This design comes from an exercise in tuning for small area on the open sky130 flow, not from production work. Function was checked by simulation only, so behaviour that the tests miss may differ from the original. Some runs may be left out. An edit can pass the tests and still lose a function that they never use. The clock port is modelled as an ideal driver; clocking choices that lean on that would not hold on a real chip.

$ cat design/flow/run.sh
#!/bin/bash
# synth_recipe.tcl (not shown) runs the flow's synth.tcl, then flattens the netlist and writes it again
# the make line also repeats each setting of config.mk as NAME=value (left out here)
make -C /OpenROAD-flow-scripts/flow DESIGN_CONFIG=/design/flow/config.mk WORK_HOME=/design/flow/orfs CLKGATE_MAP_FILE= SYNTH_SCRIPT=/design/flow/synth_recipe.tcl finish
$ cat design/flow/config.mk
export PLATFORM = sky130hd
export DESIGN_NAME = maze_game
export DESIGN_NICKNAME = maze_game
export VERILOG_FILES = /design/flow/design.v
export SDC_FILE = /design/flow/constraint.sdc
export NUM_CORES = 4
export LEC_CHECK = 0
export CAP_MARGIN = 20
export CORE_MARGIN = 2
export CORE_UTILIZATION = 40
export SLEW_MARGIN = 20
export SYNTH_MEMORY_MAX_BITS = 65536
$ cat design/flow/constraint.sdc
create_clock -name core_clock -period 40.0 [get_ports {clk}]
set_input_delay 8.0000 -clock core_clock [delete_from_list [all_inputs] [get_ports {clk}]]
set_output_delay 8.0000 -clock core_clock [all_outputs]
set_load 0.01 [all_outputs]
$ cat design/flow/design.v
module one_pulse (
    input wire clk,
    input wire pb_in,
    output reg pb_out
);
	reg pb_in_delay;
	always @(posedge clk) begin
		if (pb_in == 1'b1 && pb_in_delay == 1'b0) begin
			pb_out <= 1'b1;
		end else begin
			pb_out <= 1'b0;
		end
	end
	always @(posedge clk) begin
		pb_in_delay <= pb_in;
	end
endmodule
module Map (
    input rst,
    input clk,
    input [2:0] state,
    output [0:899] map  
);
    localparam [0:899] MAZE = {  
                3'd0, 3'd0, 3'd0, 3'd0, 3'd0, 3'd0, 3'd0, 3'd0, 3'd0, 3'd0, 3'd0, 3'd0, 3'd0, 3'd0, 3'd0, 3'd0, 3'd0, 3'd0, 3'd0, 3'd0, 
                3'd0, 3'd1, 3'd1, 3'd1, 3'd0, 3'd0, 3'd0, 3'd0, 3'd0, 3'd1, 3'd0, 3'd1, 3'd0, 3'd0, 3'd1, 3'd0, 3'd1, 3'd1, 3'd1, 3'd0, 
                3'd0, 3'd0, 3'd0, 3'd1, 3'd0, 3'd0, 3'd0, 3'd1, 3'd0, 3'd1, 3'd0, 3'd1, 3'd0, 3'd1, 3'd1, 3'd0, 3'd1, 3'd0, 3'd0, 3'd0, 
                3'd0, 3'd0, 3'd1, 3'd1, 3'd1, 3'd0, 3'd1, 3'd1, 3'd1, 3'd1, 3'd1, 3'd1, 3'd0, 3'd1, 3'd0, 3'd0, 3'd1, 3'd1, 3'd0, 3'd0, 
                3'd0, 3'd0, 3'd1, 3'd0, 3'd1, 3'd0, 3'd1, 3'd0, 3'd0, 3'd0, 3'd0, 3'd1, 3'd0, 3'd1, 3'd1, 3'd1, 3'd1, 3'd1, 3'd1, 3'd0, 
                3'd0, 3'd1, 3'd1, 3'd0, 3'd1, 3'd0, 3'd1, 3'd0, 3'd0, 3'd0, 3'd0, 3'd1, 3'd0, 3'd0, 3'd1, 3'd0, 3'd0, 3'd0, 3'd1, 3'd0, 
                3'd0, 3'd1, 3'd0, 3'd0, 3'd0, 3'd0, 3'd1, 3'd0, 3'd0, 3'd1, 3'd0, 3'd1, 3'd0, 3'd0, 3'd1, 3'd0, 3'd1, 3'd1, 3'd1, 3'd0, 
                3'd0, 3'd1, 3'd0, 3'd0, 3'd0, 3'd0, 3'd0, 3'd0, 3'd0, 3'd1, 3'd1, 3'd1, 3'd1, 3'd0, 3'd1, 3'd0, 3'd0, 3'd0, 3'd1, 3'd0, 
                3'd0, 3'd1, 3'd0, 3'd0, 3'd0, 3'd0, 3'd0, 3'd0, 3'd1, 3'd1, 3'd0, 3'd0, 3'd1, 3'd1, 3'd1, 3'd0, 3'd0, 3'd0, 3'd1, 3'd0, 
                3'd0, 3'd1, 3'd1, 3'd1, 3'd1, 3'd1, 3'd1, 3'd0, 3'd0, 3'd1, 3'd1, 3'd1, 3'd1, 3'd0, 3'd0, 3'd0, 3'd1, 3'd1, 3'd1, 3'd0, 
                3'd0, 3'd0, 3'd0, 3'd0, 3'd0, 3'd1, 3'd0, 3'd0, 3'd0, 3'd0, 3'd0, 3'd1, 3'd0, 3'd0, 3'd0, 3'd0, 3'd1, 3'd0, 3'd0, 3'd0, 
                3'd0, 3'd1, 3'd1, 3'd1, 3'd1, 3'd1, 3'd0, 3'd0, 3'd0, 3'd1, 3'd1, 3'd1, 3'd0, 3'd2, 3'd0, 3'd0, 3'd1, 3'd1, 3'd1, 3'd0, 
                3'd0, 3'd0, 3'd1, 3'd0, 3'd0, 3'd0, 3'd0, 3'd1, 3'd1, 3'd1, 3'd0, 3'd0, 3'd0, 3'd1, 3'd0, 3'd0, 3'd1, 3'd0, 3'd0, 3'd0, 
                3'd0, 3'd0, 3'd1, 3'd1, 3'd1, 3'd1, 3'd1, 3'd1, 3'd0, 3'd1, 3'd1, 3'd0, 3'd0, 3'd1, 3'd1, 3'd1, 3'd1, 3'd0, 3'd0, 3'd0, 
                3'd0, 3'd0, 3'd0, 3'd0, 3'd0, 3'd0, 3'd0, 3'd0, 3'd0, 3'd0, 3'd0, 3'd0, 3'd0, 3'd0, 3'd0, 3'd0, 3'd0, 3'd0, 3'd0, 3'd0
            };
    localparam [0:899] WINMAP = {
                3'd0, 3'd0, 3'd0, 3'd0, 3'd0, 3'd0, 3'd0, 3'd0, 3'd0, 3'd0, 3'd0, 3'd0, 3'd0, 3'd0, 3'd0, 3'd0, 3'd0, 3'd0, 3'd0, 3'd0, 
                3'd0, 3'd1, 3'd0, 3'd0, 3'd0, 3'd0, 3'd0, 3'd1, 3'd0, 3'd0, 3'd0, 3'd0, 3'd0, 3'd0, 3'd0, 3'd0, 3'd0, 3'd0, 3'd0, 3'd0, 
                3'd0, 3'd1, 3'd0, 3'd0, 3'd1, 3'd0, 3'd0, 3'd1, 3'd0, 3'd0, 3'd0, 3'd0, 3'd0, 3'd0, 3'd0, 3'd0, 3'd0, 3'd0, 3'd0, 3'd0, 
                3'd0, 3'd1, 3'd1, 3'd1, 3'd0, 3'd1, 3'd1, 3'd1, 3'd0, 3'd0, 3'd0, 3'd0, 3'd0, 3'd0, 3'd0, 3'd0, 3'd0, 3'd0, 3'd0, 3'd0, 
                3'd0, 3'd1, 3'd1, 3'd0, 3'd0, 3'd0, 3'd1, 3'd1, 3'd0, 3'd1, 3'd1, 3'd1, 3'd0, 3'd0, 3'd0, 3'd0, 3'd0, 3'd0, 3'd0, 3'd0, 
                3'd0, 3'd0, 3'd1, 3'd0, 3'd0, 3'd0, 3'd1, 3'd0, 3'd0, 3'd0, 3'd1, 3'd0, 3'd0, 3'd0, 3'd0, 3'd0, 3'd0, 3'd0, 3'd0, 3'd0, 
                3'd0, 3'd0, 3'd1, 3'd0, 3'd0, 3'd0, 3'd1, 3'd0, 3'd0, 3'd0, 3'd1, 3'd0, 3'd0, 3'd0, 3'd0, 3'd0, 3'd0, 3'd0, 3'd0, 3'd0, 
                3'd0, 3'd0, 3'd0, 3'd0, 3'd0, 3'd0, 3'd0, 3'd0, 3'd0, 3'd0, 3'd1, 3'd0, 3'd0, 3'd0, 3'd0, 3'd0, 3'd0, 3'd0, 3'd0, 3'd0, 
                3'd0, 3'd0, 3'd0, 3'd0, 3'd0, 3'd0, 3'd0, 3'd0, 3'd0, 3'd0, 3'd1, 3'd0, 3'd0, 3'd1, 3'd0, 3'd0, 3'd0, 3'd1, 3'd0, 3'd0, 
                3'd0, 3'd0, 3'd0, 3'd0, 3'd0, 3'd0, 3'd0, 3'd0, 3'd0, 3'd1, 3'd1, 3'd1, 3'd0, 3'd1, 3'd1, 3'd0, 3'd0, 3'd1, 3'd0, 3'd0, 
                3'd0, 3'd0, 3'd0, 3'd0, 3'd0, 3'd0, 3'd0, 3'd0, 3'd0, 3'd0, 3'd0, 3'd0, 3'd0, 3'd1, 3'd1, 3'd1, 3'd0, 3'd1, 3'd0, 3'd0, 
                3'd0, 3'd0, 3'd0, 3'd0, 3'd0, 3'd0, 3'd0, 3'd0, 3'd0, 3'd0, 3'd0, 3'd0, 3'd0, 3'd1, 3'd0, 3'd1, 3'd0, 3'd1, 3'd0, 3'd0,
                3'd0, 3'd0, 3'd0, 3'd0, 3'd0, 3'd0, 3'd0, 3'd0, 3'd0, 3'd0, 3'd0, 3'd0, 3'd0, 3'd1, 3'd0, 3'd0, 3'd1, 3'd1, 3'd0, 3'd0,
                3'd0, 3'd0, 3'd0, 3'd0, 3'd0, 3'd0, 3'd0, 3'd0, 3'd0, 3'd0, 3'd0, 3'd0, 3'd0, 3'd1, 3'd0, 3'd0, 3'd0, 3'd1, 3'd0, 3'd0,
                3'd0, 3'd0, 3'd0, 3'd0, 3'd0, 3'd0, 3'd0, 3'd0, 3'd0, 3'd0, 3'd0, 3'd0, 3'd0, 3'd0, 3'd0, 3'd0, 3'd0, 3'd0, 3'd0, 3'd0
            };
    localparam [0:899] LOSEMAP = {
                3'd0, 3'd0, 3'd0, 3'd0, 3'd0, 3'd0, 3'd0, 3'd0, 3'd0, 3'd0, 3'd0, 3'd0, 3'd0, 3'd0, 3'd0, 3'd0, 3'd0, 3'd0, 3'd0, 3'd0, 
                3'd0, 3'd0, 3'd0, 3'd0, 3'd0, 3'd0, 3'd0, 3'd0, 3'd0, 3'd0, 3'd0, 3'd0, 3'd0, 3'd0, 3'd0, 3'd0, 3'd0, 3'd0, 3'd0, 3'd0, 
                3'd0, 3'd0, 3'd0, 3'd0, 3'd0, 3'd1, 3'd1, 3'd1, 3'd0, 3'd0, 3'd0, 3'd0, 3'd0, 3'd0, 3'd0, 3'd0, 3'd0, 3'd0, 3'd0, 3'd0, 
                3'd0, 3'd0, 3'd0, 3'd0, 3'd1, 3'd0, 3'd0, 3'd0, 3'd1, 3'd0, 3'd0, 3'd0, 3'd0, 3'd0, 3'd0, 3'd1, 3'd1, 3'd1, 3'd1, 3'd0, 
                3'd0, 3'd1, 3'd0, 3'd0, 3'd1, 3'd0, 3'd0, 3'd0, 3'd1, 3'd0, 3'd0, 3'd1, 3'd1, 3'd1, 3'd0, 3'd1, 3'd0, 3'd0, 3'd0, 3'd0, 
                3'd0, 3'd1, 3'd0, 3'd0, 3'd1, 3'd0, 3'd0, 3'd0, 3'd1, 3'd0, 3'd1, 3'd0, 3'd0, 3'd0, 3'd0, 3'd1, 3'd0, 3'd0, 3'd0, 3'd0, 
                3'd0, 3'd1, 3'd0, 3'd0, 3'd1, 3'd0, 3'd0, 3'd0, 3'd1, 3'd0, 3'd1, 3'd0, 3'd0, 3'd0, 3'd0, 3'd1, 3'd1, 3'd1, 3'd1, 3'd0, 
                3'd0, 3'd1, 3'd0, 3'd0, 3'd0, 3'd1, 3'd1, 3'd1, 3'd0, 3'd0, 3'd0, 3'd1, 3'd1, 3'd0, 3'd0, 3'd1, 3'd0, 3'd0, 3'd0, 3'd0, 
                3'd0, 3'd1, 3'd0, 3'd0, 3'd0, 3'd0, 3'd0, 3'd0, 3'd0, 3'd0, 3'd0, 3'd0, 3'd0, 3'd1, 3'd0, 3'd1, 3'd0, 3'd0, 3'd0, 3'd0, 
                3'd0, 3'd1, 3'd1, 3'd1, 3'd1, 3'd0, 3'd0, 3'd0, 3'd0, 3'd0, 3'd0, 3'd0, 3'd0, 3'd1, 3'd0, 3'd1, 3'd1, 3'd1, 3'd1, 3'd0, 
                3'd0, 3'd0, 3'd0, 3'd0, 3'd0, 3'd0, 3'd0, 3'd0, 3'd0, 3'd0, 3'd1, 3'd1, 3'd1, 3'd0, 3'd0, 3'd0, 3'd0, 3'd0, 3'd0, 3'd0, 
                3'd0, 3'd0, 3'd0, 3'd0, 3'd0, 3'd0, 3'd0, 3'd0, 3'd0, 3'd0, 3'd0, 3'd0, 3'd0, 3'd0, 3'd0, 3'd0, 3'd0, 3'd0, 3'd0, 3'd0,
                3'd0, 3'd0, 3'd0, 3'd0, 3'd0, 3'd0, 3'd0, 3'd0, 3'd0, 3'd0, 3'd0, 3'd0, 3'd0, 3'd0, 3'd0, 3'd0, 3'd0, 3'd0, 3'd0, 3'd0,
                3'd0, 3'd0, 3'd0, 3'd0, 3'd0, 3'd0, 3'd0, 3'd0, 3'd0, 3'd0, 3'd0, 3'd0, 3'd0, 3'd0, 3'd0, 3'd0, 3'd0, 3'd0, 3'd0, 3'd0,
                3'd0, 3'd0, 3'd0, 3'd0, 3'd0, 3'd0, 3'd0, 3'd0, 3'd0, 3'd0, 3'd0, 3'd0, 3'd0, 3'd0, 3'd0, 3'd0, 3'd0, 3'd0, 3'd0, 3'd0
            };
    reg [1:0] sel;
    always @(posedge clk or posedge rst) begin
        if(rst) sel <= 2'd0;
        else if(state==3'b010) sel <= 2'd0;
        else if(state==3'b011) sel <= 2'd1;
        else if(state==3'b100) sel <= 2'd2;
    end
    assign map = (sel == 2'd0) ? MAZE : ((sel == 2'd1) ? WINMAP : LOSEMAP);
endmodule
module Charactor (
    input rst,
    input clk,
    input [2:0] state,
    input [2:0] key_num,
    input key,
    input [0:899] map,  
    output reg [8:0] charactor_h,  
    output reg [8:0] charactor_v,  
    output reg charactor_dir  
);  
    parameter MAX_CNT = 32'd500;  
    parameter INIT = 3'b000;
    parameter WAIT = 3'b001;
    parameter GAME = 3'b010;
    parameter WIN  = 3'b011;
    parameter LOSE = 3'b100;
    parameter [2:0] UP    = 3'd0;  
	parameter [2:0] LEFT  = 3'd1; 
	parameter [2:0] DOWN  = 3'd2; 
	parameter [2:0] RIGHT = 3'd3; 
    parameter NONE = 3'd0;
    parameter LINE = 3'd1;
    parameter TERMINAL = 3'd2;
    reg [2:0] target_key;
    reg [31:0] cnt;
    reg [8:0] nxt_charactor_h, nxt_charactor_v;
    reg [4:0] nxt_map_h, nxt_map_v;
    always @(posedge clk or posedge rst) begin
        if(rst) target_key <= UP;
        else if(key && (cnt == 1'b0)) target_key <= key_num;
        else target_key <= target_key;
    end
    always @(posedge clk) begin
        if(key && ((cnt == 1'b0) || (target_key == key_num))) 
            cnt <= ((cnt < MAX_CNT) ? (cnt + 1'b1) : 1'b0);
        else cnt <= 1'b0;
    end
    always @(*) begin
        case (target_key)
            UP: begin
                nxt_charactor_h <= charactor_h;
                nxt_charactor_v <= charactor_v - 1;
            end
            LEFT: begin
                nxt_charactor_h <= charactor_h - 1;
                nxt_charactor_v <= charactor_v;
            end
            DOWN: begin
                nxt_charactor_h <= charactor_h;
                nxt_charactor_v <= charactor_v + 1;
            end
            RIGHT: begin
                nxt_charactor_h <= charactor_h + 1;
                nxt_charactor_v <= charactor_v;
            end
            default: begin
                nxt_charactor_h <= charactor_h;
                nxt_charactor_v <= charactor_v;
            end
        endcase
    end
    always @(posedge clk) begin
        if(cnt == 1'b0) nxt_map_h <= 1'b0;
        else if(((nxt_map_h + 1) * 16) < nxt_charactor_h) 
            nxt_map_h <= nxt_map_h + 1'b1;
        else nxt_map_h <= nxt_map_h;
    end
    always @(posedge clk) begin
        if(cnt == 1'b0) nxt_map_v <= 1'b0;
        else if(((nxt_map_v + 1) * 16) < nxt_charactor_v) 
            nxt_map_v <= nxt_map_v + 1'b1;
        else nxt_map_v <= nxt_map_v;
    end
    always @(posedge clk) begin
        case (state)
            INIT: begin
                charactor_h <= 4*16 + 8;
                charactor_v <= 4*16 + 8;
            end
            WAIT: begin
                charactor_h <= 4*16 + 8;
                charactor_v <= 4*16 + 8;
            end
            GAME: begin
                if((cnt == MAX_CNT) && ( 
                    {map[(nxt_map_h + nxt_map_v*20)*3], 
                    map[(nxt_map_h + nxt_map_v*20)*3 + 1], 
                    map[(nxt_map_h + nxt_map_v*20)*3 + 2]} != NONE
                )) begin 
                    charactor_h <= nxt_charactor_h;
                    charactor_v <= nxt_charactor_v;
                end
                else begin
                    charactor_h <= charactor_h;
                    charactor_v <= charactor_v;
                end
            end
            WIN: begin
                charactor_h <= charactor_h;
                charactor_v <= charactor_v;
            end
            LOSE: begin
                charactor_h <= charactor_h;
                charactor_v <= charactor_v;
            end 
            default: begin
                charactor_h <= charactor_h;
                charactor_v <= charactor_v;
            end
        endcase
    end
    always @(posedge clk or posedge rst) begin
        if(rst) charactor_dir <= 1'b0;
        else if(key && (cnt == 1'b0)) begin
            case (key_num)
                UP:      charactor_dir <= 1'b0;
                LEFT:    charactor_dir <= 1'b0;
                DOWN:    charactor_dir <= 1'b1;
                RIGHT:   charactor_dir <= 1'b1;
                default: charactor_dir <= charactor_dir;
            endcase
        end
    end
endmodule
module Screen (
    input rst,
    input clk,
    input [2:0] state,
    input [0:899] map,
    input [8:0] charactor_h,
    input [8:0] charactor_v,
    input charactor_dir,
    output all_star_collect,  
    output reg star_countA,
    output reg star_countB,
    output reg star_countC,
    output [3:0] vgaRed,    
    output [3:0] vgaGreen,
    output [3:0] vgaBlue,   
    output hsync,           
    output vsync       
);
    parameter INIT = 3'b000;
    parameter WAIT = 3'b001;
    parameter GAME = 3'b010;
    parameter WIN  = 3'b011;
    parameter LOSE = 3'b100;
    wire valid;
    wire [9:0] h_cnt, v_cnt;  
    wire on_char,on_starA,on_starB,on_starC;  
    wire [11:0] pixel_char, pixel_map,pixel_starA,pixel_starB,pixel_starC;
    reg [4:0] map_h, map_v;  
    reg [3:0] pigeon_h, pigeon_v;  
    reg [11:0] pixel;
    assign all_star_collect = star_countA & star_countB & star_countC;
    Vga_controller vga_controller(
        .clk(clk),
        .rst(rst),
        .hsync(hsync),  
        .vsync(vsync),  
        .valid(valid),  
        .h_cnt(h_cnt),  
        .v_cnt(v_cnt)   
    );
    always @(*) map_h = (h_cnt>>5);
    always @(*) map_v = (v_cnt>>5);
    always @(*) pigeon_h = ((h_cnt>>1) - map_h*16);
    always @(*) pigeon_v = ((v_cnt>>1) - map_v*16);
    Data_charactor data_charactor(
        .charactor_h(charactor_h),
        .charactor_v(charactor_v),
        .charactor_dir(charactor_dir),
        .h_cnt(h_cnt),  
        .v_cnt(v_cnt),  
        .on_char(on_char),  
        .pixel_char(pixel_char)
    );
    Data_star data_starA( 
        .star_h(1*16+7),
        .star_v(1*16+7),
        .h_cnt(h_cnt),  
        .v_cnt(v_cnt),  
        .on_star(on_starA),  
        .pixel_star(pixel_starA) 
    );
    Data_star data_starB( 
        .star_h(6*16+7),
        .star_v(6*16+7),
        .h_cnt(h_cnt),  
        .v_cnt(v_cnt),  
        .on_star(on_starB),  
        .pixel_star(pixel_starB) 
    );
    Data_star data_starC( 
        .star_h(14*16+7),
        .star_v(1*16+7),
        .h_cnt(h_cnt),  
        .v_cnt(v_cnt),  
        .on_star(on_starC),  
        .pixel_star(pixel_starC) 
    );
    Data_map data_map( 
        .map(map),
        .map_h(map_h),
        .map_v(map_v),
        .pigeon_h(pigeon_h),
        .pigeon_v(pigeon_v),
        .all_star_collect(all_star_collect),
        .pixel_map(pixel_map)
    );
    reg [5:0] disx,disy;  
    wire [3:0] char_distance,dis;
    always @(*) begin
        if((h_cnt>>1)>charactor_h) begin
            disx = ((h_cnt>>1)-charactor_h)>>4;
        end else begin
            disx = (charactor_h-(h_cnt>>1))>>4;
        end
    end
    always @(*) begin
        if((v_cnt>>1) > charactor_v) begin
            disy = ((v_cnt>>1)-charactor_v)>>4;
        end else begin
            disy = (charactor_v-(v_cnt>>1))>>4;
        end
    end
    assign char_distance = disx+disy > 7 ? 7 :disx+disy;
    always @(*) begin
        case (state)
            GAME: begin
                if(on_char) pixel = pixel_char;
                else if(on_starA && star_countA ==0) pixel = pixel_starA;
                else if(on_starB && star_countB ==0) pixel = pixel_starB;
                else if(on_starC && star_countC ==0) pixel = pixel_starC;
                else pixel = pixel_map;
            end
            WIN: pixel = pixel_map;
            LOSE: pixel = pixel_map;
            default: pixel = 0;
        endcase
    end
    always @(posedge clk) begin
        case (state)
            GAME: begin
                if(on_char) begin
                    if(charactor_h >16 && charactor_h<32 && charactor_v>16 && charactor_v <32) 
                        star_countA <=1;
                    else if(charactor_h>96  && charactor_h < 112 && charactor_v >96 && charactor_v <112) 
                        star_countB <=1;
                    else if(charactor_h>224  && charactor_h < 240 && charactor_v >16 && charactor_v <32)
                        star_countC <=1;
                end
            end
            WIN: ;
            LOSE: ;
            default: begin
                star_countA <=0;
                star_countB <=0;
                star_countC <=0;
            end
        endcase
    end
    wire [3:0] Redtem,Greentem,Bluetem; 
    assign {Redtem,Greentem,Bluetem} = (valid ? pixel : 0);
    assign vgaRed   = (state==GAME) ? ((Redtem>2*char_distance) ? (Redtem   - 2*char_distance ) : 0) : Redtem; 
    assign vgaGreen = (state==GAME) ? ((Greentem>2*char_distance) ? (Greentem -2* char_distance ) : 0) : Greentem;
    assign vgaBlue  = (state==GAME) ? ((Bluetem > 2*char_distance) ? (Bluetem  - 2*char_distance) : 0) : Bluetem;
endmodule
module Vga_controller (
    input wire clk, rst,
    output wire hsync, vsync, valid,
    output wire [9:0] h_cnt,
    output wire [9:0] v_cnt
    );
    reg [9:0]pixel_cnt;
    reg [9:0]line_cnt;
    reg hsync_i,vsync_i;
    parameter HD = 640;
    parameter HF = 16;
    parameter HS = 96;
    parameter HB = 48;
    parameter HT = 800; 
    parameter VD = 480;
    parameter VF = 10;
    parameter VS = 2;
    parameter VB = 33;
    parameter VT = 525;
    parameter hsync_default = 1'b1;
    parameter vsync_default = 1'b1;
    always @(posedge clk)
        if (rst)
            pixel_cnt <= 0;
        else
            if (pixel_cnt < (HT - 1))
                pixel_cnt <= pixel_cnt + 1;
            else
                pixel_cnt <= 0;
    always @(posedge clk)
        if (rst)
            hsync_i <= hsync_default;
        else
            if ((pixel_cnt >= (HD + HF - 1)) && (pixel_cnt < (HD + HF + HS - 1)))
                hsync_i <= ~hsync_default;
            else
                hsync_i <= hsync_default; 
    always @(posedge clk)
        if (rst)
            line_cnt <= 0;
        else
            if (pixel_cnt == (HT -1))
                if (line_cnt < (VT - 1))
                    line_cnt <= line_cnt + 1;
                else
                    line_cnt <= 0;
    always @(posedge clk)
        if (rst)
            vsync_i <= vsync_default; 
        else if ((line_cnt >= (VD + VF - 1)) && (line_cnt < (VD + VF + VS - 1)))
            vsync_i <= ~vsync_default; 
        else
            vsync_i <= vsync_default; 
    assign hsync = hsync_i;
    assign vsync = vsync_i;
    assign valid = ((pixel_cnt < HD) && (line_cnt < VD));
    assign h_cnt = (pixel_cnt < HD) ? pixel_cnt : 10'd0;
    assign v_cnt = (line_cnt < VD) ? line_cnt : 10'd0;
endmodule
module Data_charactor (
    input [8:0] charactor_h,  
    input [8:0] charactor_v,  
    input charactor_dir,  
    input [9:0] h_cnt,  
    input [9:0] v_cnt,  
    output reg on_char,  
    output reg [11:0] pixel_char  
);
    localparam [256*12-1:0] DATA_P = {  
        12'h000, 12'h000, 12'h000, 12'h000, 12'h000, 12'h000, 12'h09F, 12'h09F, 12'h09F, 12'h09F, 12'h09F, 12'h09F, 12'h000, 12'h000, 12'h000, 12'h000,
        12'h000, 12'h000, 12'h000, 12'h000, 12'h000, 12'h09F, 12'hFFF, 12'hFFF, 12'hFFF, 12'hFFF, 12'h09F, 12'h000, 12'h000, 12'h000, 12'h000, 12'h000,
        12'h000, 12'h000, 12'h000, 12'h000, 12'h09F, 12'hFFF, 12'hFFF, 12'hFFF, 12'hFFF, 12'hFFF, 12'h09F, 12'h000, 12'h000, 12'h000, 12'h000, 12'h000,
        12'h000, 12'h000, 12'h000, 12'h000, 12'h09F, 12'hFFF, 12'hF00, 12'hFFF, 12'hF00, 12'hFFF, 12'hFFF, 12'h09F, 12'h000, 12'h000, 12'h000, 12'h000,
        12'h000, 12'h000, 12'h000, 12'h000, 12'h09F, 12'hFFF, 12'hFFF, 12'hFFF, 12'hFFF, 12'hFF0, 12'hFFF, 12'h09F, 12'h000, 12'h000, 12'h000, 12'h000,
        12'h000, 12'h09F, 12'h09F, 12'h09F, 12'hFFF, 12'hFFF, 12'hFF0, 12'hFF0, 12'hFF0, 12'hFFF, 12'hFFF, 12'hFFF, 12'h09F, 12'h09F, 12'h09F, 12'h000,
        12'h000, 12'h09F, 12'hFFF, 12'hFFF, 12'hFFF, 12'hFFF, 12'hFFF, 12'hFFF, 12'hFFF, 12'hFFF, 12'hFFF, 12'hFFF, 12'hFFF, 12'hFFF, 12'h09F, 12'h000,
        12'h000, 12'h000, 12'h09F, 12'hFFF, 12'hFFF, 12'hFFF, 12'hFFF, 12'hFFF, 12'hFFF, 12'hFFF, 12'hFFF, 12'hFFF, 12'hFFF, 12'h09F, 12'h000, 12'h000,
        12'h000, 12'h000, 12'h000, 12'h09F, 12'hFFF, 12'hFFF, 12'hFFF, 12'hFFF, 12'hFFF, 12'hFFF, 12'hFFF, 12'hFFF, 12'h09F, 12'h000, 12'h000, 12'h000,
        12'h000, 12'h000, 12'h000, 12'h09F, 12'hFFF, 12'hFFF, 12'hFFF, 12'hFFF, 12'hFFF, 12'hFFF, 12'hFFF, 12'h09F, 12'h000, 12'h000, 12'h000, 12'h000,
        12'h000, 12'h000, 12'h000, 12'h09F, 12'hFFF, 12'hFFF, 12'hFFF, 12'hFFF, 12'hFFF, 12'hFFF, 12'hFFF, 12'h09F, 12'h000, 12'h000, 12'h000, 12'h000,
        12'h000, 12'h000, 12'h000, 12'h000, 12'h09F, 12'hFFF, 12'hFFF, 12'hFFF, 12'hFFF, 12'hFFF, 12'hFFF, 12'h09F, 12'h000, 12'h000, 12'h000, 12'h000,
        12'h000, 12'h000, 12'h000, 12'h000, 12'h000, 12'h09F, 12'hFFF, 12'hFFF, 12'hFFF, 12'hFFF, 12'h09F, 12'h000, 12'h000, 12'h000, 12'h000, 12'h000,
        12'h000, 12'h000, 12'h000, 12'h000, 12'h000, 12'h000, 12'h09F, 12'h09F, 12'hFFF, 12'hFFF, 12'h09F, 12'h000, 12'h000, 12'h000, 12'h000, 12'h000,
        12'h000, 12'h000, 12'h000, 12'h000, 12'h000, 12'h000, 12'h000, 12'h000, 12'h09F, 12'h09F, 12'h09F, 12'h09F, 12'h000, 12'h000, 12'h000, 12'h000,
        12'h000, 12'h000, 12'h000, 12'h000, 12'h000, 12'h000, 12'h000, 12'h000, 12'h09F, 12'h09F, 12'h000, 12'h000, 12'h000, 12'h000, 12'h000, 12'h000
    };  
    wire [8:0] h, v;
    reg [31:0] char_idx;
    assign h = h_cnt[9:1];  
    assign v = v_cnt[9:1];  
    always @(*) begin
        if((h-8 < charactor_h && charactor_h < h+9) 
        && (v-8 < charactor_v && charactor_v < v+9)) begin
            char_idx = (charactor_dir ? 
                ((15-((h-charactor_h)+7)) + ((v-charactor_v)+7)*16) : 
                (((h-charactor_h)+7) + ((v-charactor_v)+7)*16));
            pixel_char = (char_idx < 256) ? DATA_P[(255-char_idx[7:0])*12 +: 12] : 12'h000;
            on_char = (pixel_char != 12'h000);
        end
        else begin
            char_idx = 32'd0;
            pixel_char = 12'h000;
            on_char = 1'b0;
        end
    end
endmodule
module Data_map (
    input [0:899] map,  
    input [4:0] map_h,  
    input [4:0] map_v,
    input [3:0] pigeon_h,  
    input [3:0] pigeon_v,
    input all_star_collect,
    output reg [11:0] pixel_map  
);  
    parameter NONE = 3'd0;
    parameter LINE = 3'd1;
    parameter TERMINAL = 3'd2;
    parameter STAR = 3'd3;
    localparam [256*12-1:0] DATA_LINE_P = {  
        12'h800, 12'h800, 12'h800, 12'h800, 12'h800, 12'h800, 12'h800, 12'h800, 12'h800, 12'h800, 12'h800, 12'h800, 12'h800, 12'h800, 12'h800, 12'h800,
        12'h800, 12'hA00, 12'hA00, 12'hA00, 12'hA00, 12'hA00, 12'hA00, 12'hA00, 12'hA00, 12'hA00, 12'hA00, 12'hA00, 12'hA00, 12'hA00, 12'hA00, 12'h800,
        12'h800, 12'hA00, 12'hA00, 12'hA00, 12'hA00, 12'hA00, 12'hA00, 12'hA00, 12'hA00, 12'hA00, 12'hA00, 12'hA00, 12'hA00, 12'hA00, 12'hA00, 12'h800,
        12'h800, 12'hA00, 12'hA00, 12'hA00, 12'hA00, 12'hA00, 12'hA00, 12'hA00, 12'hA00, 12'hA00, 12'hA00, 12'hA00, 12'hA00, 12'hA00, 12'hA00, 12'h800,
        12'h800, 12'hA00, 12'hA00, 12'hA00, 12'hA00, 12'hA00, 12'hA00, 12'hA00, 12'hA00, 12'hA00, 12'hA00, 12'hA00, 12'hA00, 12'hA00, 12'hA00, 12'h800,
        12'h800, 12'hA00, 12'hA00, 12'hA00, 12'hA00, 12'hA00, 12'hA00, 12'hA00, 12'hA00, 12'hA00, 12'hA00, 12'hA00, 12'hA00, 12'hA00, 12'hA00, 12'h800,
        12'h800, 12'hA00, 12'hA00, 12'hA00, 12'hA00, 12'hA00, 12'hA00, 12'hA00, 12'hA00, 12'hA00, 12'hA00, 12'hA00, 12'hA00, 12'hA00, 12'hA00, 12'h800,
        12'h800, 12'hA00, 12'hA00, 12'hA00, 12'hA00, 12'hA00, 12'hA00, 12'hA00, 12'hA00, 12'hA00, 12'hA00, 12'hA00, 12'hA00, 12'hA00, 12'hA00, 12'h800,
        12'h800, 12'hA00, 12'hA00, 12'hA00, 12'hA00, 12'hA00, 12'hA00, 12'hA00, 12'hA00, 12'hA00, 12'hA00, 12'hA00, 12'hA00, 12'hA00, 12'hA00, 12'h800,
        12'h800, 12'hA00, 12'hA00, 12'hA00, 12'hA00, 12'hA00, 12'hA00, 12'hA00, 12'hA00, 12'hA00, 12'hA00, 12'hA00, 12'hA00, 12'hA00, 12'hA00, 12'h800,
        12'h800, 12'hA00, 12'hA00, 12'hA00, 12'hA00, 12'hA00, 12'hA00, 12'hA00, 12'hA00, 12'hA00, 12'hA00, 12'hA00, 12'hA00, 12'hA00, 12'hA00, 12'h800,
        12'h800, 12'hA00, 12'hA00, 12'hA00, 12'hA00, 12'hA00, 12'hA00, 12'hA00, 12'hA00, 12'hA00, 12'hA00, 12'hA00, 12'hA00, 12'hA00, 12'hA00, 12'h800,
        12'h800, 12'hA00, 12'hA00, 12'hA00, 12'hA00, 12'hA00, 12'hA00, 12'hA00, 12'hA00, 12'hA00, 12'hA00, 12'hA00, 12'hA00, 12'hA00, 12'hA00, 12'h800,
        12'h800, 12'hA00, 12'hA00, 12'hA00, 12'hA00, 12'hA00, 12'hA00, 12'hA00, 12'hA00, 12'hA00, 12'hA00, 12'hA00, 12'hA00, 12'hA00, 12'hA00, 12'h800,
        12'h800, 12'hA00, 12'hA00, 12'hA00, 12'hA00, 12'hA00, 12'hA00, 12'hA00, 12'hA00, 12'hA00, 12'hA00, 12'hA00, 12'hA00, 12'hA00, 12'hA00, 12'h800,
        12'h800, 12'h800, 12'h800, 12'h800, 12'h800, 12'h800, 12'h800, 12'h800, 12'h800, 12'h800, 12'h800, 12'h800, 12'h800, 12'h800, 12'h800, 12'h800
    };
    wire [2:0] target_pigeon, left, right, up, down;
    assign target_pigeon = {
        map[(map_h + map_v*20)*3], map[(map_h + map_v*20)*3 + 1], map[(map_h + map_v*20)*3 + 2]
    };
    assign left = {
        map[((map_h-1) + map_v*20)*3], map[((map_h-1) + map_v*20)*3 + 1], map[((map_h-1) + map_v*20)*3 + 2]
    };
    assign right = {
        map[((map_h+1) + map_v*20)*3], map[((map_h+1) + map_v*20)*3 + 1], map[((map_h+1) + map_v*20)*3 + 2]
    };
    assign up = {
        map[(map_h + (map_v-1)*20)*3], map[(map_h + (map_v-1)*20)*3 + 1], map[(map_h + (map_v-1)*20)*3 + 2]
    };
    assign down = {
        map[(map_h + (map_v+1)*20)*3], map[(map_h + (map_v+1)*20)*3 + 1], map[(map_h + (map_v+1)*20)*3 + 2]
    };
    always @(*) begin
        case (target_pigeon)
            NONE: begin
                pixel_map = 12'h000;  
            end
            LINE: begin
                pixel_map = DATA_LINE_P[(255-{pigeon_v, pigeon_h})*12 +: 12];  
            end
            TERMINAL: begin
                pixel_map = all_star_collect ? 12'hA0A : 12'h622;  
            end
            default: begin
                pixel_map = 12'h000;  
            end
        endcase
    end
endmodule
module Data_star(
    input [8:0] star_h,
    input [8:0] star_v,
    input [9:0] h_cnt,  
    input [9:0] v_cnt,  
    output reg on_star,  
    output reg [11:0] pixel_star  
);
    wire [8:0] h,v;
    reg [31:0] star_idx;
    assign h = h_cnt[9:1];  
    assign v = v_cnt[9:1];  
    localparam [256*12-1:0] DATA_P = {  
        12'h000, 12'h000, 12'h000, 12'h000, 12'h000, 12'h000, 12'h000, 12'h000, 12'h00F, 12'h000, 12'h000, 12'h000, 12'h000, 12'h000, 12'h000, 12'h000,
        12'h000, 12'h000, 12'h000, 12'h000, 12'h000, 12'h000, 12'h000, 12'h00F, 12'h00F, 12'h00F, 12'h000, 12'h000, 12'h000, 12'h000, 12'h000, 12'h000,
        12'h000, 12'h000, 12'h000, 12'h000, 12'h000, 12'h000, 12'h000, 12'h00F, 12'h00F, 12'h00F, 12'h000, 12'h000, 12'h000, 12'h000, 12'h000, 12'h000,
        12'h000, 12'h000, 12'h000, 12'h000, 12'h000, 12'h000, 12'h00F, 12'h00F, 12'h00F, 12'h00F, 12'h00F, 12'h000, 12'h000, 12'h000, 12'h000, 12'h000,
        12'h000, 12'h00F, 12'h00F, 12'h00F, 12'h00F, 12'h00F, 12'h00F, 12'h00F, 12'h00F, 12'h00F, 12'h00F, 12'h00F, 12'h00F, 12'h00F, 12'h00F, 12'h00F,
        12'h000, 12'h000, 12'h00F, 12'h00F, 12'h00F, 12'h00F, 12'h00F, 12'h00F, 12'h00F, 12'h00F, 12'h00F, 12'h00F, 12'h00F, 12'h00F, 12'h00F, 12'h000,
        12'h000, 12'h000, 12'h000, 12'h00F, 12'h00F, 12'h00F, 12'h00F, 12'h00F, 12'h00F, 12'h00F, 12'h00F, 12'h00F, 12'h00F, 12'h00F, 12'h000, 12'h000,
        12'h000, 12'h000, 12'h000, 12'h000, 12'h00F, 12'h00F, 12'h00F, 12'h00F, 12'h00F, 12'h00F, 12'h00F, 12'h00F, 12'h00F, 12'h000, 12'h000, 12'h000,
        12'h000, 12'h000, 12'h000, 12'h000, 12'h000, 12'h00F, 12'h00F, 12'h00F, 12'h00F, 12'h00F, 12'h00F, 12'h00F, 12'h000, 12'h000, 12'h000, 12'h000,
        12'h000, 12'h000, 12'h000, 12'h000, 12'h000, 12'h000, 12'h00F, 12'h00F, 12'h00F, 12'h00F, 12'h00F, 12'h000, 12'h000, 12'h000, 12'h000, 12'h000,
        12'h000, 12'h000, 12'h000, 12'h000, 12'h000, 12'h00F, 12'h00F, 12'h00F, 12'h00F, 12'h00F, 12'h00F, 12'h00F, 12'h000, 12'h000, 12'h000, 12'h000,
        12'h000, 12'h000, 12'h000, 12'h000, 12'h00F, 12'h00F, 12'h00F, 12'h00F, 12'h00F, 12'h00F, 12'h00F, 12'h00F, 12'h00F, 12'h000, 12'h000, 12'h000,
        12'h000, 12'h000, 12'h000, 12'h000, 12'h00F, 12'h00F, 12'h00F, 12'h00F, 12'h00F, 12'h00F, 12'h00F, 12'h00F, 12'h00F, 12'h000, 12'h000, 12'h000,
        12'h000, 12'h000, 12'h000, 12'h00F, 12'h00F, 12'h00F, 12'h00F, 12'h000, 12'h000, 12'h000, 12'h00F, 12'h00F, 12'h00F, 12'h00F, 12'h000, 12'h000,
        12'h000, 12'h000, 12'h000, 12'h00F, 12'h00F, 12'h000, 12'h000, 12'h000, 12'h000, 12'h000, 12'h000, 12'h000, 12'h00F, 12'h00F, 12'h000, 12'h000,
        12'h000, 12'h000, 12'h00F, 12'h00F, 12'h000, 12'h000, 12'h000, 12'h000, 12'h000, 12'h000, 12'h000, 12'h000, 12'h000, 12'h00F, 12'h00F, 12'h000
    };  
    always @(*) begin
        if((h-8 < star_h && star_h < h+9) 
        && (v-8 < star_v && star_v < v+9)) begin
            star_idx = ((h-star_h)+8) + ((v-star_v)+8)*16;
            pixel_star = DATA_P[(255-star_idx[7:0])*12 +: 12];
            on_star = (pixel_star != 12'h000);
        end
        else begin
            star_idx = 32'd0;
            pixel_star = 12'h000;
            on_star = 1'b0;
        end
    end
endmodule
module Led (
    input rst,
	input clk,
    input div_hsec,
    input [2:0] state,
    input [2:0] curr_hp,
    input [2:0] volume,
    output reg [15:0] LED
);
    parameter INIT = 3'b000;
    parameter WAIT = 3'b001;
    parameter GAME = 3'b010;
    parameter WIN  = 3'b011;
    parameter LOSE = 3'b100;
    wire led_en;
    assign led_en = (((state == WAIT) || (state == LOSE)) ? div_hsec : 1'b1);
    always @(posedge clk) if (led_en) begin
        case (state)
            INIT: begin 
                LED <= {
                    7'b1111111, 4'b0000,
                    (volume > 4), (volume > 3), (volume > 2), (volume > 1), (volume > 0)
                };
            end
            WAIT: begin 
                LED <= {
                    ((LED[15:9] == 7'b1111111) ? 7'b0000000 : 7'b1111111), 4'b0000,
                    (volume > 4), (volume > 3), (volume > 2), (volume > 1), (volume > 0)
                }; 
            end
            GAME: begin 
                LED <= {
                    (curr_hp > 0), (curr_hp > 1), (curr_hp > 1), (curr_hp > 3), 
                    (curr_hp > 4), (curr_hp > 5), (curr_hp > 6), 4'b0000,
                    (volume > 4), (volume > 3), (volume > 2), (volume > 1), (volume > 0)
                };
            end
            WIN: begin
                LED <= 16'b1111111111111111;
            end
            LOSE: begin
                LED <= 16'b0000000000000000;
            end
            default: LED <= 16'b0000000000000000;
        endcase
    end
endmodule
module Seven_segment (
    input rst,
    input clk,
    input div_15,  
    input [15:0] num,
    output reg [6:0] DISPLAY,
    output reg [3:0] DIGIT
);
    reg [3:0] display_num;
    always @(posedge clk or posedge rst) begin
        if(rst) DIGIT <= 4'b1111;
        else if(div_15) begin
            case (DIGIT)
                4'b1110: DIGIT <= 4'b1101;
                4'b1101: DIGIT <= 4'b1011;
                4'b1011: DIGIT <= 4'b0111;
                4'b0111: DIGIT <= 4'b1110;
                default: DIGIT <= 4'b1110;
            endcase
        end
    end
    always @(*) begin
        case (DIGIT)
            4'b1110: display_num = num[3:0];
            4'b1101: display_num = num[7:4];
            4'b1011: display_num = num[11:8];
            4'b0111: display_num = num[15:12];
            default: display_num = 4'd10;
        endcase
    end
    always @(*) begin
        case (display_num)
            4'd0:    DISPLAY = 7'b1000000;
			4'd1:    DISPLAY = 7'b1111001;
			4'd2:    DISPLAY = 7'b0100100;
			4'd3:    DISPLAY = 7'b0110000;
			4'd4:    DISPLAY = 7'b0011001;
			4'd5:    DISPLAY = 7'b0010010;
			4'd6:    DISPLAY = 7'b0000010;
			4'd7:    DISPLAY = 7'b1111000;
			4'd8:    DISPLAY = 7'b0000000;
			4'd9:    DISPLAY = 7'b0010000;
			4'd10:   DISPLAY = 7'b0111111;  
            default: DISPLAY = 7'b0111111;
        endcase
    end
endmodule
module maze_game (
    input clk,
    input rst,          
    input tick15,       
    input tick_hsec,    
    input key,          
    input [2:0] key_num,  
    input [2:0] volume,   
    output [15:0] LED, 
    output [6:0] DISPLAY,  
    output [3:0] DIGIT,    
    output [3:0] vgaRed,     
    output [3:0] vgaGreen,   
    output [3:0] vgaBlue,    
    output hsync,            
    output vsync,            
    output sound_effect      
);
    parameter INIT = 3'b000;
    parameter WAIT = 3'b001;
    parameter GAME = 3'b010;
    parameter WIN  = 3'b011;
    parameter LOSE = 3'b100;
    parameter [2:0] UP    = 3'd0; 
	parameter [2:0] LEFT  = 3'd1; 
	parameter [2:0] DOWN  = 3'd2; 
	parameter [2:0] RIGHT = 3'd3; 
	parameter [2:0] ENTER = 3'd4; 
    wire div_hsec = tick_hsec;  
    wire all_star_collect,star_countA,star_countB,star_countC;  
    wire opA,opB,opC;
    wire [8:0] charactor_h, charactor_v;
    wire charactor_dir; 
    wire [0:899] map;  
    reg [3:0] three_sec_cnt;
    reg time_left_cnt;
    reg [3:0] time_left [0:2];  
    reg [2:0] curr_hp;  
    reg [2:0] state;
    reg [15:0] num;
    always @(posedge clk or posedge rst)
        if(rst) three_sec_cnt <= 4'd0;
        else if(div_hsec) three_sec_cnt <= ((state == WAIT) ? (three_sec_cnt + 1) : 1'b0);
    always @(posedge clk or posedge rst) begin
        if(rst) state <= INIT;
        else begin
            case (state)
                INIT: begin
                    if(key && (key_num == ENTER)) state <= WAIT;
                    else state <= state;
                end
                WAIT: begin
                    if(three_sec_cnt >= 6) state <= GAME;
                    else state <= state;
                end
                GAME: begin
                    if(charactor_h>16*13 && charactor_h <16*14 && charactor_v>16*11 && charactor_v <16*12 && all_star_collect) state <= WIN;  
                    else if((!time_left[0] && !time_left[1] && !time_left[2]) 
                    || (curr_hp == 0)) 
                        state <= LOSE;
                    else state <= state;
                end
                WIN: begin
                    if(key && (key_num == ENTER)) state <= WAIT;
                    else state <= state;
                end
                LOSE: begin
                    if(key && (key_num == ENTER)) state <= WAIT;
                    else state <= state;
                end
                default: state <= state;
            endcase
        end
    end
    one_pulse oA(
        .clk(clk),
        .pb_in(star_countA),
        .pb_out(opA)
    );
    one_pulse oB(
        .clk(clk),
        .pb_in(star_countB),
        .pb_out(opB)
    );
    one_pulse oC(
        .clk(clk),
        .pb_in(star_countC),
        .pb_out(opC)
    );
    assign sound_effect = opA|opB|opC;
    always @(posedge clk) begin
        case (state)
            INIT: curr_hp <=3;
            WAIT: curr_hp <=3;
            GAME: begin
                curr_hp <=3;
            end 
            default: curr_hp <=3;
        endcase
    end
    Led led(
        .rst(rst),
		.clk(clk),
        .div_hsec(div_hsec),
        .state(state),
        .curr_hp(curr_hp),
        .volume(volume), 
        .LED(LED)
    );
    always @(posedge clk or posedge rst)
        if(rst) time_left_cnt <= 1'b0;
        else if(div_hsec) time_left_cnt <= !time_left_cnt;
    always @(posedge clk or posedge rst) begin
        if(rst) begin
            time_left[2] <= 4'd1;
            time_left[1] <= 4'd4;
            time_left[0] <= 4'd7;
        end
        else if(!(div_hsec && !time_left_cnt)) begin
            time_left[2] <= time_left[2];
            time_left[1] <= time_left[1];
            time_left[0] <= time_left[0];
        end
        else if(state == WIN || state == LOSE) begin 
            time_left[2] <= time_left[2];
            time_left[1] <= time_left[1];
            time_left[0] <= time_left[0];
        end
        else if(state != GAME) begin 
            time_left[2] <= 4'd1;
            time_left[1] <= 4'd4;
            time_left[0] <= 4'd7;
        end
        else begin
            time_left[2] <= (((time_left[1]==1'b0) && (time_left[0]==1'b0)) ? (time_left[2]-1) : time_left[2]);
            time_left[1] <= ((time_left[0]==1'b0) ? (((time_left[1]>0) ? (time_left[1]-1) : 4'd5)) : time_left[1]);
            time_left[0] <= ((time_left[0]>0) ? (time_left[0]-1) : 4'd9);
        end
    end
    always @(posedge clk) begin
        case (state)
            INIT: begin
                num <= {4'd10, 4'd10, 4'd10, 4'd10};  
            end
            WAIT: begin
                num <= {4'd10, 4'd10, 4'd10, ((4'd7 - three_sec_cnt)>>1)};
            end
            GAME: begin
                num <= {4'd0, time_left[2], time_left[1], time_left[0]};
            end
            WIN: begin
                num <= {4'd0, time_left[2], time_left[1], time_left[0]};
            end
            LOSE: begin
                num <= {4'd10, 4'd10, 4'd10, 4'd10};  
            end
            default: num <= {4'd10, 4'd10, 4'd10, 4'd10};  
        endcase
    end
    Seven_segment seven_segment(
        .rst(rst),
        .clk(clk),
		.div_15(tick15),
        .num(num),  
        .DISPLAY(DISPLAY),
        .DIGIT(DIGIT)
    );
    Map m(
        .rst(rst),
        .clk(clk),
        .state(state),
        .map(map)  
    );
    Charactor charactor(
        .rst(rst),
        .clk(clk),
        .state(state),
        .key_num(key_num),
        .key(key),
        .map(map),
        .charactor_h(charactor_h),  
        .charactor_v(charactor_v),  
        .charactor_dir(charactor_dir)  
    );
    Screen screen(
        .rst(rst),
		.clk(clk), 
        .state(state),
        .map(map),
        .charactor_h(charactor_h),  
        .charactor_v(charactor_v),  
        .charactor_dir(charactor_dir),  
        .all_star_collect(all_star_collect),
        .star_countA(star_countA),
        .star_countB(star_countB),
        .star_countC(star_countC),
        .vgaRed(vgaRed),    
        .vgaGreen(vgaGreen),  
        .vgaBlue(vgaBlue),   
        .hsync(hsync),           
        .vsync(vsync)
    );
endmodule
==> results_dict.tcl, run 1 <==
set metrics [dict create \
    synth_edf_count 29 \
    core_mm2 0.0836 \
    slew_violations 0 \
    grt_max_degree 50 \
    num_vias 39862 \
    grt_pass1_wl_um 211000 \
    wl_um 137000 \
    worst_pin_slew_ns 1.18 \
    end_kind "output port" \
    hold_class "reg -> reg" \
    path_max_fanout 19 \
    r2r_start "screen.vga_controller.pixel_cnt[8]" \
    dieArea_mm2 0.0867 \
    synth_commonest_cells "497 x nor2_1, 489 x nand2_1, 369 x a21oi_1" \
    async_reset_ff_frac 0.211 \
    first_pass_iters 7 \
    crit_path_start "screen.vga_controller.pixel_cnt[8]" \
    tns_ns 0 \
    layout.nets 5111 \
    hpwl_um 99400 \
    clock_tree.htree_level_count 4 \
    status "complete, no violations" \
    syn_area_mm2 0.0337 \
    critical_path_class "reg -> out" \
    ant_nets 0 \
    max_freq_ghz 0.0529 \
    drc 0 \
    multiInputGateArea_mm2 0.0285 \
    ios 53 \
    ys_warn_count 18 \
    start_kind "register" \
    arrival_ns 10.89 \
    post_cts_buffers 0 \
    overflow 0 \
    maxCapViolCount 0 \
    drt_iter0_drc 5227 \
    cpMostUsedCell "ha_1" \
    slew_headroom 0.209 \
    avgSynthCellArea_um2 6.82 \
    netlist_instances 4950 \
    cts_resized 0 \
    hold_buffers 0 \
    syn_to_final_growth_pct 6.18 \
    period_needed_ns 18.89 \
    grt_usage 0.301 \
]
-- run 1: final cells by class --
type	count	area share
clock buffer	18	0.0120
tap	1080	0.0377
sequential	142	0.0921
clock inverter	14	0.00304
multi-input combinational	4283	0.794
timing repair buffer	177	0.0407
inverter	192	0.0201
-- run 1: placed cells by master, fill, tap and decap left out, types with 54 or more instances in the layout --
master    instances
a221oi_1         60
nand2_1         489
nand3_1         204
xor2_1           73
inv_1           186
nand2b_1         55
nor3_1          167
a211oi_1         93
ha_1            268
a31oi_1         102
o22ai_1          72
o211ai_1         79
xnor2_1         180
nor4_1           54
a21oi_1         369
dfxtp_1          82
nor2b_1          57
buf_4           125
o21ai_0         366
a21o_1           74
nor2_1          493
-- run 1: flip-flops by register name, summed over array words and instances (netlist names), 8 cells and up --
register                         cells
charactor.cnt                       32
num                                 13
time_left                           12
screen.vga_controller.line_cnt      10
screen.vga_controller.pixel_cnt     10
charactor.charactor_h                9
charactor.charactor_v                9
led.LED                              8
-- run 1: routing by layer --
layer  routed length (µm)  global-route usage  share of wire
met4                 6450               0.134          0.047
met2                61000               0.482           0.45
met3                12200              0.0392          0.089
met5                    0                   0              0
met1                56900               0.402           0.42
-- run 1: logic make-up after synthesis --
group,share of synthesized area
xor gates and xnor gates,0.0825
muxes,0.0199
DFF,0.0976
other,0.000223
buffers and inverters,0.0655
AOI/OAI and AO/OA,0.371
and+or+nand+nor,0.252
adders and majority gates,0.111
-- run 1: critical path, delay by kind of cell (launching register included) --
| kind | cells | cell delay [ns] |
|---|---|---|
| DFF | 1 | 0.73 |
| AOI/OAI and AO/OA | 22 | 5.05 |
| adders and majority gates | 6 | 1.89 |
| xor gates and xnor gates | 1 | 0.18 |
| and+or+nand+nor | 7 | 1.39 |
| buffers and inverters | 5 | 1.14 |
-- run 1: final timing paths --
kind	end	slack [ns]
max	vgaBlue[3]	21.11
min	oB.pb_out	0.39
max reg2reg	screen.star_countA	31.45
min reg2reg	oB.pb_out	0.39
max in group asynchronous	time_left[1][2]	31.44
min in group asynchronous	m.sel[0]	8.17
-- run 1: through the flow --
step	hold WS [ns]	area [µm²]	cells
after floorplan	0.367	33800	4976
after global placement	0.376	35300	5874
after detailed placement	0.375	35300	5874
after CTS	0.378	35800	5906
after global routing	0.398	35800	5906
final	0.387	35800	5906
Run 1, PDN straps and rails:
Drawn at 1.5 px/µm. Pins as bars on the die edge.
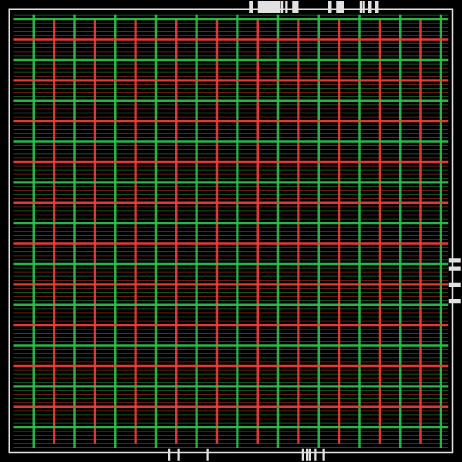
colour	net
red	VDD
green	VSS
signal pins	53
met5 straps	21
met1 rails	107
rows	106
die width: 294 µm
die height: 294 µm

Run 1, cells coloured by class:
Drawn at 2 px/µm. Fill, decap, tap and diode cells in grey.
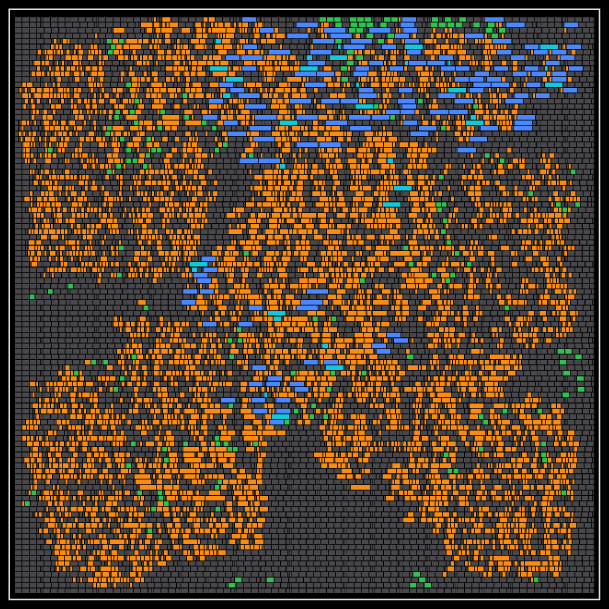
colour	class	cells	share of their area
green	remaining buffers and delay cells	177	4.2%
cyan	clock drivers and dummy loads	32	1.6%
blue	sequential cells	142	9.6%
orange	remaining logic cells	4,475	85%
sequential share of cell area: 0.0921
num rows: 106

Run 1, clock wires, drivers and flops:
Drawn at 2 px/µm.
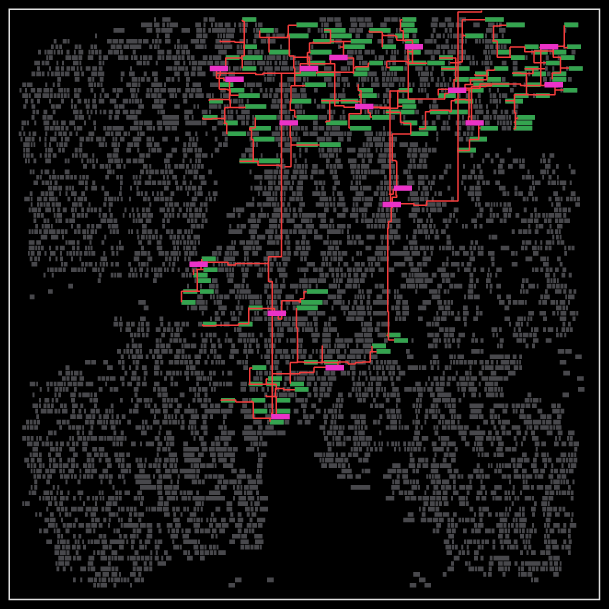
[magenta] clock-net drivers | count: 17
[green] flip-flops | count: 142
[red] clock wires | length: 2,300 µm
routed clock nets	18
Worst Skew: 0.0105 ns

Run 1, final layout:
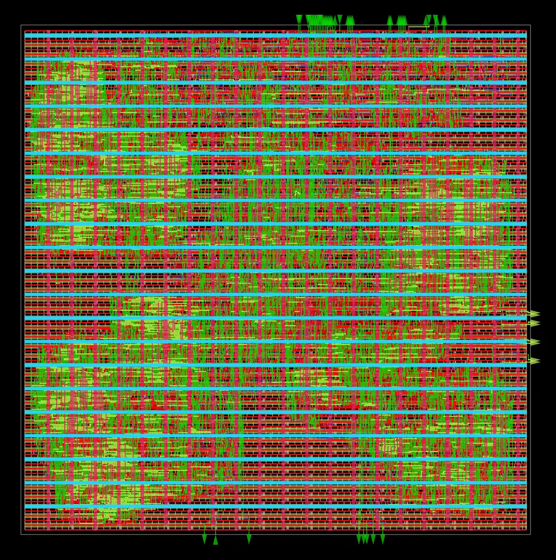

--- run 2 (changed files replaced; the others as in run 1) ---
==> design/flow/design.v <==
module maze_game (
    input clk, input rst, input tick15, input tick_hsec, input key,
    input [2:0] key_num, input [2:0] volume,
    output [15:0] LED, output reg [6:0] DISPLAY, output reg [3:0] DIGIT,
    output [3:0] vgaRed, output [3:0] vgaGreen, output [3:0] vgaBlue,
    output hsync, output vsync, output reg sound_effect
);
    localparam INIT = 3'd0, WAIT = 3'd1, GAME = 3'd2, WIN = 3'd3, LOSE = 3'd4;
    function [2:0] char_rom(input d, input [3:0] uy, input [3:0] ux);
        case ({d, uy, ux})
            9'd23: char_rom = 3'd1;
            9'd24: char_rom = 3'd1;
            9'd25: char_rom = 3'd1;
            9'd26: char_rom = 3'd1;
            9'd27: char_rom = 3'd1;
            9'd28: char_rom = 3'd1;
            9'd38: char_rom = 3'd1;
            9'd39: char_rom = 3'd7;
            9'd40: char_rom = 3'd7;
            9'd41: char_rom = 3'd7;
            9'd42: char_rom = 3'd7;
            9'd43: char_rom = 3'd1;
            9'd53: char_rom = 3'd1;
            9'd54: char_rom = 3'd7;
            9'd55: char_rom = 3'd7;
            9'd56: char_rom = 3'd7;
            9'd57: char_rom = 3'd7;
            9'd58: char_rom = 3'd7;
            9'd59: char_rom = 3'd1;
            9'd69: char_rom = 3'd1;
            9'd70: char_rom = 3'd7;
            9'd71: char_rom = 3'd4;
            9'd72: char_rom = 3'd7;
            9'd73: char_rom = 3'd4;
            9'd74: char_rom = 3'd7;
            9'd75: char_rom = 3'd7;
            9'd76: char_rom = 3'd1;
            9'd85: char_rom = 3'd1;
            9'd86: char_rom = 3'd7;
            9'd87: char_rom = 3'd7;
            9'd88: char_rom = 3'd7;
            9'd89: char_rom = 3'd7;
            9'd90: char_rom = 3'd6;
            9'd91: char_rom = 3'd7;
            9'd92: char_rom = 3'd1;
            9'd98: char_rom = 3'd1;
            9'd99: char_rom = 3'd1;
            9'd100: char_rom = 3'd1;
            9'd101: char_rom = 3'd7;
            9'd102: char_rom = 3'd7;
            9'd103: char_rom = 3'd6;
            9'd104: char_rom = 3'd6;
            9'd105: char_rom = 3'd6;
            9'd106: char_rom = 3'd7;
            9'd107: char_rom = 3'd7;
            9'd108: char_rom = 3'd7;
            9'd109: char_rom = 3'd1;
            9'd110: char_rom = 3'd1;
            9'd111: char_rom = 3'd1;
            9'd114: char_rom = 3'd1;
            9'd115: char_rom = 3'd7;
            9'd116: char_rom = 3'd7;
            9'd117: char_rom = 3'd7;
            9'd118: char_rom = 3'd7;
            9'd119: char_rom = 3'd7;
            9'd120: char_rom = 3'd7;
            9'd121: char_rom = 3'd7;
            9'd122: char_rom = 3'd7;
            9'd123: char_rom = 3'd7;
            9'd124: char_rom = 3'd7;
            9'd125: char_rom = 3'd7;
            9'd126: char_rom = 3'd7;
            9'd127: char_rom = 3'd1;
            9'd131: char_rom = 3'd1;
            9'd132: char_rom = 3'd7;
            9'd133: char_rom = 3'd7;
            9'd134: char_rom = 3'd7;
            9'd135: char_rom = 3'd7;
            9'd136: char_rom = 3'd7;
            9'd137: char_rom = 3'd7;
            9'd138: char_rom = 3'd7;
            9'd139: char_rom = 3'd7;
            9'd140: char_rom = 3'd7;
            9'd141: char_rom = 3'd7;
            9'd142: char_rom = 3'd1;
            9'd148: char_rom = 3'd1;
            9'd149: char_rom = 3'd7;
            9'd150: char_rom = 3'd7;
            9'd151: char_rom = 3'd7;
            9'd152: char_rom = 3'd7;
            9'd153: char_rom = 3'd7;
            9'd154: char_rom = 3'd7;
            9'd155: char_rom = 3'd7;
            9'd156: char_rom = 3'd7;
            9'd157: char_rom = 3'd1;
            9'd164: char_rom = 3'd1;
            9'd165: char_rom = 3'd7;
            9'd166: char_rom = 3'd7;
            9'd167: char_rom = 3'd7;
            9'd168: char_rom = 3'd7;
            9'd169: char_rom = 3'd7;
            9'd170: char_rom = 3'd7;
            9'd171: char_rom = 3'd7;
            9'd172: char_rom = 3'd1;
            9'd180: char_rom = 3'd1;
            9'd181: char_rom = 3'd7;
            9'd182: char_rom = 3'd7;
            9'd183: char_rom = 3'd7;
            9'd184: char_rom = 3'd7;
            9'd185: char_rom = 3'd7;
            9'd186: char_rom = 3'd7;
            9'd187: char_rom = 3'd7;
            9'd188: char_rom = 3'd1;
            9'd197: char_rom = 3'd1;
            9'd198: char_rom = 3'd7;
            9'd199: char_rom = 3'd7;
            9'd200: char_rom = 3'd7;
            9'd201: char_rom = 3'd7;
            9'd202: char_rom = 3'd7;
            9'd203: char_rom = 3'd7;
            9'd204: char_rom = 3'd1;
            9'd214: char_rom = 3'd1;
            9'd215: char_rom = 3'd7;
            9'd216: char_rom = 3'd7;
            9'd217: char_rom = 3'd7;
            9'd218: char_rom = 3'd7;
            9'd219: char_rom = 3'd1;
            9'd231: char_rom = 3'd1;
            9'd232: char_rom = 3'd1;
            9'd233: char_rom = 3'd7;
            9'd234: char_rom = 3'd7;
            9'd235: char_rom = 3'd1;
            9'd249: char_rom = 3'd1;
            9'd250: char_rom = 3'd1;
            9'd251: char_rom = 3'd1;
            9'd252: char_rom = 3'd1;
            9'd277: char_rom = 3'd1;
            9'd278: char_rom = 3'd1;
            9'd279: char_rom = 3'd1;
            9'd280: char_rom = 3'd1;
            9'd281: char_rom = 3'd1;
            9'd282: char_rom = 3'd1;
            9'd294: char_rom = 3'd1;
            9'd295: char_rom = 3'd7;
            9'd296: char_rom = 3'd7;
            9'd297: char_rom = 3'd7;
            9'd298: char_rom = 3'd7;
            9'd299: char_rom = 3'd1;
            9'd310: char_rom = 3'd1;
            9'd311: char_rom = 3'd7;
            9'd312: char_rom = 3'd7;
            9'd313: char_rom = 3'd7;
            9'd314: char_rom = 3'd7;
            9'd315: char_rom = 3'd7;
            9'd316: char_rom = 3'd1;
            9'd325: char_rom = 3'd1;
            9'd326: char_rom = 3'd7;
            9'd327: char_rom = 3'd7;
            9'd328: char_rom = 3'd4;
            9'd329: char_rom = 3'd7;
            9'd330: char_rom = 3'd4;
            9'd331: char_rom = 3'd7;
            9'd332: char_rom = 3'd1;
            9'd341: char_rom = 3'd1;
            9'd342: char_rom = 3'd7;
            9'd343: char_rom = 3'd6;
            9'd344: char_rom = 3'd7;
            9'd345: char_rom = 3'd7;
            9'd346: char_rom = 3'd7;
            9'd347: char_rom = 3'd7;
            9'd348: char_rom = 3'd1;
            9'd354: char_rom = 3'd1;
            9'd355: char_rom = 3'd1;
            9'd356: char_rom = 3'd1;
            9'd357: char_rom = 3'd7;
            9'd358: char_rom = 3'd7;
            9'd359: char_rom = 3'd7;
            9'd360: char_rom = 3'd6;
            9'd361: char_rom = 3'd6;
            9'd362: char_rom = 3'd6;
            9'd363: char_rom = 3'd7;
            9'd364: char_rom = 3'd7;
            9'd365: char_rom = 3'd1;
            9'd366: char_rom = 3'd1;
            9'd367: char_rom = 3'd1;
            9'd370: char_rom = 3'd1;
            9'd371: char_rom = 3'd7;
            9'd372: char_rom = 3'd7;
            9'd373: char_rom = 3'd7;
            9'd374: char_rom = 3'd7;
            9'd375: char_rom = 3'd7;
            9'd376: char_rom = 3'd7;
            9'd377: char_rom = 3'd7;
            9'd378: char_rom = 3'd7;
            9'd379: char_rom = 3'd7;
            9'd380: char_rom = 3'd7;
            9'd381: char_rom = 3'd7;
            9'd382: char_rom = 3'd7;
            9'd383: char_rom = 3'd1;
            9'd387: char_rom = 3'd1;
            9'd388: char_rom = 3'd7;
            9'd389: char_rom = 3'd7;
            9'd390: char_rom = 3'd7;
            9'd391: char_rom = 3'd7;
            9'd392: char_rom = 3'd7;
            9'd393: char_rom = 3'd7;
            9'd394: char_rom = 3'd7;
            9'd395: char_rom = 3'd7;
            9'd396: char_rom = 3'd7;
            9'd397: char_rom = 3'd7;
            9'd398: char_rom = 3'd1;
            9'd404: char_rom = 3'd1;
            9'd405: char_rom = 3'd7;
            9'd406: char_rom = 3'd7;
            9'd407: char_rom = 3'd7;
            9'd408: char_rom = 3'd7;
            9'd409: char_rom = 3'd7;
            9'd410: char_rom = 3'd7;
            9'd411: char_rom = 3'd7;
            9'd412: char_rom = 3'd7;
            9'd413: char_rom = 3'd1;
            9'd421: char_rom = 3'd1;
            9'd422: char_rom = 3'd7;
            9'd423: char_rom = 3'd7;
            9'd424: char_rom = 3'd7;
            9'd425: char_rom = 3'd7;
            9'd426: char_rom = 3'd7;
            9'd427: char_rom = 3'd7;
            9'd428: char_rom = 3'd7;
            9'd429: char_rom = 3'd1;
            9'd437: char_rom = 3'd1;
            9'd438: char_rom = 3'd7;
            9'd439: char_rom = 3'd7;
            9'd440: char_rom = 3'd7;
            9'd441: char_rom = 3'd7;
            9'd442: char_rom = 3'd7;
            9'd443: char_rom = 3'd7;
            9'd444: char_rom = 3'd7;
            9'd445: char_rom = 3'd1;
            9'd453: char_rom = 3'd1;
            9'd454: char_rom = 3'd7;
            9'd455: char_rom = 3'd7;
            9'd456: char_rom = 3'd7;
            9'd457: char_rom = 3'd7;
            9'd458: char_rom = 3'd7;
            9'd459: char_rom = 3'd7;
            9'd460: char_rom = 3'd1;
            9'd470: char_rom = 3'd1;
            9'd471: char_rom = 3'd7;
            9'd472: char_rom = 3'd7;
            9'd473: char_rom = 3'd7;
            9'd474: char_rom = 3'd7;
            9'd475: char_rom = 3'd1;
            9'd486: char_rom = 3'd1;
            9'd487: char_rom = 3'd7;
            9'd488: char_rom = 3'd7;
            9'd489: char_rom = 3'd1;
            9'd490: char_rom = 3'd1;
            9'd501: char_rom = 3'd1;
            9'd502: char_rom = 3'd1;
            9'd503: char_rom = 3'd1;
            9'd504: char_rom = 3'd1;
            default: char_rom = 3'd0;
        endcase
    endfunction
    function star_rom(input [3:0] r, input [3:0] c);
        case ({r, c})
            8'd8: star_rom = 1'b1;
            8'd23: star_rom = 1'b1;
            8'd24: star_rom = 1'b1;
            8'd25: star_rom = 1'b1;
            8'd39: star_rom = 1'b1;
            8'd40: star_rom = 1'b1;
            8'd41: star_rom = 1'b1;
            8'd54: star_rom = 1'b1;
            8'd55: star_rom = 1'b1;
            8'd56: star_rom = 1'b1;
            8'd57: star_rom = 1'b1;
            8'd58: star_rom = 1'b1;
            8'd65: star_rom = 1'b1;
            8'd66: star_rom = 1'b1;
            8'd67: star_rom = 1'b1;
            8'd68: star_rom = 1'b1;
            8'd69: star_rom = 1'b1;
            8'd70: star_rom = 1'b1;
            8'd71: star_rom = 1'b1;
            8'd72: star_rom = 1'b1;
            8'd73: star_rom = 1'b1;
            8'd74: star_rom = 1'b1;
            8'd75: star_rom = 1'b1;
            8'd76: star_rom = 1'b1;
            8'd77: star_rom = 1'b1;
            8'd78: star_rom = 1'b1;
            8'd79: star_rom = 1'b1;
            8'd82: star_rom = 1'b1;
            8'd83: star_rom = 1'b1;
            8'd84: star_rom = 1'b1;
            8'd85: star_rom = 1'b1;
            8'd86: star_rom = 1'b1;
            8'd87: star_rom = 1'b1;
            8'd88: star_rom = 1'b1;
            8'd89: star_rom = 1'b1;
            8'd90: star_rom = 1'b1;
            8'd91: star_rom = 1'b1;
            8'd92: star_rom = 1'b1;
            8'd93: star_rom = 1'b1;
            8'd94: star_rom = 1'b1;
            8'd99: star_rom = 1'b1;
            8'd100: star_rom = 1'b1;
            8'd101: star_rom = 1'b1;
            8'd102: star_rom = 1'b1;
            8'd103: star_rom = 1'b1;
            8'd104: star_rom = 1'b1;
            8'd105: star_rom = 1'b1;
            8'd106: star_rom = 1'b1;
            8'd107: star_rom = 1'b1;
            8'd108: star_rom = 1'b1;
            8'd109: star_rom = 1'b1;
            8'd116: star_rom = 1'b1;
            8'd117: star_rom = 1'b1;
            8'd118: star_rom = 1'b1;
            8'd119: star_rom = 1'b1;
            8'd120: star_rom = 1'b1;
            8'd121: star_rom = 1'b1;
            8'd122: star_rom = 1'b1;
            8'd123: star_rom = 1'b1;
            8'd124: star_rom = 1'b1;
            8'd133: star_rom = 1'b1;
            8'd134: star_rom = 1'b1;
            8'd135: star_rom = 1'b1;
            8'd136: star_rom = 1'b1;
            8'd137: star_rom = 1'b1;
            8'd138: star_rom = 1'b1;
            8'd139: star_rom = 1'b1;
            8'd150: star_rom = 1'b1;
            8'd151: star_rom = 1'b1;
            8'd152: star_rom = 1'b1;
            8'd153: star_rom = 1'b1;
            8'd154: star_rom = 1'b1;
            8'd165: star_rom = 1'b1;
            8'd166: star_rom = 1'b1;
            8'd167: star_rom = 1'b1;
            8'd168: star_rom = 1'b1;
            8'd169: star_rom = 1'b1;
            8'd170: star_rom = 1'b1;
            8'd171: star_rom = 1'b1;
            8'd180: star_rom = 1'b1;
            8'd181: star_rom = 1'b1;
            8'd182: star_rom = 1'b1;
            8'd183: star_rom = 1'b1;
            8'd184: star_rom = 1'b1;
            8'd185: star_rom = 1'b1;
            8'd186: star_rom = 1'b1;
            8'd187: star_rom = 1'b1;
            8'd188: star_rom = 1'b1;
            8'd196: star_rom = 1'b1;
            8'd197: star_rom = 1'b1;
            8'd198: star_rom = 1'b1;
            8'd199: star_rom = 1'b1;
            8'd200: star_rom = 1'b1;
            8'd201: star_rom = 1'b1;
            8'd202: star_rom = 1'b1;
            8'd203: star_rom = 1'b1;
            8'd204: star_rom = 1'b1;
            8'd211: star_rom = 1'b1;
            8'd212: star_rom = 1'b1;
            8'd213: star_rom = 1'b1;
            8'd214: star_rom = 1'b1;
            8'd218: star_rom = 1'b1;
            8'd219: star_rom = 1'b1;
            8'd220: star_rom = 1'b1;
            8'd221: star_rom = 1'b1;
            8'd227: star_rom = 1'b1;
            8'd228: star_rom = 1'b1;
            8'd236: star_rom = 1'b1;
            8'd237: star_rom = 1'b1;
            8'd242: star_rom = 1'b1;
            8'd243: star_rom = 1'b1;
            8'd253: star_rom = 1'b1;
            8'd254: star_rom = 1'b1;
            default: star_rom = 1'b0;
        endcase
    endfunction
    function maze_rom(input [3:0] r, input [4:0] c);
        case ({r, c})
            9'd33: maze_rom = 1'b1;
            9'd34: maze_rom = 1'b1;
            9'd35: maze_rom = 1'b1;
            9'd41: maze_rom = 1'b1;
            9'd43: maze_rom = 1'b1;
            9'd46: maze_rom = 1'b1;
            9'd48: maze_rom = 1'b1;
            9'd49: maze_rom = 1'b1;
            9'd50: maze_rom = 1'b1;
            9'd67: maze_rom = 1'b1;
            9'd71: maze_rom = 1'b1;
            9'd73: maze_rom = 1'b1;
            9'd75: maze_rom = 1'b1;
            9'd77: maze_rom = 1'b1;
            9'd78: maze_rom = 1'b1;
            9'd80: maze_rom = 1'b1;
            9'd98: maze_rom = 1'b1;
            9'd99: maze_rom = 1'b1;
            9'd100: maze_rom = 1'b1;
            9'd102: maze_rom = 1'b1;
            9'd103: maze_rom = 1'b1;
            9'd104: maze_rom = 1'b1;
            9'd105: maze_rom = 1'b1;
            9'd106: maze_rom = 1'b1;
            9'd107: maze_rom = 1'b1;
            9'd109: maze_rom = 1'b1;
            9'd112: maze_rom = 1'b1;
            9'd113: maze_rom = 1'b1;
            9'd130: maze_rom = 1'b1;
            9'd132: maze_rom = 1'b1;
            9'd134: maze_rom = 1'b1;
            9'd139: maze_rom = 1'b1;
            9'd141: maze_rom = 1'b1;
            9'd142: maze_rom = 1'b1;
            9'd143: maze_rom = 1'b1;
            9'd144: maze_rom = 1'b1;
            9'd145: maze_rom = 1'b1;
            9'd146: maze_rom = 1'b1;
            9'd161: maze_rom = 1'b1;
            9'd162: maze_rom = 1'b1;
            9'd164: maze_rom = 1'b1;
            9'd166: maze_rom = 1'b1;
            9'd171: maze_rom = 1'b1;
            9'd174: maze_rom = 1'b1;
            9'd178: maze_rom = 1'b1;
            9'd193: maze_rom = 1'b1;
            9'd198: maze_rom = 1'b1;
            9'd201: maze_rom = 1'b1;
            9'd203: maze_rom = 1'b1;
            9'd206: maze_rom = 1'b1;
            9'd208: maze_rom = 1'b1;
            9'd209: maze_rom = 1'b1;
            9'd210: maze_rom = 1'b1;
            9'd225: maze_rom = 1'b1;
            9'd233: maze_rom = 1'b1;
            9'd234: maze_rom = 1'b1;
            9'd235: maze_rom = 1'b1;
            9'd236: maze_rom = 1'b1;
            9'd238: maze_rom = 1'b1;
            9'd242: maze_rom = 1'b1;
            9'd257: maze_rom = 1'b1;
            9'd264: maze_rom = 1'b1;
            9'd265: maze_rom = 1'b1;
            9'd268: maze_rom = 1'b1;
            9'd269: maze_rom = 1'b1;
            9'd270: maze_rom = 1'b1;
            9'd274: maze_rom = 1'b1;
            9'd289: maze_rom = 1'b1;
            9'd290: maze_rom = 1'b1;
            9'd291: maze_rom = 1'b1;
            9'd292: maze_rom = 1'b1;
            9'd293: maze_rom = 1'b1;
            9'd294: maze_rom = 1'b1;
            9'd297: maze_rom = 1'b1;
            9'd298: maze_rom = 1'b1;
            9'd299: maze_rom = 1'b1;
            9'd300: maze_rom = 1'b1;
            9'd304: maze_rom = 1'b1;
            9'd305: maze_rom = 1'b1;
            9'd306: maze_rom = 1'b1;
            9'd325: maze_rom = 1'b1;
            9'd331: maze_rom = 1'b1;
            9'd336: maze_rom = 1'b1;
            9'd353: maze_rom = 1'b1;
            9'd354: maze_rom = 1'b1;
            9'd355: maze_rom = 1'b1;
            9'd356: maze_rom = 1'b1;
            9'd357: maze_rom = 1'b1;
            9'd361: maze_rom = 1'b1;
            9'd362: maze_rom = 1'b1;
            9'd363: maze_rom = 1'b1;
            9'd365: maze_rom = 1'b1;
            9'd368: maze_rom = 1'b1;
            9'd369: maze_rom = 1'b1;
            9'd370: maze_rom = 1'b1;
            9'd386: maze_rom = 1'b1;
            9'd391: maze_rom = 1'b1;
            9'd392: maze_rom = 1'b1;
            9'd393: maze_rom = 1'b1;
            9'd397: maze_rom = 1'b1;
            9'd400: maze_rom = 1'b1;
            9'd418: maze_rom = 1'b1;
            9'd419: maze_rom = 1'b1;
            9'd420: maze_rom = 1'b1;
            9'd421: maze_rom = 1'b1;
            9'd422: maze_rom = 1'b1;
            9'd423: maze_rom = 1'b1;
            9'd425: maze_rom = 1'b1;
            9'd426: maze_rom = 1'b1;
            9'd429: maze_rom = 1'b1;
            9'd430: maze_rom = 1'b1;
            9'd431: maze_rom = 1'b1;
            9'd432: maze_rom = 1'b1;
            default: maze_rom = 1'b0;
        endcase
    endfunction
    function win_rom(input [3:0] r, input [4:0] c);
        case ({r, c})
            9'd33: win_rom = 1'b1;
            9'd39: win_rom = 1'b1;
            9'd65: win_rom = 1'b1;
            9'd68: win_rom = 1'b1;
            9'd71: win_rom = 1'b1;
            9'd97: win_rom = 1'b1;
            9'd98: win_rom = 1'b1;
            9'd99: win_rom = 1'b1;
            9'd101: win_rom = 1'b1;
            9'd102: win_rom = 1'b1;
            9'd103: win_rom = 1'b1;
            9'd129: win_rom = 1'b1;
            9'd130: win_rom = 1'b1;
            9'd134: win_rom = 1'b1;
            9'd135: win_rom = 1'b1;
            9'd137: win_rom = 1'b1;
            9'd138: win_rom = 1'b1;
            9'd139: win_rom = 1'b1;
            9'd162: win_rom = 1'b1;
            9'd166: win_rom = 1'b1;
            9'd170: win_rom = 1'b1;
            9'd194: win_rom = 1'b1;
            9'd198: win_rom = 1'b1;
            9'd202: win_rom = 1'b1;
            9'd234: win_rom = 1'b1;
            9'd266: win_rom = 1'b1;
            9'd269: win_rom = 1'b1;
            9'd273: win_rom = 1'b1;
            9'd297: win_rom = 1'b1;
            9'd298: win_rom = 1'b1;
            9'd299: win_rom = 1'b1;
            9'd301: win_rom = 1'b1;
            9'd302: win_rom = 1'b1;
            9'd305: win_rom = 1'b1;
            9'd333: win_rom = 1'b1;
            9'd334: win_rom = 1'b1;
            9'd335: win_rom = 1'b1;
            9'd337: win_rom = 1'b1;
            9'd365: win_rom = 1'b1;
            9'd367: win_rom = 1'b1;
            9'd369: win_rom = 1'b1;
            9'd397: win_rom = 1'b1;
            9'd400: win_rom = 1'b1;
            9'd401: win_rom = 1'b1;
            9'd429: win_rom = 1'b1;
            9'd433: win_rom = 1'b1;
            default: win_rom = 1'b0;
        endcase
    endfunction
    function lose_rom(input [3:0] r, input [4:0] c);
        case ({r, c})
            9'd69: lose_rom = 1'b1;
            9'd70: lose_rom = 1'b1;
            9'd71: lose_rom = 1'b1;
            9'd100: lose_rom = 1'b1;
            9'd104: lose_rom = 1'b1;
            9'd111: lose_rom = 1'b1;
            9'd112: lose_rom = 1'b1;
            9'd113: lose_rom = 1'b1;
            9'd114: lose_rom = 1'b1;
            9'd129: lose_rom = 1'b1;
            9'd132: lose_rom = 1'b1;
            9'd136: lose_rom = 1'b1;
            9'd139: lose_rom = 1'b1;
            9'd140: lose_rom = 1'b1;
            9'd141: lose_rom = 1'b1;
            9'd143: lose_rom = 1'b1;
            9'd161: lose_rom = 1'b1;
            9'd164: lose_rom = 1'b1;
            9'd168: lose_rom = 1'b1;
            9'd170: lose_rom = 1'b1;
            9'd175: lose_rom = 1'b1;
            9'd193: lose_rom = 1'b1;
            9'd196: lose_rom = 1'b1;
            9'd200: lose_rom = 1'b1;
            9'd202: lose_rom = 1'b1;
            9'd207: lose_rom = 1'b1;
            9'd208: lose_rom = 1'b1;
            9'd209: lose_rom = 1'b1;
            9'd210: lose_rom = 1'b1;
            9'd225: lose_rom = 1'b1;
            9'd229: lose_rom = 1'b1;
            9'd230: lose_rom = 1'b1;
            9'd231: lose_rom = 1'b1;
            9'd235: lose_rom = 1'b1;
            9'd236: lose_rom = 1'b1;
            9'd239: lose_rom = 1'b1;
            9'd257: lose_rom = 1'b1;
            9'd269: lose_rom = 1'b1;
            9'd271: lose_rom = 1'b1;
            9'd289: lose_rom = 1'b1;
            9'd290: lose_rom = 1'b1;
            9'd291: lose_rom = 1'b1;
            9'd292: lose_rom = 1'b1;
            9'd301: lose_rom = 1'b1;
            9'd303: lose_rom = 1'b1;
            9'd304: lose_rom = 1'b1;
            9'd305: lose_rom = 1'b1;
            9'd306: lose_rom = 1'b1;
            9'd330: lose_rom = 1'b1;
            9'd331: lose_rom = 1'b1;
            9'd332: lose_rom = 1'b1;
            default: lose_rom = 1'b0;
        endcase
    endfunction
    reg [9:0] pixel_cnt, line_cnt;
    reg hsync_i, vsync_i;
    always @(posedge clk)
        if (rst) pixel_cnt <= 10'd0;
        else if (pixel_cnt < 10'd799) pixel_cnt <= pixel_cnt + 10'd1;
        else pixel_cnt <= 10'd0;
    always @(posedge clk)
        if (rst) hsync_i <= 1'b1;
        else hsync_i <= !((pixel_cnt >= 10'd655) && (pixel_cnt < 10'd751));
    always @(posedge clk)
        if (rst) line_cnt <= 10'd0;
        else if (pixel_cnt == 10'd799) line_cnt <= (line_cnt < 10'd524) ? line_cnt + 10'd1 : 10'd0;
    always @(posedge clk)
        if (rst) vsync_i <= 1'b1;
        else vsync_i <= !((line_cnt >= 10'd489) && (line_cnt < 10'd491));
    assign hsync = hsync_i;
    assign vsync = vsync_i;
    wire valid = (pixel_cnt < 10'd640) && (line_cnt < 10'd480);
    wire [8:0] h = pixel_cnt[9:1];
    wire [7:0] v = line_cnt[8:1];
    reg [2:0] state;
    reg [3:0] three_sec_cnt;
    reg time_left_cnt;
    reg t2;               
    reg [2:0] t1;         
    reg [3:0] t0;         
    reg [1:0] sel;        
    reg [8:0] charactor_h;
    reg [7:0] charactor_v;
    reg charactor_dir;
    reg [2:0] target_key;
    reg [8:0] cnt;        
    reg star_countA, star_countB, star_countC;
    wire all_star = star_countA & star_countB & star_countC;
    wire enter = key && (key_num == 3'd4);
    wire time_zero = !t2 && (t1 == 3'd0) && (t0 == 4'd0);
    wire at_exit = (charactor_h[8:4] == 5'd13) && (charactor_h[3:0] != 4'd0) &&
                   (charactor_v[7:4] == 4'd11) && (charactor_v[3:0] != 4'd0);
    always @(posedge clk or posedge rst)
        if (rst) three_sec_cnt <= 4'd0;
        else if (tick_hsec) three_sec_cnt <= (state == WAIT) ? three_sec_cnt + 4'd1 : 4'd0;
    always @(posedge clk or posedge rst)
        if (rst) state <= INIT;
        else case (state)
            INIT, WIN, LOSE: if (enter) state <= WAIT;
            WAIT: if (three_sec_cnt >= 4'd6) state <= GAME;
            GAME: if (at_exit && all_star) state <= WIN;
                  else if (time_zero) state <= LOSE;
            default: ;
        endcase
    always @(posedge clk or posedge rst)
        if (rst) time_left_cnt <= 1'b0;
        else if (tick_hsec) time_left_cnt <= !time_left_cnt;
    always @(posedge clk or posedge rst)
        if (rst) begin
            t2 <= 1'b1; t1 <= 3'd4; t0 <= 4'd7;
        end else if (tick_hsec && !time_left_cnt && state != WIN && state != LOSE) begin
            if (state != GAME) begin
                t2 <= 1'b1; t1 <= 3'd4; t0 <= 4'd7;
            end else begin
                if (t1 == 3'd0 && t0 == 4'd0) t2 <= 1'b0;
                if (t0 == 4'd0) t1 <= (t1 != 3'd0) ? t1 - 3'd1 : 3'd5;
                t0 <= (t0 != 4'd0) ? t0 - 4'd1 : 4'd9;
            end
        end
    always @(posedge clk or posedge rst)
        if (rst) sel <= 2'd0;
        else if (state == GAME) sel <= 2'd0;
        else if (state == WIN) sel <= 2'd1;
        else if (state == LOSE) sel <= 2'd2;
    reg [3:0] digit_n;
    always @(*) begin
        digit_n = DIGIT;
        if (tick15) case (DIGIT)
            4'b1110: digit_n = 4'b1101;
            4'b1101: digit_n = 4'b1011;
            4'b1011: digit_n = 4'b0111;
            default: digit_n = 4'b1110;
        endcase
    end
    always @(posedge clk or posedge rst)
        if (rst) DIGIT <= 4'b1111;
        else DIGIT <= digit_n;
    wire show_time = (state == GAME) || (state == WIN);
    wire [3:0] wait_digit = (4'd7 - three_sec_cnt) >> 1;
    reg [3:0] dnum;
    always @(*) begin
        dnum = 4'd10;
        case (digit_n)
            4'b1110: dnum = show_time ? t0 : (state == WAIT) ? wait_digit : 4'd10;
            4'b1101: dnum = show_time ? {1'b0, t1} : 4'd10;
            4'b1011: dnum = show_time ? {3'b000, t2} : 4'd10;
            4'b0111: dnum = show_time ? 4'd0 : 4'd10;
            default: dnum = 4'd10;
        endcase
    end
    reg [6:0] seg;
    always @(*)
        case (dnum)
            4'd0: seg = 7'b1000000;
            4'd1: seg = 7'b1111001;
            4'd2: seg = 7'b0100100;
            4'd3: seg = 7'b0110000;
            4'd4: seg = 7'b0011001;
            4'd5: seg = 7'b0010010;
            4'd6: seg = 7'b0000010;
            4'd7: seg = 7'b1111000;
            4'd8: seg = 7'b0000000;
            4'd9: seg = 7'b0010000;
            default: seg = 7'b0111111;
        endcase
    always @(posedge clk or posedge rst)
        if (rst) DISPLAY <= 7'b0111111;
        else DISPLAY <= seg;
    reg led_a, led_b, led_c;    
    reg [4:0] led_v;            
    wire led_en = ((state == WAIT) || (state == LOSE)) ? tick_hsec : 1'b1;
    wire [4:0] vol_bar = {(volume > 3'd4), (volume > 3'd3), (volume > 3'd2), (volume > 3'd1), (volume > 3'd0)};
    always @(posedge clk) if (led_en) begin
        case (state)
            INIT: begin led_a <= 1'b1; led_b <= 1'b1; led_c <= 1'b0; led_v <= vol_bar; end
            WAIT: begin led_a <= !(led_a & led_b); led_b <= !(led_a & led_b); led_c <= 1'b0; led_v <= vol_bar; end
            GAME: begin led_a <= 1'b1; led_b <= 1'b0; led_c <= 1'b0; led_v <= vol_bar; end
            WIN:  begin led_a <= 1'b1; led_b <= 1'b1; led_c <= 1'b1; led_v <= 5'b11111; end
            default: begin led_a <= 1'b0; led_b <= 1'b0; led_c <= 1'b0; led_v <= 5'b00000; end
        endcase
    end
    assign LED = {{3{led_a}}, {4{led_b}}, {4{led_c}}, led_v};
    wire cnt_zero = (cnt == 9'd0);
    wire cnt_max = (cnt == 9'd67);
    wire [8:0] cnt_step = {cnt[7:0], !(cnt[8] ^ cnt[4])};
    always @(posedge clk)
        if (key && (cnt_zero || (target_key == key_num))) cnt <= cnt_max ? 9'd0 : cnt_step;
        else cnt <= 9'd0;
    always @(posedge clk or posedge rst)
        if (rst) target_key <= 3'd0;
        else if (key && cnt_zero) target_key <= key_num;
    always @(posedge clk or posedge rst)
        if (rst) charactor_dir <= 1'b0;
        else if (key && cnt_zero && !key_num[2]) charactor_dir <= key_num[1];
    wire mv_up = (target_key == 3'd0), mv_left = (target_key == 3'd1);
    wire mv_down = (target_key == 3'd2), mv_right = (target_key == 3'd3);
    wire [8:0] nxt_h = mv_left ? charactor_h - 9'd1 : mv_right ? charactor_h + 9'd1 : charactor_h;
    wire [7:0] nxt_v = mv_up ? charactor_v - 8'd1 : mv_down ? charactor_v + 8'd1 : charactor_v;
    wire [8:0] nh1 = nxt_h - 9'd1;
    wire [7:0] nv1 = nxt_v - 8'd1;
    wire pass = (sel == 2'd0) ? maze_rom(nv1[7:4], nh1[8:4]) : sel[1];
    always @(posedge clk)
        if (state == INIT || state == WAIT) begin
            charactor_h <= 9'd72; charactor_v <= 8'd72;
        end else if (state == GAME && cnt_max && pass) begin
            charactor_h <= nxt_h; charactor_v <= nxt_v;
        end
    wire [9:0] dx = {1'b0, h} - {1'b0, charactor_h};
    wire [9:0] dy = {2'b0, v} - {2'b0, charactor_v};
    wire win_x = dx[3] ? (dx[9:4] == 6'h3f) : (dx[9:4] == 6'h00);
    wire win_y = dy[3] ? (dy[9:4] == 6'h3f) : (dy[9:4] == 6'h00);
    wire [2:0] ccode = char_rom(charactor_dir, {!dy[3], dy[2:0]}, {!dx[3], dx[2:0]});
    wire on_char = valid && win_x && win_y && (ccode != 3'd0);
    wire [9:0] adx = dx[9] ? -dx : dx;
    wire [9:0] ady = dy[9] ? -dy : dy;
    wire [5:0] dsum = adx[9:4] + ady[9:4];
    wire [2:0] cdist = (dsum > 6'd7) ? 3'd7 : dsum[2:0];
    wire [8:0] hp = h + 9'd1;
    wire [7:0] vp = v + 8'd1;
    wire sbit = star_rom(vp[3:0], hp[3:0]);
    wire sA = (hp[8:4] == 5'd1) && (vp[7:4] == 4'd1) && !star_countA;
    wire sB = (hp[8:4] == 5'd6) && (vp[7:4] == 4'd6) && !star_countB;
    wire sC = (hp[8:4] == 5'd14) && (vp[7:4] == 4'd1) && !star_countC;
    wire on_star = sbit && (sA || sB || sC);
    wire [3:0] mrow = line_cnt[8:5];
    wire [4:0] mcol = pixel_cnt[9:5];
    wire mz = maze_rom(mrow, mcol);
    wire mterm = (mrow == 4'd11) && (mcol == 5'd13);
    wire cell_on = (sel == 2'd0) ? mz : sel[1] ? lose_rom(mrow, mcol) : win_rom(mrow, mcol);
    wire cell_term = (sel == 2'd0) && mterm;
    wire border = (pixel_cnt[4:1] == 4'd0) || (pixel_cnt[4:1] == 4'd15) ||
                  (line_cnt[4:1] == 4'd0) || (line_cnt[4:1] == 4'd15);
    reg [11:0] mpix;
    always @(*)
        if (!cell_on) mpix = 12'h000;
        else if (cell_term) mpix = all_star ? 12'hA0A : 12'h622;
        else mpix = border ? 12'h800 : 12'hA00;
    wire game = (state == GAME);
    reg [11:0] pixel;
    always @(*)
        if (!valid) pixel = 12'h000;
        else if (game) begin
            if (on_char) pixel = {{4{ccode[2]}}, ccode[1] ? 4'hF : (ccode[0] & !ccode[2]) ? 4'h9 : 4'h0, {4{ccode[0]}}};
            else if (on_star) pixel = 12'h00F;
            else pixel = mpix;
        end
        else if (state == WIN || state == LOSE) pixel = mpix;
        else pixel = 12'h000;
    function [3:0] fade(input [3:0] c, input [2:0] d);
        fade = (c > {d, 1'b0}) ? c - {d, 1'b0} : 4'd0;
    endfunction
    assign vgaRed   = game ? fade(pixel[11:8], cdist) : pixel[11:8];
    assign vgaGreen = game ? fade(pixel[7:4], cdist) : pixel[7:4];
    assign vgaBlue  = game ? fade(pixel[3:0], cdist) : pixel[3:0];
    wire in_A = (charactor_h[8:4] == 5'd1) && (charactor_h[3:0] != 4'd0) &&
                (charactor_v[7:4] == 4'd1) && (charactor_v[3:0] != 4'd0);
    wire in_B = (charactor_h[8:4] == 5'd6) && (charactor_h[3:0] != 4'd0) &&
                (charactor_v[7:4] == 4'd6) && (charactor_v[3:0] != 4'd0);
    wire in_C = (charactor_h[8:4] == 5'd14) && (charactor_h[3:0] != 4'd0) &&
                (charactor_v[7:4] == 4'd1) && (charactor_v[3:0] != 4'd0);
    wire pick = game && on_char;
    always @(posedge clk)
        if (pick) begin
            if (in_A) star_countA <= 1'b1;
            else if (in_B) star_countB <= 1'b1;
            else if (in_C) star_countC <= 1'b1;
        end else if (state != GAME && state != WIN && state != LOSE) begin
            star_countA <= 1'b0; star_countB <= 1'b0; star_countC <= 1'b0;
        end
    reg picked;
    always @(posedge clk) begin
        picked <= pick && ((in_A && !star_countA) || (!in_A && in_B && !star_countB) ||
                           (!in_A && !in_B && in_C && !star_countC));
        sound_effect <= picked;
    end
endmodule
==> design/flow/config.mk <==
export PLATFORM = sky130hd
export DESIGN_NAME = maze_game
export DESIGN_NICKNAME = maze_game
export VERILOG_FILES = /design/flow/design.v
export SDC_FILE = /design/flow/constraint.sdc
export NUM_CORES = 4
export LEC_CHECK = 0
export ABC_AREA = 1
export CAP_MARGIN = 20
export CORE_MARGIN = 2
export CORE_UTILIZATION = 60
export SLEW_MARGIN = 20
export SYNTH_MEMORY_MAX_BITS = 65536
Run 2, final layout:
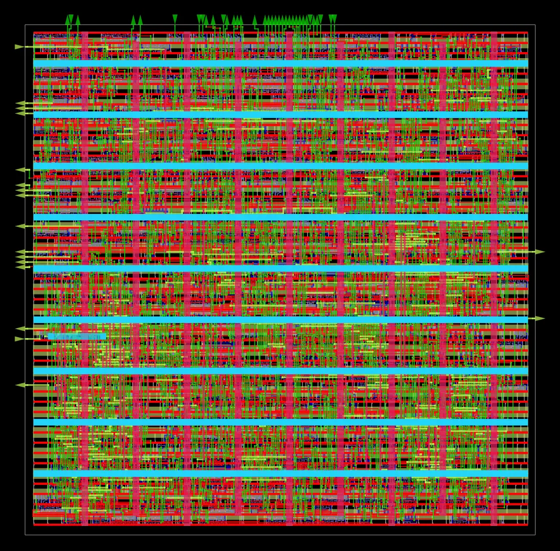
die area: 0.0183 mm²
die width: 135 µm
number of top-level pins: 53
Final Util: 0.657
die height: 135 µm

Run 2, clock wires, drivers and flops:
Drawn at 6 px/µm.
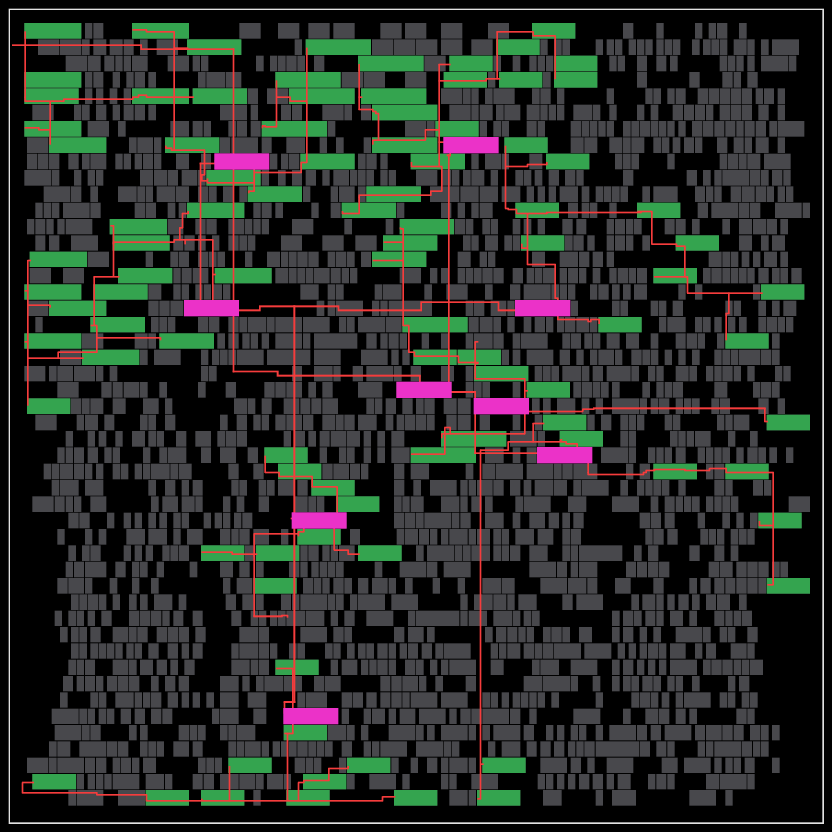
[magenta] clock-net drivers | count: 9
[green] flip-flops | count: 94
[red] clock wires | length: 1,360 µm
flops lie	spread over the die
Clock Latency Late Sink: 0.36 ns
Worst Skew: 0.0105 ns

==> results_dict.tcl, run 2 <==
set metrics [dict create \
    drt_iter0_drc 789 \
    ant_nets 0 \
    worst_pin_slew_ns 1.10 \
    overflow 0 \
    synth-simple-area-share 0.389 \
    synth_compound_area_frac 0.142 \
    path_max_fanout 17 \
    first_pass_iters 5 \
    max_freq_ghz 0.0688 \
    top_regs "line_cnt: 10 flops, pixel_cnt: 10 flops" \
    layout.nets 1828 \
    status "complete, no violations" \
    post_cts_buffers 0 \
    synth_edf_count 11 \
    synth_fa_ha_area_frac 0.113 \
    muxShareOfSynthArea 0 \
    mostFrequentLayoutCells "433 x nand2_1, 234 x inv_1, 214 x nor2_1" \
    core_mm2 0.0171 \
    hold_class "reg -> reg" \
    period_needed_ns 14.52 \
    start_kind "register" \
    num_vias 11241 \
    ys_warn_count 1 \
    grt_usage 0.323 \
    drc 0 \
    clock_tree.htree_level_count 3 \
    hpwl_um 23500 \
    async_reset_ff_frac 0.351 \
    synth_commonest_cells "433 x nand2_1, 234 x inv_1, 214 x nor2_1" \
    tns_ns 0 \
]
Run 2, cells coloured by class:
Drawn at 4 px/µm. Fill, decap, tap and diode cells in grey.
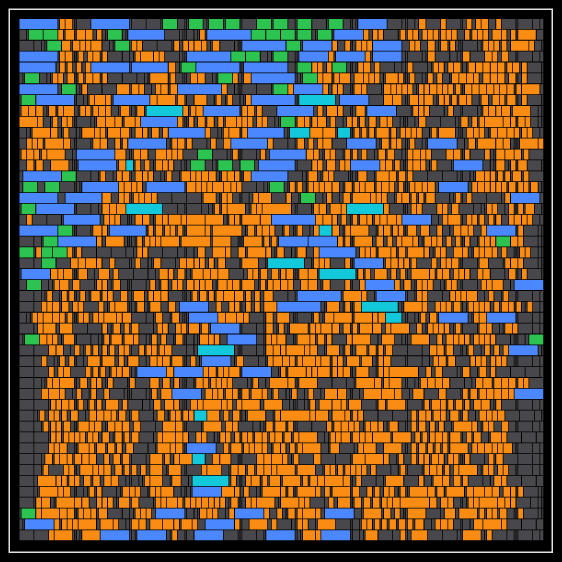
colour	class	cells	share of their area
blue	sequential cells	94	20%
cyan	clock drivers and dummy loads	16	2.6%
orange	remaining logic cells	1,569	73%
green	remaining buffers and delay cells	53	4.8%
num rows: 48
post-route cell area: 0.0112 mm²

## run 2: cell count changes in the layout (fill, tap and decap cells not counted), moves of 133 or more
cell     change
xnor2_1    -170
nor3_1     -133
o21ai_0    -263
a21oi_1    -295
nor2_1     -279
ha_1       -184
## run 2: cell families (layout without fill, tap and decap cells)
logic type / Yosys count / count (layout)
AOI/OAI and AO/OA: 254 / 254
xor gates and xnor gates: 43 / 43
adders and majority gates: 90 / 90
buffers and inverters: 284 / 313
DFF: 94 / 94
and+or+nand+nor: 938 / 938
## run 2: worst paths after layout
check / start / endpoint / slack, ns
max in group asynchronous: rst / t0[0] / 31.34
hold reg to reg: picked / sound_effect / 0.34
hold / removal: picked / sound_effect / 0.34
setup / recovery: charactor_h[2] / vgaGreen[2] / 25.48
setup reg to reg: target_key[1] / charactor_v[0] / 35.62
min in group asynchronous: rst / charactor_dir / 8.32
## run 2: cell type report
class,instances,share of cell area
inverter,244,0.0815
clock inverter,6,0.00456
sequential,94,0.194
multi-input combinational,1325,0.627
clock buffer,10,0.0213
timing repair buffer,53,0.0470
tap,225,0.0250
## run 2: worst max-delay path: cells and delay by family (launching register included)
| family | cells | cell delay (ns) |
|---|---|---|
| AO/OA/AOI/OAI | 6 | 1.24 |
| adder cells (fa/ha/maj) | 4 | 1.33 |
| buffers and inverters | 4 | 0.90 |
| XOR/XNOR | 2 | 0.34 |
| AND/OR/NAND/NOR | 13 | 1.91 |
| flip-flops | 1 | 0.43 |
## run 2: routing by layer
| layer | global-route usage | up-vias | routed length [µm] |
|---|---|---|---|
| met1 | 0.414 | 5072 | 13200 |
| met2 | 0.551 | 433 | 13800 |
| met3 | 0.0438 | 86 | 1690 |
| met5 | 0 | - | 13 |
| met4 | 0.129 | 2 | 1030 |
| li1 | - | 5648 | - |
## run 2: metrics by stage
stage	setup WS, ns	hold WS [ns]	instances	cell area, µm²	utilization
3_3_place_gp	26.21	0.316	1941	11000	0.640
5_1_grt	25.00	0.354	1957	11200	0.657
6_report	25.48	0.341	1957	11200	0.657
2_1_floorplan	27.04	0.310	1703	10400	-
4_1_cts	25.55	0.350	1957	11200	0.657
3_5_place_dp	25.93	0.332	1941	11000	0.640
Run 2, PDN straps and rails:
Drawn at 3 px/µm. Pins as bars on the die edge.
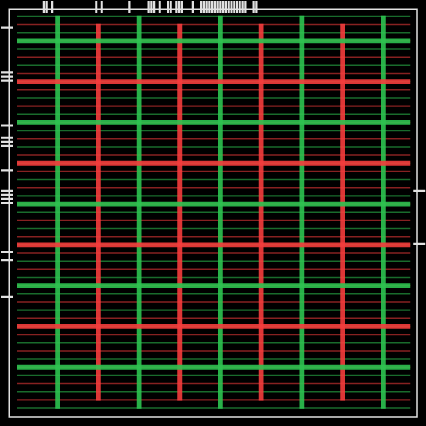

==> run 3: changes to the inputs <==
==> design/flow/flow/run.sh (new file) <==
#!/bin/bash
# Own flow: the standard synthesis, then its combinational logic is re-optimised for area
# (registers are left exactly as the standard synthesis made them), then the standard layout
# with smaller port buffers and a lighter clock tree. Each tool's output goes to log_*.txt here.
set -euo pipefail
W=$(cd "$(dirname "$0")/.." && pwd)
cd "$W"
LIB=$FLOW_HOME/platforms/sky130hd/lib/sky130_fd_sc_hd__tt_025C_1v80.lib
YOSYS=$(command -v yosys || echo "$FLOW_HOME/../tools/install/yosys/bin/yosys")
R=orfs/results/sky130hd/maze_game/base

bash standard.sh synth > log_1_synth.txt 2>&1
cp $R/1_2_yosys.v synth_standard.v

python3 flow/mkmodels.py "$LIB" comb_models.v > log_2_models.txt 2>&1
DU=$(grep -o "sky130_fd_sc_hd__\(lpflow\|probe\)[a-z0-9_]*" "$FLOW_HOME/platforms/sky130hd/config.mk" | sort -u | sed "s/^/-dont_use /" | tr "\n" " ")
"$YOSYS" -l log_3_resynth.txt -p "read_liberty -lib $LIB; read_verilog -overwrite comb_models.v; \
  read_verilog synth_standard.v; hierarchy -top maze_game; flatten; opt -purge; techmap; opt -fast -purge; \
  abc -liberty $LIB $DU -script $W/flow/resynth.abc; opt_clean -purge; setundef -zero; \
  hilomap -singleton -hicell sky130_fd_sc_hd__conb_1 HI -locell sky130_fd_sc_hd__conb_1 LO; \
  rename -hide w:*.*; opt_clean -purge; insbuf -buf sky130_fd_sc_hd__buf_1 A X; splitnets; opt_clean -purge; \
  write_verilog -noattr resynth.v; tee -o resynth_stat.txt stat -liberty $LIB"
cp resynth.v $R/1_2_yosys.v
rm -f $R/1_synth.odb $R/1_synth.sdc

bash standard.sh "BUFFER_PORTS_ARGS=-buffer_cell sky130_fd_sc_hd__buf_1" \
  "CTS_ARGS=-sink_clustering_enable -repair_clock_nets -dont_use_dummy_load" finish > log_4_layout.txt 2>&1
==> design/flow/flow/mkmodels.py (new file) <==
# Writes Verilog models of the platform's combinational cells from the liberty file's functions.
import re, sys
lib = open(sys.argv[1]).read()
out = []
for m in re.finditer(r'\n\s*cell\s*\(\s*"?(sky130_fd_sc_hd__\w+)"?\s*\)\s*\{', lib):
    name = m.group(1)
    # cell body: up to next top-level cell
    start = m.end()
    nxt = re.compile(r'\n\s*cell\s*\(').search(lib, start)
    body = lib[start: nxt.start() if nxt else len(lib)]
    if re.search(r'\b(ff|latch|statetable)\s*\(', body):
        continue
    pins = []
    for pm in re.finditer(r'\n\s*pin\s*\(\s*"?(\w+)"?\s*\)\s*\{', body):
        ps = pm.end()
        # pin body until matching brace (approx: next "pin (" or end)
        depth = 1; i = ps
        while depth and i < len(body):
            if body[i] == '{': depth += 1
            elif body[i] == '}': depth -= 1
            i += 1
        pb = body[ps:i]
        d = re.search(r'direction\s*:\s*"?(\w+)"?', pb)
        f = re.search(r'\bfunction\s*:\s*"([^"]*)"', pb)
        pins.append((pm.group(1), d.group(1) if d else None, f.group(1) if f else None))
    outs = [p for p in pins if p[1] == 'output']
    if not outs or any(p[2] is None for p in outs):
        continue
    ins = [p for p in pins if p[1] == 'input']
    ports = [p[0] for p in ins] + [p[0] for p in outs]
    s = ['module %s(%s);' % (name, ', '.join(ports))]
    for p in ins: s.append('  input %s;' % p[0])
    for p in outs:
        e = p[2].replace('!', '~').replace('+', '|').replace('*', '&')
        e = re.sub(r"(\w+)'", r"~\1", e)
        s.append('  output %s;' % p[0])
        s.append('  assign %s = %s;' % (p[0], e))
    s.append('endmodule')
    out.append('\n'.join(s))
open(sys.argv[2], 'w').write('\n'.join(out) + '\n')
print(len(out), 'models')
==> design/flow/flow/resynth.abc (new file) <==
strash
&get -n
&deepsyn -T 60
&put
dch -f
amap
topo
==> design/flow/standard.sh (new file) <==
#!/bin/bash
# synth_recipe.tcl (not shown) runs the flow's synth.tcl, then flattens the netlist and writes it again
# the make line also repeats each setting of config.mk as NAME=value (left out here)
make -C /OpenROAD-flow-scripts/flow DESIGN_CONFIG=/design/flow/config.mk WORK_HOME=/design/flow/orfs CLKGATE_MAP_FILE= SYNTH_SCRIPT=/design/flow/synth_recipe.tcl "${@:-finish}"
--- a/design/flow/config.mk
+++ b/design/flow/config.mk
@@ -10,4 +10,5 @@
 export CORE_MARGIN = 2
 export CORE_UTILIZATION = 60
+export CTS_BUF_LIST = sky130_fd_sc_hd__clkbuf_4
 export SLEW_MARGIN = 20
 export SYNTH_MEMORY_MAX_BITS = 65536
removed: design/flow/run.sh
Run 3, PDN straps and rails:
Drawn at 4 px/µm. Pins as bars on the die edge.
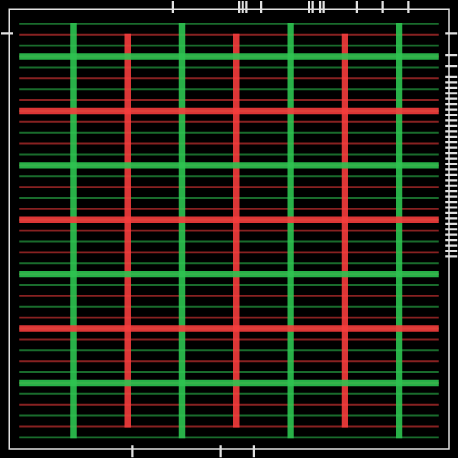
colour	net
red	VDD
green	VSS
rows	38
signal pins	53
met5 straps	7
die height: 110 µm
core area: 0.0108 mm²
die width: 110 µm

Run 3, cells coloured by class:
Drawn at 4 px/µm. Fill, decap, tap and diode cells in grey.
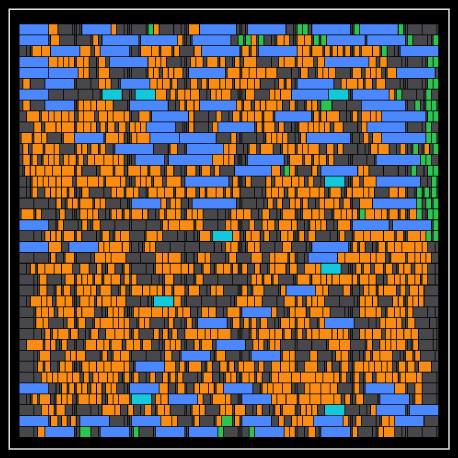
post-route cell area: 0.00717 mm²
num rows: 38
sequential share of cell area: 0.304
Final Util: 0.661

==> results_dict.tcl, run 3 <==
set metrics [dict create \
    status "complete, no violations" \
    final_common_cell "nor2_1" \
    critical_path_class "reg -> out" \
    slew_violations 0 \
    dr_wl_met3_um 2560 \
    clock_tree.htree_level_count 3 \
    syn_to_final_growth_pct 7.22 \
    tns_ns 0 \
    syn_area_mm2 0.00669 \
    highest_layer "met4" \
    ios 53 \
    drc 0 \
    num_vias 7714 \
    arrival_ns 7.13 \
    grt_pass1_wl_um 32900 \
    start_kind "register" \
    overflow 0 \
    layout.nets 1074 \
    post_cts_buffers 0 \
    netlist_instances 1006 \
    cpMostUsedCell "nand2_1" \
    end_kind "output port" \
    first_pass_iters 6 \
    maxCapViolCount 0 \
    r2r_slack_ns 33.41 \
]
Run 3, final layout:
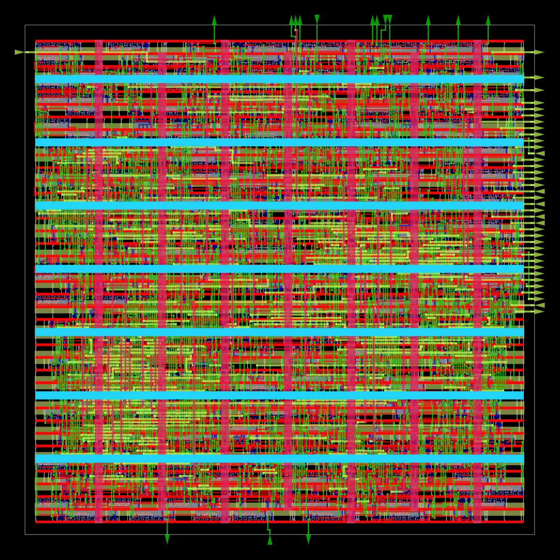
Final Non-Filler Cells: 1,201
die area: 0.0120 mm²
DRT Wirelength: 21,000 µm

[run 3: critical path, delay by kind of cell, from the launching register on]
kind	cells	cell delay, ns
AO/OA/AOI/OAI	17	3.25
buffers and inverters	3	0.50
flip-flops	1	0.52
AND/OR/NAND/NOR	18	2.51
[run 3: layout make-up]
| class | instances | area [µm²] |
|---|---|---|
| Fill cell | 996 | 3670 |
| Tap cell | 140 | 175 |
| Multi-Input combinational cell | 770 | 3980 |
| Timing Repair Buffer | 55 | 218 |
| Inverter | 133 | 499 |
| Sequential cell | 94 | 2180 |
| Clock buffer | 9 | 124 |
[run 3: stage by stage]
| step | utilization | setup slack (ns) | hold WS [ns] | instances | instance area (µm²) |
|---|---|---|---|---|---|
| 6_report | 0.661 | 24.87 | 0.348 | 1201 | 7170 |
| 5_1_grt | 0.661 | 24.09 | 0.355 | 1201 | 7170 |
| 4_1_cts | 0.661 | 25.12 | 0.349 | 1201 | 7170 |
| 3_5_place_dp | 0.650 | 25.58 | 0.323 | 1192 | 7040 |
| 3_3_place_gp | 0.650 | 25.95 | 0.313 | 1192 | 7040 |
| 2_1_floorplan | - | 26.46 | 0.310 | 1006 | 6690 |
[run 3: layer usage]
layer  vias to the layer above  global-route usage
li1                       3734                   -
met3                        77              0.0747
met5                         -                   0
met1                      3383               0.516
met4                         0               0.162
met2                       520               0.504
[run 3: final timing paths]
kind | from | to
min reg2reg | picked | sound_effect
max | pixel_cnt[2] | vgaGreen[1]
min in group asynchronous | rst | three_sec_cnt[0]
max reg2reg | pixel_cnt[2] | star_countC
min | picked | sound_effect
max in group asynchronous | rst | DISPLAY[4]
Run 3, signal wires by layer:
Drawn at 4 px/µm.
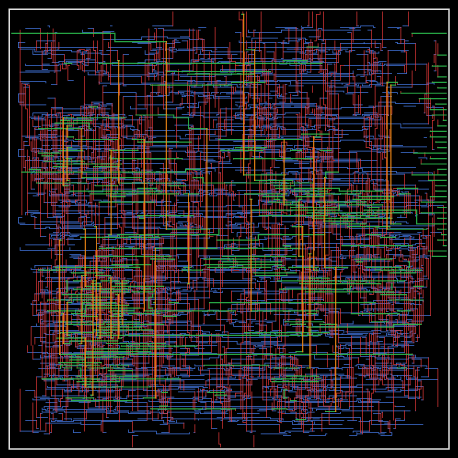

## Run 4: files that changed since run 3, shown whole
removed: design/flow/flow/resynth.abc
==> design/flow/design.v <==
module maze_game (
    input clk, input rst, input tick15, input tick_hsec, input key,
    input [2:0] key_num, input [2:0] volume,
    output [15:0] LED, output [6:0] DISPLAY, output reg [3:0] DIGIT,
    output [3:0] vgaRed, output [3:0] vgaGreen, output [3:0] vgaBlue,
    output hsync, output vsync, output reg sound_effect
);
    localparam INIT = 3'd0, WAIT = 3'd1, GAME = 3'd2, WIN = 3'd3, LOSE = 3'd4;
    function [2:0] char_rom(input [3:0] r, input [3:0] c);
        case ({r, c})
            8'd6: char_rom = 3'd1;
            8'd7: char_rom = 3'd1;
            8'd8: char_rom = 3'd1;
            8'd9: char_rom = 3'd1;
            8'd10: char_rom = 3'd1;
            8'd11: char_rom = 3'd1;
            8'd21: char_rom = 3'd1;
            8'd22: char_rom = 3'd7;
            8'd23: char_rom = 3'd7;
            8'd24: char_rom = 3'd7;
            8'd25: char_rom = 3'd7;
            8'd26: char_rom = 3'd1;
            8'd36: char_rom = 3'd1;
            8'd37: char_rom = 3'd7;
            8'd38: char_rom = 3'd7;
            8'd39: char_rom = 3'd7;
            8'd40: char_rom = 3'd7;
            8'd41: char_rom = 3'd7;
            8'd42: char_rom = 3'd1;
            8'd52: char_rom = 3'd1;
            8'd53: char_rom = 3'd7;
            8'd54: char_rom = 3'd4;
            8'd55: char_rom = 3'd7;
            8'd56: char_rom = 3'd4;
            8'd57: char_rom = 3'd7;
            8'd58: char_rom = 3'd7;
            8'd59: char_rom = 3'd1;
            8'd68: char_rom = 3'd1;
            8'd69: char_rom = 3'd7;
            8'd70: char_rom = 3'd7;
            8'd71: char_rom = 3'd7;
            8'd72: char_rom = 3'd7;
            8'd73: char_rom = 3'd6;
            8'd74: char_rom = 3'd7;
            8'd75: char_rom = 3'd1;
            8'd81: char_rom = 3'd1;
            8'd82: char_rom = 3'd1;
            8'd83: char_rom = 3'd1;
            8'd84: char_rom = 3'd7;
            8'd85: char_rom = 3'd7;
            8'd86: char_rom = 3'd6;
            8'd87: char_rom = 3'd6;
            8'd88: char_rom = 3'd6;
            8'd89: char_rom = 3'd7;
            8'd90: char_rom = 3'd7;
            8'd91: char_rom = 3'd7;
            8'd92: char_rom = 3'd1;
            8'd93: char_rom = 3'd1;
            8'd94: char_rom = 3'd1;
            8'd97: char_rom = 3'd1;
            8'd98: char_rom = 3'd7;
            8'd99: char_rom = 3'd7;
            8'd100: char_rom = 3'd7;
            8'd101: char_rom = 3'd7;
            8'd102: char_rom = 3'd7;
            8'd103: char_rom = 3'd7;
            8'd104: char_rom = 3'd7;
            8'd105: char_rom = 3'd7;
            8'd106: char_rom = 3'd7;
            8'd107: char_rom = 3'd7;
            8'd108: char_rom = 3'd7;
            8'd109: char_rom = 3'd7;
            8'd110: char_rom = 3'd1;
            8'd114: char_rom = 3'd1;
            8'd115: char_rom = 3'd7;
            8'd116: char_rom = 3'd7;
            8'd117: char_rom = 3'd7;
            8'd118: char_rom = 3'd7;
            8'd119: char_rom = 3'd7;
            8'd120: char_rom = 3'd7;
            8'd121: char_rom = 3'd7;
            8'd122: char_rom = 3'd7;
            8'd123: char_rom = 3'd7;
            8'd124: char_rom = 3'd7;
            8'd125: char_rom = 3'd1;
            8'd131: char_rom = 3'd1;
            8'd132: char_rom = 3'd7;
            8'd133: char_rom = 3'd7;
            8'd134: char_rom = 3'd7;
            8'd135: char_rom = 3'd7;
            8'd136: char_rom = 3'd7;
            8'd137: char_rom = 3'd7;
            8'd138: char_rom = 3'd7;
            8'd139: char_rom = 3'd7;
            8'd140: char_rom = 3'd1;
            8'd147: char_rom = 3'd1;
            8'd148: char_rom = 3'd7;
            8'd149: char_rom = 3'd7;
            8'd150: char_rom = 3'd7;
            8'd151: char_rom = 3'd7;
            8'd152: char_rom = 3'd7;
            8'd153: char_rom = 3'd7;
            8'd154: char_rom = 3'd7;
            8'd155: char_rom = 3'd1;
            8'd163: char_rom = 3'd1;
            8'd164: char_rom = 3'd7;
            8'd165: char_rom = 3'd7;
            8'd166: char_rom = 3'd7;
            8'd167: char_rom = 3'd7;
            8'd168: char_rom = 3'd7;
            8'd169: char_rom = 3'd7;
            8'd170: char_rom = 3'd7;
            8'd171: char_rom = 3'd1;
            8'd180: char_rom = 3'd1;
            8'd181: char_rom = 3'd7;
            8'd182: char_rom = 3'd7;
            8'd183: char_rom = 3'd7;
            8'd184: char_rom = 3'd7;
            8'd185: char_rom = 3'd7;
            8'd186: char_rom = 3'd7;
            8'd187: char_rom = 3'd1;
            8'd197: char_rom = 3'd1;
            8'd198: char_rom = 3'd7;
            8'd199: char_rom = 3'd7;
            8'd200: char_rom = 3'd7;
            8'd201: char_rom = 3'd7;
            8'd202: char_rom = 3'd1;
            8'd214: char_rom = 3'd1;
            8'd215: char_rom = 3'd1;
            8'd216: char_rom = 3'd7;
            8'd217: char_rom = 3'd7;
            8'd218: char_rom = 3'd1;
            8'd232: char_rom = 3'd1;
            8'd233: char_rom = 3'd1;
            8'd234: char_rom = 3'd1;
            8'd235: char_rom = 3'd1;
            8'd248: char_rom = 3'd1;
            8'd249: char_rom = 3'd1;
            default: char_rom = 3'd0;
        endcase
    endfunction
    function star_rom(input [3:0] r, input [3:0] c);
        case ({r, c})
            8'd8: star_rom = 1'b1;
            8'd23: star_rom = 1'b1;
            8'd24: star_rom = 1'b1;
            8'd25: star_rom = 1'b1;
            8'd39: star_rom = 1'b1;
            8'd40: star_rom = 1'b1;
            8'd41: star_rom = 1'b1;
            8'd54: star_rom = 1'b1;
            8'd55: star_rom = 1'b1;
            8'd56: star_rom = 1'b1;
            8'd57: star_rom = 1'b1;
            8'd58: star_rom = 1'b1;
            8'd65: star_rom = 1'b1;
            8'd66: star_rom = 1'b1;
            8'd67: star_rom = 1'b1;
            8'd68: star_rom = 1'b1;
            8'd69: star_rom = 1'b1;
            8'd70: star_rom = 1'b1;
            8'd71: star_rom = 1'b1;
            8'd72: star_rom = 1'b1;
            8'd73: star_rom = 1'b1;
            8'd74: star_rom = 1'b1;
            8'd75: star_rom = 1'b1;
            8'd76: star_rom = 1'b1;
            8'd77: star_rom = 1'b1;
            8'd78: star_rom = 1'b1;
            8'd79: star_rom = 1'b1;
            8'd82: star_rom = 1'b1;
            8'd83: star_rom = 1'b1;
            8'd84: star_rom = 1'b1;
            8'd85: star_rom = 1'b1;
            8'd86: star_rom = 1'b1;
            8'd87: star_rom = 1'b1;
            8'd88: star_rom = 1'b1;
            8'd89: star_rom = 1'b1;
            8'd90: star_rom = 1'b1;
            8'd91: star_rom = 1'b1;
            8'd92: star_rom = 1'b1;
            8'd93: star_rom = 1'b1;
            8'd94: star_rom = 1'b1;
            8'd99: star_rom = 1'b1;
            8'd100: star_rom = 1'b1;
            8'd101: star_rom = 1'b1;
            8'd102: star_rom = 1'b1;
            8'd103: star_rom = 1'b1;
            8'd104: star_rom = 1'b1;
            8'd105: star_rom = 1'b1;
            8'd106: star_rom = 1'b1;
            8'd107: star_rom = 1'b1;
            8'd108: star_rom = 1'b1;
            8'd109: star_rom = 1'b1;
            8'd116: star_rom = 1'b1;
            8'd117: star_rom = 1'b1;
            8'd118: star_rom = 1'b1;
            8'd119: star_rom = 1'b1;
            8'd120: star_rom = 1'b1;
            8'd121: star_rom = 1'b1;
            8'd122: star_rom = 1'b1;
            8'd123: star_rom = 1'b1;
            8'd124: star_rom = 1'b1;
            8'd133: star_rom = 1'b1;
            8'd134: star_rom = 1'b1;
            8'd135: star_rom = 1'b1;
            8'd136: star_rom = 1'b1;
            8'd137: star_rom = 1'b1;
            8'd138: star_rom = 1'b1;
            8'd139: star_rom = 1'b1;
            8'd150: star_rom = 1'b1;
            8'd151: star_rom = 1'b1;
            8'd152: star_rom = 1'b1;
            8'd153: star_rom = 1'b1;
            8'd154: star_rom = 1'b1;
            8'd165: star_rom = 1'b1;
            8'd166: star_rom = 1'b1;
            8'd167: star_rom = 1'b1;
            8'd168: star_rom = 1'b1;
            8'd169: star_rom = 1'b1;
            8'd170: star_rom = 1'b1;
            8'd171: star_rom = 1'b1;
            8'd180: star_rom = 1'b1;
            8'd181: star_rom = 1'b1;
            8'd182: star_rom = 1'b1;
            8'd183: star_rom = 1'b1;
            8'd184: star_rom = 1'b1;
            8'd185: star_rom = 1'b1;
            8'd186: star_rom = 1'b1;
            8'd187: star_rom = 1'b1;
            8'd188: star_rom = 1'b1;
            8'd196: star_rom = 1'b1;
            8'd197: star_rom = 1'b1;
            8'd198: star_rom = 1'b1;
            8'd199: star_rom = 1'b1;
            8'd200: star_rom = 1'b1;
            8'd201: star_rom = 1'b1;
            8'd202: star_rom = 1'b1;
            8'd203: star_rom = 1'b1;
            8'd204: star_rom = 1'b1;
            8'd211: star_rom = 1'b1;
            8'd212: star_rom = 1'b1;
            8'd213: star_rom = 1'b1;
            8'd214: star_rom = 1'b1;
            8'd218: star_rom = 1'b1;
            8'd219: star_rom = 1'b1;
            8'd220: star_rom = 1'b1;
            8'd221: star_rom = 1'b1;
            8'd227: star_rom = 1'b1;
            8'd228: star_rom = 1'b1;
            8'd236: star_rom = 1'b1;
            8'd237: star_rom = 1'b1;
            8'd242: star_rom = 1'b1;
            8'd243: star_rom = 1'b1;
            8'd253: star_rom = 1'b1;
            8'd254: star_rom = 1'b1;
            default: star_rom = 1'b0;
        endcase
    endfunction
    function maze_rom(input [3:0] r, input [4:0] c);
        case ({r, c})
            9'd33: maze_rom = 1'b1;
            9'd34: maze_rom = 1'b1;
            9'd35: maze_rom = 1'b1;
            9'd41: maze_rom = 1'b1;
            9'd43: maze_rom = 1'b1;
            9'd46: maze_rom = 1'b1;
            9'd48: maze_rom = 1'b1;
            9'd49: maze_rom = 1'b1;
            9'd50: maze_rom = 1'b1;
            9'd67: maze_rom = 1'b1;
            9'd71: maze_rom = 1'b1;
            9'd73: maze_rom = 1'b1;
            9'd75: maze_rom = 1'b1;
            9'd77: maze_rom = 1'b1;
            9'd78: maze_rom = 1'b1;
            9'd80: maze_rom = 1'b1;
            9'd98: maze_rom = 1'b1;
            9'd99: maze_rom = 1'b1;
            9'd100: maze_rom = 1'b1;
            9'd102: maze_rom = 1'b1;
            9'd103: maze_rom = 1'b1;
            9'd104: maze_rom = 1'b1;
            9'd105: maze_rom = 1'b1;
            9'd106: maze_rom = 1'b1;
            9'd107: maze_rom = 1'b1;
            9'd109: maze_rom = 1'b1;
            9'd112: maze_rom = 1'b1;
            9'd113: maze_rom = 1'b1;
            9'd130: maze_rom = 1'b1;
            9'd132: maze_rom = 1'b1;
            9'd134: maze_rom = 1'b1;
            9'd139: maze_rom = 1'b1;
            9'd141: maze_rom = 1'b1;
            9'd142: maze_rom = 1'b1;
            9'd143: maze_rom = 1'b1;
            9'd144: maze_rom = 1'b1;
            9'd145: maze_rom = 1'b1;
            9'd146: maze_rom = 1'b1;
            9'd161: maze_rom = 1'b1;
            9'd162: maze_rom = 1'b1;
            9'd164: maze_rom = 1'b1;
            9'd166: maze_rom = 1'b1;
            9'd171: maze_rom = 1'b1;
            9'd174: maze_rom = 1'b1;
            9'd178: maze_rom = 1'b1;
            9'd193: maze_rom = 1'b1;
            9'd198: maze_rom = 1'b1;
            9'd201: maze_rom = 1'b1;
            9'd203: maze_rom = 1'b1;
            9'd206: maze_rom = 1'b1;
            9'd208: maze_rom = 1'b1;
            9'd209: maze_rom = 1'b1;
            9'd210: maze_rom = 1'b1;
            9'd225: maze_rom = 1'b1;
            9'd233: maze_rom = 1'b1;
            9'd234: maze_rom = 1'b1;
            9'd235: maze_rom = 1'b1;
            9'd236: maze_rom = 1'b1;
            9'd238: maze_rom = 1'b1;
            9'd242: maze_rom = 1'b1;
            9'd257: maze_rom = 1'b1;
            9'd264: maze_rom = 1'b1;
            9'd265: maze_rom = 1'b1;
            9'd268: maze_rom = 1'b1;
            9'd269: maze_rom = 1'b1;
            9'd270: maze_rom = 1'b1;
            9'd274: maze_rom = 1'b1;
            9'd289: maze_rom = 1'b1;
            9'd290: maze_rom = 1'b1;
            9'd291: maze_rom = 1'b1;
            9'd292: maze_rom = 1'b1;
            9'd293: maze_rom = 1'b1;
            9'd294: maze_rom = 1'b1;
            9'd297: maze_rom = 1'b1;
            9'd298: maze_rom = 1'b1;
            9'd299: maze_rom = 1'b1;
            9'd300: maze_rom = 1'b1;
            9'd304: maze_rom = 1'b1;
            9'd305: maze_rom = 1'b1;
            9'd306: maze_rom = 1'b1;
            9'd325: maze_rom = 1'b1;
            9'd331: maze_rom = 1'b1;
            9'd336: maze_rom = 1'b1;
            9'd353: maze_rom = 1'b1;
            9'd354: maze_rom = 1'b1;
            9'd355: maze_rom = 1'b1;
            9'd356: maze_rom = 1'b1;
            9'd357: maze_rom = 1'b1;
            9'd361: maze_rom = 1'b1;
            9'd362: maze_rom = 1'b1;
            9'd363: maze_rom = 1'b1;
            9'd365: maze_rom = 1'b1;
            9'd368: maze_rom = 1'b1;
            9'd369: maze_rom = 1'b1;
            9'd370: maze_rom = 1'b1;
            9'd386: maze_rom = 1'b1;
            9'd391: maze_rom = 1'b1;
            9'd392: maze_rom = 1'b1;
            9'd393: maze_rom = 1'b1;
            9'd397: maze_rom = 1'b1;
            9'd400: maze_rom = 1'b1;
            9'd418: maze_rom = 1'b1;
            9'd419: maze_rom = 1'b1;
            9'd420: maze_rom = 1'b1;
            9'd421: maze_rom = 1'b1;
            9'd422: maze_rom = 1'b1;
            9'd423: maze_rom = 1'b1;
            9'd425: maze_rom = 1'b1;
            9'd426: maze_rom = 1'b1;
            9'd429: maze_rom = 1'b1;
            9'd430: maze_rom = 1'b1;
            9'd431: maze_rom = 1'b1;
            9'd432: maze_rom = 1'b1;
            default: maze_rom = 1'b0;
        endcase
    endfunction
    function win_rom(input [3:0] r, input [4:0] c);
        case ({r, c})
            9'd33: win_rom = 1'b1;
            9'd39: win_rom = 1'b1;
            9'd65: win_rom = 1'b1;
            9'd68: win_rom = 1'b1;
            9'd71: win_rom = 1'b1;
            9'd97: win_rom = 1'b1;
            9'd98: win_rom = 1'b1;
            9'd99: win_rom = 1'b1;
            9'd101: win_rom = 1'b1;
            9'd102: win_rom = 1'b1;
            9'd103: win_rom = 1'b1;
            9'd129: win_rom = 1'b1;
            9'd130: win_rom = 1'b1;
            9'd134: win_rom = 1'b1;
            9'd135: win_rom = 1'b1;
            9'd137: win_rom = 1'b1;
            9'd138: win_rom = 1'b1;
            9'd139: win_rom = 1'b1;
            9'd162: win_rom = 1'b1;
            9'd166: win_rom = 1'b1;
            9'd170: win_rom = 1'b1;
            9'd194: win_rom = 1'b1;
            9'd198: win_rom = 1'b1;
            9'd202: win_rom = 1'b1;
            9'd234: win_rom = 1'b1;
            9'd266: win_rom = 1'b1;
            9'd269: win_rom = 1'b1;
            9'd273: win_rom = 1'b1;
            9'd297: win_rom = 1'b1;
            9'd298: win_rom = 1'b1;
            9'd299: win_rom = 1'b1;
            9'd301: win_rom = 1'b1;
            9'd302: win_rom = 1'b1;
            9'd305: win_rom = 1'b1;
            9'd333: win_rom = 1'b1;
            9'd334: win_rom = 1'b1;
            9'd335: win_rom = 1'b1;
            9'd337: win_rom = 1'b1;
            9'd365: win_rom = 1'b1;
            9'd367: win_rom = 1'b1;
            9'd369: win_rom = 1'b1;
            9'd397: win_rom = 1'b1;
            9'd400: win_rom = 1'b1;
            9'd401: win_rom = 1'b1;
            9'd429: win_rom = 1'b1;
            9'd433: win_rom = 1'b1;
            default: win_rom = 1'b0;
        endcase
    endfunction
    function lose_rom(input [3:0] r, input [4:0] c);
        case ({r, c})
            9'd69: lose_rom = 1'b1;
            9'd70: lose_rom = 1'b1;
            9'd71: lose_rom = 1'b1;
            9'd100: lose_rom = 1'b1;
            9'd104: lose_rom = 1'b1;
            9'd111: lose_rom = 1'b1;
            9'd112: lose_rom = 1'b1;
            9'd113: lose_rom = 1'b1;
            9'd114: lose_rom = 1'b1;
            9'd129: lose_rom = 1'b1;
            9'd132: lose_rom = 1'b1;
            9'd136: lose_rom = 1'b1;
            9'd139: lose_rom = 1'b1;
            9'd140: lose_rom = 1'b1;
            9'd141: lose_rom = 1'b1;
            9'd143: lose_rom = 1'b1;
            9'd161: lose_rom = 1'b1;
            9'd164: lose_rom = 1'b1;
            9'd168: lose_rom = 1'b1;
            9'd170: lose_rom = 1'b1;
            9'd175: lose_rom = 1'b1;
            9'd193: lose_rom = 1'b1;
            9'd196: lose_rom = 1'b1;
            9'd200: lose_rom = 1'b1;
            9'd202: lose_rom = 1'b1;
            9'd207: lose_rom = 1'b1;
            9'd208: lose_rom = 1'b1;
            9'd209: lose_rom = 1'b1;
            9'd210: lose_rom = 1'b1;
            9'd225: lose_rom = 1'b1;
            9'd229: lose_rom = 1'b1;
            9'd230: lose_rom = 1'b1;
            9'd231: lose_rom = 1'b1;
            9'd235: lose_rom = 1'b1;
            9'd236: lose_rom = 1'b1;
            9'd239: lose_rom = 1'b1;
            9'd257: lose_rom = 1'b1;
            9'd269: lose_rom = 1'b1;
            9'd271: lose_rom = 1'b1;
            9'd289: lose_rom = 1'b1;
            9'd290: lose_rom = 1'b1;
            9'd291: lose_rom = 1'b1;
            9'd292: lose_rom = 1'b1;
            9'd301: lose_rom = 1'b1;
            9'd303: lose_rom = 1'b1;
            9'd304: lose_rom = 1'b1;
            9'd305: lose_rom = 1'b1;
            9'd306: lose_rom = 1'b1;
            9'd330: lose_rom = 1'b1;
            9'd331: lose_rom = 1'b1;
            9'd332: lose_rom = 1'b1;
            default: lose_rom = 1'b0;
        endcase
    endfunction
    reg [9:0] pixel_cnt, line_cnt;
    wire pix_end = pixel_cnt[9] & pixel_cnt[8] & (&pixel_cnt[4:0]);    
    wire line_end = line_cnt[9] & line_cnt[3] & line_cnt[2];           
    always @(posedge clk)
        if (rst || pix_end) pixel_cnt <= 10'd0;
        else pixel_cnt <= pixel_cnt + 10'd1;
    always @(posedge clk)
        if (rst) line_cnt <= 10'd0;
        else if (pix_end) line_cnt <= line_end ? 10'd0 : line_cnt + 10'd1;
    assign hsync = !((pixel_cnt >= 10'd656) && (pixel_cnt < 10'd752));
    assign vsync = (pixel_cnt == 10'd0) ? !((line_cnt == 10'd490) || (line_cnt == 10'd491))
                                        : !((line_cnt == 10'd489) || (line_cnt == 10'd490));
    wire valid = (pixel_cnt < 10'd640) && (line_cnt < 10'd480);
    wire [8:0] h = pixel_cnt[9:1];
    wire [3:0] mrow = line_cnt[8:5];
    wire [4:0] mcol = pixel_cnt[9:5];
    wire [7:0] v = line_cnt[8:1];
    reg [2:0] state;
    reg [3:0] three_sec_cnt;
    reg time_left_cnt;
    reg t2;               
    reg [2:0] t1;         
    reg [3:0] t0;         
    reg [1:0] sel;        
    reg [8:0] charactor_h;
    reg [7:0] charactor_v;
    reg charactor_dir;
    reg [2:0] target_key;
    reg [8:0] cnt;        
    reg star_countA, star_countB, star_countC;
    wire all_star = star_countA & star_countB & star_countC;
    wire st_init = !(state[2] | state[1] | state[0]);
    wire st_wait = state[0] & !state[1];
    wire st_game = state[1] & !state[0];
    wire st_win  = state[1] & state[0];
    wire st_lose = state[2];
    wire enter = key && (key_num == 3'd4);
    wire time_zero = !t2 && (t1 == 3'd0) && (t0 == 4'd0);
    wire at_exit = (charactor_h[8:4] == 5'd13) && (charactor_h[3:0] != 4'd0) &&
                   (charactor_v[7:4] == 4'd11) && (charactor_v[3:0] != 4'd0);
    always @(posedge clk or posedge rst)
        if (rst) three_sec_cnt <= 4'd0;
        else if (tick_hsec) three_sec_cnt <= st_wait ? three_sec_cnt + 4'd1 : 4'd0;
    always @(posedge clk or posedge rst)
        if (rst) state <= INIT;
        else if ((st_init | st_win | st_lose) & enter) state <= WAIT;
        else if (st_wait & (three_sec_cnt[3] | (three_sec_cnt[2] & three_sec_cnt[1]))) state <= GAME;
        else if (st_game & at_exit & all_star) state <= WIN;
        else if (st_game & time_zero) state <= LOSE;
    always @(posedge clk or posedge rst)
        if (rst) time_left_cnt <= 1'b0;
        else if (tick_hsec) time_left_cnt <= !time_left_cnt;
    always @(posedge clk or posedge rst)
        if (rst) begin
            t2 <= 1'b1; t1 <= 3'd4; t0 <= 4'd7;
        end else if (tick_hsec && !time_left_cnt && !st_win && !st_lose) begin
            if (!st_game) begin
                t2 <= 1'b1; t1 <= 3'd4; t0 <= 4'd7;
            end else begin
                if (t1 == 3'd0 && t0 == 4'd0) t2 <= 1'b0;
                if (t0 == 4'd0) t1 <= (t1 != 3'd0) ? t1 - 3'd1 : 3'd5;
                t0 <= (t0 != 4'd0) ? t0 - 4'd1 : 4'd9;
            end
        end
    always @(posedge clk or posedge rst)
        if (rst) sel <= 2'd0;
        else if (st_game) sel <= 2'd0;
        else if (st_win) sel <= 2'd1;
        else if (st_lose) sel <= 2'd2;
    reg [3:0] digit_n;
    always @(*) begin
        digit_n = DIGIT;
        if (tick15) case (DIGIT)
            4'b1110: digit_n = 4'b1101;
            4'b1101: digit_n = 4'b1011;
            4'b1011: digit_n = 4'b0111;
            default: digit_n = 4'b1110;
        endcase
    end
    always @(posedge clk or posedge rst)
        if (rst) DIGIT <= 4'b1111;
        else DIGIT <= digit_n;
    wire show_time = state[1];
    wire [3:0] wait_digit = (4'd7 - three_sec_cnt) >> 1;
    reg [3:0] dnum;
    always @(*) begin
        dnum = 4'd10;
        case (digit_n)
            4'b1110: dnum = show_time ? t0 : st_wait ? wait_digit : 4'd10;
            4'b1101: dnum = show_time ? {1'b0, t1} : 4'd10;
            4'b1011: dnum = show_time ? {3'b000, t2} : 4'd10;
            4'b0111: dnum = show_time ? 4'd0 : 4'd10;
            default: dnum = 4'd10;
        endcase
    end
    reg [3:0] dnum_r;    
    reg [6:0] seg;
    always @(*)
        case (dnum_r)
            4'd0: seg = 7'b1000000;
            4'd1: seg = 7'b1111001;
            4'd2: seg = 7'b0100100;
            4'd3: seg = 7'b0110000;
            4'd4: seg = 7'b0011001;
            4'd5: seg = 7'b0010010;
            4'd6: seg = 7'b0000010;
            4'd7: seg = 7'b1111000;
            4'd8: seg = 7'b0000000;
            4'd9: seg = 7'b0010000;
            default: seg = 7'b0111111;
        endcase
    assign DISPLAY = seg;
    always @(posedge clk or posedge rst)
        if (rst) dnum_r <= 4'd10;
        else dnum_r <= dnum;
    reg led_a, led_b, led_c;    
    reg [2:0] led_s;            
    wire led_en = (st_wait | st_lose) ? tick_hsec : 1'b1;
    wire [4:0] vol_bar = {(volume > 3'd4), (volume > 3'd3), (volume > 3'd2), (volume > 3'd1), (volume > 3'd0)};
    always @(posedge clk) if (led_en) begin
        case (state)
            INIT: begin led_a <= 1'b1; led_b <= 1'b1; led_c <= 1'b0; led_s <= volume; end
            WAIT: begin led_a <= !(led_a & led_b); led_b <= !(led_a & led_b); led_c <= 1'b0; led_s <= volume; end
            GAME: begin led_a <= 1'b1; led_b <= 1'b0; led_c <= 1'b0; led_s <= volume; end
            WIN:  begin led_a <= 1'b1; led_b <= 1'b1; led_c <= 1'b1; led_s <= 3'd7; end
            default: begin led_a <= 1'b0; led_b <= 1'b0; led_c <= 1'b0; led_s <= 3'd0; end
        endcase
    end
    assign LED = {{3{led_a}}, {4{led_b}}, {4{led_c}}, (led_s > 3'd4), (led_s > 3'd3), (led_s > 3'd2), (led_s > 3'd1), (led_s > 3'd0)};
    wire cnt_zero = (cnt == 9'd0);
    wire cnt_max = (cnt == 9'd67);
    wire [8:0] cnt_step = {cnt[7:0], !(cnt[8] ^ cnt[4])};
    always @(posedge clk)
        if (key && (cnt_zero || (target_key == key_num))) cnt <= cnt_max ? 9'd0 : cnt_step;
        else cnt <= 9'd0;
    always @(posedge clk or posedge rst)
        if (rst) target_key <= 3'd0;
        else if (key && cnt_zero) target_key <= key_num;
    always @(posedge clk or posedge rst)
        if (rst) charactor_dir <= 1'b0;
        else if (key && cnt_zero && !key_num[2]) charactor_dir <= key_num[1];
    wire mv_up = (target_key == 3'd0), mv_left = (target_key == 3'd1);
    wire mv_down = (target_key == 3'd2), mv_right = (target_key == 3'd3);
    wire [4:0] ncell_h = charactor_h[8:4] - {4'd0, (charactor_h[3:0] == 4'd0 && !mv_right) ||
                                                   (charactor_h[3:0] == 4'd1 && mv_left)};
    wire [3:0] ncell_v = charactor_v[7:4] - {3'd0, (charactor_v[3:0] == 4'd0 && !mv_down) ||
                                                   (charactor_v[3:0] == 4'd1 && mv_up)};
    wire slot = (pixel_cnt[4:0] == 5'd16);
    reg pass_r;
    wire rom_z;
    always @(posedge clk) if (slot) pass_r <= rom_z;
    wire pass = sel[1] | (!sel[0] & pass_r);
    wire go = st_game && cnt_max && pass;
    always @(posedge clk)
        if (!(state[2] | state[1])) begin
            charactor_h <= 9'd72; charactor_v <= 8'd72;
        end else begin
            charactor_h <= charactor_h + {{8{go & mv_left}}, go & (mv_left | mv_right)};
            charactor_v <= charactor_v + {{7{go & mv_up}}, go & (mv_up | mv_down)};
        end
    wire [9:0] dx = {1'b0, h} - {1'b0, charactor_h};
    wire [9:0] dy = {2'b0, v} - {2'b0, charactor_v};
    wire [9:0] ex = dx + 10'd7;
    wire [9:0] ey = dy + 10'd7;
    wire win_x = (ex[9:4] == 6'd0) && (ex[3:0] != 4'd15);
    wire win_y = (ey[9:4] == 6'd0) && (ey[3:0] != 4'd15);
    wire [2:0] ccode = char_rom(ey[3:0], ex[3:0] ^ {4{charactor_dir}});
    wire on_char = valid && win_x && win_y && (ccode != 3'd0);
    wire [9:0] adx = dx[9] ? -dx : dx;
    wire [9:0] ady = dy[9] ? -dy : dy;
    wire [5:0] dsum = adx[9:4] + ady[9:4];
    wire [2:0] cdist = (dsum > 6'd7) ? 3'd7 : dsum[2:0];
    wire [8:0] hp = h + 9'd1;
    wire [7:0] vp = v + 8'd1;
    wire sbit = star_rom(vp[3:0], hp[3:0]);
    wire sA = (hp[8:4] == 5'd1) && (vp[7:4] == 4'd1) && !star_countA;
    wire sB = (hp[8:4] == 5'd6) && (vp[7:4] == 4'd6) && !star_countB;
    wire sC = (hp[8:4] == 5'd14) && (vp[7:4] == 4'd1) && !star_countC;
    wire on_star = sbit && (sA || sB || sC);
    wire [3:0] arow = slot ? ncell_v : mrow;
    wire [4:0] acol = slot ? ncell_h : mcol;
    assign rom_z = maze_rom(arow, acol);
    wire rom_w = win_rom(arow, acol), rom_l = lose_rom(arow, acol);
    reg last_z, last_w, last_l;
    always @(posedge clk) begin
        last_z <= rom_z; last_w <= rom_w; last_l <= rom_l;
    end
    wire mz = slot ? last_z : rom_z;
    wire mw = slot ? last_w : rom_w;
    wire ml = slot ? last_l : rom_l;
    wire mterm = (mrow == 4'd11) && (mcol == 5'd13);
    wire cell_on = sel[1] ? ml : sel[0] ? mw : mz;
    wire cell_term = !(sel[1] | sel[0]) && mterm;
    wire border = (pixel_cnt[4:1] == 4'd0) || (pixel_cnt[4:1] == 4'd15) ||
                  (line_cnt[4:1] == 4'd0) || (line_cnt[4:1] == 4'd15);
    reg [11:0] mpix;
    always @(*)
        if (!cell_on) mpix = 12'h000;
        else if (cell_term) mpix = all_star ? 12'hA0A : 12'h622;
        else mpix = border ? 12'h800 : 12'hA00;
    wire game = st_game;
    reg [11:0] pixel;
    always @(*)
        if (!valid) pixel = 12'h000;
        else if (game) begin
            if (on_char) pixel = {{4{ccode[2]}}, ccode[1] ? 4'hF : (ccode[0] & !ccode[2]) ? 4'h9 : 4'h0, {4{ccode[0]}}};
            else if (on_star) pixel = 12'h00F;
            else pixel = mpix;
        end
        else if (st_win | st_lose) pixel = mpix;
        else pixel = 12'h000;
    function [3:0] fade(input [3:0] c, input [2:0] d);
        fade = (c > {d, 1'b0}) ? c - {d, 1'b0} : 4'd0;
    endfunction
    assign vgaRed   = game ? fade(pixel[11:8], cdist) : pixel[11:8];
    assign vgaGreen = game ? fade(pixel[7:4], cdist) : pixel[7:4];
    assign vgaBlue  = game ? fade(pixel[3:0], cdist) : pixel[3:0];
    wire in_A = (charactor_h[8:4] == 5'd1) && (charactor_h[3:0] != 4'd0) &&
                (charactor_v[7:4] == 4'd1) && (charactor_v[3:0] != 4'd0);
    wire in_B = (charactor_h[8:4] == 5'd6) && (charactor_h[3:0] != 4'd0) &&
                (charactor_v[7:4] == 4'd6) && (charactor_v[3:0] != 4'd0);
    wire in_C = (charactor_h[8:4] == 5'd14) && (charactor_h[3:0] != 4'd0) &&
                (charactor_v[7:4] == 4'd1) && (charactor_v[3:0] != 4'd0);
    wire pick = game && on_char;
    wire clr = !(state[2] | state[1]);
    wire setA = pick & in_A, setB = pick & !in_A & in_B, setC = pick & !in_A & !in_B & in_C;
    always @(posedge clk) begin
        star_countA <= setA | (star_countA & !clr);
        star_countB <= setB | (star_countB & !clr);
        star_countC <= setC | (star_countC & !clr);
    end
    reg picked;
    always @(posedge clk) begin
        picked <= pick && ((in_A && !star_countA) || (!in_A && in_B && !star_countB) ||
                           (!in_A && !in_B && in_C && !star_countC));
        sound_effect <= picked;
    end
endmodule
==> design/flow/flow/run.sh <==
#!/bin/bash
# Own flow: the standard synthesis, then its combinational logic is re-optimised for area
# (registers are left exactly as the standard synthesis made them; two ABC scripts are tried
# and the smaller result is kept), then the standard layout with minimum-size port buffers and
# a lighter clock tree. Each tool's output goes to its own log_*.txt here.
set -euo pipefail
W=$(cd "$(dirname "$0")/.." && pwd)
cd "$W"
LIB=$FLOW_HOME/platforms/sky130hd/lib/sky130_fd_sc_hd__tt_025C_1v80.lib
YOSYS=$(command -v yosys || echo "$FLOW_HOME/../tools/install/yosys/bin/yosys")
R=orfs/results/sky130hd/maze_game/base

bash standard.sh synth > log_1_synth.txt 2>&1
cp $R/1_2_yosys.v synth_standard.v

python3 flow/mkmodels.py "$LIB" comb_models.v > log_2_models.txt 2>&1
DU=$(grep -o "sky130_fd_sc_hd__\(lpflow\|probe\)[a-z0-9_]*" "$FLOW_HOME/platforms/sky130hd/config.mk" | sort -u | sed "s/^/-dont_use /" | tr "\n" " ")
resynth() {
  "$YOSYS" -l log_3_resynth_$1.txt -p "read_liberty -lib $LIB; read_verilog -overwrite comb_models.v; \
    read_verilog synth_standard.v; hierarchy -top maze_game; flatten; opt -purge; techmap; opt -fast -purge; \
    abc -liberty $LIB $DU -script $W/flow/resynth_$1.abc; opt_clean -purge; setundef -zero; \
    hilomap -singleton -hicell sky130_fd_sc_hd__conb_1 HI -locell sky130_fd_sc_hd__conb_1 LO; \
    rename -hide w:*.*; opt_clean -purge; insbuf -buf sky130_fd_sc_hd__buf_1 A X; splitnets; opt_clean -purge; \
    write_verilog -noattr resynth_$1.v; tee -o resynth_stat_$1.txt stat -liberty $LIB" > /dev/null
}
resynth a & PA=$!
resynth b & PB=$!
wait $PA; wait $PB
AA=$(awk '/Chip area/ {print $NF}' resynth_stat_a.txt)
AB=$(awk '/Chip area/ {print $NF}' resynth_stat_b.txt)
if awk -v a="$AA" -v b="$AB" 'BEGIN {exit !(a <= b)}'; then BEST=a; else BEST=b; fi
echo "resynth a: $AA  b: $AB  kept: $BEST" > log_3_resynth_choice.txt
cp resynth_$BEST.v $R/1_2_yosys.v
rm -f $R/1_synth.odb $R/1_synth.sdc

bash standard.sh "BUFFER_PORTS_ARGS=-buffer_cell sky130_fd_sc_hd__buf_1" \
  "CTS_ARGS=-sink_clustering_enable -repair_clock_nets -dont_use_dummy_load" \
  finish > log_4_layout.txt 2>&1
==> design/flow/flow/resynth_a.abc <==
strash
&get -n
&deepsyn -T 60
&put
dch -f
amap -F 10 -A 30
topo
==> design/flow/flow/resynth_b.abc <==
strash
&get -n
&deepsyn -T 60
&put
strash
&get -n
&dch -f
&nf -R 1000
&put
topo
==> design/flow/config.mk <==
export PLATFORM = sky130hd
export DESIGN_NAME = maze_game
export DESIGN_NICKNAME = maze_game
export VERILOG_FILES = /design/flow/design.v
export SDC_FILE = /design/flow/constraint.sdc
export NUM_CORES = 4
export LEC_CHECK = 0
export ABC_AREA = 1
export CAP_MARGIN = 20
export CORE_MARGIN = 2
export CORE_UTILIZATION = 60
export SLEW_MARGIN = 20
export SYNTH_MEMORY_MAX_BITS = 65536
Run 4, signal wires by layer:
Drawn at 4 px/µm.
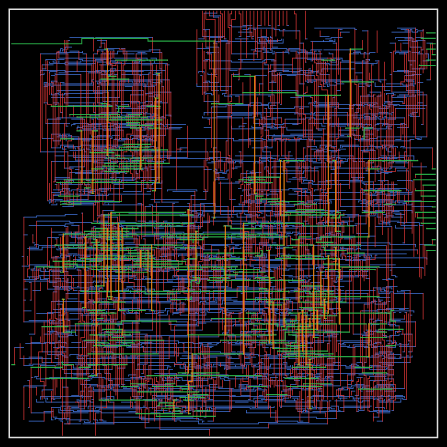
colour	layer	wire length
green	M3	2,020 µm
red	M2	9,130 µm
orange	M4	845 µm
blue	M1	8,260 µm
DRT Wirelength: 20,300 µm
drt wl/cell: 17.6 µm
DR vias: 7,543
Total GRT Usage: 0.362

Run 4, final layout:
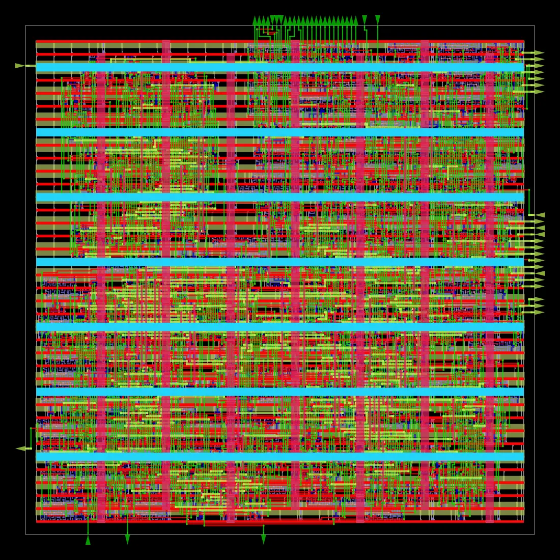
die area: 0.0114 mm²
die width: 107 µm
die height: 107 µm
post-route cell area: 0.00684 mm²

==> results_dict.tcl, run 4 <==
set metrics [dict create \
    final_common_cell "nor2_1" \
    overflow 0 \
    worst_pin_slew_ns 1.05 \
    critical_path_class "reg -> out" \
    slew_headroom 0.296 \
    ios 53 \
    fin_util 0.666 \
    avgSynthCellArea_um2 6.63 \
    drive_above_1_share 0.0277 \
    max_freq_ghz 0.0668 \
    cts_resized 0 \
    viasPerCell 6.57 \
    cts_tree "built" \
    layout.nets 1025 \
    syn_to_final_growth_pct 8.15 \
    finalCritPeriodShare 0.374 \
    drt_iter0_drc 1012 \
    clkLatencyLatePin_ns 0.38 \
    cpMostUsedCell "o21ai_0" \
    setup_viol 0 \
    end_kind "output port" \
    period_needed_ns 14.96 \
    finalClockSkew_ns 0.0314 \
    maxCapViolCount 0 \
    dpl_worst_slack_ns 25.82 \
    rows 37 \
    path_max_fanout 8 \
    ys_warn_count 1 \
    gp_congestion 1.03 \
    syn_area_mm2 0.00633 \
    netlist_instances 954 \
    hold_class "reg -> reg" \
    start_kind "register" \
    ant_nets 0 \
    fillers 901 \
    dpl_cell_area_mm2 0.00672 \
    clock_tree.htree_level_count 3 \
    final_hold_viol_count 0 \
    mostFrequentLayoutCells "202 x nor2_1, 150 x clkinv_1, 87 x o21ai_0" \
    finalWorstSetupSlack_ns 25.04 \
    hpwl_um 15700 \
    hold_buffers 0 \
    status "complete, no violations" \
    first_pass_iters 5 \
    grt_pass1_wl_um 33000 \
    tns_ns 0 \
    antenna_found_initial 0 \
    top_regs "line_cnt: 10 flops, pixel_cnt: 10 flops" \
    slew_violations 0 \
    arrival_ns 6.96 \
    drc 0 \
    post_cts_buffers 0 \
    grt_max_degree 32 \
]
Run 4, PDN straps and rails:
Drawn at 4 px/µm. Pins as bars on the die edge.
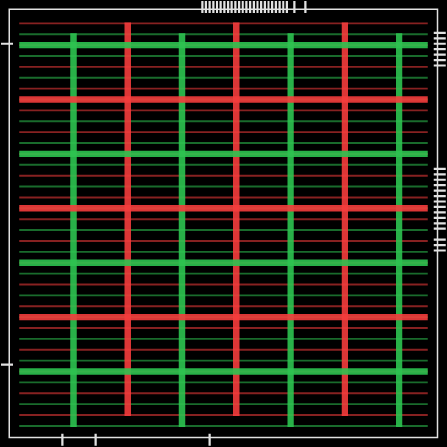
core area: 0.0103 mm²

-- run 4: critical path, delay by kind of cell, from the launching register on --
family	cells	cell delay [ns]
DFF	1	0.36
buffers and inverters	3	0.76
and+or+nand+nor	12	2.54
AOI/OAI and AO/OA	15	2.94
-- run 4: final timing paths --
path	start	end	slack [ns]	cells past startpoint
max in group asynchronous	rst	DIGIT[1]	31.81	3
worst max-delay path	charactor_h[3]	vgaRed[2]	25.04	30
worst min register to register	picked	sound_effect	0.34	0
worst min-delay path	picked	sound_effect	0.34	0
worst max register to register	line_cnt[2]	picked	34.41	27
min in group asynchronous	rst	state[0]	7.85	3
-- run 4: per-layer routing --
layer / track usage / part of all wire / routed length, µm
met5: 0 / 0 / 0
met4: 0.170 / 0.042 / 844
met3: 0.0784 / 0.10 / 2020
met2: 0.581 / 0.45 / 9130
met1: 0.464 / 0.41 / 8260
-- run 4: metrics by stage --
stage / cells / hold WS, ns
2_1_floorplan: 954 / 0.310
3_3_place_gp: 1139 / 0.322
3_5_place_dp: 1139 / 0.315
4_1_cts: 1148 / 0.341
5_1_grt: 1148 / 0.348
6_report: 1148 / 0.341
-- run 4: area by class of cell --
type                    instances  area (µm²)  area share
clock buffers                   9         124      0.0181
flip-flops and latches         91        2060       0.300
repair buffers                 58         240      0.0351
multi-input cells             704        3690       0.539
well taps                     136         170      0.0249
inverters                     150         563      0.0823
Run 4, cells coloured by class:
Drawn at 6 px/µm. Fill, decap, tap and diode cells in grey.
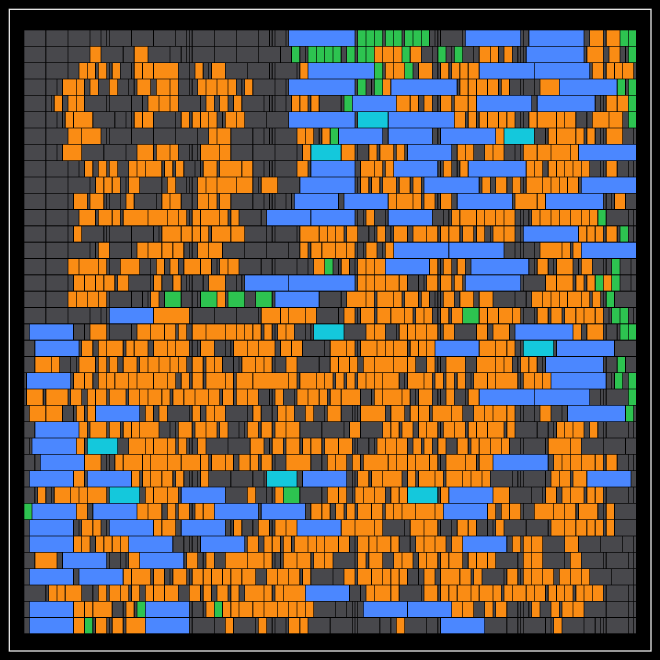

==> run 5: changes to the inputs <==
==> design/flow/flow/run.sh (replaced) <==
#!/bin/bash
# Own flow: the standard synthesis, then its combinational logic is re-optimised for area
# (registers are left exactly as the standard synthesis made them; ABC's deepsyn runs with four
# seeds in parallel and the smallest result is kept), then the standard layout with
# minimum-size port buffers and no CTS dummy loads. Each tool's output goes to its own
# log_*.txt here.
set -euo pipefail
W=$(cd "$(dirname "$0")/.." && pwd)
cd "$W"
LIB=$FLOW_HOME/platforms/sky130hd/lib/sky130_fd_sc_hd__tt_025C_1v80.lib
YOSYS=$(command -v yosys || echo "$FLOW_HOME/../tools/install/yosys/bin/yosys")
R=orfs/results/sky130hd/maze_game/base

bash standard.sh synth > log_1_synth.txt 2>&1
cp $R/1_2_yosys.v synth_standard.v

python3 flow/mkmodels.py "$LIB" comb_models.v > log_2_models.txt 2>&1
DU=$(grep -o "sky130_fd_sc_hd__\(lpflow\|probe\)[a-z0-9_]*" "$FLOW_HOME/platforms/sky130hd/config.mk" | sort -u | sed "s/^/-dont_use /" | tr "\n" " ")
resynth() {
  S=$1
  printf 'strash\n&get -n\n&deepsyn -S %d -T 60\n&put\ndch -f\namap -F 10 -A 30\nstrash\n&get -n\n&deepsyn -S %d -T 60\n&put\ndch -f\namap -F 10 -A 30\ntopo\n' \
    "$S" "$((S + 10))" > resynth_$S.abc
  "$YOSYS" -l log_3_resynth_$S.txt -p "read_liberty -lib $LIB; read_verilog -overwrite comb_models.v; \
    read_verilog synth_standard.v; hierarchy -top maze_game; flatten; opt -purge; techmap; opt -fast -purge; \
    abc -liberty $LIB $DU -script $W/resynth_$S.abc; opt_clean -purge; setundef -zero; \
    hilomap -singleton -hicell sky130_fd_sc_hd__conb_1 HI -locell sky130_fd_sc_hd__conb_1 LO; \
    rename -hide w:*.*; opt_clean -purge; insbuf -buf sky130_fd_sc_hd__buf_1 A X; splitnets; opt_clean -purge; \
    write_verilog -noattr resynth_$S.v; tee -o resynth_stat_$S.txt stat -liberty $LIB" > /dev/null
}
PIDS=""
for S in 1 2 3 4; do resynth $S & PIDS="$PIDS $!"; done
for P in $PIDS; do wait $P; done
BEST=""; BA=""
for S in 1 2 3 4; do
  A=$(awk '/Chip area/ {print $NF}' resynth_stat_$S.txt)
  echo "seed $S: $A" >> log_3_resynth_choice.txt
  if [ -z "$BA" ] || awk -v a="$A" -v b="$BA" 'BEGIN {exit !(a < b)}'; then BEST=$S; BA=$A; fi
done
echo "kept seed $BEST: $BA" >> log_3_resynth_choice.txt
cp resynth_$BEST.v $R/1_2_yosys.v
rm -f $R/1_synth.odb $R/1_synth.sdc

bash standard.sh "BUFFER_PORTS_ARGS=-buffer_cell sky130_fd_sc_hd__buf_1" \
  "CTS_ARGS=-sink_clustering_enable -repair_clock_nets -dont_use_dummy_load" \
  finish > log_4_layout.txt 2>&1
--- a/design/flow/config.mk
+++ b/design/flow/config.mk
@@ -10,4 +10,5 @@
 export CORE_MARGIN = 2
 export CORE_UTILIZATION = 60
+export GPL_TIMING_DRIVEN = 0
 export SLEW_MARGIN = 20
 export SYNTH_MEMORY_MAX_BITS = 65536
removed: design/flow/flow/resynth_a.abc
removed: design/flow/flow/resynth_b.abc
Run 5, cells coloured by class:
Drawn at 6 px/µm. Fill, decap, tap and diode cells in grey.
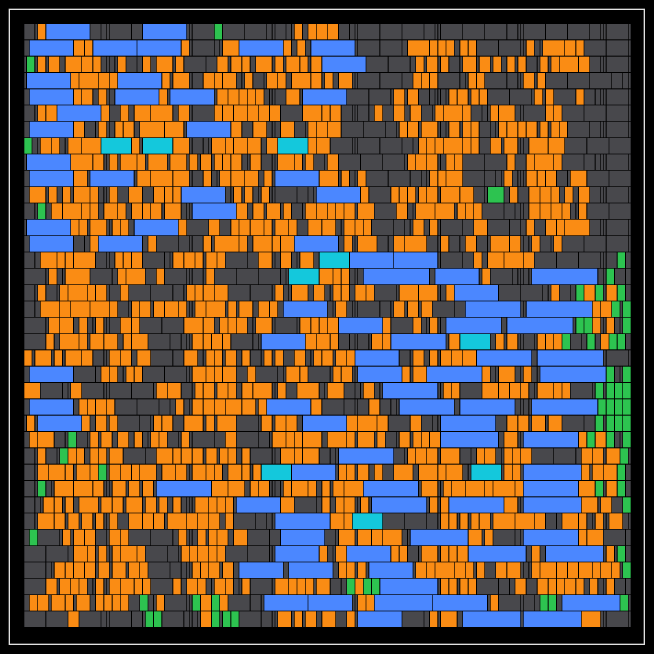
colour	class	cells	share of their area
orange	remaining logic cells	819	63%
green	remaining buffers and delay cells	62	3.6%
blue	sequential cells	91	32%
cyan	clock-net drivers	9	1.9%
Final Util: 0.657
sequential share of cell area: 0.307
post-route cell area: 0.00669 mm²

Run 5, clock wires, drivers and flops:
Drawn at 8 px/µm.
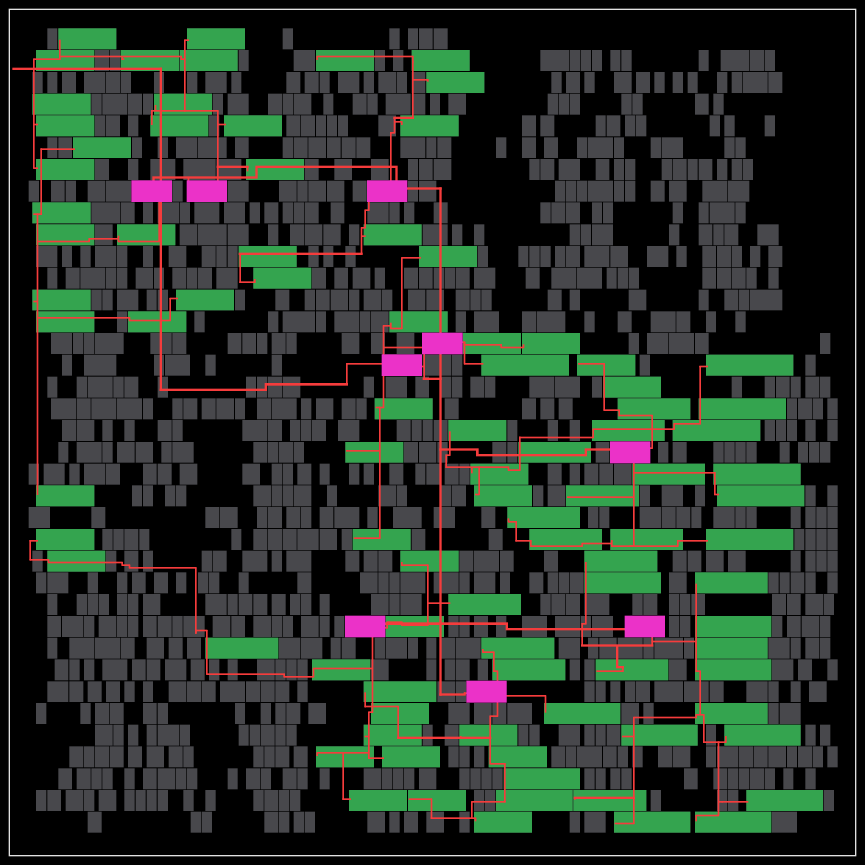
[red] clock wires | length: 1,020 µm
[magenta] clock-net drivers | count: 9
[green] flip-flops | count: 91
routed clock nets	10
Worst Skew: 0.0388 ns
Clock Latency Late Sink: 0.38 ns

==> results_dict.tcl, run 5 <==
set metrics [dict create \
    status "complete, no violations" \
    period_needed_ns 15.46 \
    antenna_found_initial 0 \
    hold_buffers 0 \
    crit_cells 27 \
    grt_usage 0.334 \
    maxCapViolCount 0 \
    highest_layer "met4" \
    wl_um 18500 \
    avgSynthCellArea_um2 6.74 \
    worst_pin_slew_ns 0.980 \
    netlist_instances 919 \
    post_cts_buffers 0 \
    ios 53 \
    cpMostUsedCell "nor2_1" \
    dr_wl_met2_um 8800 \
    drive_above_1_share 0.0234 \
    end_kind "output port" \
    seqCellArea_mm2 0.00206 \
    syn_to_final_growth_pct 8.06 \
    clock_tree.htree_level_count 3 \
    cp_top_family "simple AND/OR/NAND/NOR gates" \
    cts_resized 0 \
    hold_depth 0 \
    syn_area_mm2 0.00619 \
    cp_num_buf_inv 5 \
    final_hold_viol_count 0 \
    top_regs "line_cnt: 10 flops, pixel_cnt: 10 flops" \
    dp.cells 1107 \
    mostFrequentLayoutCells "186 x nor2_1, 147 x clkinv_1, 93 x o21ai_0" \
    tns_ns 0 \
    slew_violations 0 \
    max_freq_ghz 0.0647 \
    arrival_ns 7.46 \
    path_max_fanout 11 \
]
Run 5, final layout:
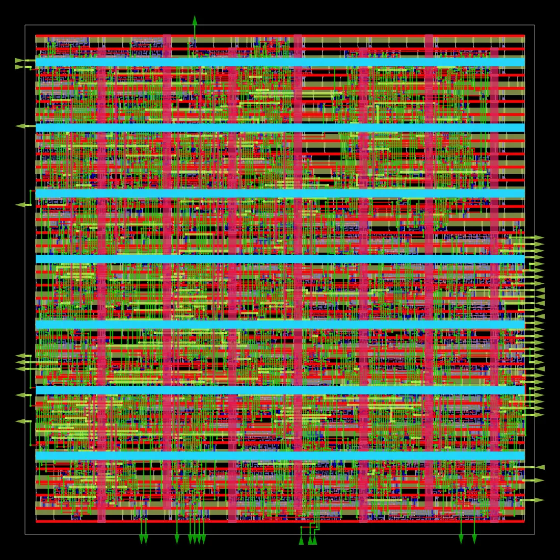
die area: 0.0112 mm²
die height: 106 µm
num rows: 37
Final Non-Filler Cells: 1,117
die width: 106 µm

==> run 5: worst register-to-register path, cell delays in order, from the launching register on <==
cell	delay [ns]
dfxtp_1	0.39
clkinv_1	0.22
a21oi_1	0.38
clkinv_1	0.20
o21ai_0	0.30
o21ai_0	0.14
o21ai_0	0.13
nor2_1	0.09
a21oi_1	0.26
nor2_1	0.09
a21oi_1	0.17
nor2_1	0.08
a21oi_1	0.17
nor2_1	0.07
a21oi_1	0.22
nor2_1	0.06
a21oi_1	0.30
clkinv_1	0.21
or2_0	0.29
o41ai_1	0.27
and3_1	0.25
o21ai_0	0.16
nand2_1	0.18
nand2_1	0.13
or3_1	0.34
nor4_1	0.34
a222oi_1	0.14
clkinv_1	0.06
==> run 5: stage by stage <==
stage	hold WS, ns	worst slack, ns	cell area, µm²
floorplan	0.310	26.83	6190
global placement	0.310	25.23	6560
detailed placement	0.323	25.15	6560
CTS	0.341	24.77	6690
global route	0.351	24.02	6690
finish	0.348	24.54	6690
==> run 5: cell type report <==
class,instances,share of cell area
Multi-Input combinational cell,671,0.531
Sequential cell,91,0.307
Inverter,148,0.0830
Timing Repair Buffer,53,0.0303
Tap cell,136,0.0254
Clock buffer,9,0.0185
Buffer,9,0.00505
==> run 5: final timing paths <==
path                               from           end  slack, ns
min in group asynchronous           rst      state[2]       7.93
max                        pixel_cnt[3]    vgaBlue[3]      24.54
min reg2reg                      picked  sound_effect       0.35
min                              picked  sound_effect       0.35
max in group asynchronous           rst         t1[0]      31.61
max reg2reg                pixel_cnt[2]        picked      34.30
==> run 5: metal layers <==
metal,global-route usage,vias up
met5,0,-
met4,0.135,0
met3,0.0501,62
met2,0.571,356
met1,0.421,3254
li1,-,3435
Run 5, signal wires by layer:
Drawn at 4 px/µm.
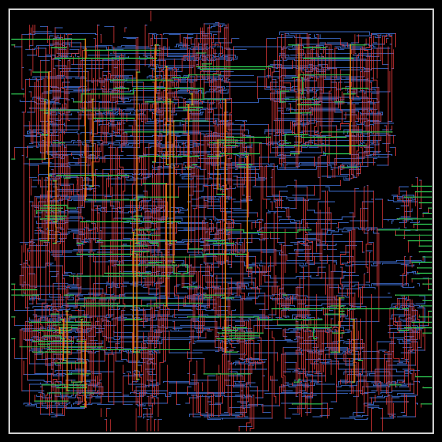

==> run 6: changes to the inputs <==
--- a/design/flow/design.v
+++ b/design/flow/design.v
@@ -137,4 +137,6 @@
             8'd248: char_rom = 3'd1;
             8'd249: char_rom = 3'd1;
+            8'd250: char_rom = 3'd1;
+            8'd251: char_rom = 3'd1;
             default: char_rom = 3'd0;
         endcase
@@ -269,4 +271,7 @@
             9'd49: maze_rom = 1'b1;
             9'd50: maze_rom = 1'b1;
+            9'd57: maze_rom = 1'b1;
+            9'd59: maze_rom = 1'b1;
+            9'd62: maze_rom = 1'b1;
             9'd67: maze_rom = 1'b1;
             9'd71: maze_rom = 1'b1;
@@ -276,4 +281,9 @@
             9'd78: maze_rom = 1'b1;
             9'd80: maze_rom = 1'b1;
+            9'd87: maze_rom = 1'b1;
+            9'd89: maze_rom = 1'b1;
+            9'd91: maze_rom = 1'b1;
+            9'd93: maze_rom = 1'b1;
+            9'd94: maze_rom = 1'b1;
             9'd98: maze_rom = 1'b1;
             9'd99: maze_rom = 1'b1;
@@ -288,4 +298,12 @@
             9'd112: maze_rom = 1'b1;
             9'd113: maze_rom = 1'b1;
+            9'd116: maze_rom = 1'b1;
+            9'd118: maze_rom = 1'b1;
+            9'd119: maze_rom = 1'b1;
+            9'd120: maze_rom = 1'b1;
+            9'd121: maze_rom = 1'b1;
+            9'd122: maze_rom = 1'b1;
+            9'd123: maze_rom = 1'b1;
+            9'd125: maze_rom = 1'b1;
             9'd130: maze_rom = 1'b1;
             9'd132: maze_rom = 1'b1;
@@ -298,4 +316,10 @@
             9'd145: maze_rom = 1'b1;
             9'd146: maze_rom = 1'b1;
+            9'd148: maze_rom = 1'b1;
+            9'd150: maze_rom = 1'b1;
+            9'd155: maze_rom = 1'b1;
+            9'd157: maze_rom = 1'b1;
+            9'd158: maze_rom = 1'b1;
+            9'd159: maze_rom = 1'b1;
             9'd161: maze_rom = 1'b1;
             9'd162: maze_rom = 1'b1;
@@ -305,4 +329,8 @@
             9'd174: maze_rom = 1'b1;
             9'd178: maze_rom = 1'b1;
+            9'd180: maze_rom = 1'b1;
+            9'd182: maze_rom = 1'b1;
+            9'd187: maze_rom = 1'b1;
+            9'd190: maze_rom = 1'b1;
             9'd193: maze_rom = 1'b1;
             9'd198: maze_rom = 1'b1;
@@ -313,4 +341,8 @@
             9'd209: maze_rom = 1'b1;
             9'd210: maze_rom = 1'b1;
+            9'd214: maze_rom = 1'b1;
+            9'd217: maze_rom = 1'b1;
+            9'd219: maze_rom = 1'b1;
+            9'd222: maze_rom = 1'b1;
             9'd225: maze_rom = 1'b1;
             9'd233: maze_rom = 1'b1;
@@ -320,4 +352,9 @@
             9'd238: maze_rom = 1'b1;
             9'd242: maze_rom = 1'b1;
+            9'd249: maze_rom = 1'b1;
+            9'd250: maze_rom = 1'b1;
+            9'd251: maze_rom = 1'b1;
+            9'd252: maze_rom = 1'b1;
+            9'd254: maze_rom = 1'b1;
             9'd257: maze_rom = 1'b1;
             9'd264: maze_rom = 1'b1;
@@ -327,4 +364,9 @@
             9'd270: maze_rom = 1'b1;
             9'd274: maze_rom = 1'b1;
+            9'd280: maze_rom = 1'b1;
+            9'd281: maze_rom = 1'b1;
+            9'd284: maze_rom = 1'b1;
+            9'd285: maze_rom = 1'b1;
+            9'd286: maze_rom = 1'b1;
             9'd289: maze_rom = 1'b1;
             9'd290: maze_rom = 1'b1;
@@ -340,7 +382,16 @@
             9'd305: maze_rom = 1'b1;
             9'd306: maze_rom = 1'b1;
+            9'd308: maze_rom = 1'b1;
+            9'd309: maze_rom = 1'b1;
+            9'd310: maze_rom = 1'b1;
+            9'd313: maze_rom = 1'b1;
+            9'd314: maze_rom = 1'b1;
+            9'd315: maze_rom = 1'b1;
+            9'd316: maze_rom = 1'b1;
             9'd325: maze_rom = 1'b1;
             9'd331: maze_rom = 1'b1;
             9'd336: maze_rom = 1'b1;
+            9'd341: maze_rom = 1'b1;
+            9'd347: maze_rom = 1'b1;
             9'd353: maze_rom = 1'b1;
             9'd354: maze_rom = 1'b1;
@@ -355,4 +406,10 @@
             9'd369: maze_rom = 1'b1;
             9'd370: maze_rom = 1'b1;
+            9'd372: maze_rom = 1'b1;
+            9'd373: maze_rom = 1'b1;
+            9'd377: maze_rom = 1'b1;
+            9'd378: maze_rom = 1'b1;
+            9'd379: maze_rom = 1'b1;
+            9'd381: maze_rom = 1'b1;
             9'd386: maze_rom = 1'b1;
             9'd391: maze_rom = 1'b1;
@@ -361,4 +418,8 @@
             9'd397: maze_rom = 1'b1;
             9'd400: maze_rom = 1'b1;
+            9'd407: maze_rom = 1'b1;
+            9'd408: maze_rom = 1'b1;
+            9'd409: maze_rom = 1'b1;
+            9'd413: maze_rom = 1'b1;
             9'd418: maze_rom = 1'b1;
             9'd419: maze_rom = 1'b1;
@@ -373,4 +434,25 @@
             9'd431: maze_rom = 1'b1;
             9'd432: maze_rom = 1'b1;
+            9'd436: maze_rom = 1'b1;
+            9'd437: maze_rom = 1'b1;
+            9'd438: maze_rom = 1'b1;
+            9'd439: maze_rom = 1'b1;
+            9'd441: maze_rom = 1'b1;
+            9'd442: maze_rom = 1'b1;
+            9'd445: maze_rom = 1'b1;
+            9'd446: maze_rom = 1'b1;
+            9'd447: maze_rom = 1'b1;
+            9'd481: maze_rom = 1'b1;
+            9'd489: maze_rom = 1'b1;
+            9'd490: maze_rom = 1'b1;
+            9'd491: maze_rom = 1'b1;
+            9'd492: maze_rom = 1'b1;
+            9'd494: maze_rom = 1'b1;
+            9'd498: maze_rom = 1'b1;
+            9'd505: maze_rom = 1'b1;
+            9'd506: maze_rom = 1'b1;
+            9'd507: maze_rom = 1'b1;
+            9'd508: maze_rom = 1'b1;
+            9'd510: maze_rom = 1'b1;
             default: maze_rom = 1'b0;
         endcase
@@ -380,7 +462,10 @@
             9'd33: win_rom = 1'b1;
             9'd39: win_rom = 1'b1;
+            9'd55: win_rom = 1'b1;
             9'd65: win_rom = 1'b1;
             9'd68: win_rom = 1'b1;
             9'd71: win_rom = 1'b1;
+            9'd84: win_rom = 1'b1;
+            9'd87: win_rom = 1'b1;
             9'd97: win_rom = 1'b1;
             9'd98: win_rom = 1'b1;
@@ -389,4 +474,7 @@
             9'd102: win_rom = 1'b1;
             9'd103: win_rom = 1'b1;
+            9'd117: win_rom = 1'b1;
+            9'd118: win_rom = 1'b1;
+            9'd119: win_rom = 1'b1;
             9'd129: win_rom = 1'b1;
             9'd130: win_rom = 1'b1;
@@ -396,14 +484,26 @@
             9'd138: win_rom = 1'b1;
             9'd139: win_rom = 1'b1;
+            9'd150: win_rom = 1'b1;
+            9'd151: win_rom = 1'b1;
+            9'd153: win_rom = 1'b1;
+            9'd154: win_rom = 1'b1;
+            9'd155: win_rom = 1'b1;
             9'd162: win_rom = 1'b1;
             9'd166: win_rom = 1'b1;
             9'd170: win_rom = 1'b1;
+            9'd182: win_rom = 1'b1;
+            9'd186: win_rom = 1'b1;
             9'd194: win_rom = 1'b1;
             9'd198: win_rom = 1'b1;
             9'd202: win_rom = 1'b1;
+            9'd214: win_rom = 1'b1;
+            9'd218: win_rom = 1'b1;
             9'd234: win_rom = 1'b1;
+            9'd250: win_rom = 1'b1;
             9'd266: win_rom = 1'b1;
             9'd269: win_rom = 1'b1;
             9'd273: win_rom = 1'b1;
+            9'd282: win_rom = 1'b1;
+            9'd285: win_rom = 1'b1;
             9'd297: win_rom = 1'b1;
             9'd298: win_rom = 1'b1;
@@ -412,16 +512,30 @@
             9'd302: win_rom = 1'b1;
             9'd305: win_rom = 1'b1;
+            9'd313: win_rom = 1'b1;
+            9'd314: win_rom = 1'b1;
+            9'd315: win_rom = 1'b1;
+            9'd317: win_rom = 1'b1;
+            9'd318: win_rom = 1'b1;
             9'd333: win_rom = 1'b1;
             9'd334: win_rom = 1'b1;
             9'd335: win_rom = 1'b1;
             9'd337: win_rom = 1'b1;
+            9'd349: win_rom = 1'b1;
+            9'd350: win_rom = 1'b1;
+            9'd351: win_rom = 1'b1;
             9'd365: win_rom = 1'b1;
             9'd367: win_rom = 1'b1;
             9'd369: win_rom = 1'b1;
+            9'd381: win_rom = 1'b1;
+            9'd383: win_rom = 1'b1;
             9'd397: win_rom = 1'b1;
             9'd400: win_rom = 1'b1;
             9'd401: win_rom = 1'b1;
+            9'd413: win_rom = 1'b1;
             9'd429: win_rom = 1'b1;
             9'd433: win_rom = 1'b1;
+            9'd445: win_rom = 1'b1;
+            9'd490: win_rom = 1'b1;
+            9'd506: win_rom = 1'b1;
             default: win_rom = 1'b0;
         endcase
@@ -432,4 +546,7 @@
             9'd70: lose_rom = 1'b1;
             9'd71: lose_rom = 1'b1;
+            9'd85: lose_rom = 1'b1;
+            9'd86: lose_rom = 1'b1;
+            9'd87: lose_rom = 1'b1;
             9'd100: lose_rom = 1'b1;
             9'd104: lose_rom = 1'b1;
@@ -438,4 +555,7 @@
             9'd113: lose_rom = 1'b1;
             9'd114: lose_rom = 1'b1;
+            9'd116: lose_rom = 1'b1;
+            9'd120: lose_rom = 1'b1;
+            9'd127: lose_rom = 1'b1;
             9'd129: lose_rom = 1'b1;
             9'd132: lose_rom = 1'b1;
@@ -445,4 +565,10 @@
             9'd141: lose_rom = 1'b1;
             9'd143: lose_rom = 1'b1;
+            9'd148: lose_rom = 1'b1;
+            9'd152: lose_rom = 1'b1;
+            9'd155: lose_rom = 1'b1;
+            9'd156: lose_rom = 1'b1;
+            9'd157: lose_rom = 1'b1;
+            9'd159: lose_rom = 1'b1;
             9'd161: lose_rom = 1'b1;
             9'd164: lose_rom = 1'b1;
@@ -450,4 +576,8 @@
             9'd170: lose_rom = 1'b1;
             9'd175: lose_rom = 1'b1;
+            9'd180: lose_rom = 1'b1;
+            9'd184: lose_rom = 1'b1;
+            9'd186: lose_rom = 1'b1;
+            9'd191: lose_rom = 1'b1;
             9'd193: lose_rom = 1'b1;
             9'd196: lose_rom = 1'b1;
@@ -458,4 +588,8 @@
             9'd209: lose_rom = 1'b1;
             9'd210: lose_rom = 1'b1;
+            9'd212: lose_rom = 1'b1;
+            9'd216: lose_rom = 1'b1;
+            9'd218: lose_rom = 1'b1;
+            9'd223: lose_rom = 1'b1;
             9'd225: lose_rom = 1'b1;
             9'd229: lose_rom = 1'b1;
@@ -465,7 +599,15 @@
             9'd236: lose_rom = 1'b1;
             9'd239: lose_rom = 1'b1;
+            9'd245: lose_rom = 1'b1;
+            9'd246: lose_rom = 1'b1;
+            9'd247: lose_rom = 1'b1;
+            9'd251: lose_rom = 1'b1;
+            9'd252: lose_rom = 1'b1;
+            9'd255: lose_rom = 1'b1;
             9'd257: lose_rom = 1'b1;
             9'd269: lose_rom = 1'b1;
             9'd271: lose_rom = 1'b1;
+            9'd285: lose_rom = 1'b1;
+            9'd287: lose_rom = 1'b1;
             9'd289: lose_rom = 1'b1;
             9'd290: lose_rom = 1'b1;
@@ -477,7 +619,26 @@
             9'd305: lose_rom = 1'b1;
             9'd306: lose_rom = 1'b1;
+            9'd308: lose_rom = 1'b1;
+            9'd317: lose_rom = 1'b1;
+            9'd319: lose_rom = 1'b1;
             9'd330: lose_rom = 1'b1;
             9'd331: lose_rom = 1'b1;
             9'd332: lose_rom = 1'b1;
+            9'd346: lose_rom = 1'b1;
+            9'd347: lose_rom = 1'b1;
+            9'd348: lose_rom = 1'b1;
+            9'd481: lose_rom = 1'b1;
+            9'd485: lose_rom = 1'b1;
+            9'd486: lose_rom = 1'b1;
+            9'd487: lose_rom = 1'b1;
+            9'd491: lose_rom = 1'b1;
+            9'd492: lose_rom = 1'b1;
+            9'd495: lose_rom = 1'b1;
+            9'd501: lose_rom = 1'b1;
+            9'd502: lose_rom = 1'b1;
+            9'd503: lose_rom = 1'b1;
+            9'd507: lose_rom = 1'b1;
+            9'd508: lose_rom = 1'b1;
+            9'd511: lose_rom = 1'b1;
             default: lose_rom = 1'b0;
         endcase
Run 6, signal wires by layer:
Drawn at 4 px/µm.
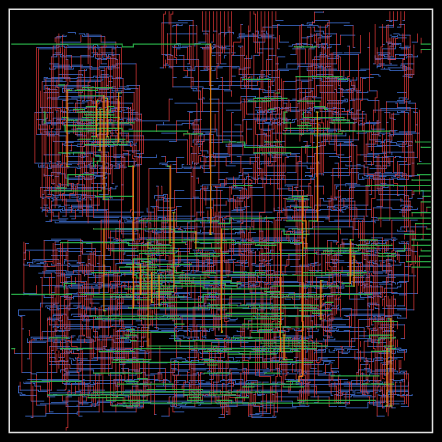
colour	layer	wire length
green	M3	2,140 µm
blue	M1	7,840 µm
red	M2	8,650 µm
orange	M4	477 µm
DRT Wirelength: 19,100 µm
Total GRT Usage: 0.337
DR vias: 7,209
drt wl/cell: 17.2 µm

Run 6, PDN straps and rails:
Drawn at 4 px/µm. Pins as bars on the die edge.
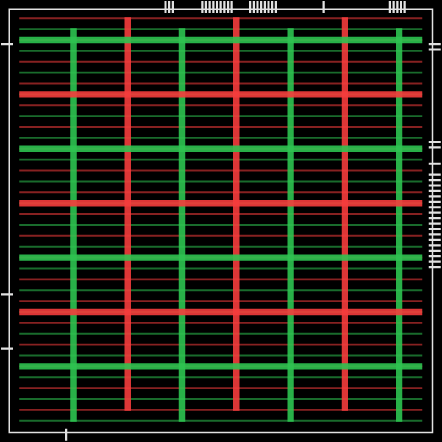
die height: 105 µm
core area: 0.0101 mm²

==> results_dict.tcl, run 6 <==
set metrics [dict create \
    gp_congestion 0.977 \
    ys_warn_count 1 \
    syn_to_final_growth_pct 8.09 \
    end_kind "output port" \
    dr_wl_met2_um 8650 \
    min_to "sound_effect" \
    netlist_instances 914 \
    syn_area_mm2 0.00617 \
    path_max_fanout 10 \
    start_kind "register" \
    rows 37 \
    grt_pass1_wl_um 30400 \
    slew_headroom 0.323 \
    first_pass_iters 6 \
    drive_above_1_share 0.0236 \
    layout.nets 988 \
    critical_path_class "reg -> out" \
    rr_endpoint "picked" \
    ios 53 \
    post_cts_buffers 0 \
    worst_pin_slew_ns 1.00 \
    r2r_start "pixel_cnt[1]" \
    setup_viol 0 \
    arrival_ns 7.75 \
    final_hold_viol_count 0 \
    maxCapViolCount 0 \
    mostFrequentLayoutCells "192 x nor2_1, 142 x clkinv_1, 91 x o21ai_0" \
    cts_tree "built" \
    final_common_cell "nor2_1" \
    min-delay-start "picked" \
    cpMostUsedCell "o21ai_0" \
    top_regs "line_cnt: 10 flops, pixel_cnt: 10 flops" \
    seqCellArea_mm2 0.00206 \
    r2r_slack_ns 33.46 \
    grt_max_degree 34 \
    highest_layer "met4" \
    period_needed_ns 15.75 \
    multiInputGateArea_mm2 0.00355 \
    viasPerCell 6.49 \
    finalCritPeriodShare 0.394 \
    finalClockSkew_ns 0.0314 \
    cts_resized 0 \
    status "complete, no violations" \
    hold_buffers 0 \
    drc 0 \
    hold_class "reg -> reg" \
    drt_iter0_drc 895 \
    clock_tree.htree_level_count 3 \
]
Run 6, final layout:
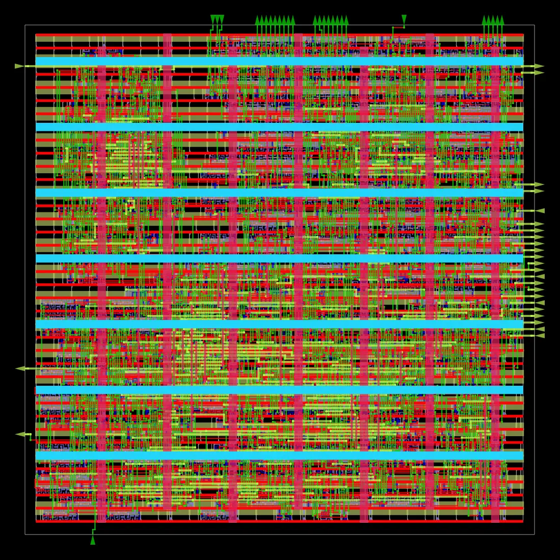
die width: 105 µm
Final Util: 0.658
die area: 0.0111 mm²
post-route cell area: 0.00667 mm²
Final Non-Filler Cells: 1,111

[run 6: cell type report]
cell class	count	share of cell area
multi-input combinational	671	0.533
sequential	91	0.308
inverter	143	0.0807
timing repair buffer	52	0.0293
tap	136	0.0255
clock buffer	9	0.0186
buffer	9	0.00506
[run 6: how the worst max path moves through the flow]
stage                             start          end  slack, ns  depth (start not counted)
after floorplan            pixel_cnt[1]  vgaGreen[1]      26.50                         36
after global placement    target_key[1]  vgaGreen[1]      25.06                         28
after detailed placement  target_key[1]  vgaGreen[1]      25.04                         28
after CTS                 target_key[1]  vgaGreen[1]      24.64                         28
after global routing       pixel_cnt[1]  vgaGreen[1]      23.66                         37
final                     target_key[1]  vgaGreen[1]      24.25                         28
[run 6: metrics by stage]
step | utilization | cell area [µm²] | setup slack, ns
after floorplan | - | 6170 | 26.50
after global placement | 0.645 | 6540 | 25.06
after detailed placement | 0.645 | 6540 | 25.04
after CTS | 0.658 | 6670 | 24.64
after global routing | 0.658 | 6670 | 23.66
final | 0.658 | 6670 | 24.25
[run 6: routing by layer]
layer,global-route usage,vias up
li1,-,3421
met1,0.463,3270
met2,0.535,452
met3,0.0550,66
met4,0.124,0
met5,0,-
Run 6, cells coloured by class:
Drawn at 6 px/µm. Fill, decap, tap and diode cells in grey.
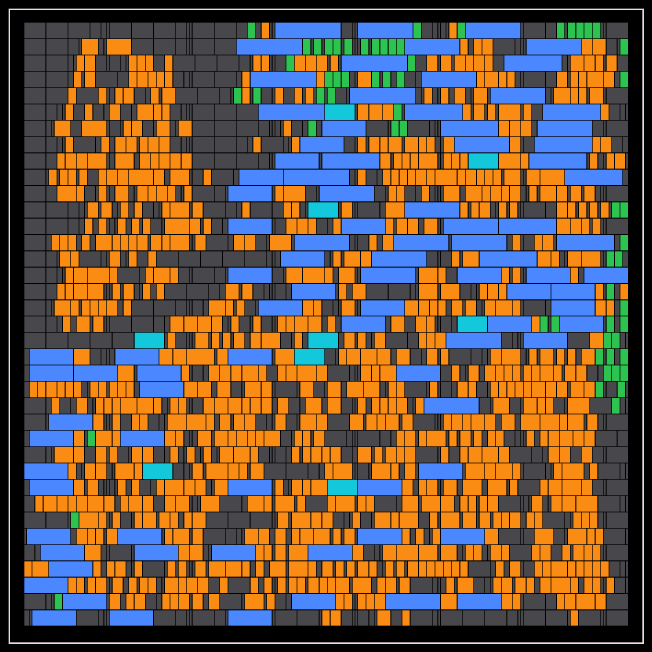

==> run 7: changes to the inputs <==
--- a/design/flow/design.v
+++ b/design/flow/design.v
@@ -708,9 +708,8 @@
             end
         end
+    wire [1:0] sel_n = st_game ? 2'd0 : st_win ? 2'd1 : st_lose ? 2'd2 : sel;
     always @(posedge clk or posedge rst)
         if (rst) sel <= 2'd0;
-        else if (st_game) sel <= 2'd0;
-        else if (st_win) sel <= 2'd1;
-        else if (st_lose) sel <= 2'd2;
+        else sel <= sel_n;
     reg [3:0] digit_n;
     always @(*) begin
@@ -827,13 +826,8 @@
     assign rom_z = maze_rom(arow, acol);
     wire rom_w = win_rom(arow, acol), rom_l = lose_rom(arow, acol);
-    reg last_z, last_w, last_l;
-    always @(posedge clk) begin
-        last_z <= rom_z; last_w <= rom_w; last_l <= rom_l;
-    end
-    wire mz = slot ? last_z : rom_z;
-    wire mw = slot ? last_w : rom_w;
-    wire ml = slot ? last_l : rom_l;
+    reg last_on;
+    always @(posedge clk) last_on <= sel_n[1] ? rom_l : sel_n[0] ? rom_w : rom_z;
     wire mterm = (mrow == 4'd11) && (mcol == 5'd13);
-    wire cell_on = sel[1] ? ml : sel[0] ? mw : mz;
+    wire cell_on = slot ? last_on : sel[1] ? rom_l : sel[0] ? rom_w : rom_z;
     wire cell_term = !(sel[1] | sel[0]) && mterm;
     wire border = (pixel_cnt[4:1] == 4'd0) || (pixel_cnt[4:1] == 4'd15) ||
Run 7, cells coloured by class:
Drawn at 6 px/µm. Fill, decap, tap and diode cells in grey.
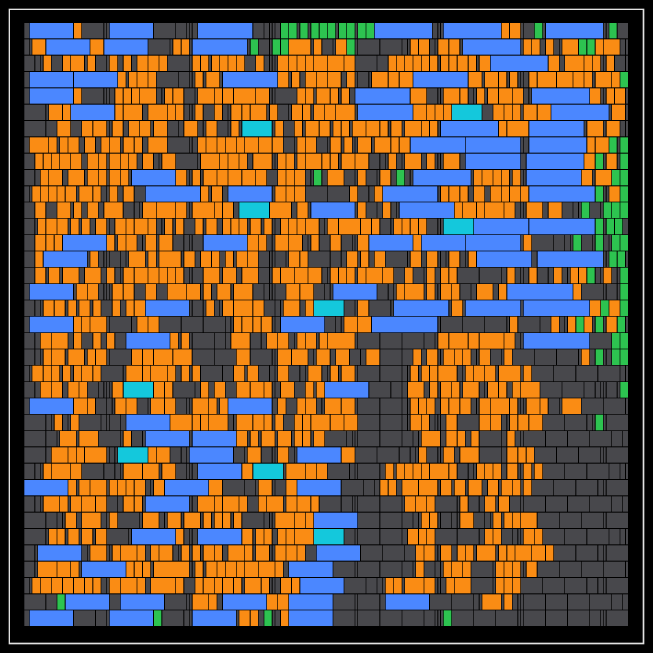
sequential share of cell area: 0.302
post-route cell area: 0.00668 mm²
Final Util: 0.659

Run 7, final layout:
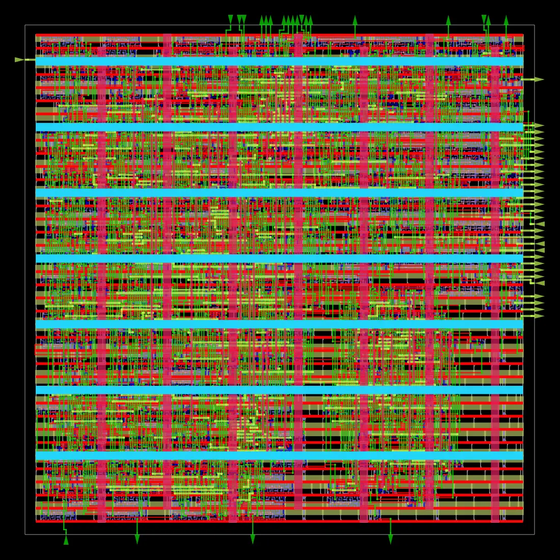
die height: 105 µm
die area: 0.0111 mm²
die width: 105 µm

==> results_dict.tcl, run 7 <==
set metrics [dict create \
    status "complete, no violations" \
    syn_to_final_growth_pct 8.16 \
    period_needed_ns 16.98 \
    r2r_slack_ns 32.22 \
    hold_buffers 0 \
    hold_class "reg -> reg" \
    hpwl_um 15000 \
    cts_tree "built" \
    dpl_worst_slack_ns 23.94 \
    core_mm2 0.0101 \
    clock_tree.htree_level_count 3 \
    overflow 0 \
    max_freq_ghz 0.0589 \
    fillers 903 \
    num_vias 7286 \
    avgSynthCellArea_um2 6.70 \
    grt_pass1_wl_um 31600 \
    final_hold_viol_count 0 \
    dpl_cell_area_mm2 0.00656 \
    r2r.worst_path.cells 37 \
    top_regs "line_cnt: 10 flops, pixel_cnt: 10 flops" \
    antenna_found_initial 0 \
    maxCapViolCount 0 \
    final_common_cell "nor2_1" \
    drc 0 \
    critical_path_class "reg -> out" \
    min-delay-start "picked" \
    first_pass_iters 7 \
    path_max_fanout 9 \
    clkLatencyLatePin_ns 0.38 \
    netlist_instances 922 \
    drt_iter0_drc 890 \
    worst_pin_slew_ns 1.04 \
    start_kind "register" \
]
Run 7, PDN straps and rails:
Drawn at 4 px/µm. Pins as bars on the die edge.
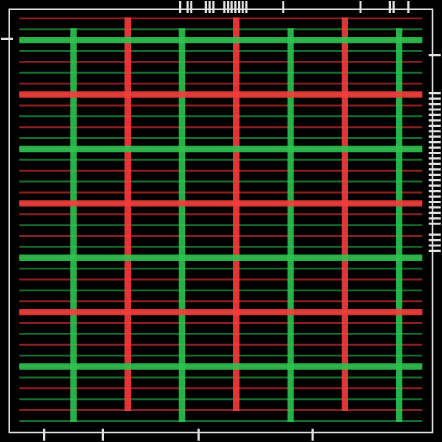
colour	net
red	VDD
green	VSS
met5 straps	7
met4 straps	7
met1 rails	38
rows	37
signal pins	53

[run 7: cell count changes in the layout (fill, tap and decap cells not counted), sizes merged, moves of 4 or more]
| cell | change |
|---|---|
| a21oi | +8 |
| a221oi | -5 |
| nand3 | +9 |
| nor2 | -10 |
| nor3 | -9 |
| nor4 | +4 |
| o21a | +8 |
| o221ai | -6 |
| o31ai | +4 |
| o41ai | +4 |
| or3 | +6 |
[run 7: worst max path at each step]
stage	from	endpoint	slack [ns]	depth (start not counted)
final	pixel_cnt[2]	vgaGreen[1]	23.02	45
after CTS	pixel_cnt[2]	vgaGreen[1]	23.48	45
after global routing	pixel_cnt[2]	vgaGreen[1]	22.11	45
after floorplan	pixel_cnt[2]	vgaGreen[1]	25.77	42
after detailed placement	pixel_cnt[2]	vgaGreen[1]	23.94	45
after global placement	pixel_cnt[2]	vgaGreen[1]	24.34	46
[run 7: metal layers]
layer,track usage,share of wire,vias to the layer above
met2,0.589,0.47,431
met4,0.210,0.049,0
met1,0.413,0.40,3309
met5,0,0,-
li1,-,-,3445
met3,0.0600,0.081,101
[run 7: stage by stage]
step	std cells	hold slack [ns]
after floorplan	922	0.310
after global placement	1110	0.311
after detailed placement	1110	0.330
after CTS	1119	0.346
after global routing	1119	0.357
final	1119	0.342
[run 7: layout make-up]
| class | instances | area, µm² | area share |
|---|---|---|---|
| tap | 136 | 170 | 0.0255 |
| sequential | 89 | 2020 | 0.302 |
| buffer | 9 | 33.8 | 0.00506 |
| multi-input combinational | 682 | 3610 | 0.540 |
| clock buffer | 9 | 124 | 0.0185 |
| timing repair buffer | 52 | 195 | 0.0292 |
| inverter | 142 | 534 | 0.0800 |
[run 7: worst max-delay path: cells and delay by family, from the launching register on]
kind	cells	cell delay (ns)
compound gates	21	4.83
simple gates	18	2.16
buf+inv	6	1.03
flops	1	0.53
Run 7, signal wires by layer:
Drawn at 4 px/µm.
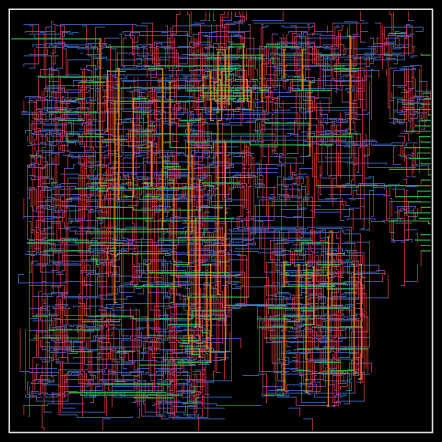

==> run 8: changes to the inputs <==
--- a/design/flow/flow/run.sh
+++ b/design/flow/flow/run.sh
@@ -3,5 +3,6 @@
 # (registers are left exactly as the standard synthesis made them; ABC's deepsyn runs with four
 # seeds in parallel and the smallest result is kept), then the standard layout with
-# minimum-size port buffers and no CTS dummy loads. Each tool's output goes to its own
+# minimum-size port buffers, no CTS dummy loads and clock buffers downsized where the
+# clock-pin slew allows. Each tool's output goes to its own
 # log_*.txt here.
 set -euo pipefail
@@ -41,5 +42,7 @@
 rm -f $R/1_synth.odb $R/1_synth.sdc
 
-bash standard.sh "BUFFER_PORTS_ARGS=-buffer_cell sky130_fd_sc_hd__buf_1" \
-  "CTS_ARGS=-sink_clustering_enable -repair_clock_nets -dont_use_dummy_load" \
-  finish > log_4_layout.txt 2>&1
+KNOBS=("BUFFER_PORTS_ARGS=-buffer_cell sky130_fd_sc_hd__buf_1"
+       "CTS_ARGS=-sink_clustering_enable -repair_clock_nets -dont_use_dummy_load")
+bash standard.sh "${KNOBS[@]}" cts > log_4_to_cts.txt 2>&1
+RESULTS="$W/$R" LIB="$LIB" openroad -no_init -exit flow/downsize_clk.tcl > log_5_clock_downsize.txt 2>&1
+bash standard.sh "${KNOBS[@]}" finish > log_6_layout.txt 2>&1
==> design/flow/flow/downsize_clk.tcl (new file) <==
set results $::env(RESULTS)
read_liberty $::env(LIB)
read_db $results/4_cts.odb
read_sdc $results/4_cts.sdc
source $::env(FLOW_HOME)/platforms/sky130hd/setRC.tcl
set_propagated_clock [all_clocks]
estimate_parasitics -placement
proc worst_clk_slew {} {
  set worst 0
  foreach pin [get_pins -hierarchical */CLK] {
    set s [get_property $pin slew_max]
    if {$s > $worst} { set worst $s }
  }
  return $worst
}
set limit 0.110
puts "worst clock-pin slew before: [worst_clk_slew]"
set bufs {}
foreach inst [get_cells *] {
  set m [get_property $inst ref_name]
  if {$m eq "sky130_fd_sc_hd__clkbuf_8" || $m eq "sky130_fd_sc_hd__clkbuf_16"} {
    lappend bufs [list [get_property $inst full_name] $m]
  }
}
foreach b $bufs {
  lassign $b name m
  replace_cell [get_cells $name] sky130_fd_sc_hd__clkbuf_4
  estimate_parasitics -placement
  set w [worst_clk_slew]
  if {$w > $limit} {
    replace_cell [get_cells $name] $m
    estimate_parasitics -placement
    puts "kept $name as $m (clkbuf_4 would give $w)"
  } else {
    puts "$name: $m -> sky130_fd_sc_hd__clkbuf_4 (worst clock-pin slew $w)"
  }
}
puts "worst clock-pin slew after: [worst_clk_slew]"
report_clock_skew
write_db $results/4_cts.odb
Run 8, signal wires by layer:
Drawn at 4 px/µm.
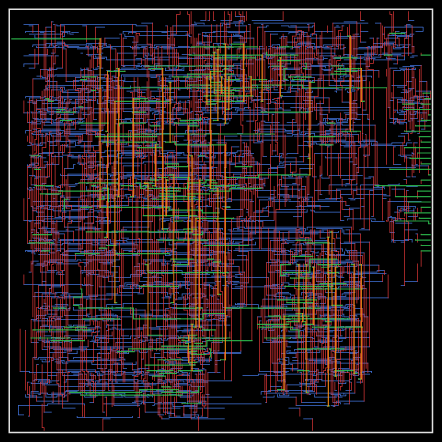
colour	layer	wire length
blue	M1	7,690 µm
orange	M4	965 µm
green	M3	1,540 µm
red	M2	9,220 µm
DR vias: 7,346
Total GRT Usage: 0.349

Run 8, cells coloured by class:
Drawn at 6 px/µm. Fill, decap, tap and diode cells in grey.
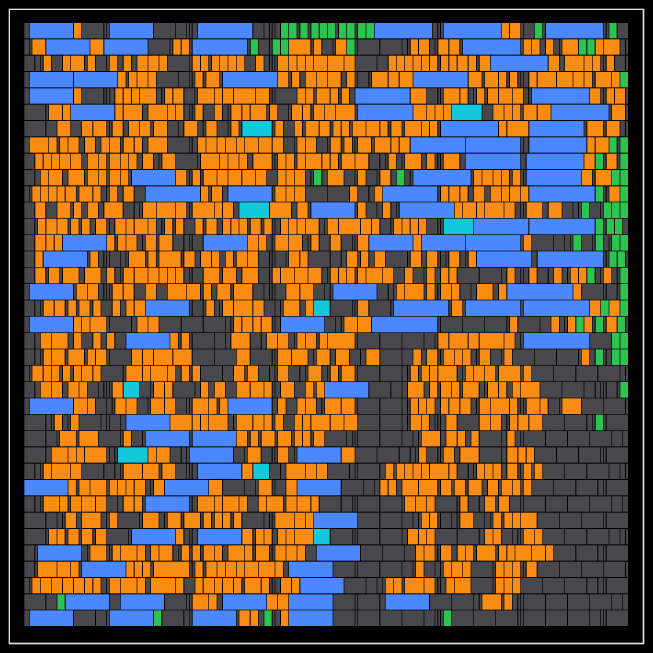
post-route cell area: 0.00666 mm²
sequential share of cell area: 0.303

Run 8, clock wires, drivers and flops:
Drawn at 8 px/µm.
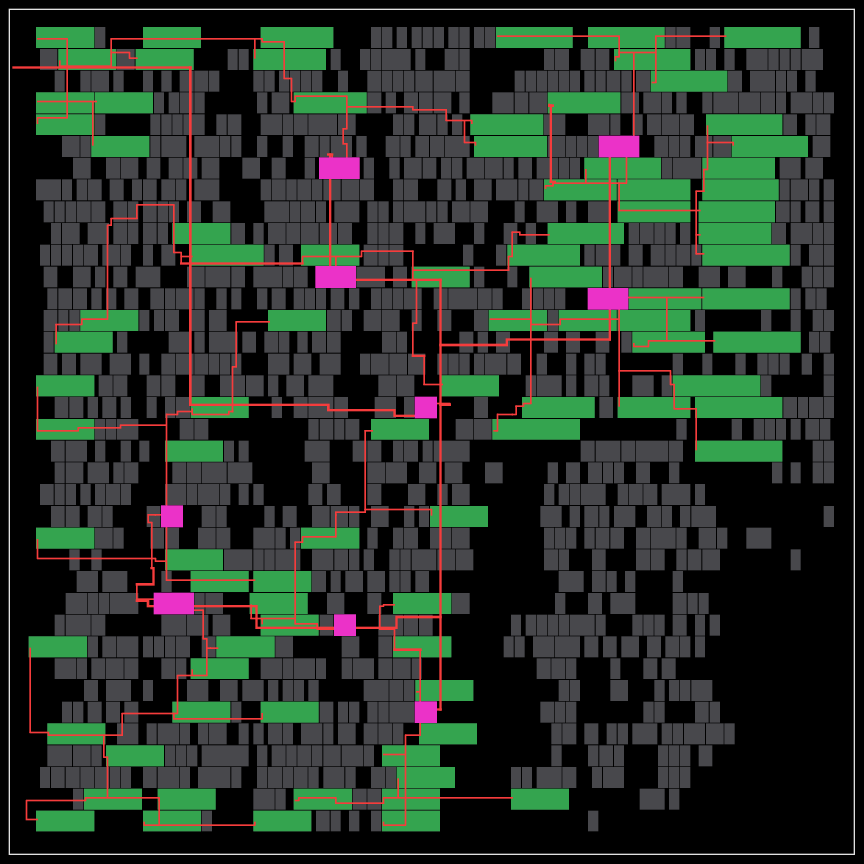
[red] clock wires | length: 1,110 µm
[magenta] clock-net drivers | count: 9
[green] flip-flops | count: 89
flops lie	spread over the die
Worst Skew: 0.0292 ns
Clock Latency Late Sink: 0.46 ns

==> results_dict.tcl, run 8 <==
set metrics [dict create \
    first_pass_iters 6 \
    setup_viol 0 \
    critical_path_class "reg -> out" \
    r2r_slack_ns 32.14 \
    mostFrequentLayoutCells "183 x nor2_1, 141 x clkinv_1, 92 x o21ai_0" \
    crit_end "vgaGreen[1]" \
    hpwl_um 15000 \
    wl_um 19400 \
    dieArea_mm2 0.0111 \
    r2r_start "pixel_cnt[2]" \
    final_common_cell "nor2_1" \
    multiInputGateArea_mm2 0.00361 \
    maxCapViolCount 0 \
    netlist_instances 922 \
    cpMostUsedCell "nor2_1" \
    status "complete, no violations" \
    gp_congestion 0.975 \
    hold_buffers 0 \
    crit_path_start "pixel_cnt[2]" \
    fillers 908 \
    drc 0 \
    cts_tree "built" \
    start_kind "register" \
    ant_nets 0 \
    slew_headroom 0.291 \
    worst_pin_slew_ns 1.06 \
    wl_per_cell_um 17.4 \
    clock_tree.htree_level_count 3 \
    r2r.worst_path.cells 37 \
    drt_iter0_drc 911 \
    overflow 0 \
]
-- run 8: worst max-delay path, delay by kind of cell (launching register included) --
| family | cells | cell delay [ns] |
|---|---|---|
| AO/OA/AOI/OAI | 21 | 4.93 |
| AND/OR/NAND/NOR | 18 | 2.18 |
| buffers and inverters | 6 | 1.06 |
| flip-flops | 1 | 0.53 |
-- run 8: worst min-delay path by stage --
stage,from,to,depth (start not counted)
2_1_floorplan,picked,sound_effect,0
3_3_place_gp,picked,sound_effect,0
3_5_place_dp,picked,sound_effect,0
4_1_cts,picked,sound_effect,0
5_1_grt,picked,sound_effect,0
6_report,picked,sound_effect,0
-- run 8: cell type report --
| cell class | instances | area share |
|---|---|---|
| buffer | 9 | 0.00508 |
| clock buffer | 9 | 0.0149 |
| inverter | 142 | 0.0803 |
| multi-input combinational | 682 | 0.542 |
| sequential | 89 | 0.303 |
| tap | 136 | 0.0256 |
| timing repair buffer | 52 | 0.0293 |
-- run 8: through the flow --
stage,hold WS [ns],utilization,instance area [µm²],worst slack [ns]
finish,0.351,0.656,6660,22.84
global placement,0.311,0.645,6540,24.34
floorplan,0.310,-,6180,25.77
global route,0.363,0.656,6660,22.04
detailed placement,0.330,0.647,6560,23.94
CTS,0.346,0.659,6680,23.48
-- run 8: layer usage --
| layer | wire length [µm] | vias to the layer above | GRT usage | part of all wire |
|---|---|---|---|---|
| li1 | - | 3441 | - | - |
| met1 | 7690 | 3356 | 0.413 | 0.40 |
| met2 | 9220 | 452 | 0.589 | 0.47 |
| met3 | 1540 | 97 | 0.0600 | 0.079 |
| met4 | 965 | 0 | 0.210 | 0.050 |
| met5 | 0 | - | 0 | 0 |
Run 8, final layout:
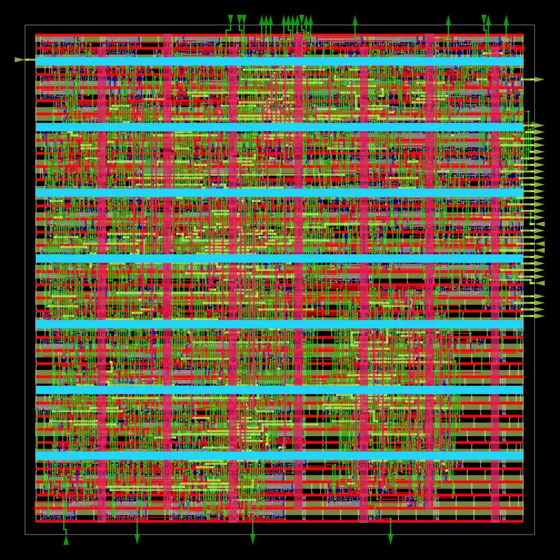

==> run 9: changes to the inputs <==
--- a/design/flow/flow/run.sh
+++ b/design/flow/flow/run.sh
@@ -1,6 +1,6 @@
 #!/bin/bash
 # Own flow: the standard synthesis, then its combinational logic is re-optimised for area
-# (registers are left exactly as the standard synthesis made them; ABC's deepsyn runs with four
-# seeds in parallel and the smallest result is kept), then the standard layout with
+# (registers are left exactly as the standard synthesis made them; four rounds of ABC's deepsyn
+# and area mapping run for eight seeds and the smallest result is kept), then the standard layout with
 # minimum-size port buffers, no CTS dummy loads and clock buffers downsized where the
 # clock-pin slew allows. Each tool's output goes to its own
@@ -20,6 +20,9 @@
 resynth() {
   S=$1
-  printf 'strash\n&get -n\n&deepsyn -S %d -T 60\n&put\ndch -f\namap -F 10 -A 30\nstrash\n&get -n\n&deepsyn -S %d -T 60\n&put\ndch -f\namap -F 10 -A 30\ntopo\n' \
-    "$S" "$((S + 10))" > resynth_$S.abc
+  : > resynth_$S.abc
+  for K in 0 1 2 3; do
+    printf 'strash\n&get -n\n&deepsyn -S %d -T 75\n&put\ndch -f\namap -F 10 -A 30\n' "$((S + 10 * K))" >> resynth_$S.abc
+  done
+  echo topo >> resynth_$S.abc
   "$YOSYS" -l log_3_resynth_$S.txt -p "read_liberty -lib $LIB; read_verilog -overwrite comb_models.v; \
     read_verilog synth_standard.v; hierarchy -top maze_game; flatten; opt -purge; techmap; opt -fast -purge; \
@@ -29,9 +32,12 @@
     write_verilog -noattr resynth_$S.v; tee -o resynth_stat_$S.txt stat -liberty $LIB" > /dev/null
 }
-PIDS=""
-for S in 1 2 3 4; do resynth $S & PIDS="$PIDS $!"; done
-for P in $PIDS; do wait $P; done
+# eight seeds, four at a time
+for BATCH in "1 2 3 4" "5 6 7 8"; do
+  PIDS=""
+  for S in $BATCH; do resynth $S & PIDS="$PIDS $!"; done
+  for P in $PIDS; do wait $P; done
+done
 BEST=""; BA=""
-for S in 1 2 3 4; do
+for S in 1 2 3 4 5 6 7 8; do
   A=$(awk '/Chip area/ {print $NF}' resynth_stat_$S.txt)
   echo "seed $S: $A" >> log_3_resynth_choice.txt
Run 9, final layout:
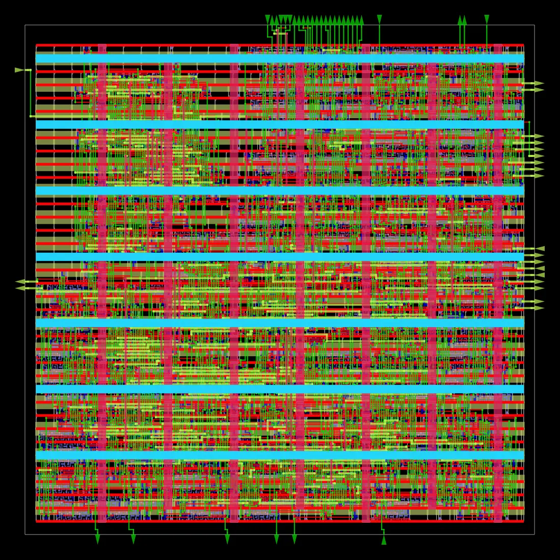
Final Non-Filler Cells: 1,102
die width: 105 µm

Run 9, signal wires by layer:
Drawn at 4 px/µm.
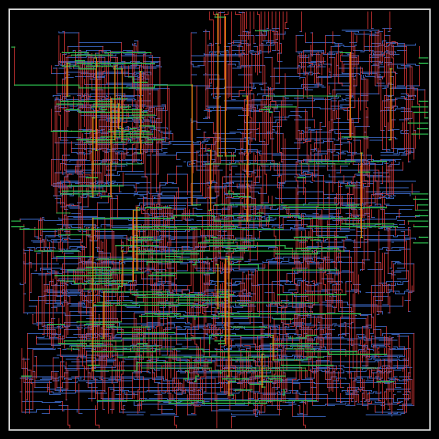
DR vias: 7,095
drt wl/cell: 16.8 µm
DRT Wirelength: 18,500 µm
Total GRT Usage: 0.339

Run 9, cells coloured by class:
Drawn at 6 px/µm. Fill, decap, tap and diode cells in grey.
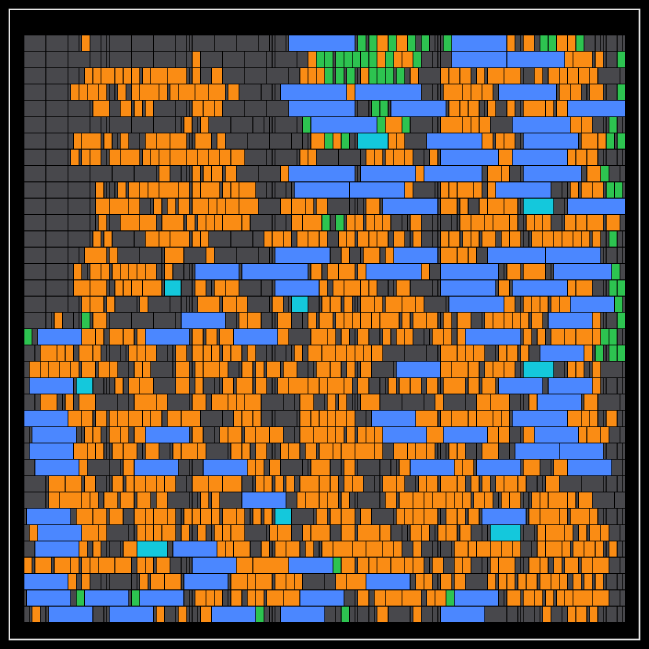
colour	class	cells	share of their area
orange	remaining logic cells	810	63%
green	remaining buffers and delay cells	61	3.6%
cyan	clock-net drivers	9	1.5%
blue	sequential cells	89	31%
sequential share of cell area: 0.307
post-route cell area: 0.00657 mm²
core area: 0.00982 mm²
Final Util: 0.669

==> results_dict.tcl, run 9 <==
set metrics [dict create \
    seqCellArea_mm2 0.00202 \
    tns_ns 0 \
    r2r.worst_path.cells 30 \
    mostFrequentLayoutCells "188 x nor2_1, 148 x clkinv_1, 82 x o21ai_0" \
    cp_num_buf_inv 3 \
    antenna_found_initial 0 \
    maxCapViolCount 0 \
    ios 53 \
    final_common_cell "nor2_1" \
    start_kind "register" \
    hold_buffers 0 \
    finalClockSkew_ns 0.0321 \
    arrival_ns 8.34 \
    multiInputGateArea_mm2 0.00350 \
    max_freq_ghz 0.0612 \
    end_kind "output port" \
    drive_above_1_share 0.0227 \
    status "complete, no violations" \
    drt_iter0_drc 945 \
    path_max_fanout 12 \
    slew_headroom 0.265 \
    grt_pass1_wl_um 30100 \
    drc 0 \
    fillers 862 \
    clock_tree.htree_level_count 3 \
    hold_class "reg -> reg" \
    grt_max_degree 34 \
    min_to "sound_effect" \
    hold_depth 0 \
    cts_tree "built" \
    rr_endpoint "picked" \
    netlist_instances 908 \
    rows 36 \
    worst_pin_slew_ns 1.10 \
    avgSynthCellArea_um2 6.71 \
    gp_congestion 0.977 \
    viasPerCell 6.44 \
    post_cts_buffers 0 \
    overflow 0 \
    hpwl_um 14400 \
    syn_to_final_growth_pct 7.70 \
    ant_nets 0 \
    r2r_start "line_cnt[2]" \
    dpl_cell_area_mm2 0.00647 \
    slew_violations 0 \
    layout.nets 982 \
    ys_warn_count 1 \
    syn_area_mm2 0.00610 \
    setup_viol 0 \
    period_needed_ns 16.34 \
    cpMostUsedCell "nor2_1" \
    r2r_slack_ns 32.01 \
    cts_resized 0 \
    final_hold_viol_count 0 \
    cp_top_family "compound AO/OA/AOI/OAI gates" \
    dieArea_mm2 0.0110 \
    critical_path_class "reg -> out" \
]
run 9: how the worst max path moves through the flow:
stage | cells past startpoint | slack, ns | to | start
after global routing | 35 | 22.94 | vgaBlue[1] | line_cnt[2]
after CTS | 34 | 24.14 | vgaBlue[1] | pixel_cnt[1]
after detailed placement | 34 | 24.59 | vgaBlue[1] | pixel_cnt[1]
final | 33 | 23.66 | vgaBlue[1] | charactor_h[1]
after floorplan | 33 | 26.48 | vgaBlue[1] | pixel_cnt[1]
after global placement | 34 | 24.44 | vgaBlue[1] | pixel_cnt[1]
run 9: layout make-up:
| type | count | area share |
|---|---|---|
| inverters | 149 | 0.0854 |
| flip-flops and latches | 89 | 0.307 |
| well taps | 133 | 0.0253 |
| clock buffers | 9 | 0.0151 |
| repair buffers | 52 | 0.0297 |
| plain buffers | 9 | 0.00514 |
| multi-input cells | 661 | 0.532 |
run 9: through the flow:
| stage | instances | hold WS [ns] | utilization | setup WS [ns] |
|---|---|---|---|---|
| 3_5_place_dp | 1093 | 0.322 | 0.659 | 24.59 |
| 3_3_place_gp | 1093 | 0.313 | 0.658 | 24.44 |
| 6_report | 1102 | 0.332 | 0.669 | 23.66 |
| 5_1_grt | 1102 | 0.340 | 0.669 | 22.94 |
| 2_1_floorplan | 908 | 0.310 | - | 26.48 |
| 4_1_cts | 1102 | 0.336 | 0.671 | 24.14 |
run 9: routing by layer:
layer / routed length, µm / GRT usage / up-vias
li1: - / - / 3399
met2: 8530 / 0.551 / 394
met3: 2000 / 0.0711 / 57
met4: 515 / 0.123 / 0
met5: 0 / 0 / -
met1: 7490 / 0.445 / 3245
Run 9, clock wires, drivers and flops:
Drawn at 8 px/µm.
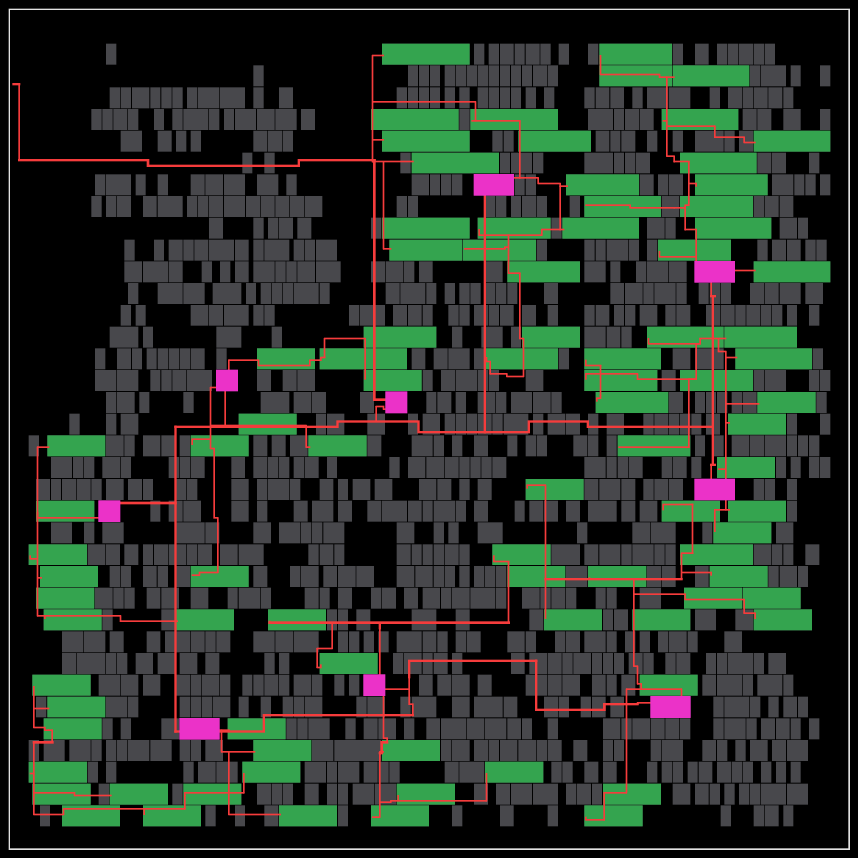

==> run 10: changes to the inputs <==
--- a/design/flow/flow/run.sh
+++ b/design/flow/flow/run.sh
@@ -4,6 +4,7 @@
 # and area mapping run for eight seeds and the smallest result is kept), then the standard layout with
 # minimum-size port buffers, no CTS dummy loads and clock buffers downsized where the
-# clock-pin slew allows. Each tool's output goes to its own
-# log_*.txt here.
+# clock-pin slew allows. Output ports that share a driver are left as assigns (no extra
+# buffers): the layout's port buffering gives each port a buffer of its own. Each tool's output
+# goes to its own log_*.txt here.
 set -euo pipefail
 W=$(cd "$(dirname "$0")/.." && pwd)
@@ -29,6 +30,6 @@
     abc -liberty $LIB $DU -script $W/resynth_$S.abc; opt_clean -purge; setundef -zero; \
     hilomap -singleton -hicell sky130_fd_sc_hd__conb_1 HI -locell sky130_fd_sc_hd__conb_1 LO; \
-    rename -hide w:*.*; opt_clean -purge; insbuf -buf sky130_fd_sc_hd__buf_1 A X; splitnets; opt_clean -purge; \
-    write_verilog -noattr resynth_$S.v; tee -o resynth_stat_$S.txt stat -liberty $LIB" > /dev/null
+    rename -hide w:*.*; opt_clean -purge; splitnets; opt_clean -purge; \
+    write_verilog -noattr -simple-lhs resynth_$S.v; tee -o resynth_stat_$S.txt stat -liberty $LIB" > /dev/null
 }
 # eight seeds, four at a time
Run 10, clock wires, drivers and flops:
Drawn at 8 px/µm.
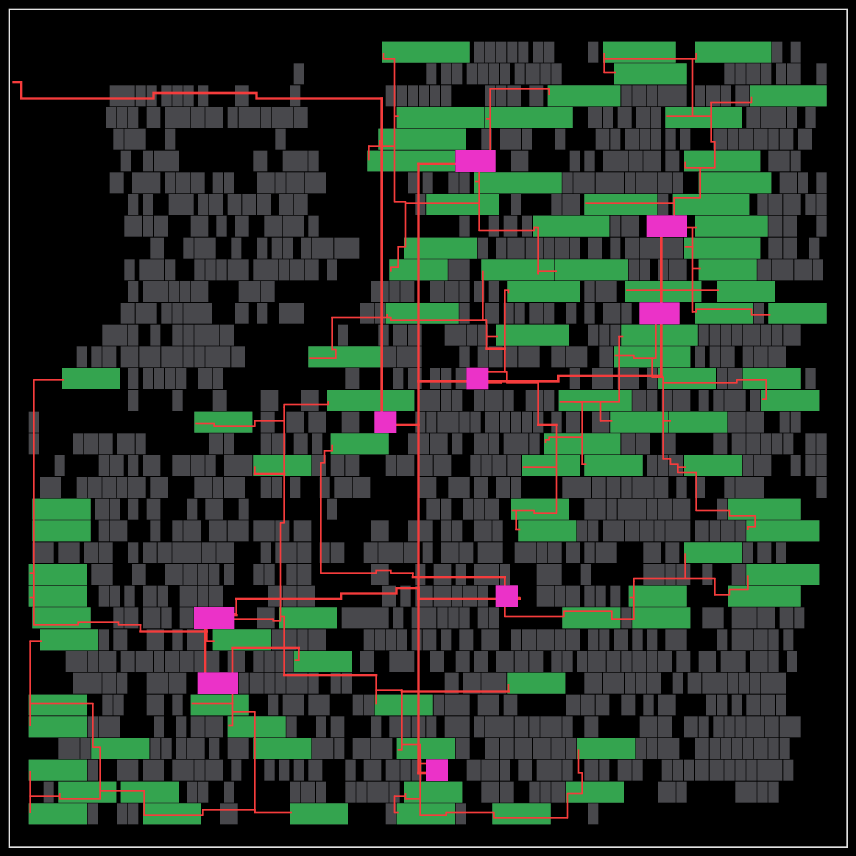
[magenta] clock-net drivers | count: 9
[red] clock wires | length: 1,130 µm
[green] flip-flops | count: 89
flops lie	spread over the die
routed clock nets	10
Clock Latency Late Sink: 0.47 ns

Run 10, signal wires by layer:
Drawn at 4 px/µm.
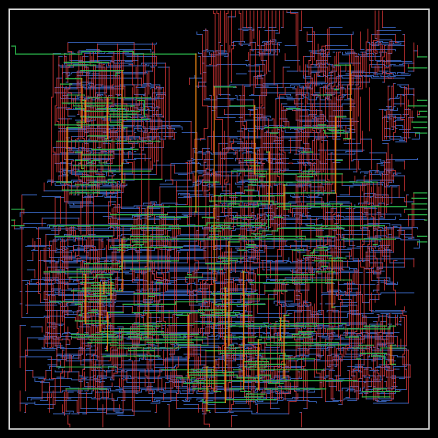
colour	layer	wire length
blue	M1	7,630 µm
green	M3	2,090 µm
red	M2	8,710 µm
orange	M4	509 µm
DRT Wirelength: 18,900 µm
Total GRT Usage: 0.345
DR vias: 7,235
drt wl/cell: 17.3 µm

Run 10, final layout:
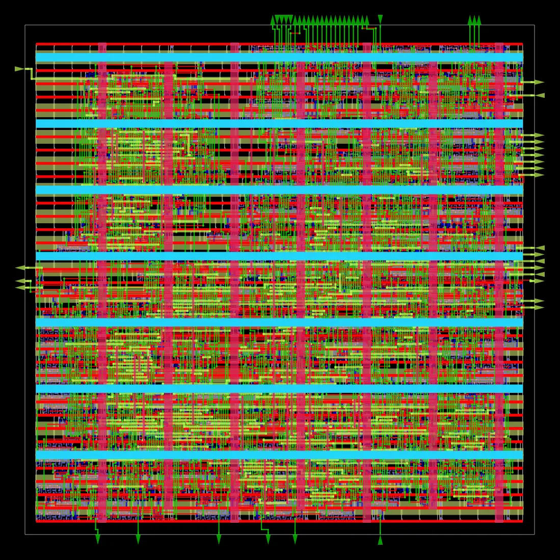
Final Non-Filler Cells: 1,094
die area: 0.0109 mm²
die height: 105 µm
post-route cell area: 0.00654 mm²
Final Util: 0.669

==> results_dict.tcl, run 10 <==
set metrics [dict create \
    gp_congestion 0.991 \
    ys_warn_count 1 \
    drive_above_1_share 0.0229 \
    worst_pin_slew_ns 1.12 \
    hold_class "reg -> reg" \
    rows 36 \
    cpMostUsedCell "nor2_1" \
    slew_violations 0 \
    cts_tree "built" \
    grt_max_degree 34 \
    first_pass_iters 6 \
    tns_ns 0 \
    ios 53 \
    slowest_stage "nor4b_1" \
    avgSynthCellArea_um2 6.74 \
    top_regs "line_cnt: 10 flops, pixel_cnt: 10 flops" \
    core_mm2 0.00977 \
    antenna_found_initial 0 \
    drt_iter0_drc 866 \
    final_hold_viol_count 0 \
    clock_tree.htree_level_count 3 \
    hold_buffers 0 \
    viasPerCell 6.61 \
    path_max_fanout 11 \
    arrival_ns 8.28 \
    finalWorstSetupSlack_ns 23.72 \
    finalClockSkew_ns 0.0359 \
    max_freq_ghz 0.0614 \
    die_w_um 105 \
    status "complete, no violations" \
    cts_resized 0 \
    grt_pass1_wl_um 30700 \
    syn_area_mm2 0.00607 \
    ant_nets 0 \
    overflow 0 \
    hpwl_um 14500 \
    post_cts_buffers 0 \
    dpl_cell_area_mm2 0.00644 \
    setup_viol 0 \
]
run 10: path summary, 6_finish.rpt:
check,start,to,slack [ns],cells after the start
worst max-delay path,line_cnt[2],vgaBlue[1],23.72,35
worst min-delay path,picked,sound_effect,0.34,0
worst max register to register,line_cnt[2],picked,32.02,30
worst min register to register,picked,sound_effect,0.34,0
max in group asynchronous,rst,three_sec_cnt[3],31.97,2
min in group asynchronous,rst,sel[0],7.60,2
run 10: cell type report:
cell class              instances  area [µm²]  area share
multi-input cells             661        3500       0.535
flip-flops and latches         89        2020       0.308
inverters                     149         561      0.0858
repair buffers                 52         195      0.0299
well taps                     133         166      0.0255
clock buffers                   9        98.8      0.0151
plain buffers                   1        3.75    0.000574
run 10: worst max-delay path: cells and delay by family (launching register included):
kind / cells / cell delay [ns]
simple gates: 15 / 3.19
flops: 1 / 0.44
buf+inv: 4 / 0.88
compound gates: 16 / 3.31
run 10: stage by stage:
stage | hold slack, ns | cells
finish | 0.336 | 1094
global placement | 0.314 | 1085
detailed placement | 0.321 | 1085
CTS | 0.337 | 1094
floorplan | 0.310 | 900
global route | 0.347 | 1094
run 10: layer usage:
metal / share of wire / vias up / track usage / routed length, µm
li1: - / 3369 / - / -
met2: 0.46 / 499 / 0.572 / 8710
met1: 0.40 / 3302 / 0.468 / 7630
met5: 0 / - / 0 / 0
met3: 0.11 / 65 / 0.0455 / 2090
met4: 0.027 / 0 / 0.110 / 509
Run 10, PDN straps and rails:
Drawn at 4 px/µm. Pins as bars on the die edge.
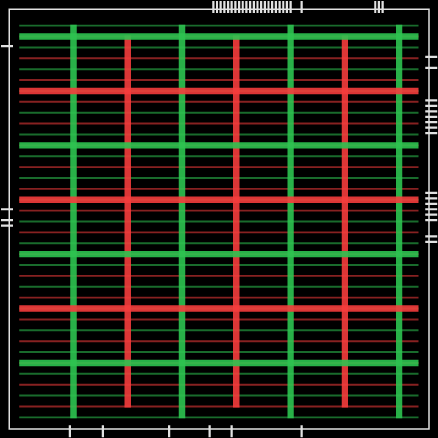

==> run 11: changes to the inputs <==
--- a/design/flow/flow/run.sh
+++ b/design/flow/flow/run.sh
@@ -2,5 +2,5 @@
 # Own flow: the standard synthesis, then its combinational logic is re-optimised for area
 # (registers are left exactly as the standard synthesis made them; four rounds of ABC's deepsyn
-# and area mapping run for eight seeds and the smallest result is kept), then the standard layout with
+# and area mapping run for twelve seeds and the smallest result is kept), then the standard layout with
 # minimum-size port buffers, no CTS dummy loads and clock buffers downsized where the
 # clock-pin slew allows. Output ports that share a driver are left as assigns (no extra
@@ -33,6 +33,6 @@
     write_verilog -noattr -simple-lhs resynth_$S.v; tee -o resynth_stat_$S.txt stat -liberty $LIB" > /dev/null
 }
-# eight seeds, four at a time
-for BATCH in "1 2 3 4" "5 6 7 8"; do
+# twelve seeds, four at a time
+for BATCH in "1 2 3 4" "5 6 7 8" "9 10 11 12"; do
   PIDS=""
   for S in $BATCH; do resynth $S & PIDS="$PIDS $!"; done
@@ -40,5 +40,5 @@
 done
 BEST=""; BA=""
-for S in 1 2 3 4 5 6 7 8; do
+for S in 1 2 3 4 5 6 7 8 9 10 11 12; do
   A=$(awk '/Chip area/ {print $NF}' resynth_stat_$S.txt)
   echo "seed $S: $A" >> log_3_resynth_choice.txt
--- a/design/flow/config.mk
+++ b/design/flow/config.mk
@@ -9,5 +9,5 @@
 export CAP_MARGIN = 20
 export CORE_MARGIN = 2
-export CORE_UTILIZATION = 60
+export CORE_UTILIZATION = 70
 export GPL_TIMING_DRIVEN = 0
 export SLEW_MARGIN = 20
Run 11, PDN straps and rails:
Drawn at 4 px/µm. Pins as bars on the die edge.
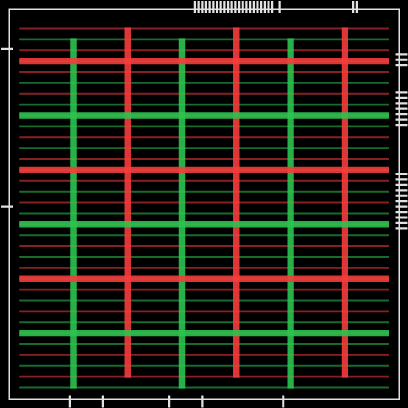
colour	net
red	VDD
green	VSS
met1 rails	34
rows	33
met4 straps	6
signal pins	53
met5 straps	6
die height: 97.1 µm
die width: 97.1 µm

Run 11, cells coloured by class:
Drawn at 6 px/µm. Fill, decap, tap and diode cells in grey.
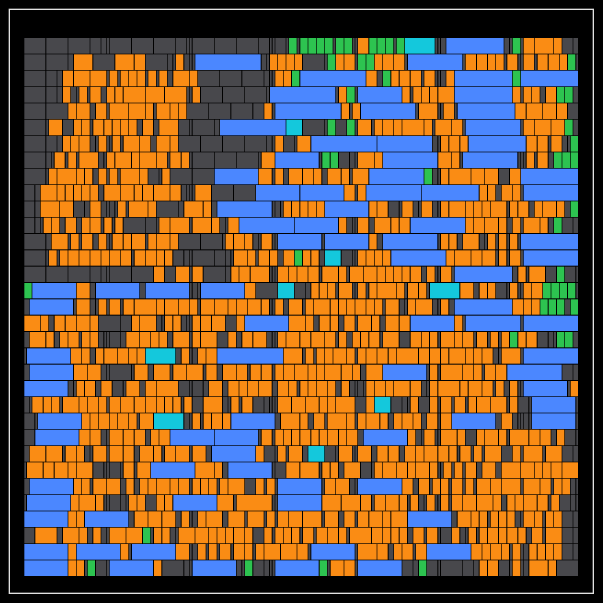
core area: 0.00830 mm²
Final Util: 0.783
num rows: 33
sequential share of cell area: 0.310

Run 11, signal wires by layer:
Drawn at 4 px/µm.
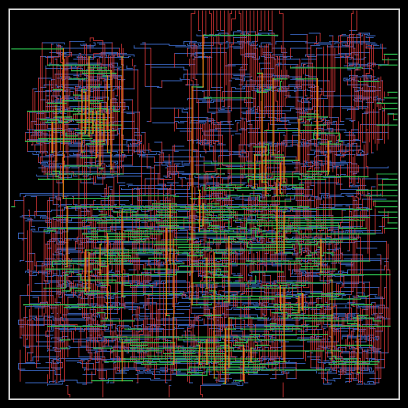
colour	layer	wire length
green	M3	2,620 µm
red	M2	8,500 µm
orange	M4	779 µm
blue	M1	7,130 µm
drt wl/cell: 17.9 µm
DRT Wirelength: 19,000 µm

==> results_dict.tcl, run 11 <==
set metrics [dict create \
    status "complete, no violations" \
    layout.nets 974 \
    ys_warn_count 1 \
    antenna_found_initial 0 \
    syn_to_final_growth_pct 7.05 \
    first_pass_iters 7 \
    ant_nets 0 \
    r2r.worst_path.cells 30 \
    grt_usage 0.395 \
    dieArea_mm2 0.00943 \
    num_vias 7354 \
    hold_class "reg -> reg" \
    final_cells 1066 \
    maxCapViolCount 0 \
    path_max_fanout 11 \
    max_freq_ghz 0.0611 \
    gp_congestion 1.10 \
    cts_tree "built" \
    finalWorstSetupSlack_ns 23.64 \
    slew_headroom 0.243 \
    clkLatencyLatePin_ns 0.46 \
    ios 53 \
    start_kind "register" \
    grt_max_degree 34 \
    finalClockSkew_ns 0.0379 \
    overflow 0 \
    post_cts_buffers 0 \
    syn_area_mm2 0.00607 \
    slowest_stage "nor4b_1" \
    final_hold_viol_count 0 \
    clock_tree.htree_level_count 3 \
    slew_violations 0 \
    final_common_cell "nor2_1" \
    top_regs "line_cnt: 10 flops, pixel_cnt: 10 flops" \
    worst_pin_slew_ns 1.13 \
    avgSynthCellArea_um2 6.74 \
    viasPerCell 6.90 \
    rr_endpoint "picked" \
    dpl_worst_slack_ns 24.69 \
    finalCritPeriodShare 0.409 \
    drt_iter0_drc 953 \
    min_to "sound_effect" \
]
## run 11: cell type report
cell class              instances  area (µm²)
repair buffers                 52         195
clock buffers                   9        92.6
inverters                     149         561
flip-flops and latches         89        2020
multi-input cells             661        3500
fillers                       581        1800
well taps                     105         131
plain buffers                   1        3.75
## run 11: routing by layer
| layer | global-route usage | up-vias | share of wire |
|---|---|---|---|
| met5 | 0 | - | 0 |
| met4 | 0.146 | 0 | 0.041 |
| met3 | 0.101 | 122 | 0.14 |
| met2 | 0.638 | 614 | 0.45 |
| met1 | 0.512 | 3250 | 0.37 |
| li1 | - | 3368 | - |
## run 11: how the worst max path moves through the flow
stage,start,slack (ns),endpoint
final,line_cnt[2],23.64,vgaBlue[1]
after global routing,pixel_cnt[2],23.01,vgaBlue[1]
after CTS,line_cnt[2],24.27,vgaBlue[1]
after detailed placement,line_cnt[2],24.69,vgaBlue[1]
after global placement,charactor_h[1],24.88,vgaBlue[1]
after floorplan,pixel_cnt[1],26.48,vgaBlue[1]
## run 11: worst max-delay path, delay by kind of cell (launching register included)
family,cells,cell delay [ns]
DFF,1,0.44
and+or+nand+nor,15,3.23
AOI/OAI and AO/OA,16,3.32
buffers and inverters,4,0.93
## run 11: per-stage QoR
stage	instance area, µm²	hold WS, ns
after floorplan	6070	0.310
after CTS	6530	0.346
after global placement	6390	0.313
after global routing	6490	0.351
after detailed placement	6400	0.316
final	6490	0.341

## separate check: timing with driven ports
The results above use ideal ports. As a check the final layouts listed here were re-extracted and re-timed, cells and wires unchanged. Step 1: set_driving_cell puts a clkbuf_16 on clk and a buf_2 on each other input, an assumption about the parent block. Step 2 also shifts input and output timing later by t, the mid clock arrival at the registers, as if the neighbouring blocks saw the same clock. a / b / c = ideal / step 1 / step 2; a / b = the first two.
run	t, ns	setup WS [ns]	hold WS [ns]	slew at the worst register clock pin (ns)	worst slew at a driven data input, ns
run 1	0.513	21.110 / 21.062 / 21.575	0.387 / 0.387 / 0.387	0.07 / 0.07	0.05
run 2	0.400	25.475 / 25.429 / 25.828	0.341 / 0.341 / 0.341	0.07 / 0.07	0.04
run 3	0.417	24.873 / 24.838 / 25.255	0.348 / 0.348 / 0.348	0.10 / 0.10	0.04
run 4	0.398	25.041 / 25.006 / 25.404	0.341 / 0.341 / 0.341	0.10 / 0.10	0.04
run 5	0.393	24.544 / 24.509 / 24.903	0.348 / 0.348 / 0.348	0.11 / 0.11	0.04
run 6	0.398	24.251 / 24.217 / 24.615	0.333 / 0.333 / 0.333	0.11 / 0.11	0.03
run 7	0.395	23.023 / 22.985 / 23.380	0.342 / 0.342 / 0.342	0.10 / 0.10	0.03
run 8	0.484	22.839 / 22.804 / 23.288	0.351 / 0.351 / 0.351	0.11 / 0.11	0.03
run 9	0.520	23.660 / 23.630 / 24.150	0.332 / 0.332 / 0.332	0.11 / 0.11	0.04
run 10	0.485	23.724 / 23.693 / 24.178	0.336 / 0.336 / 0.336	0.11 / 0.11	0.04
run 11	0.472	23.644 / 23.612 / 24.085	0.341 / 0.341 / 0.341	0.12 / 0.12	0.05
After both steps setup and hold are still met in every run listed.
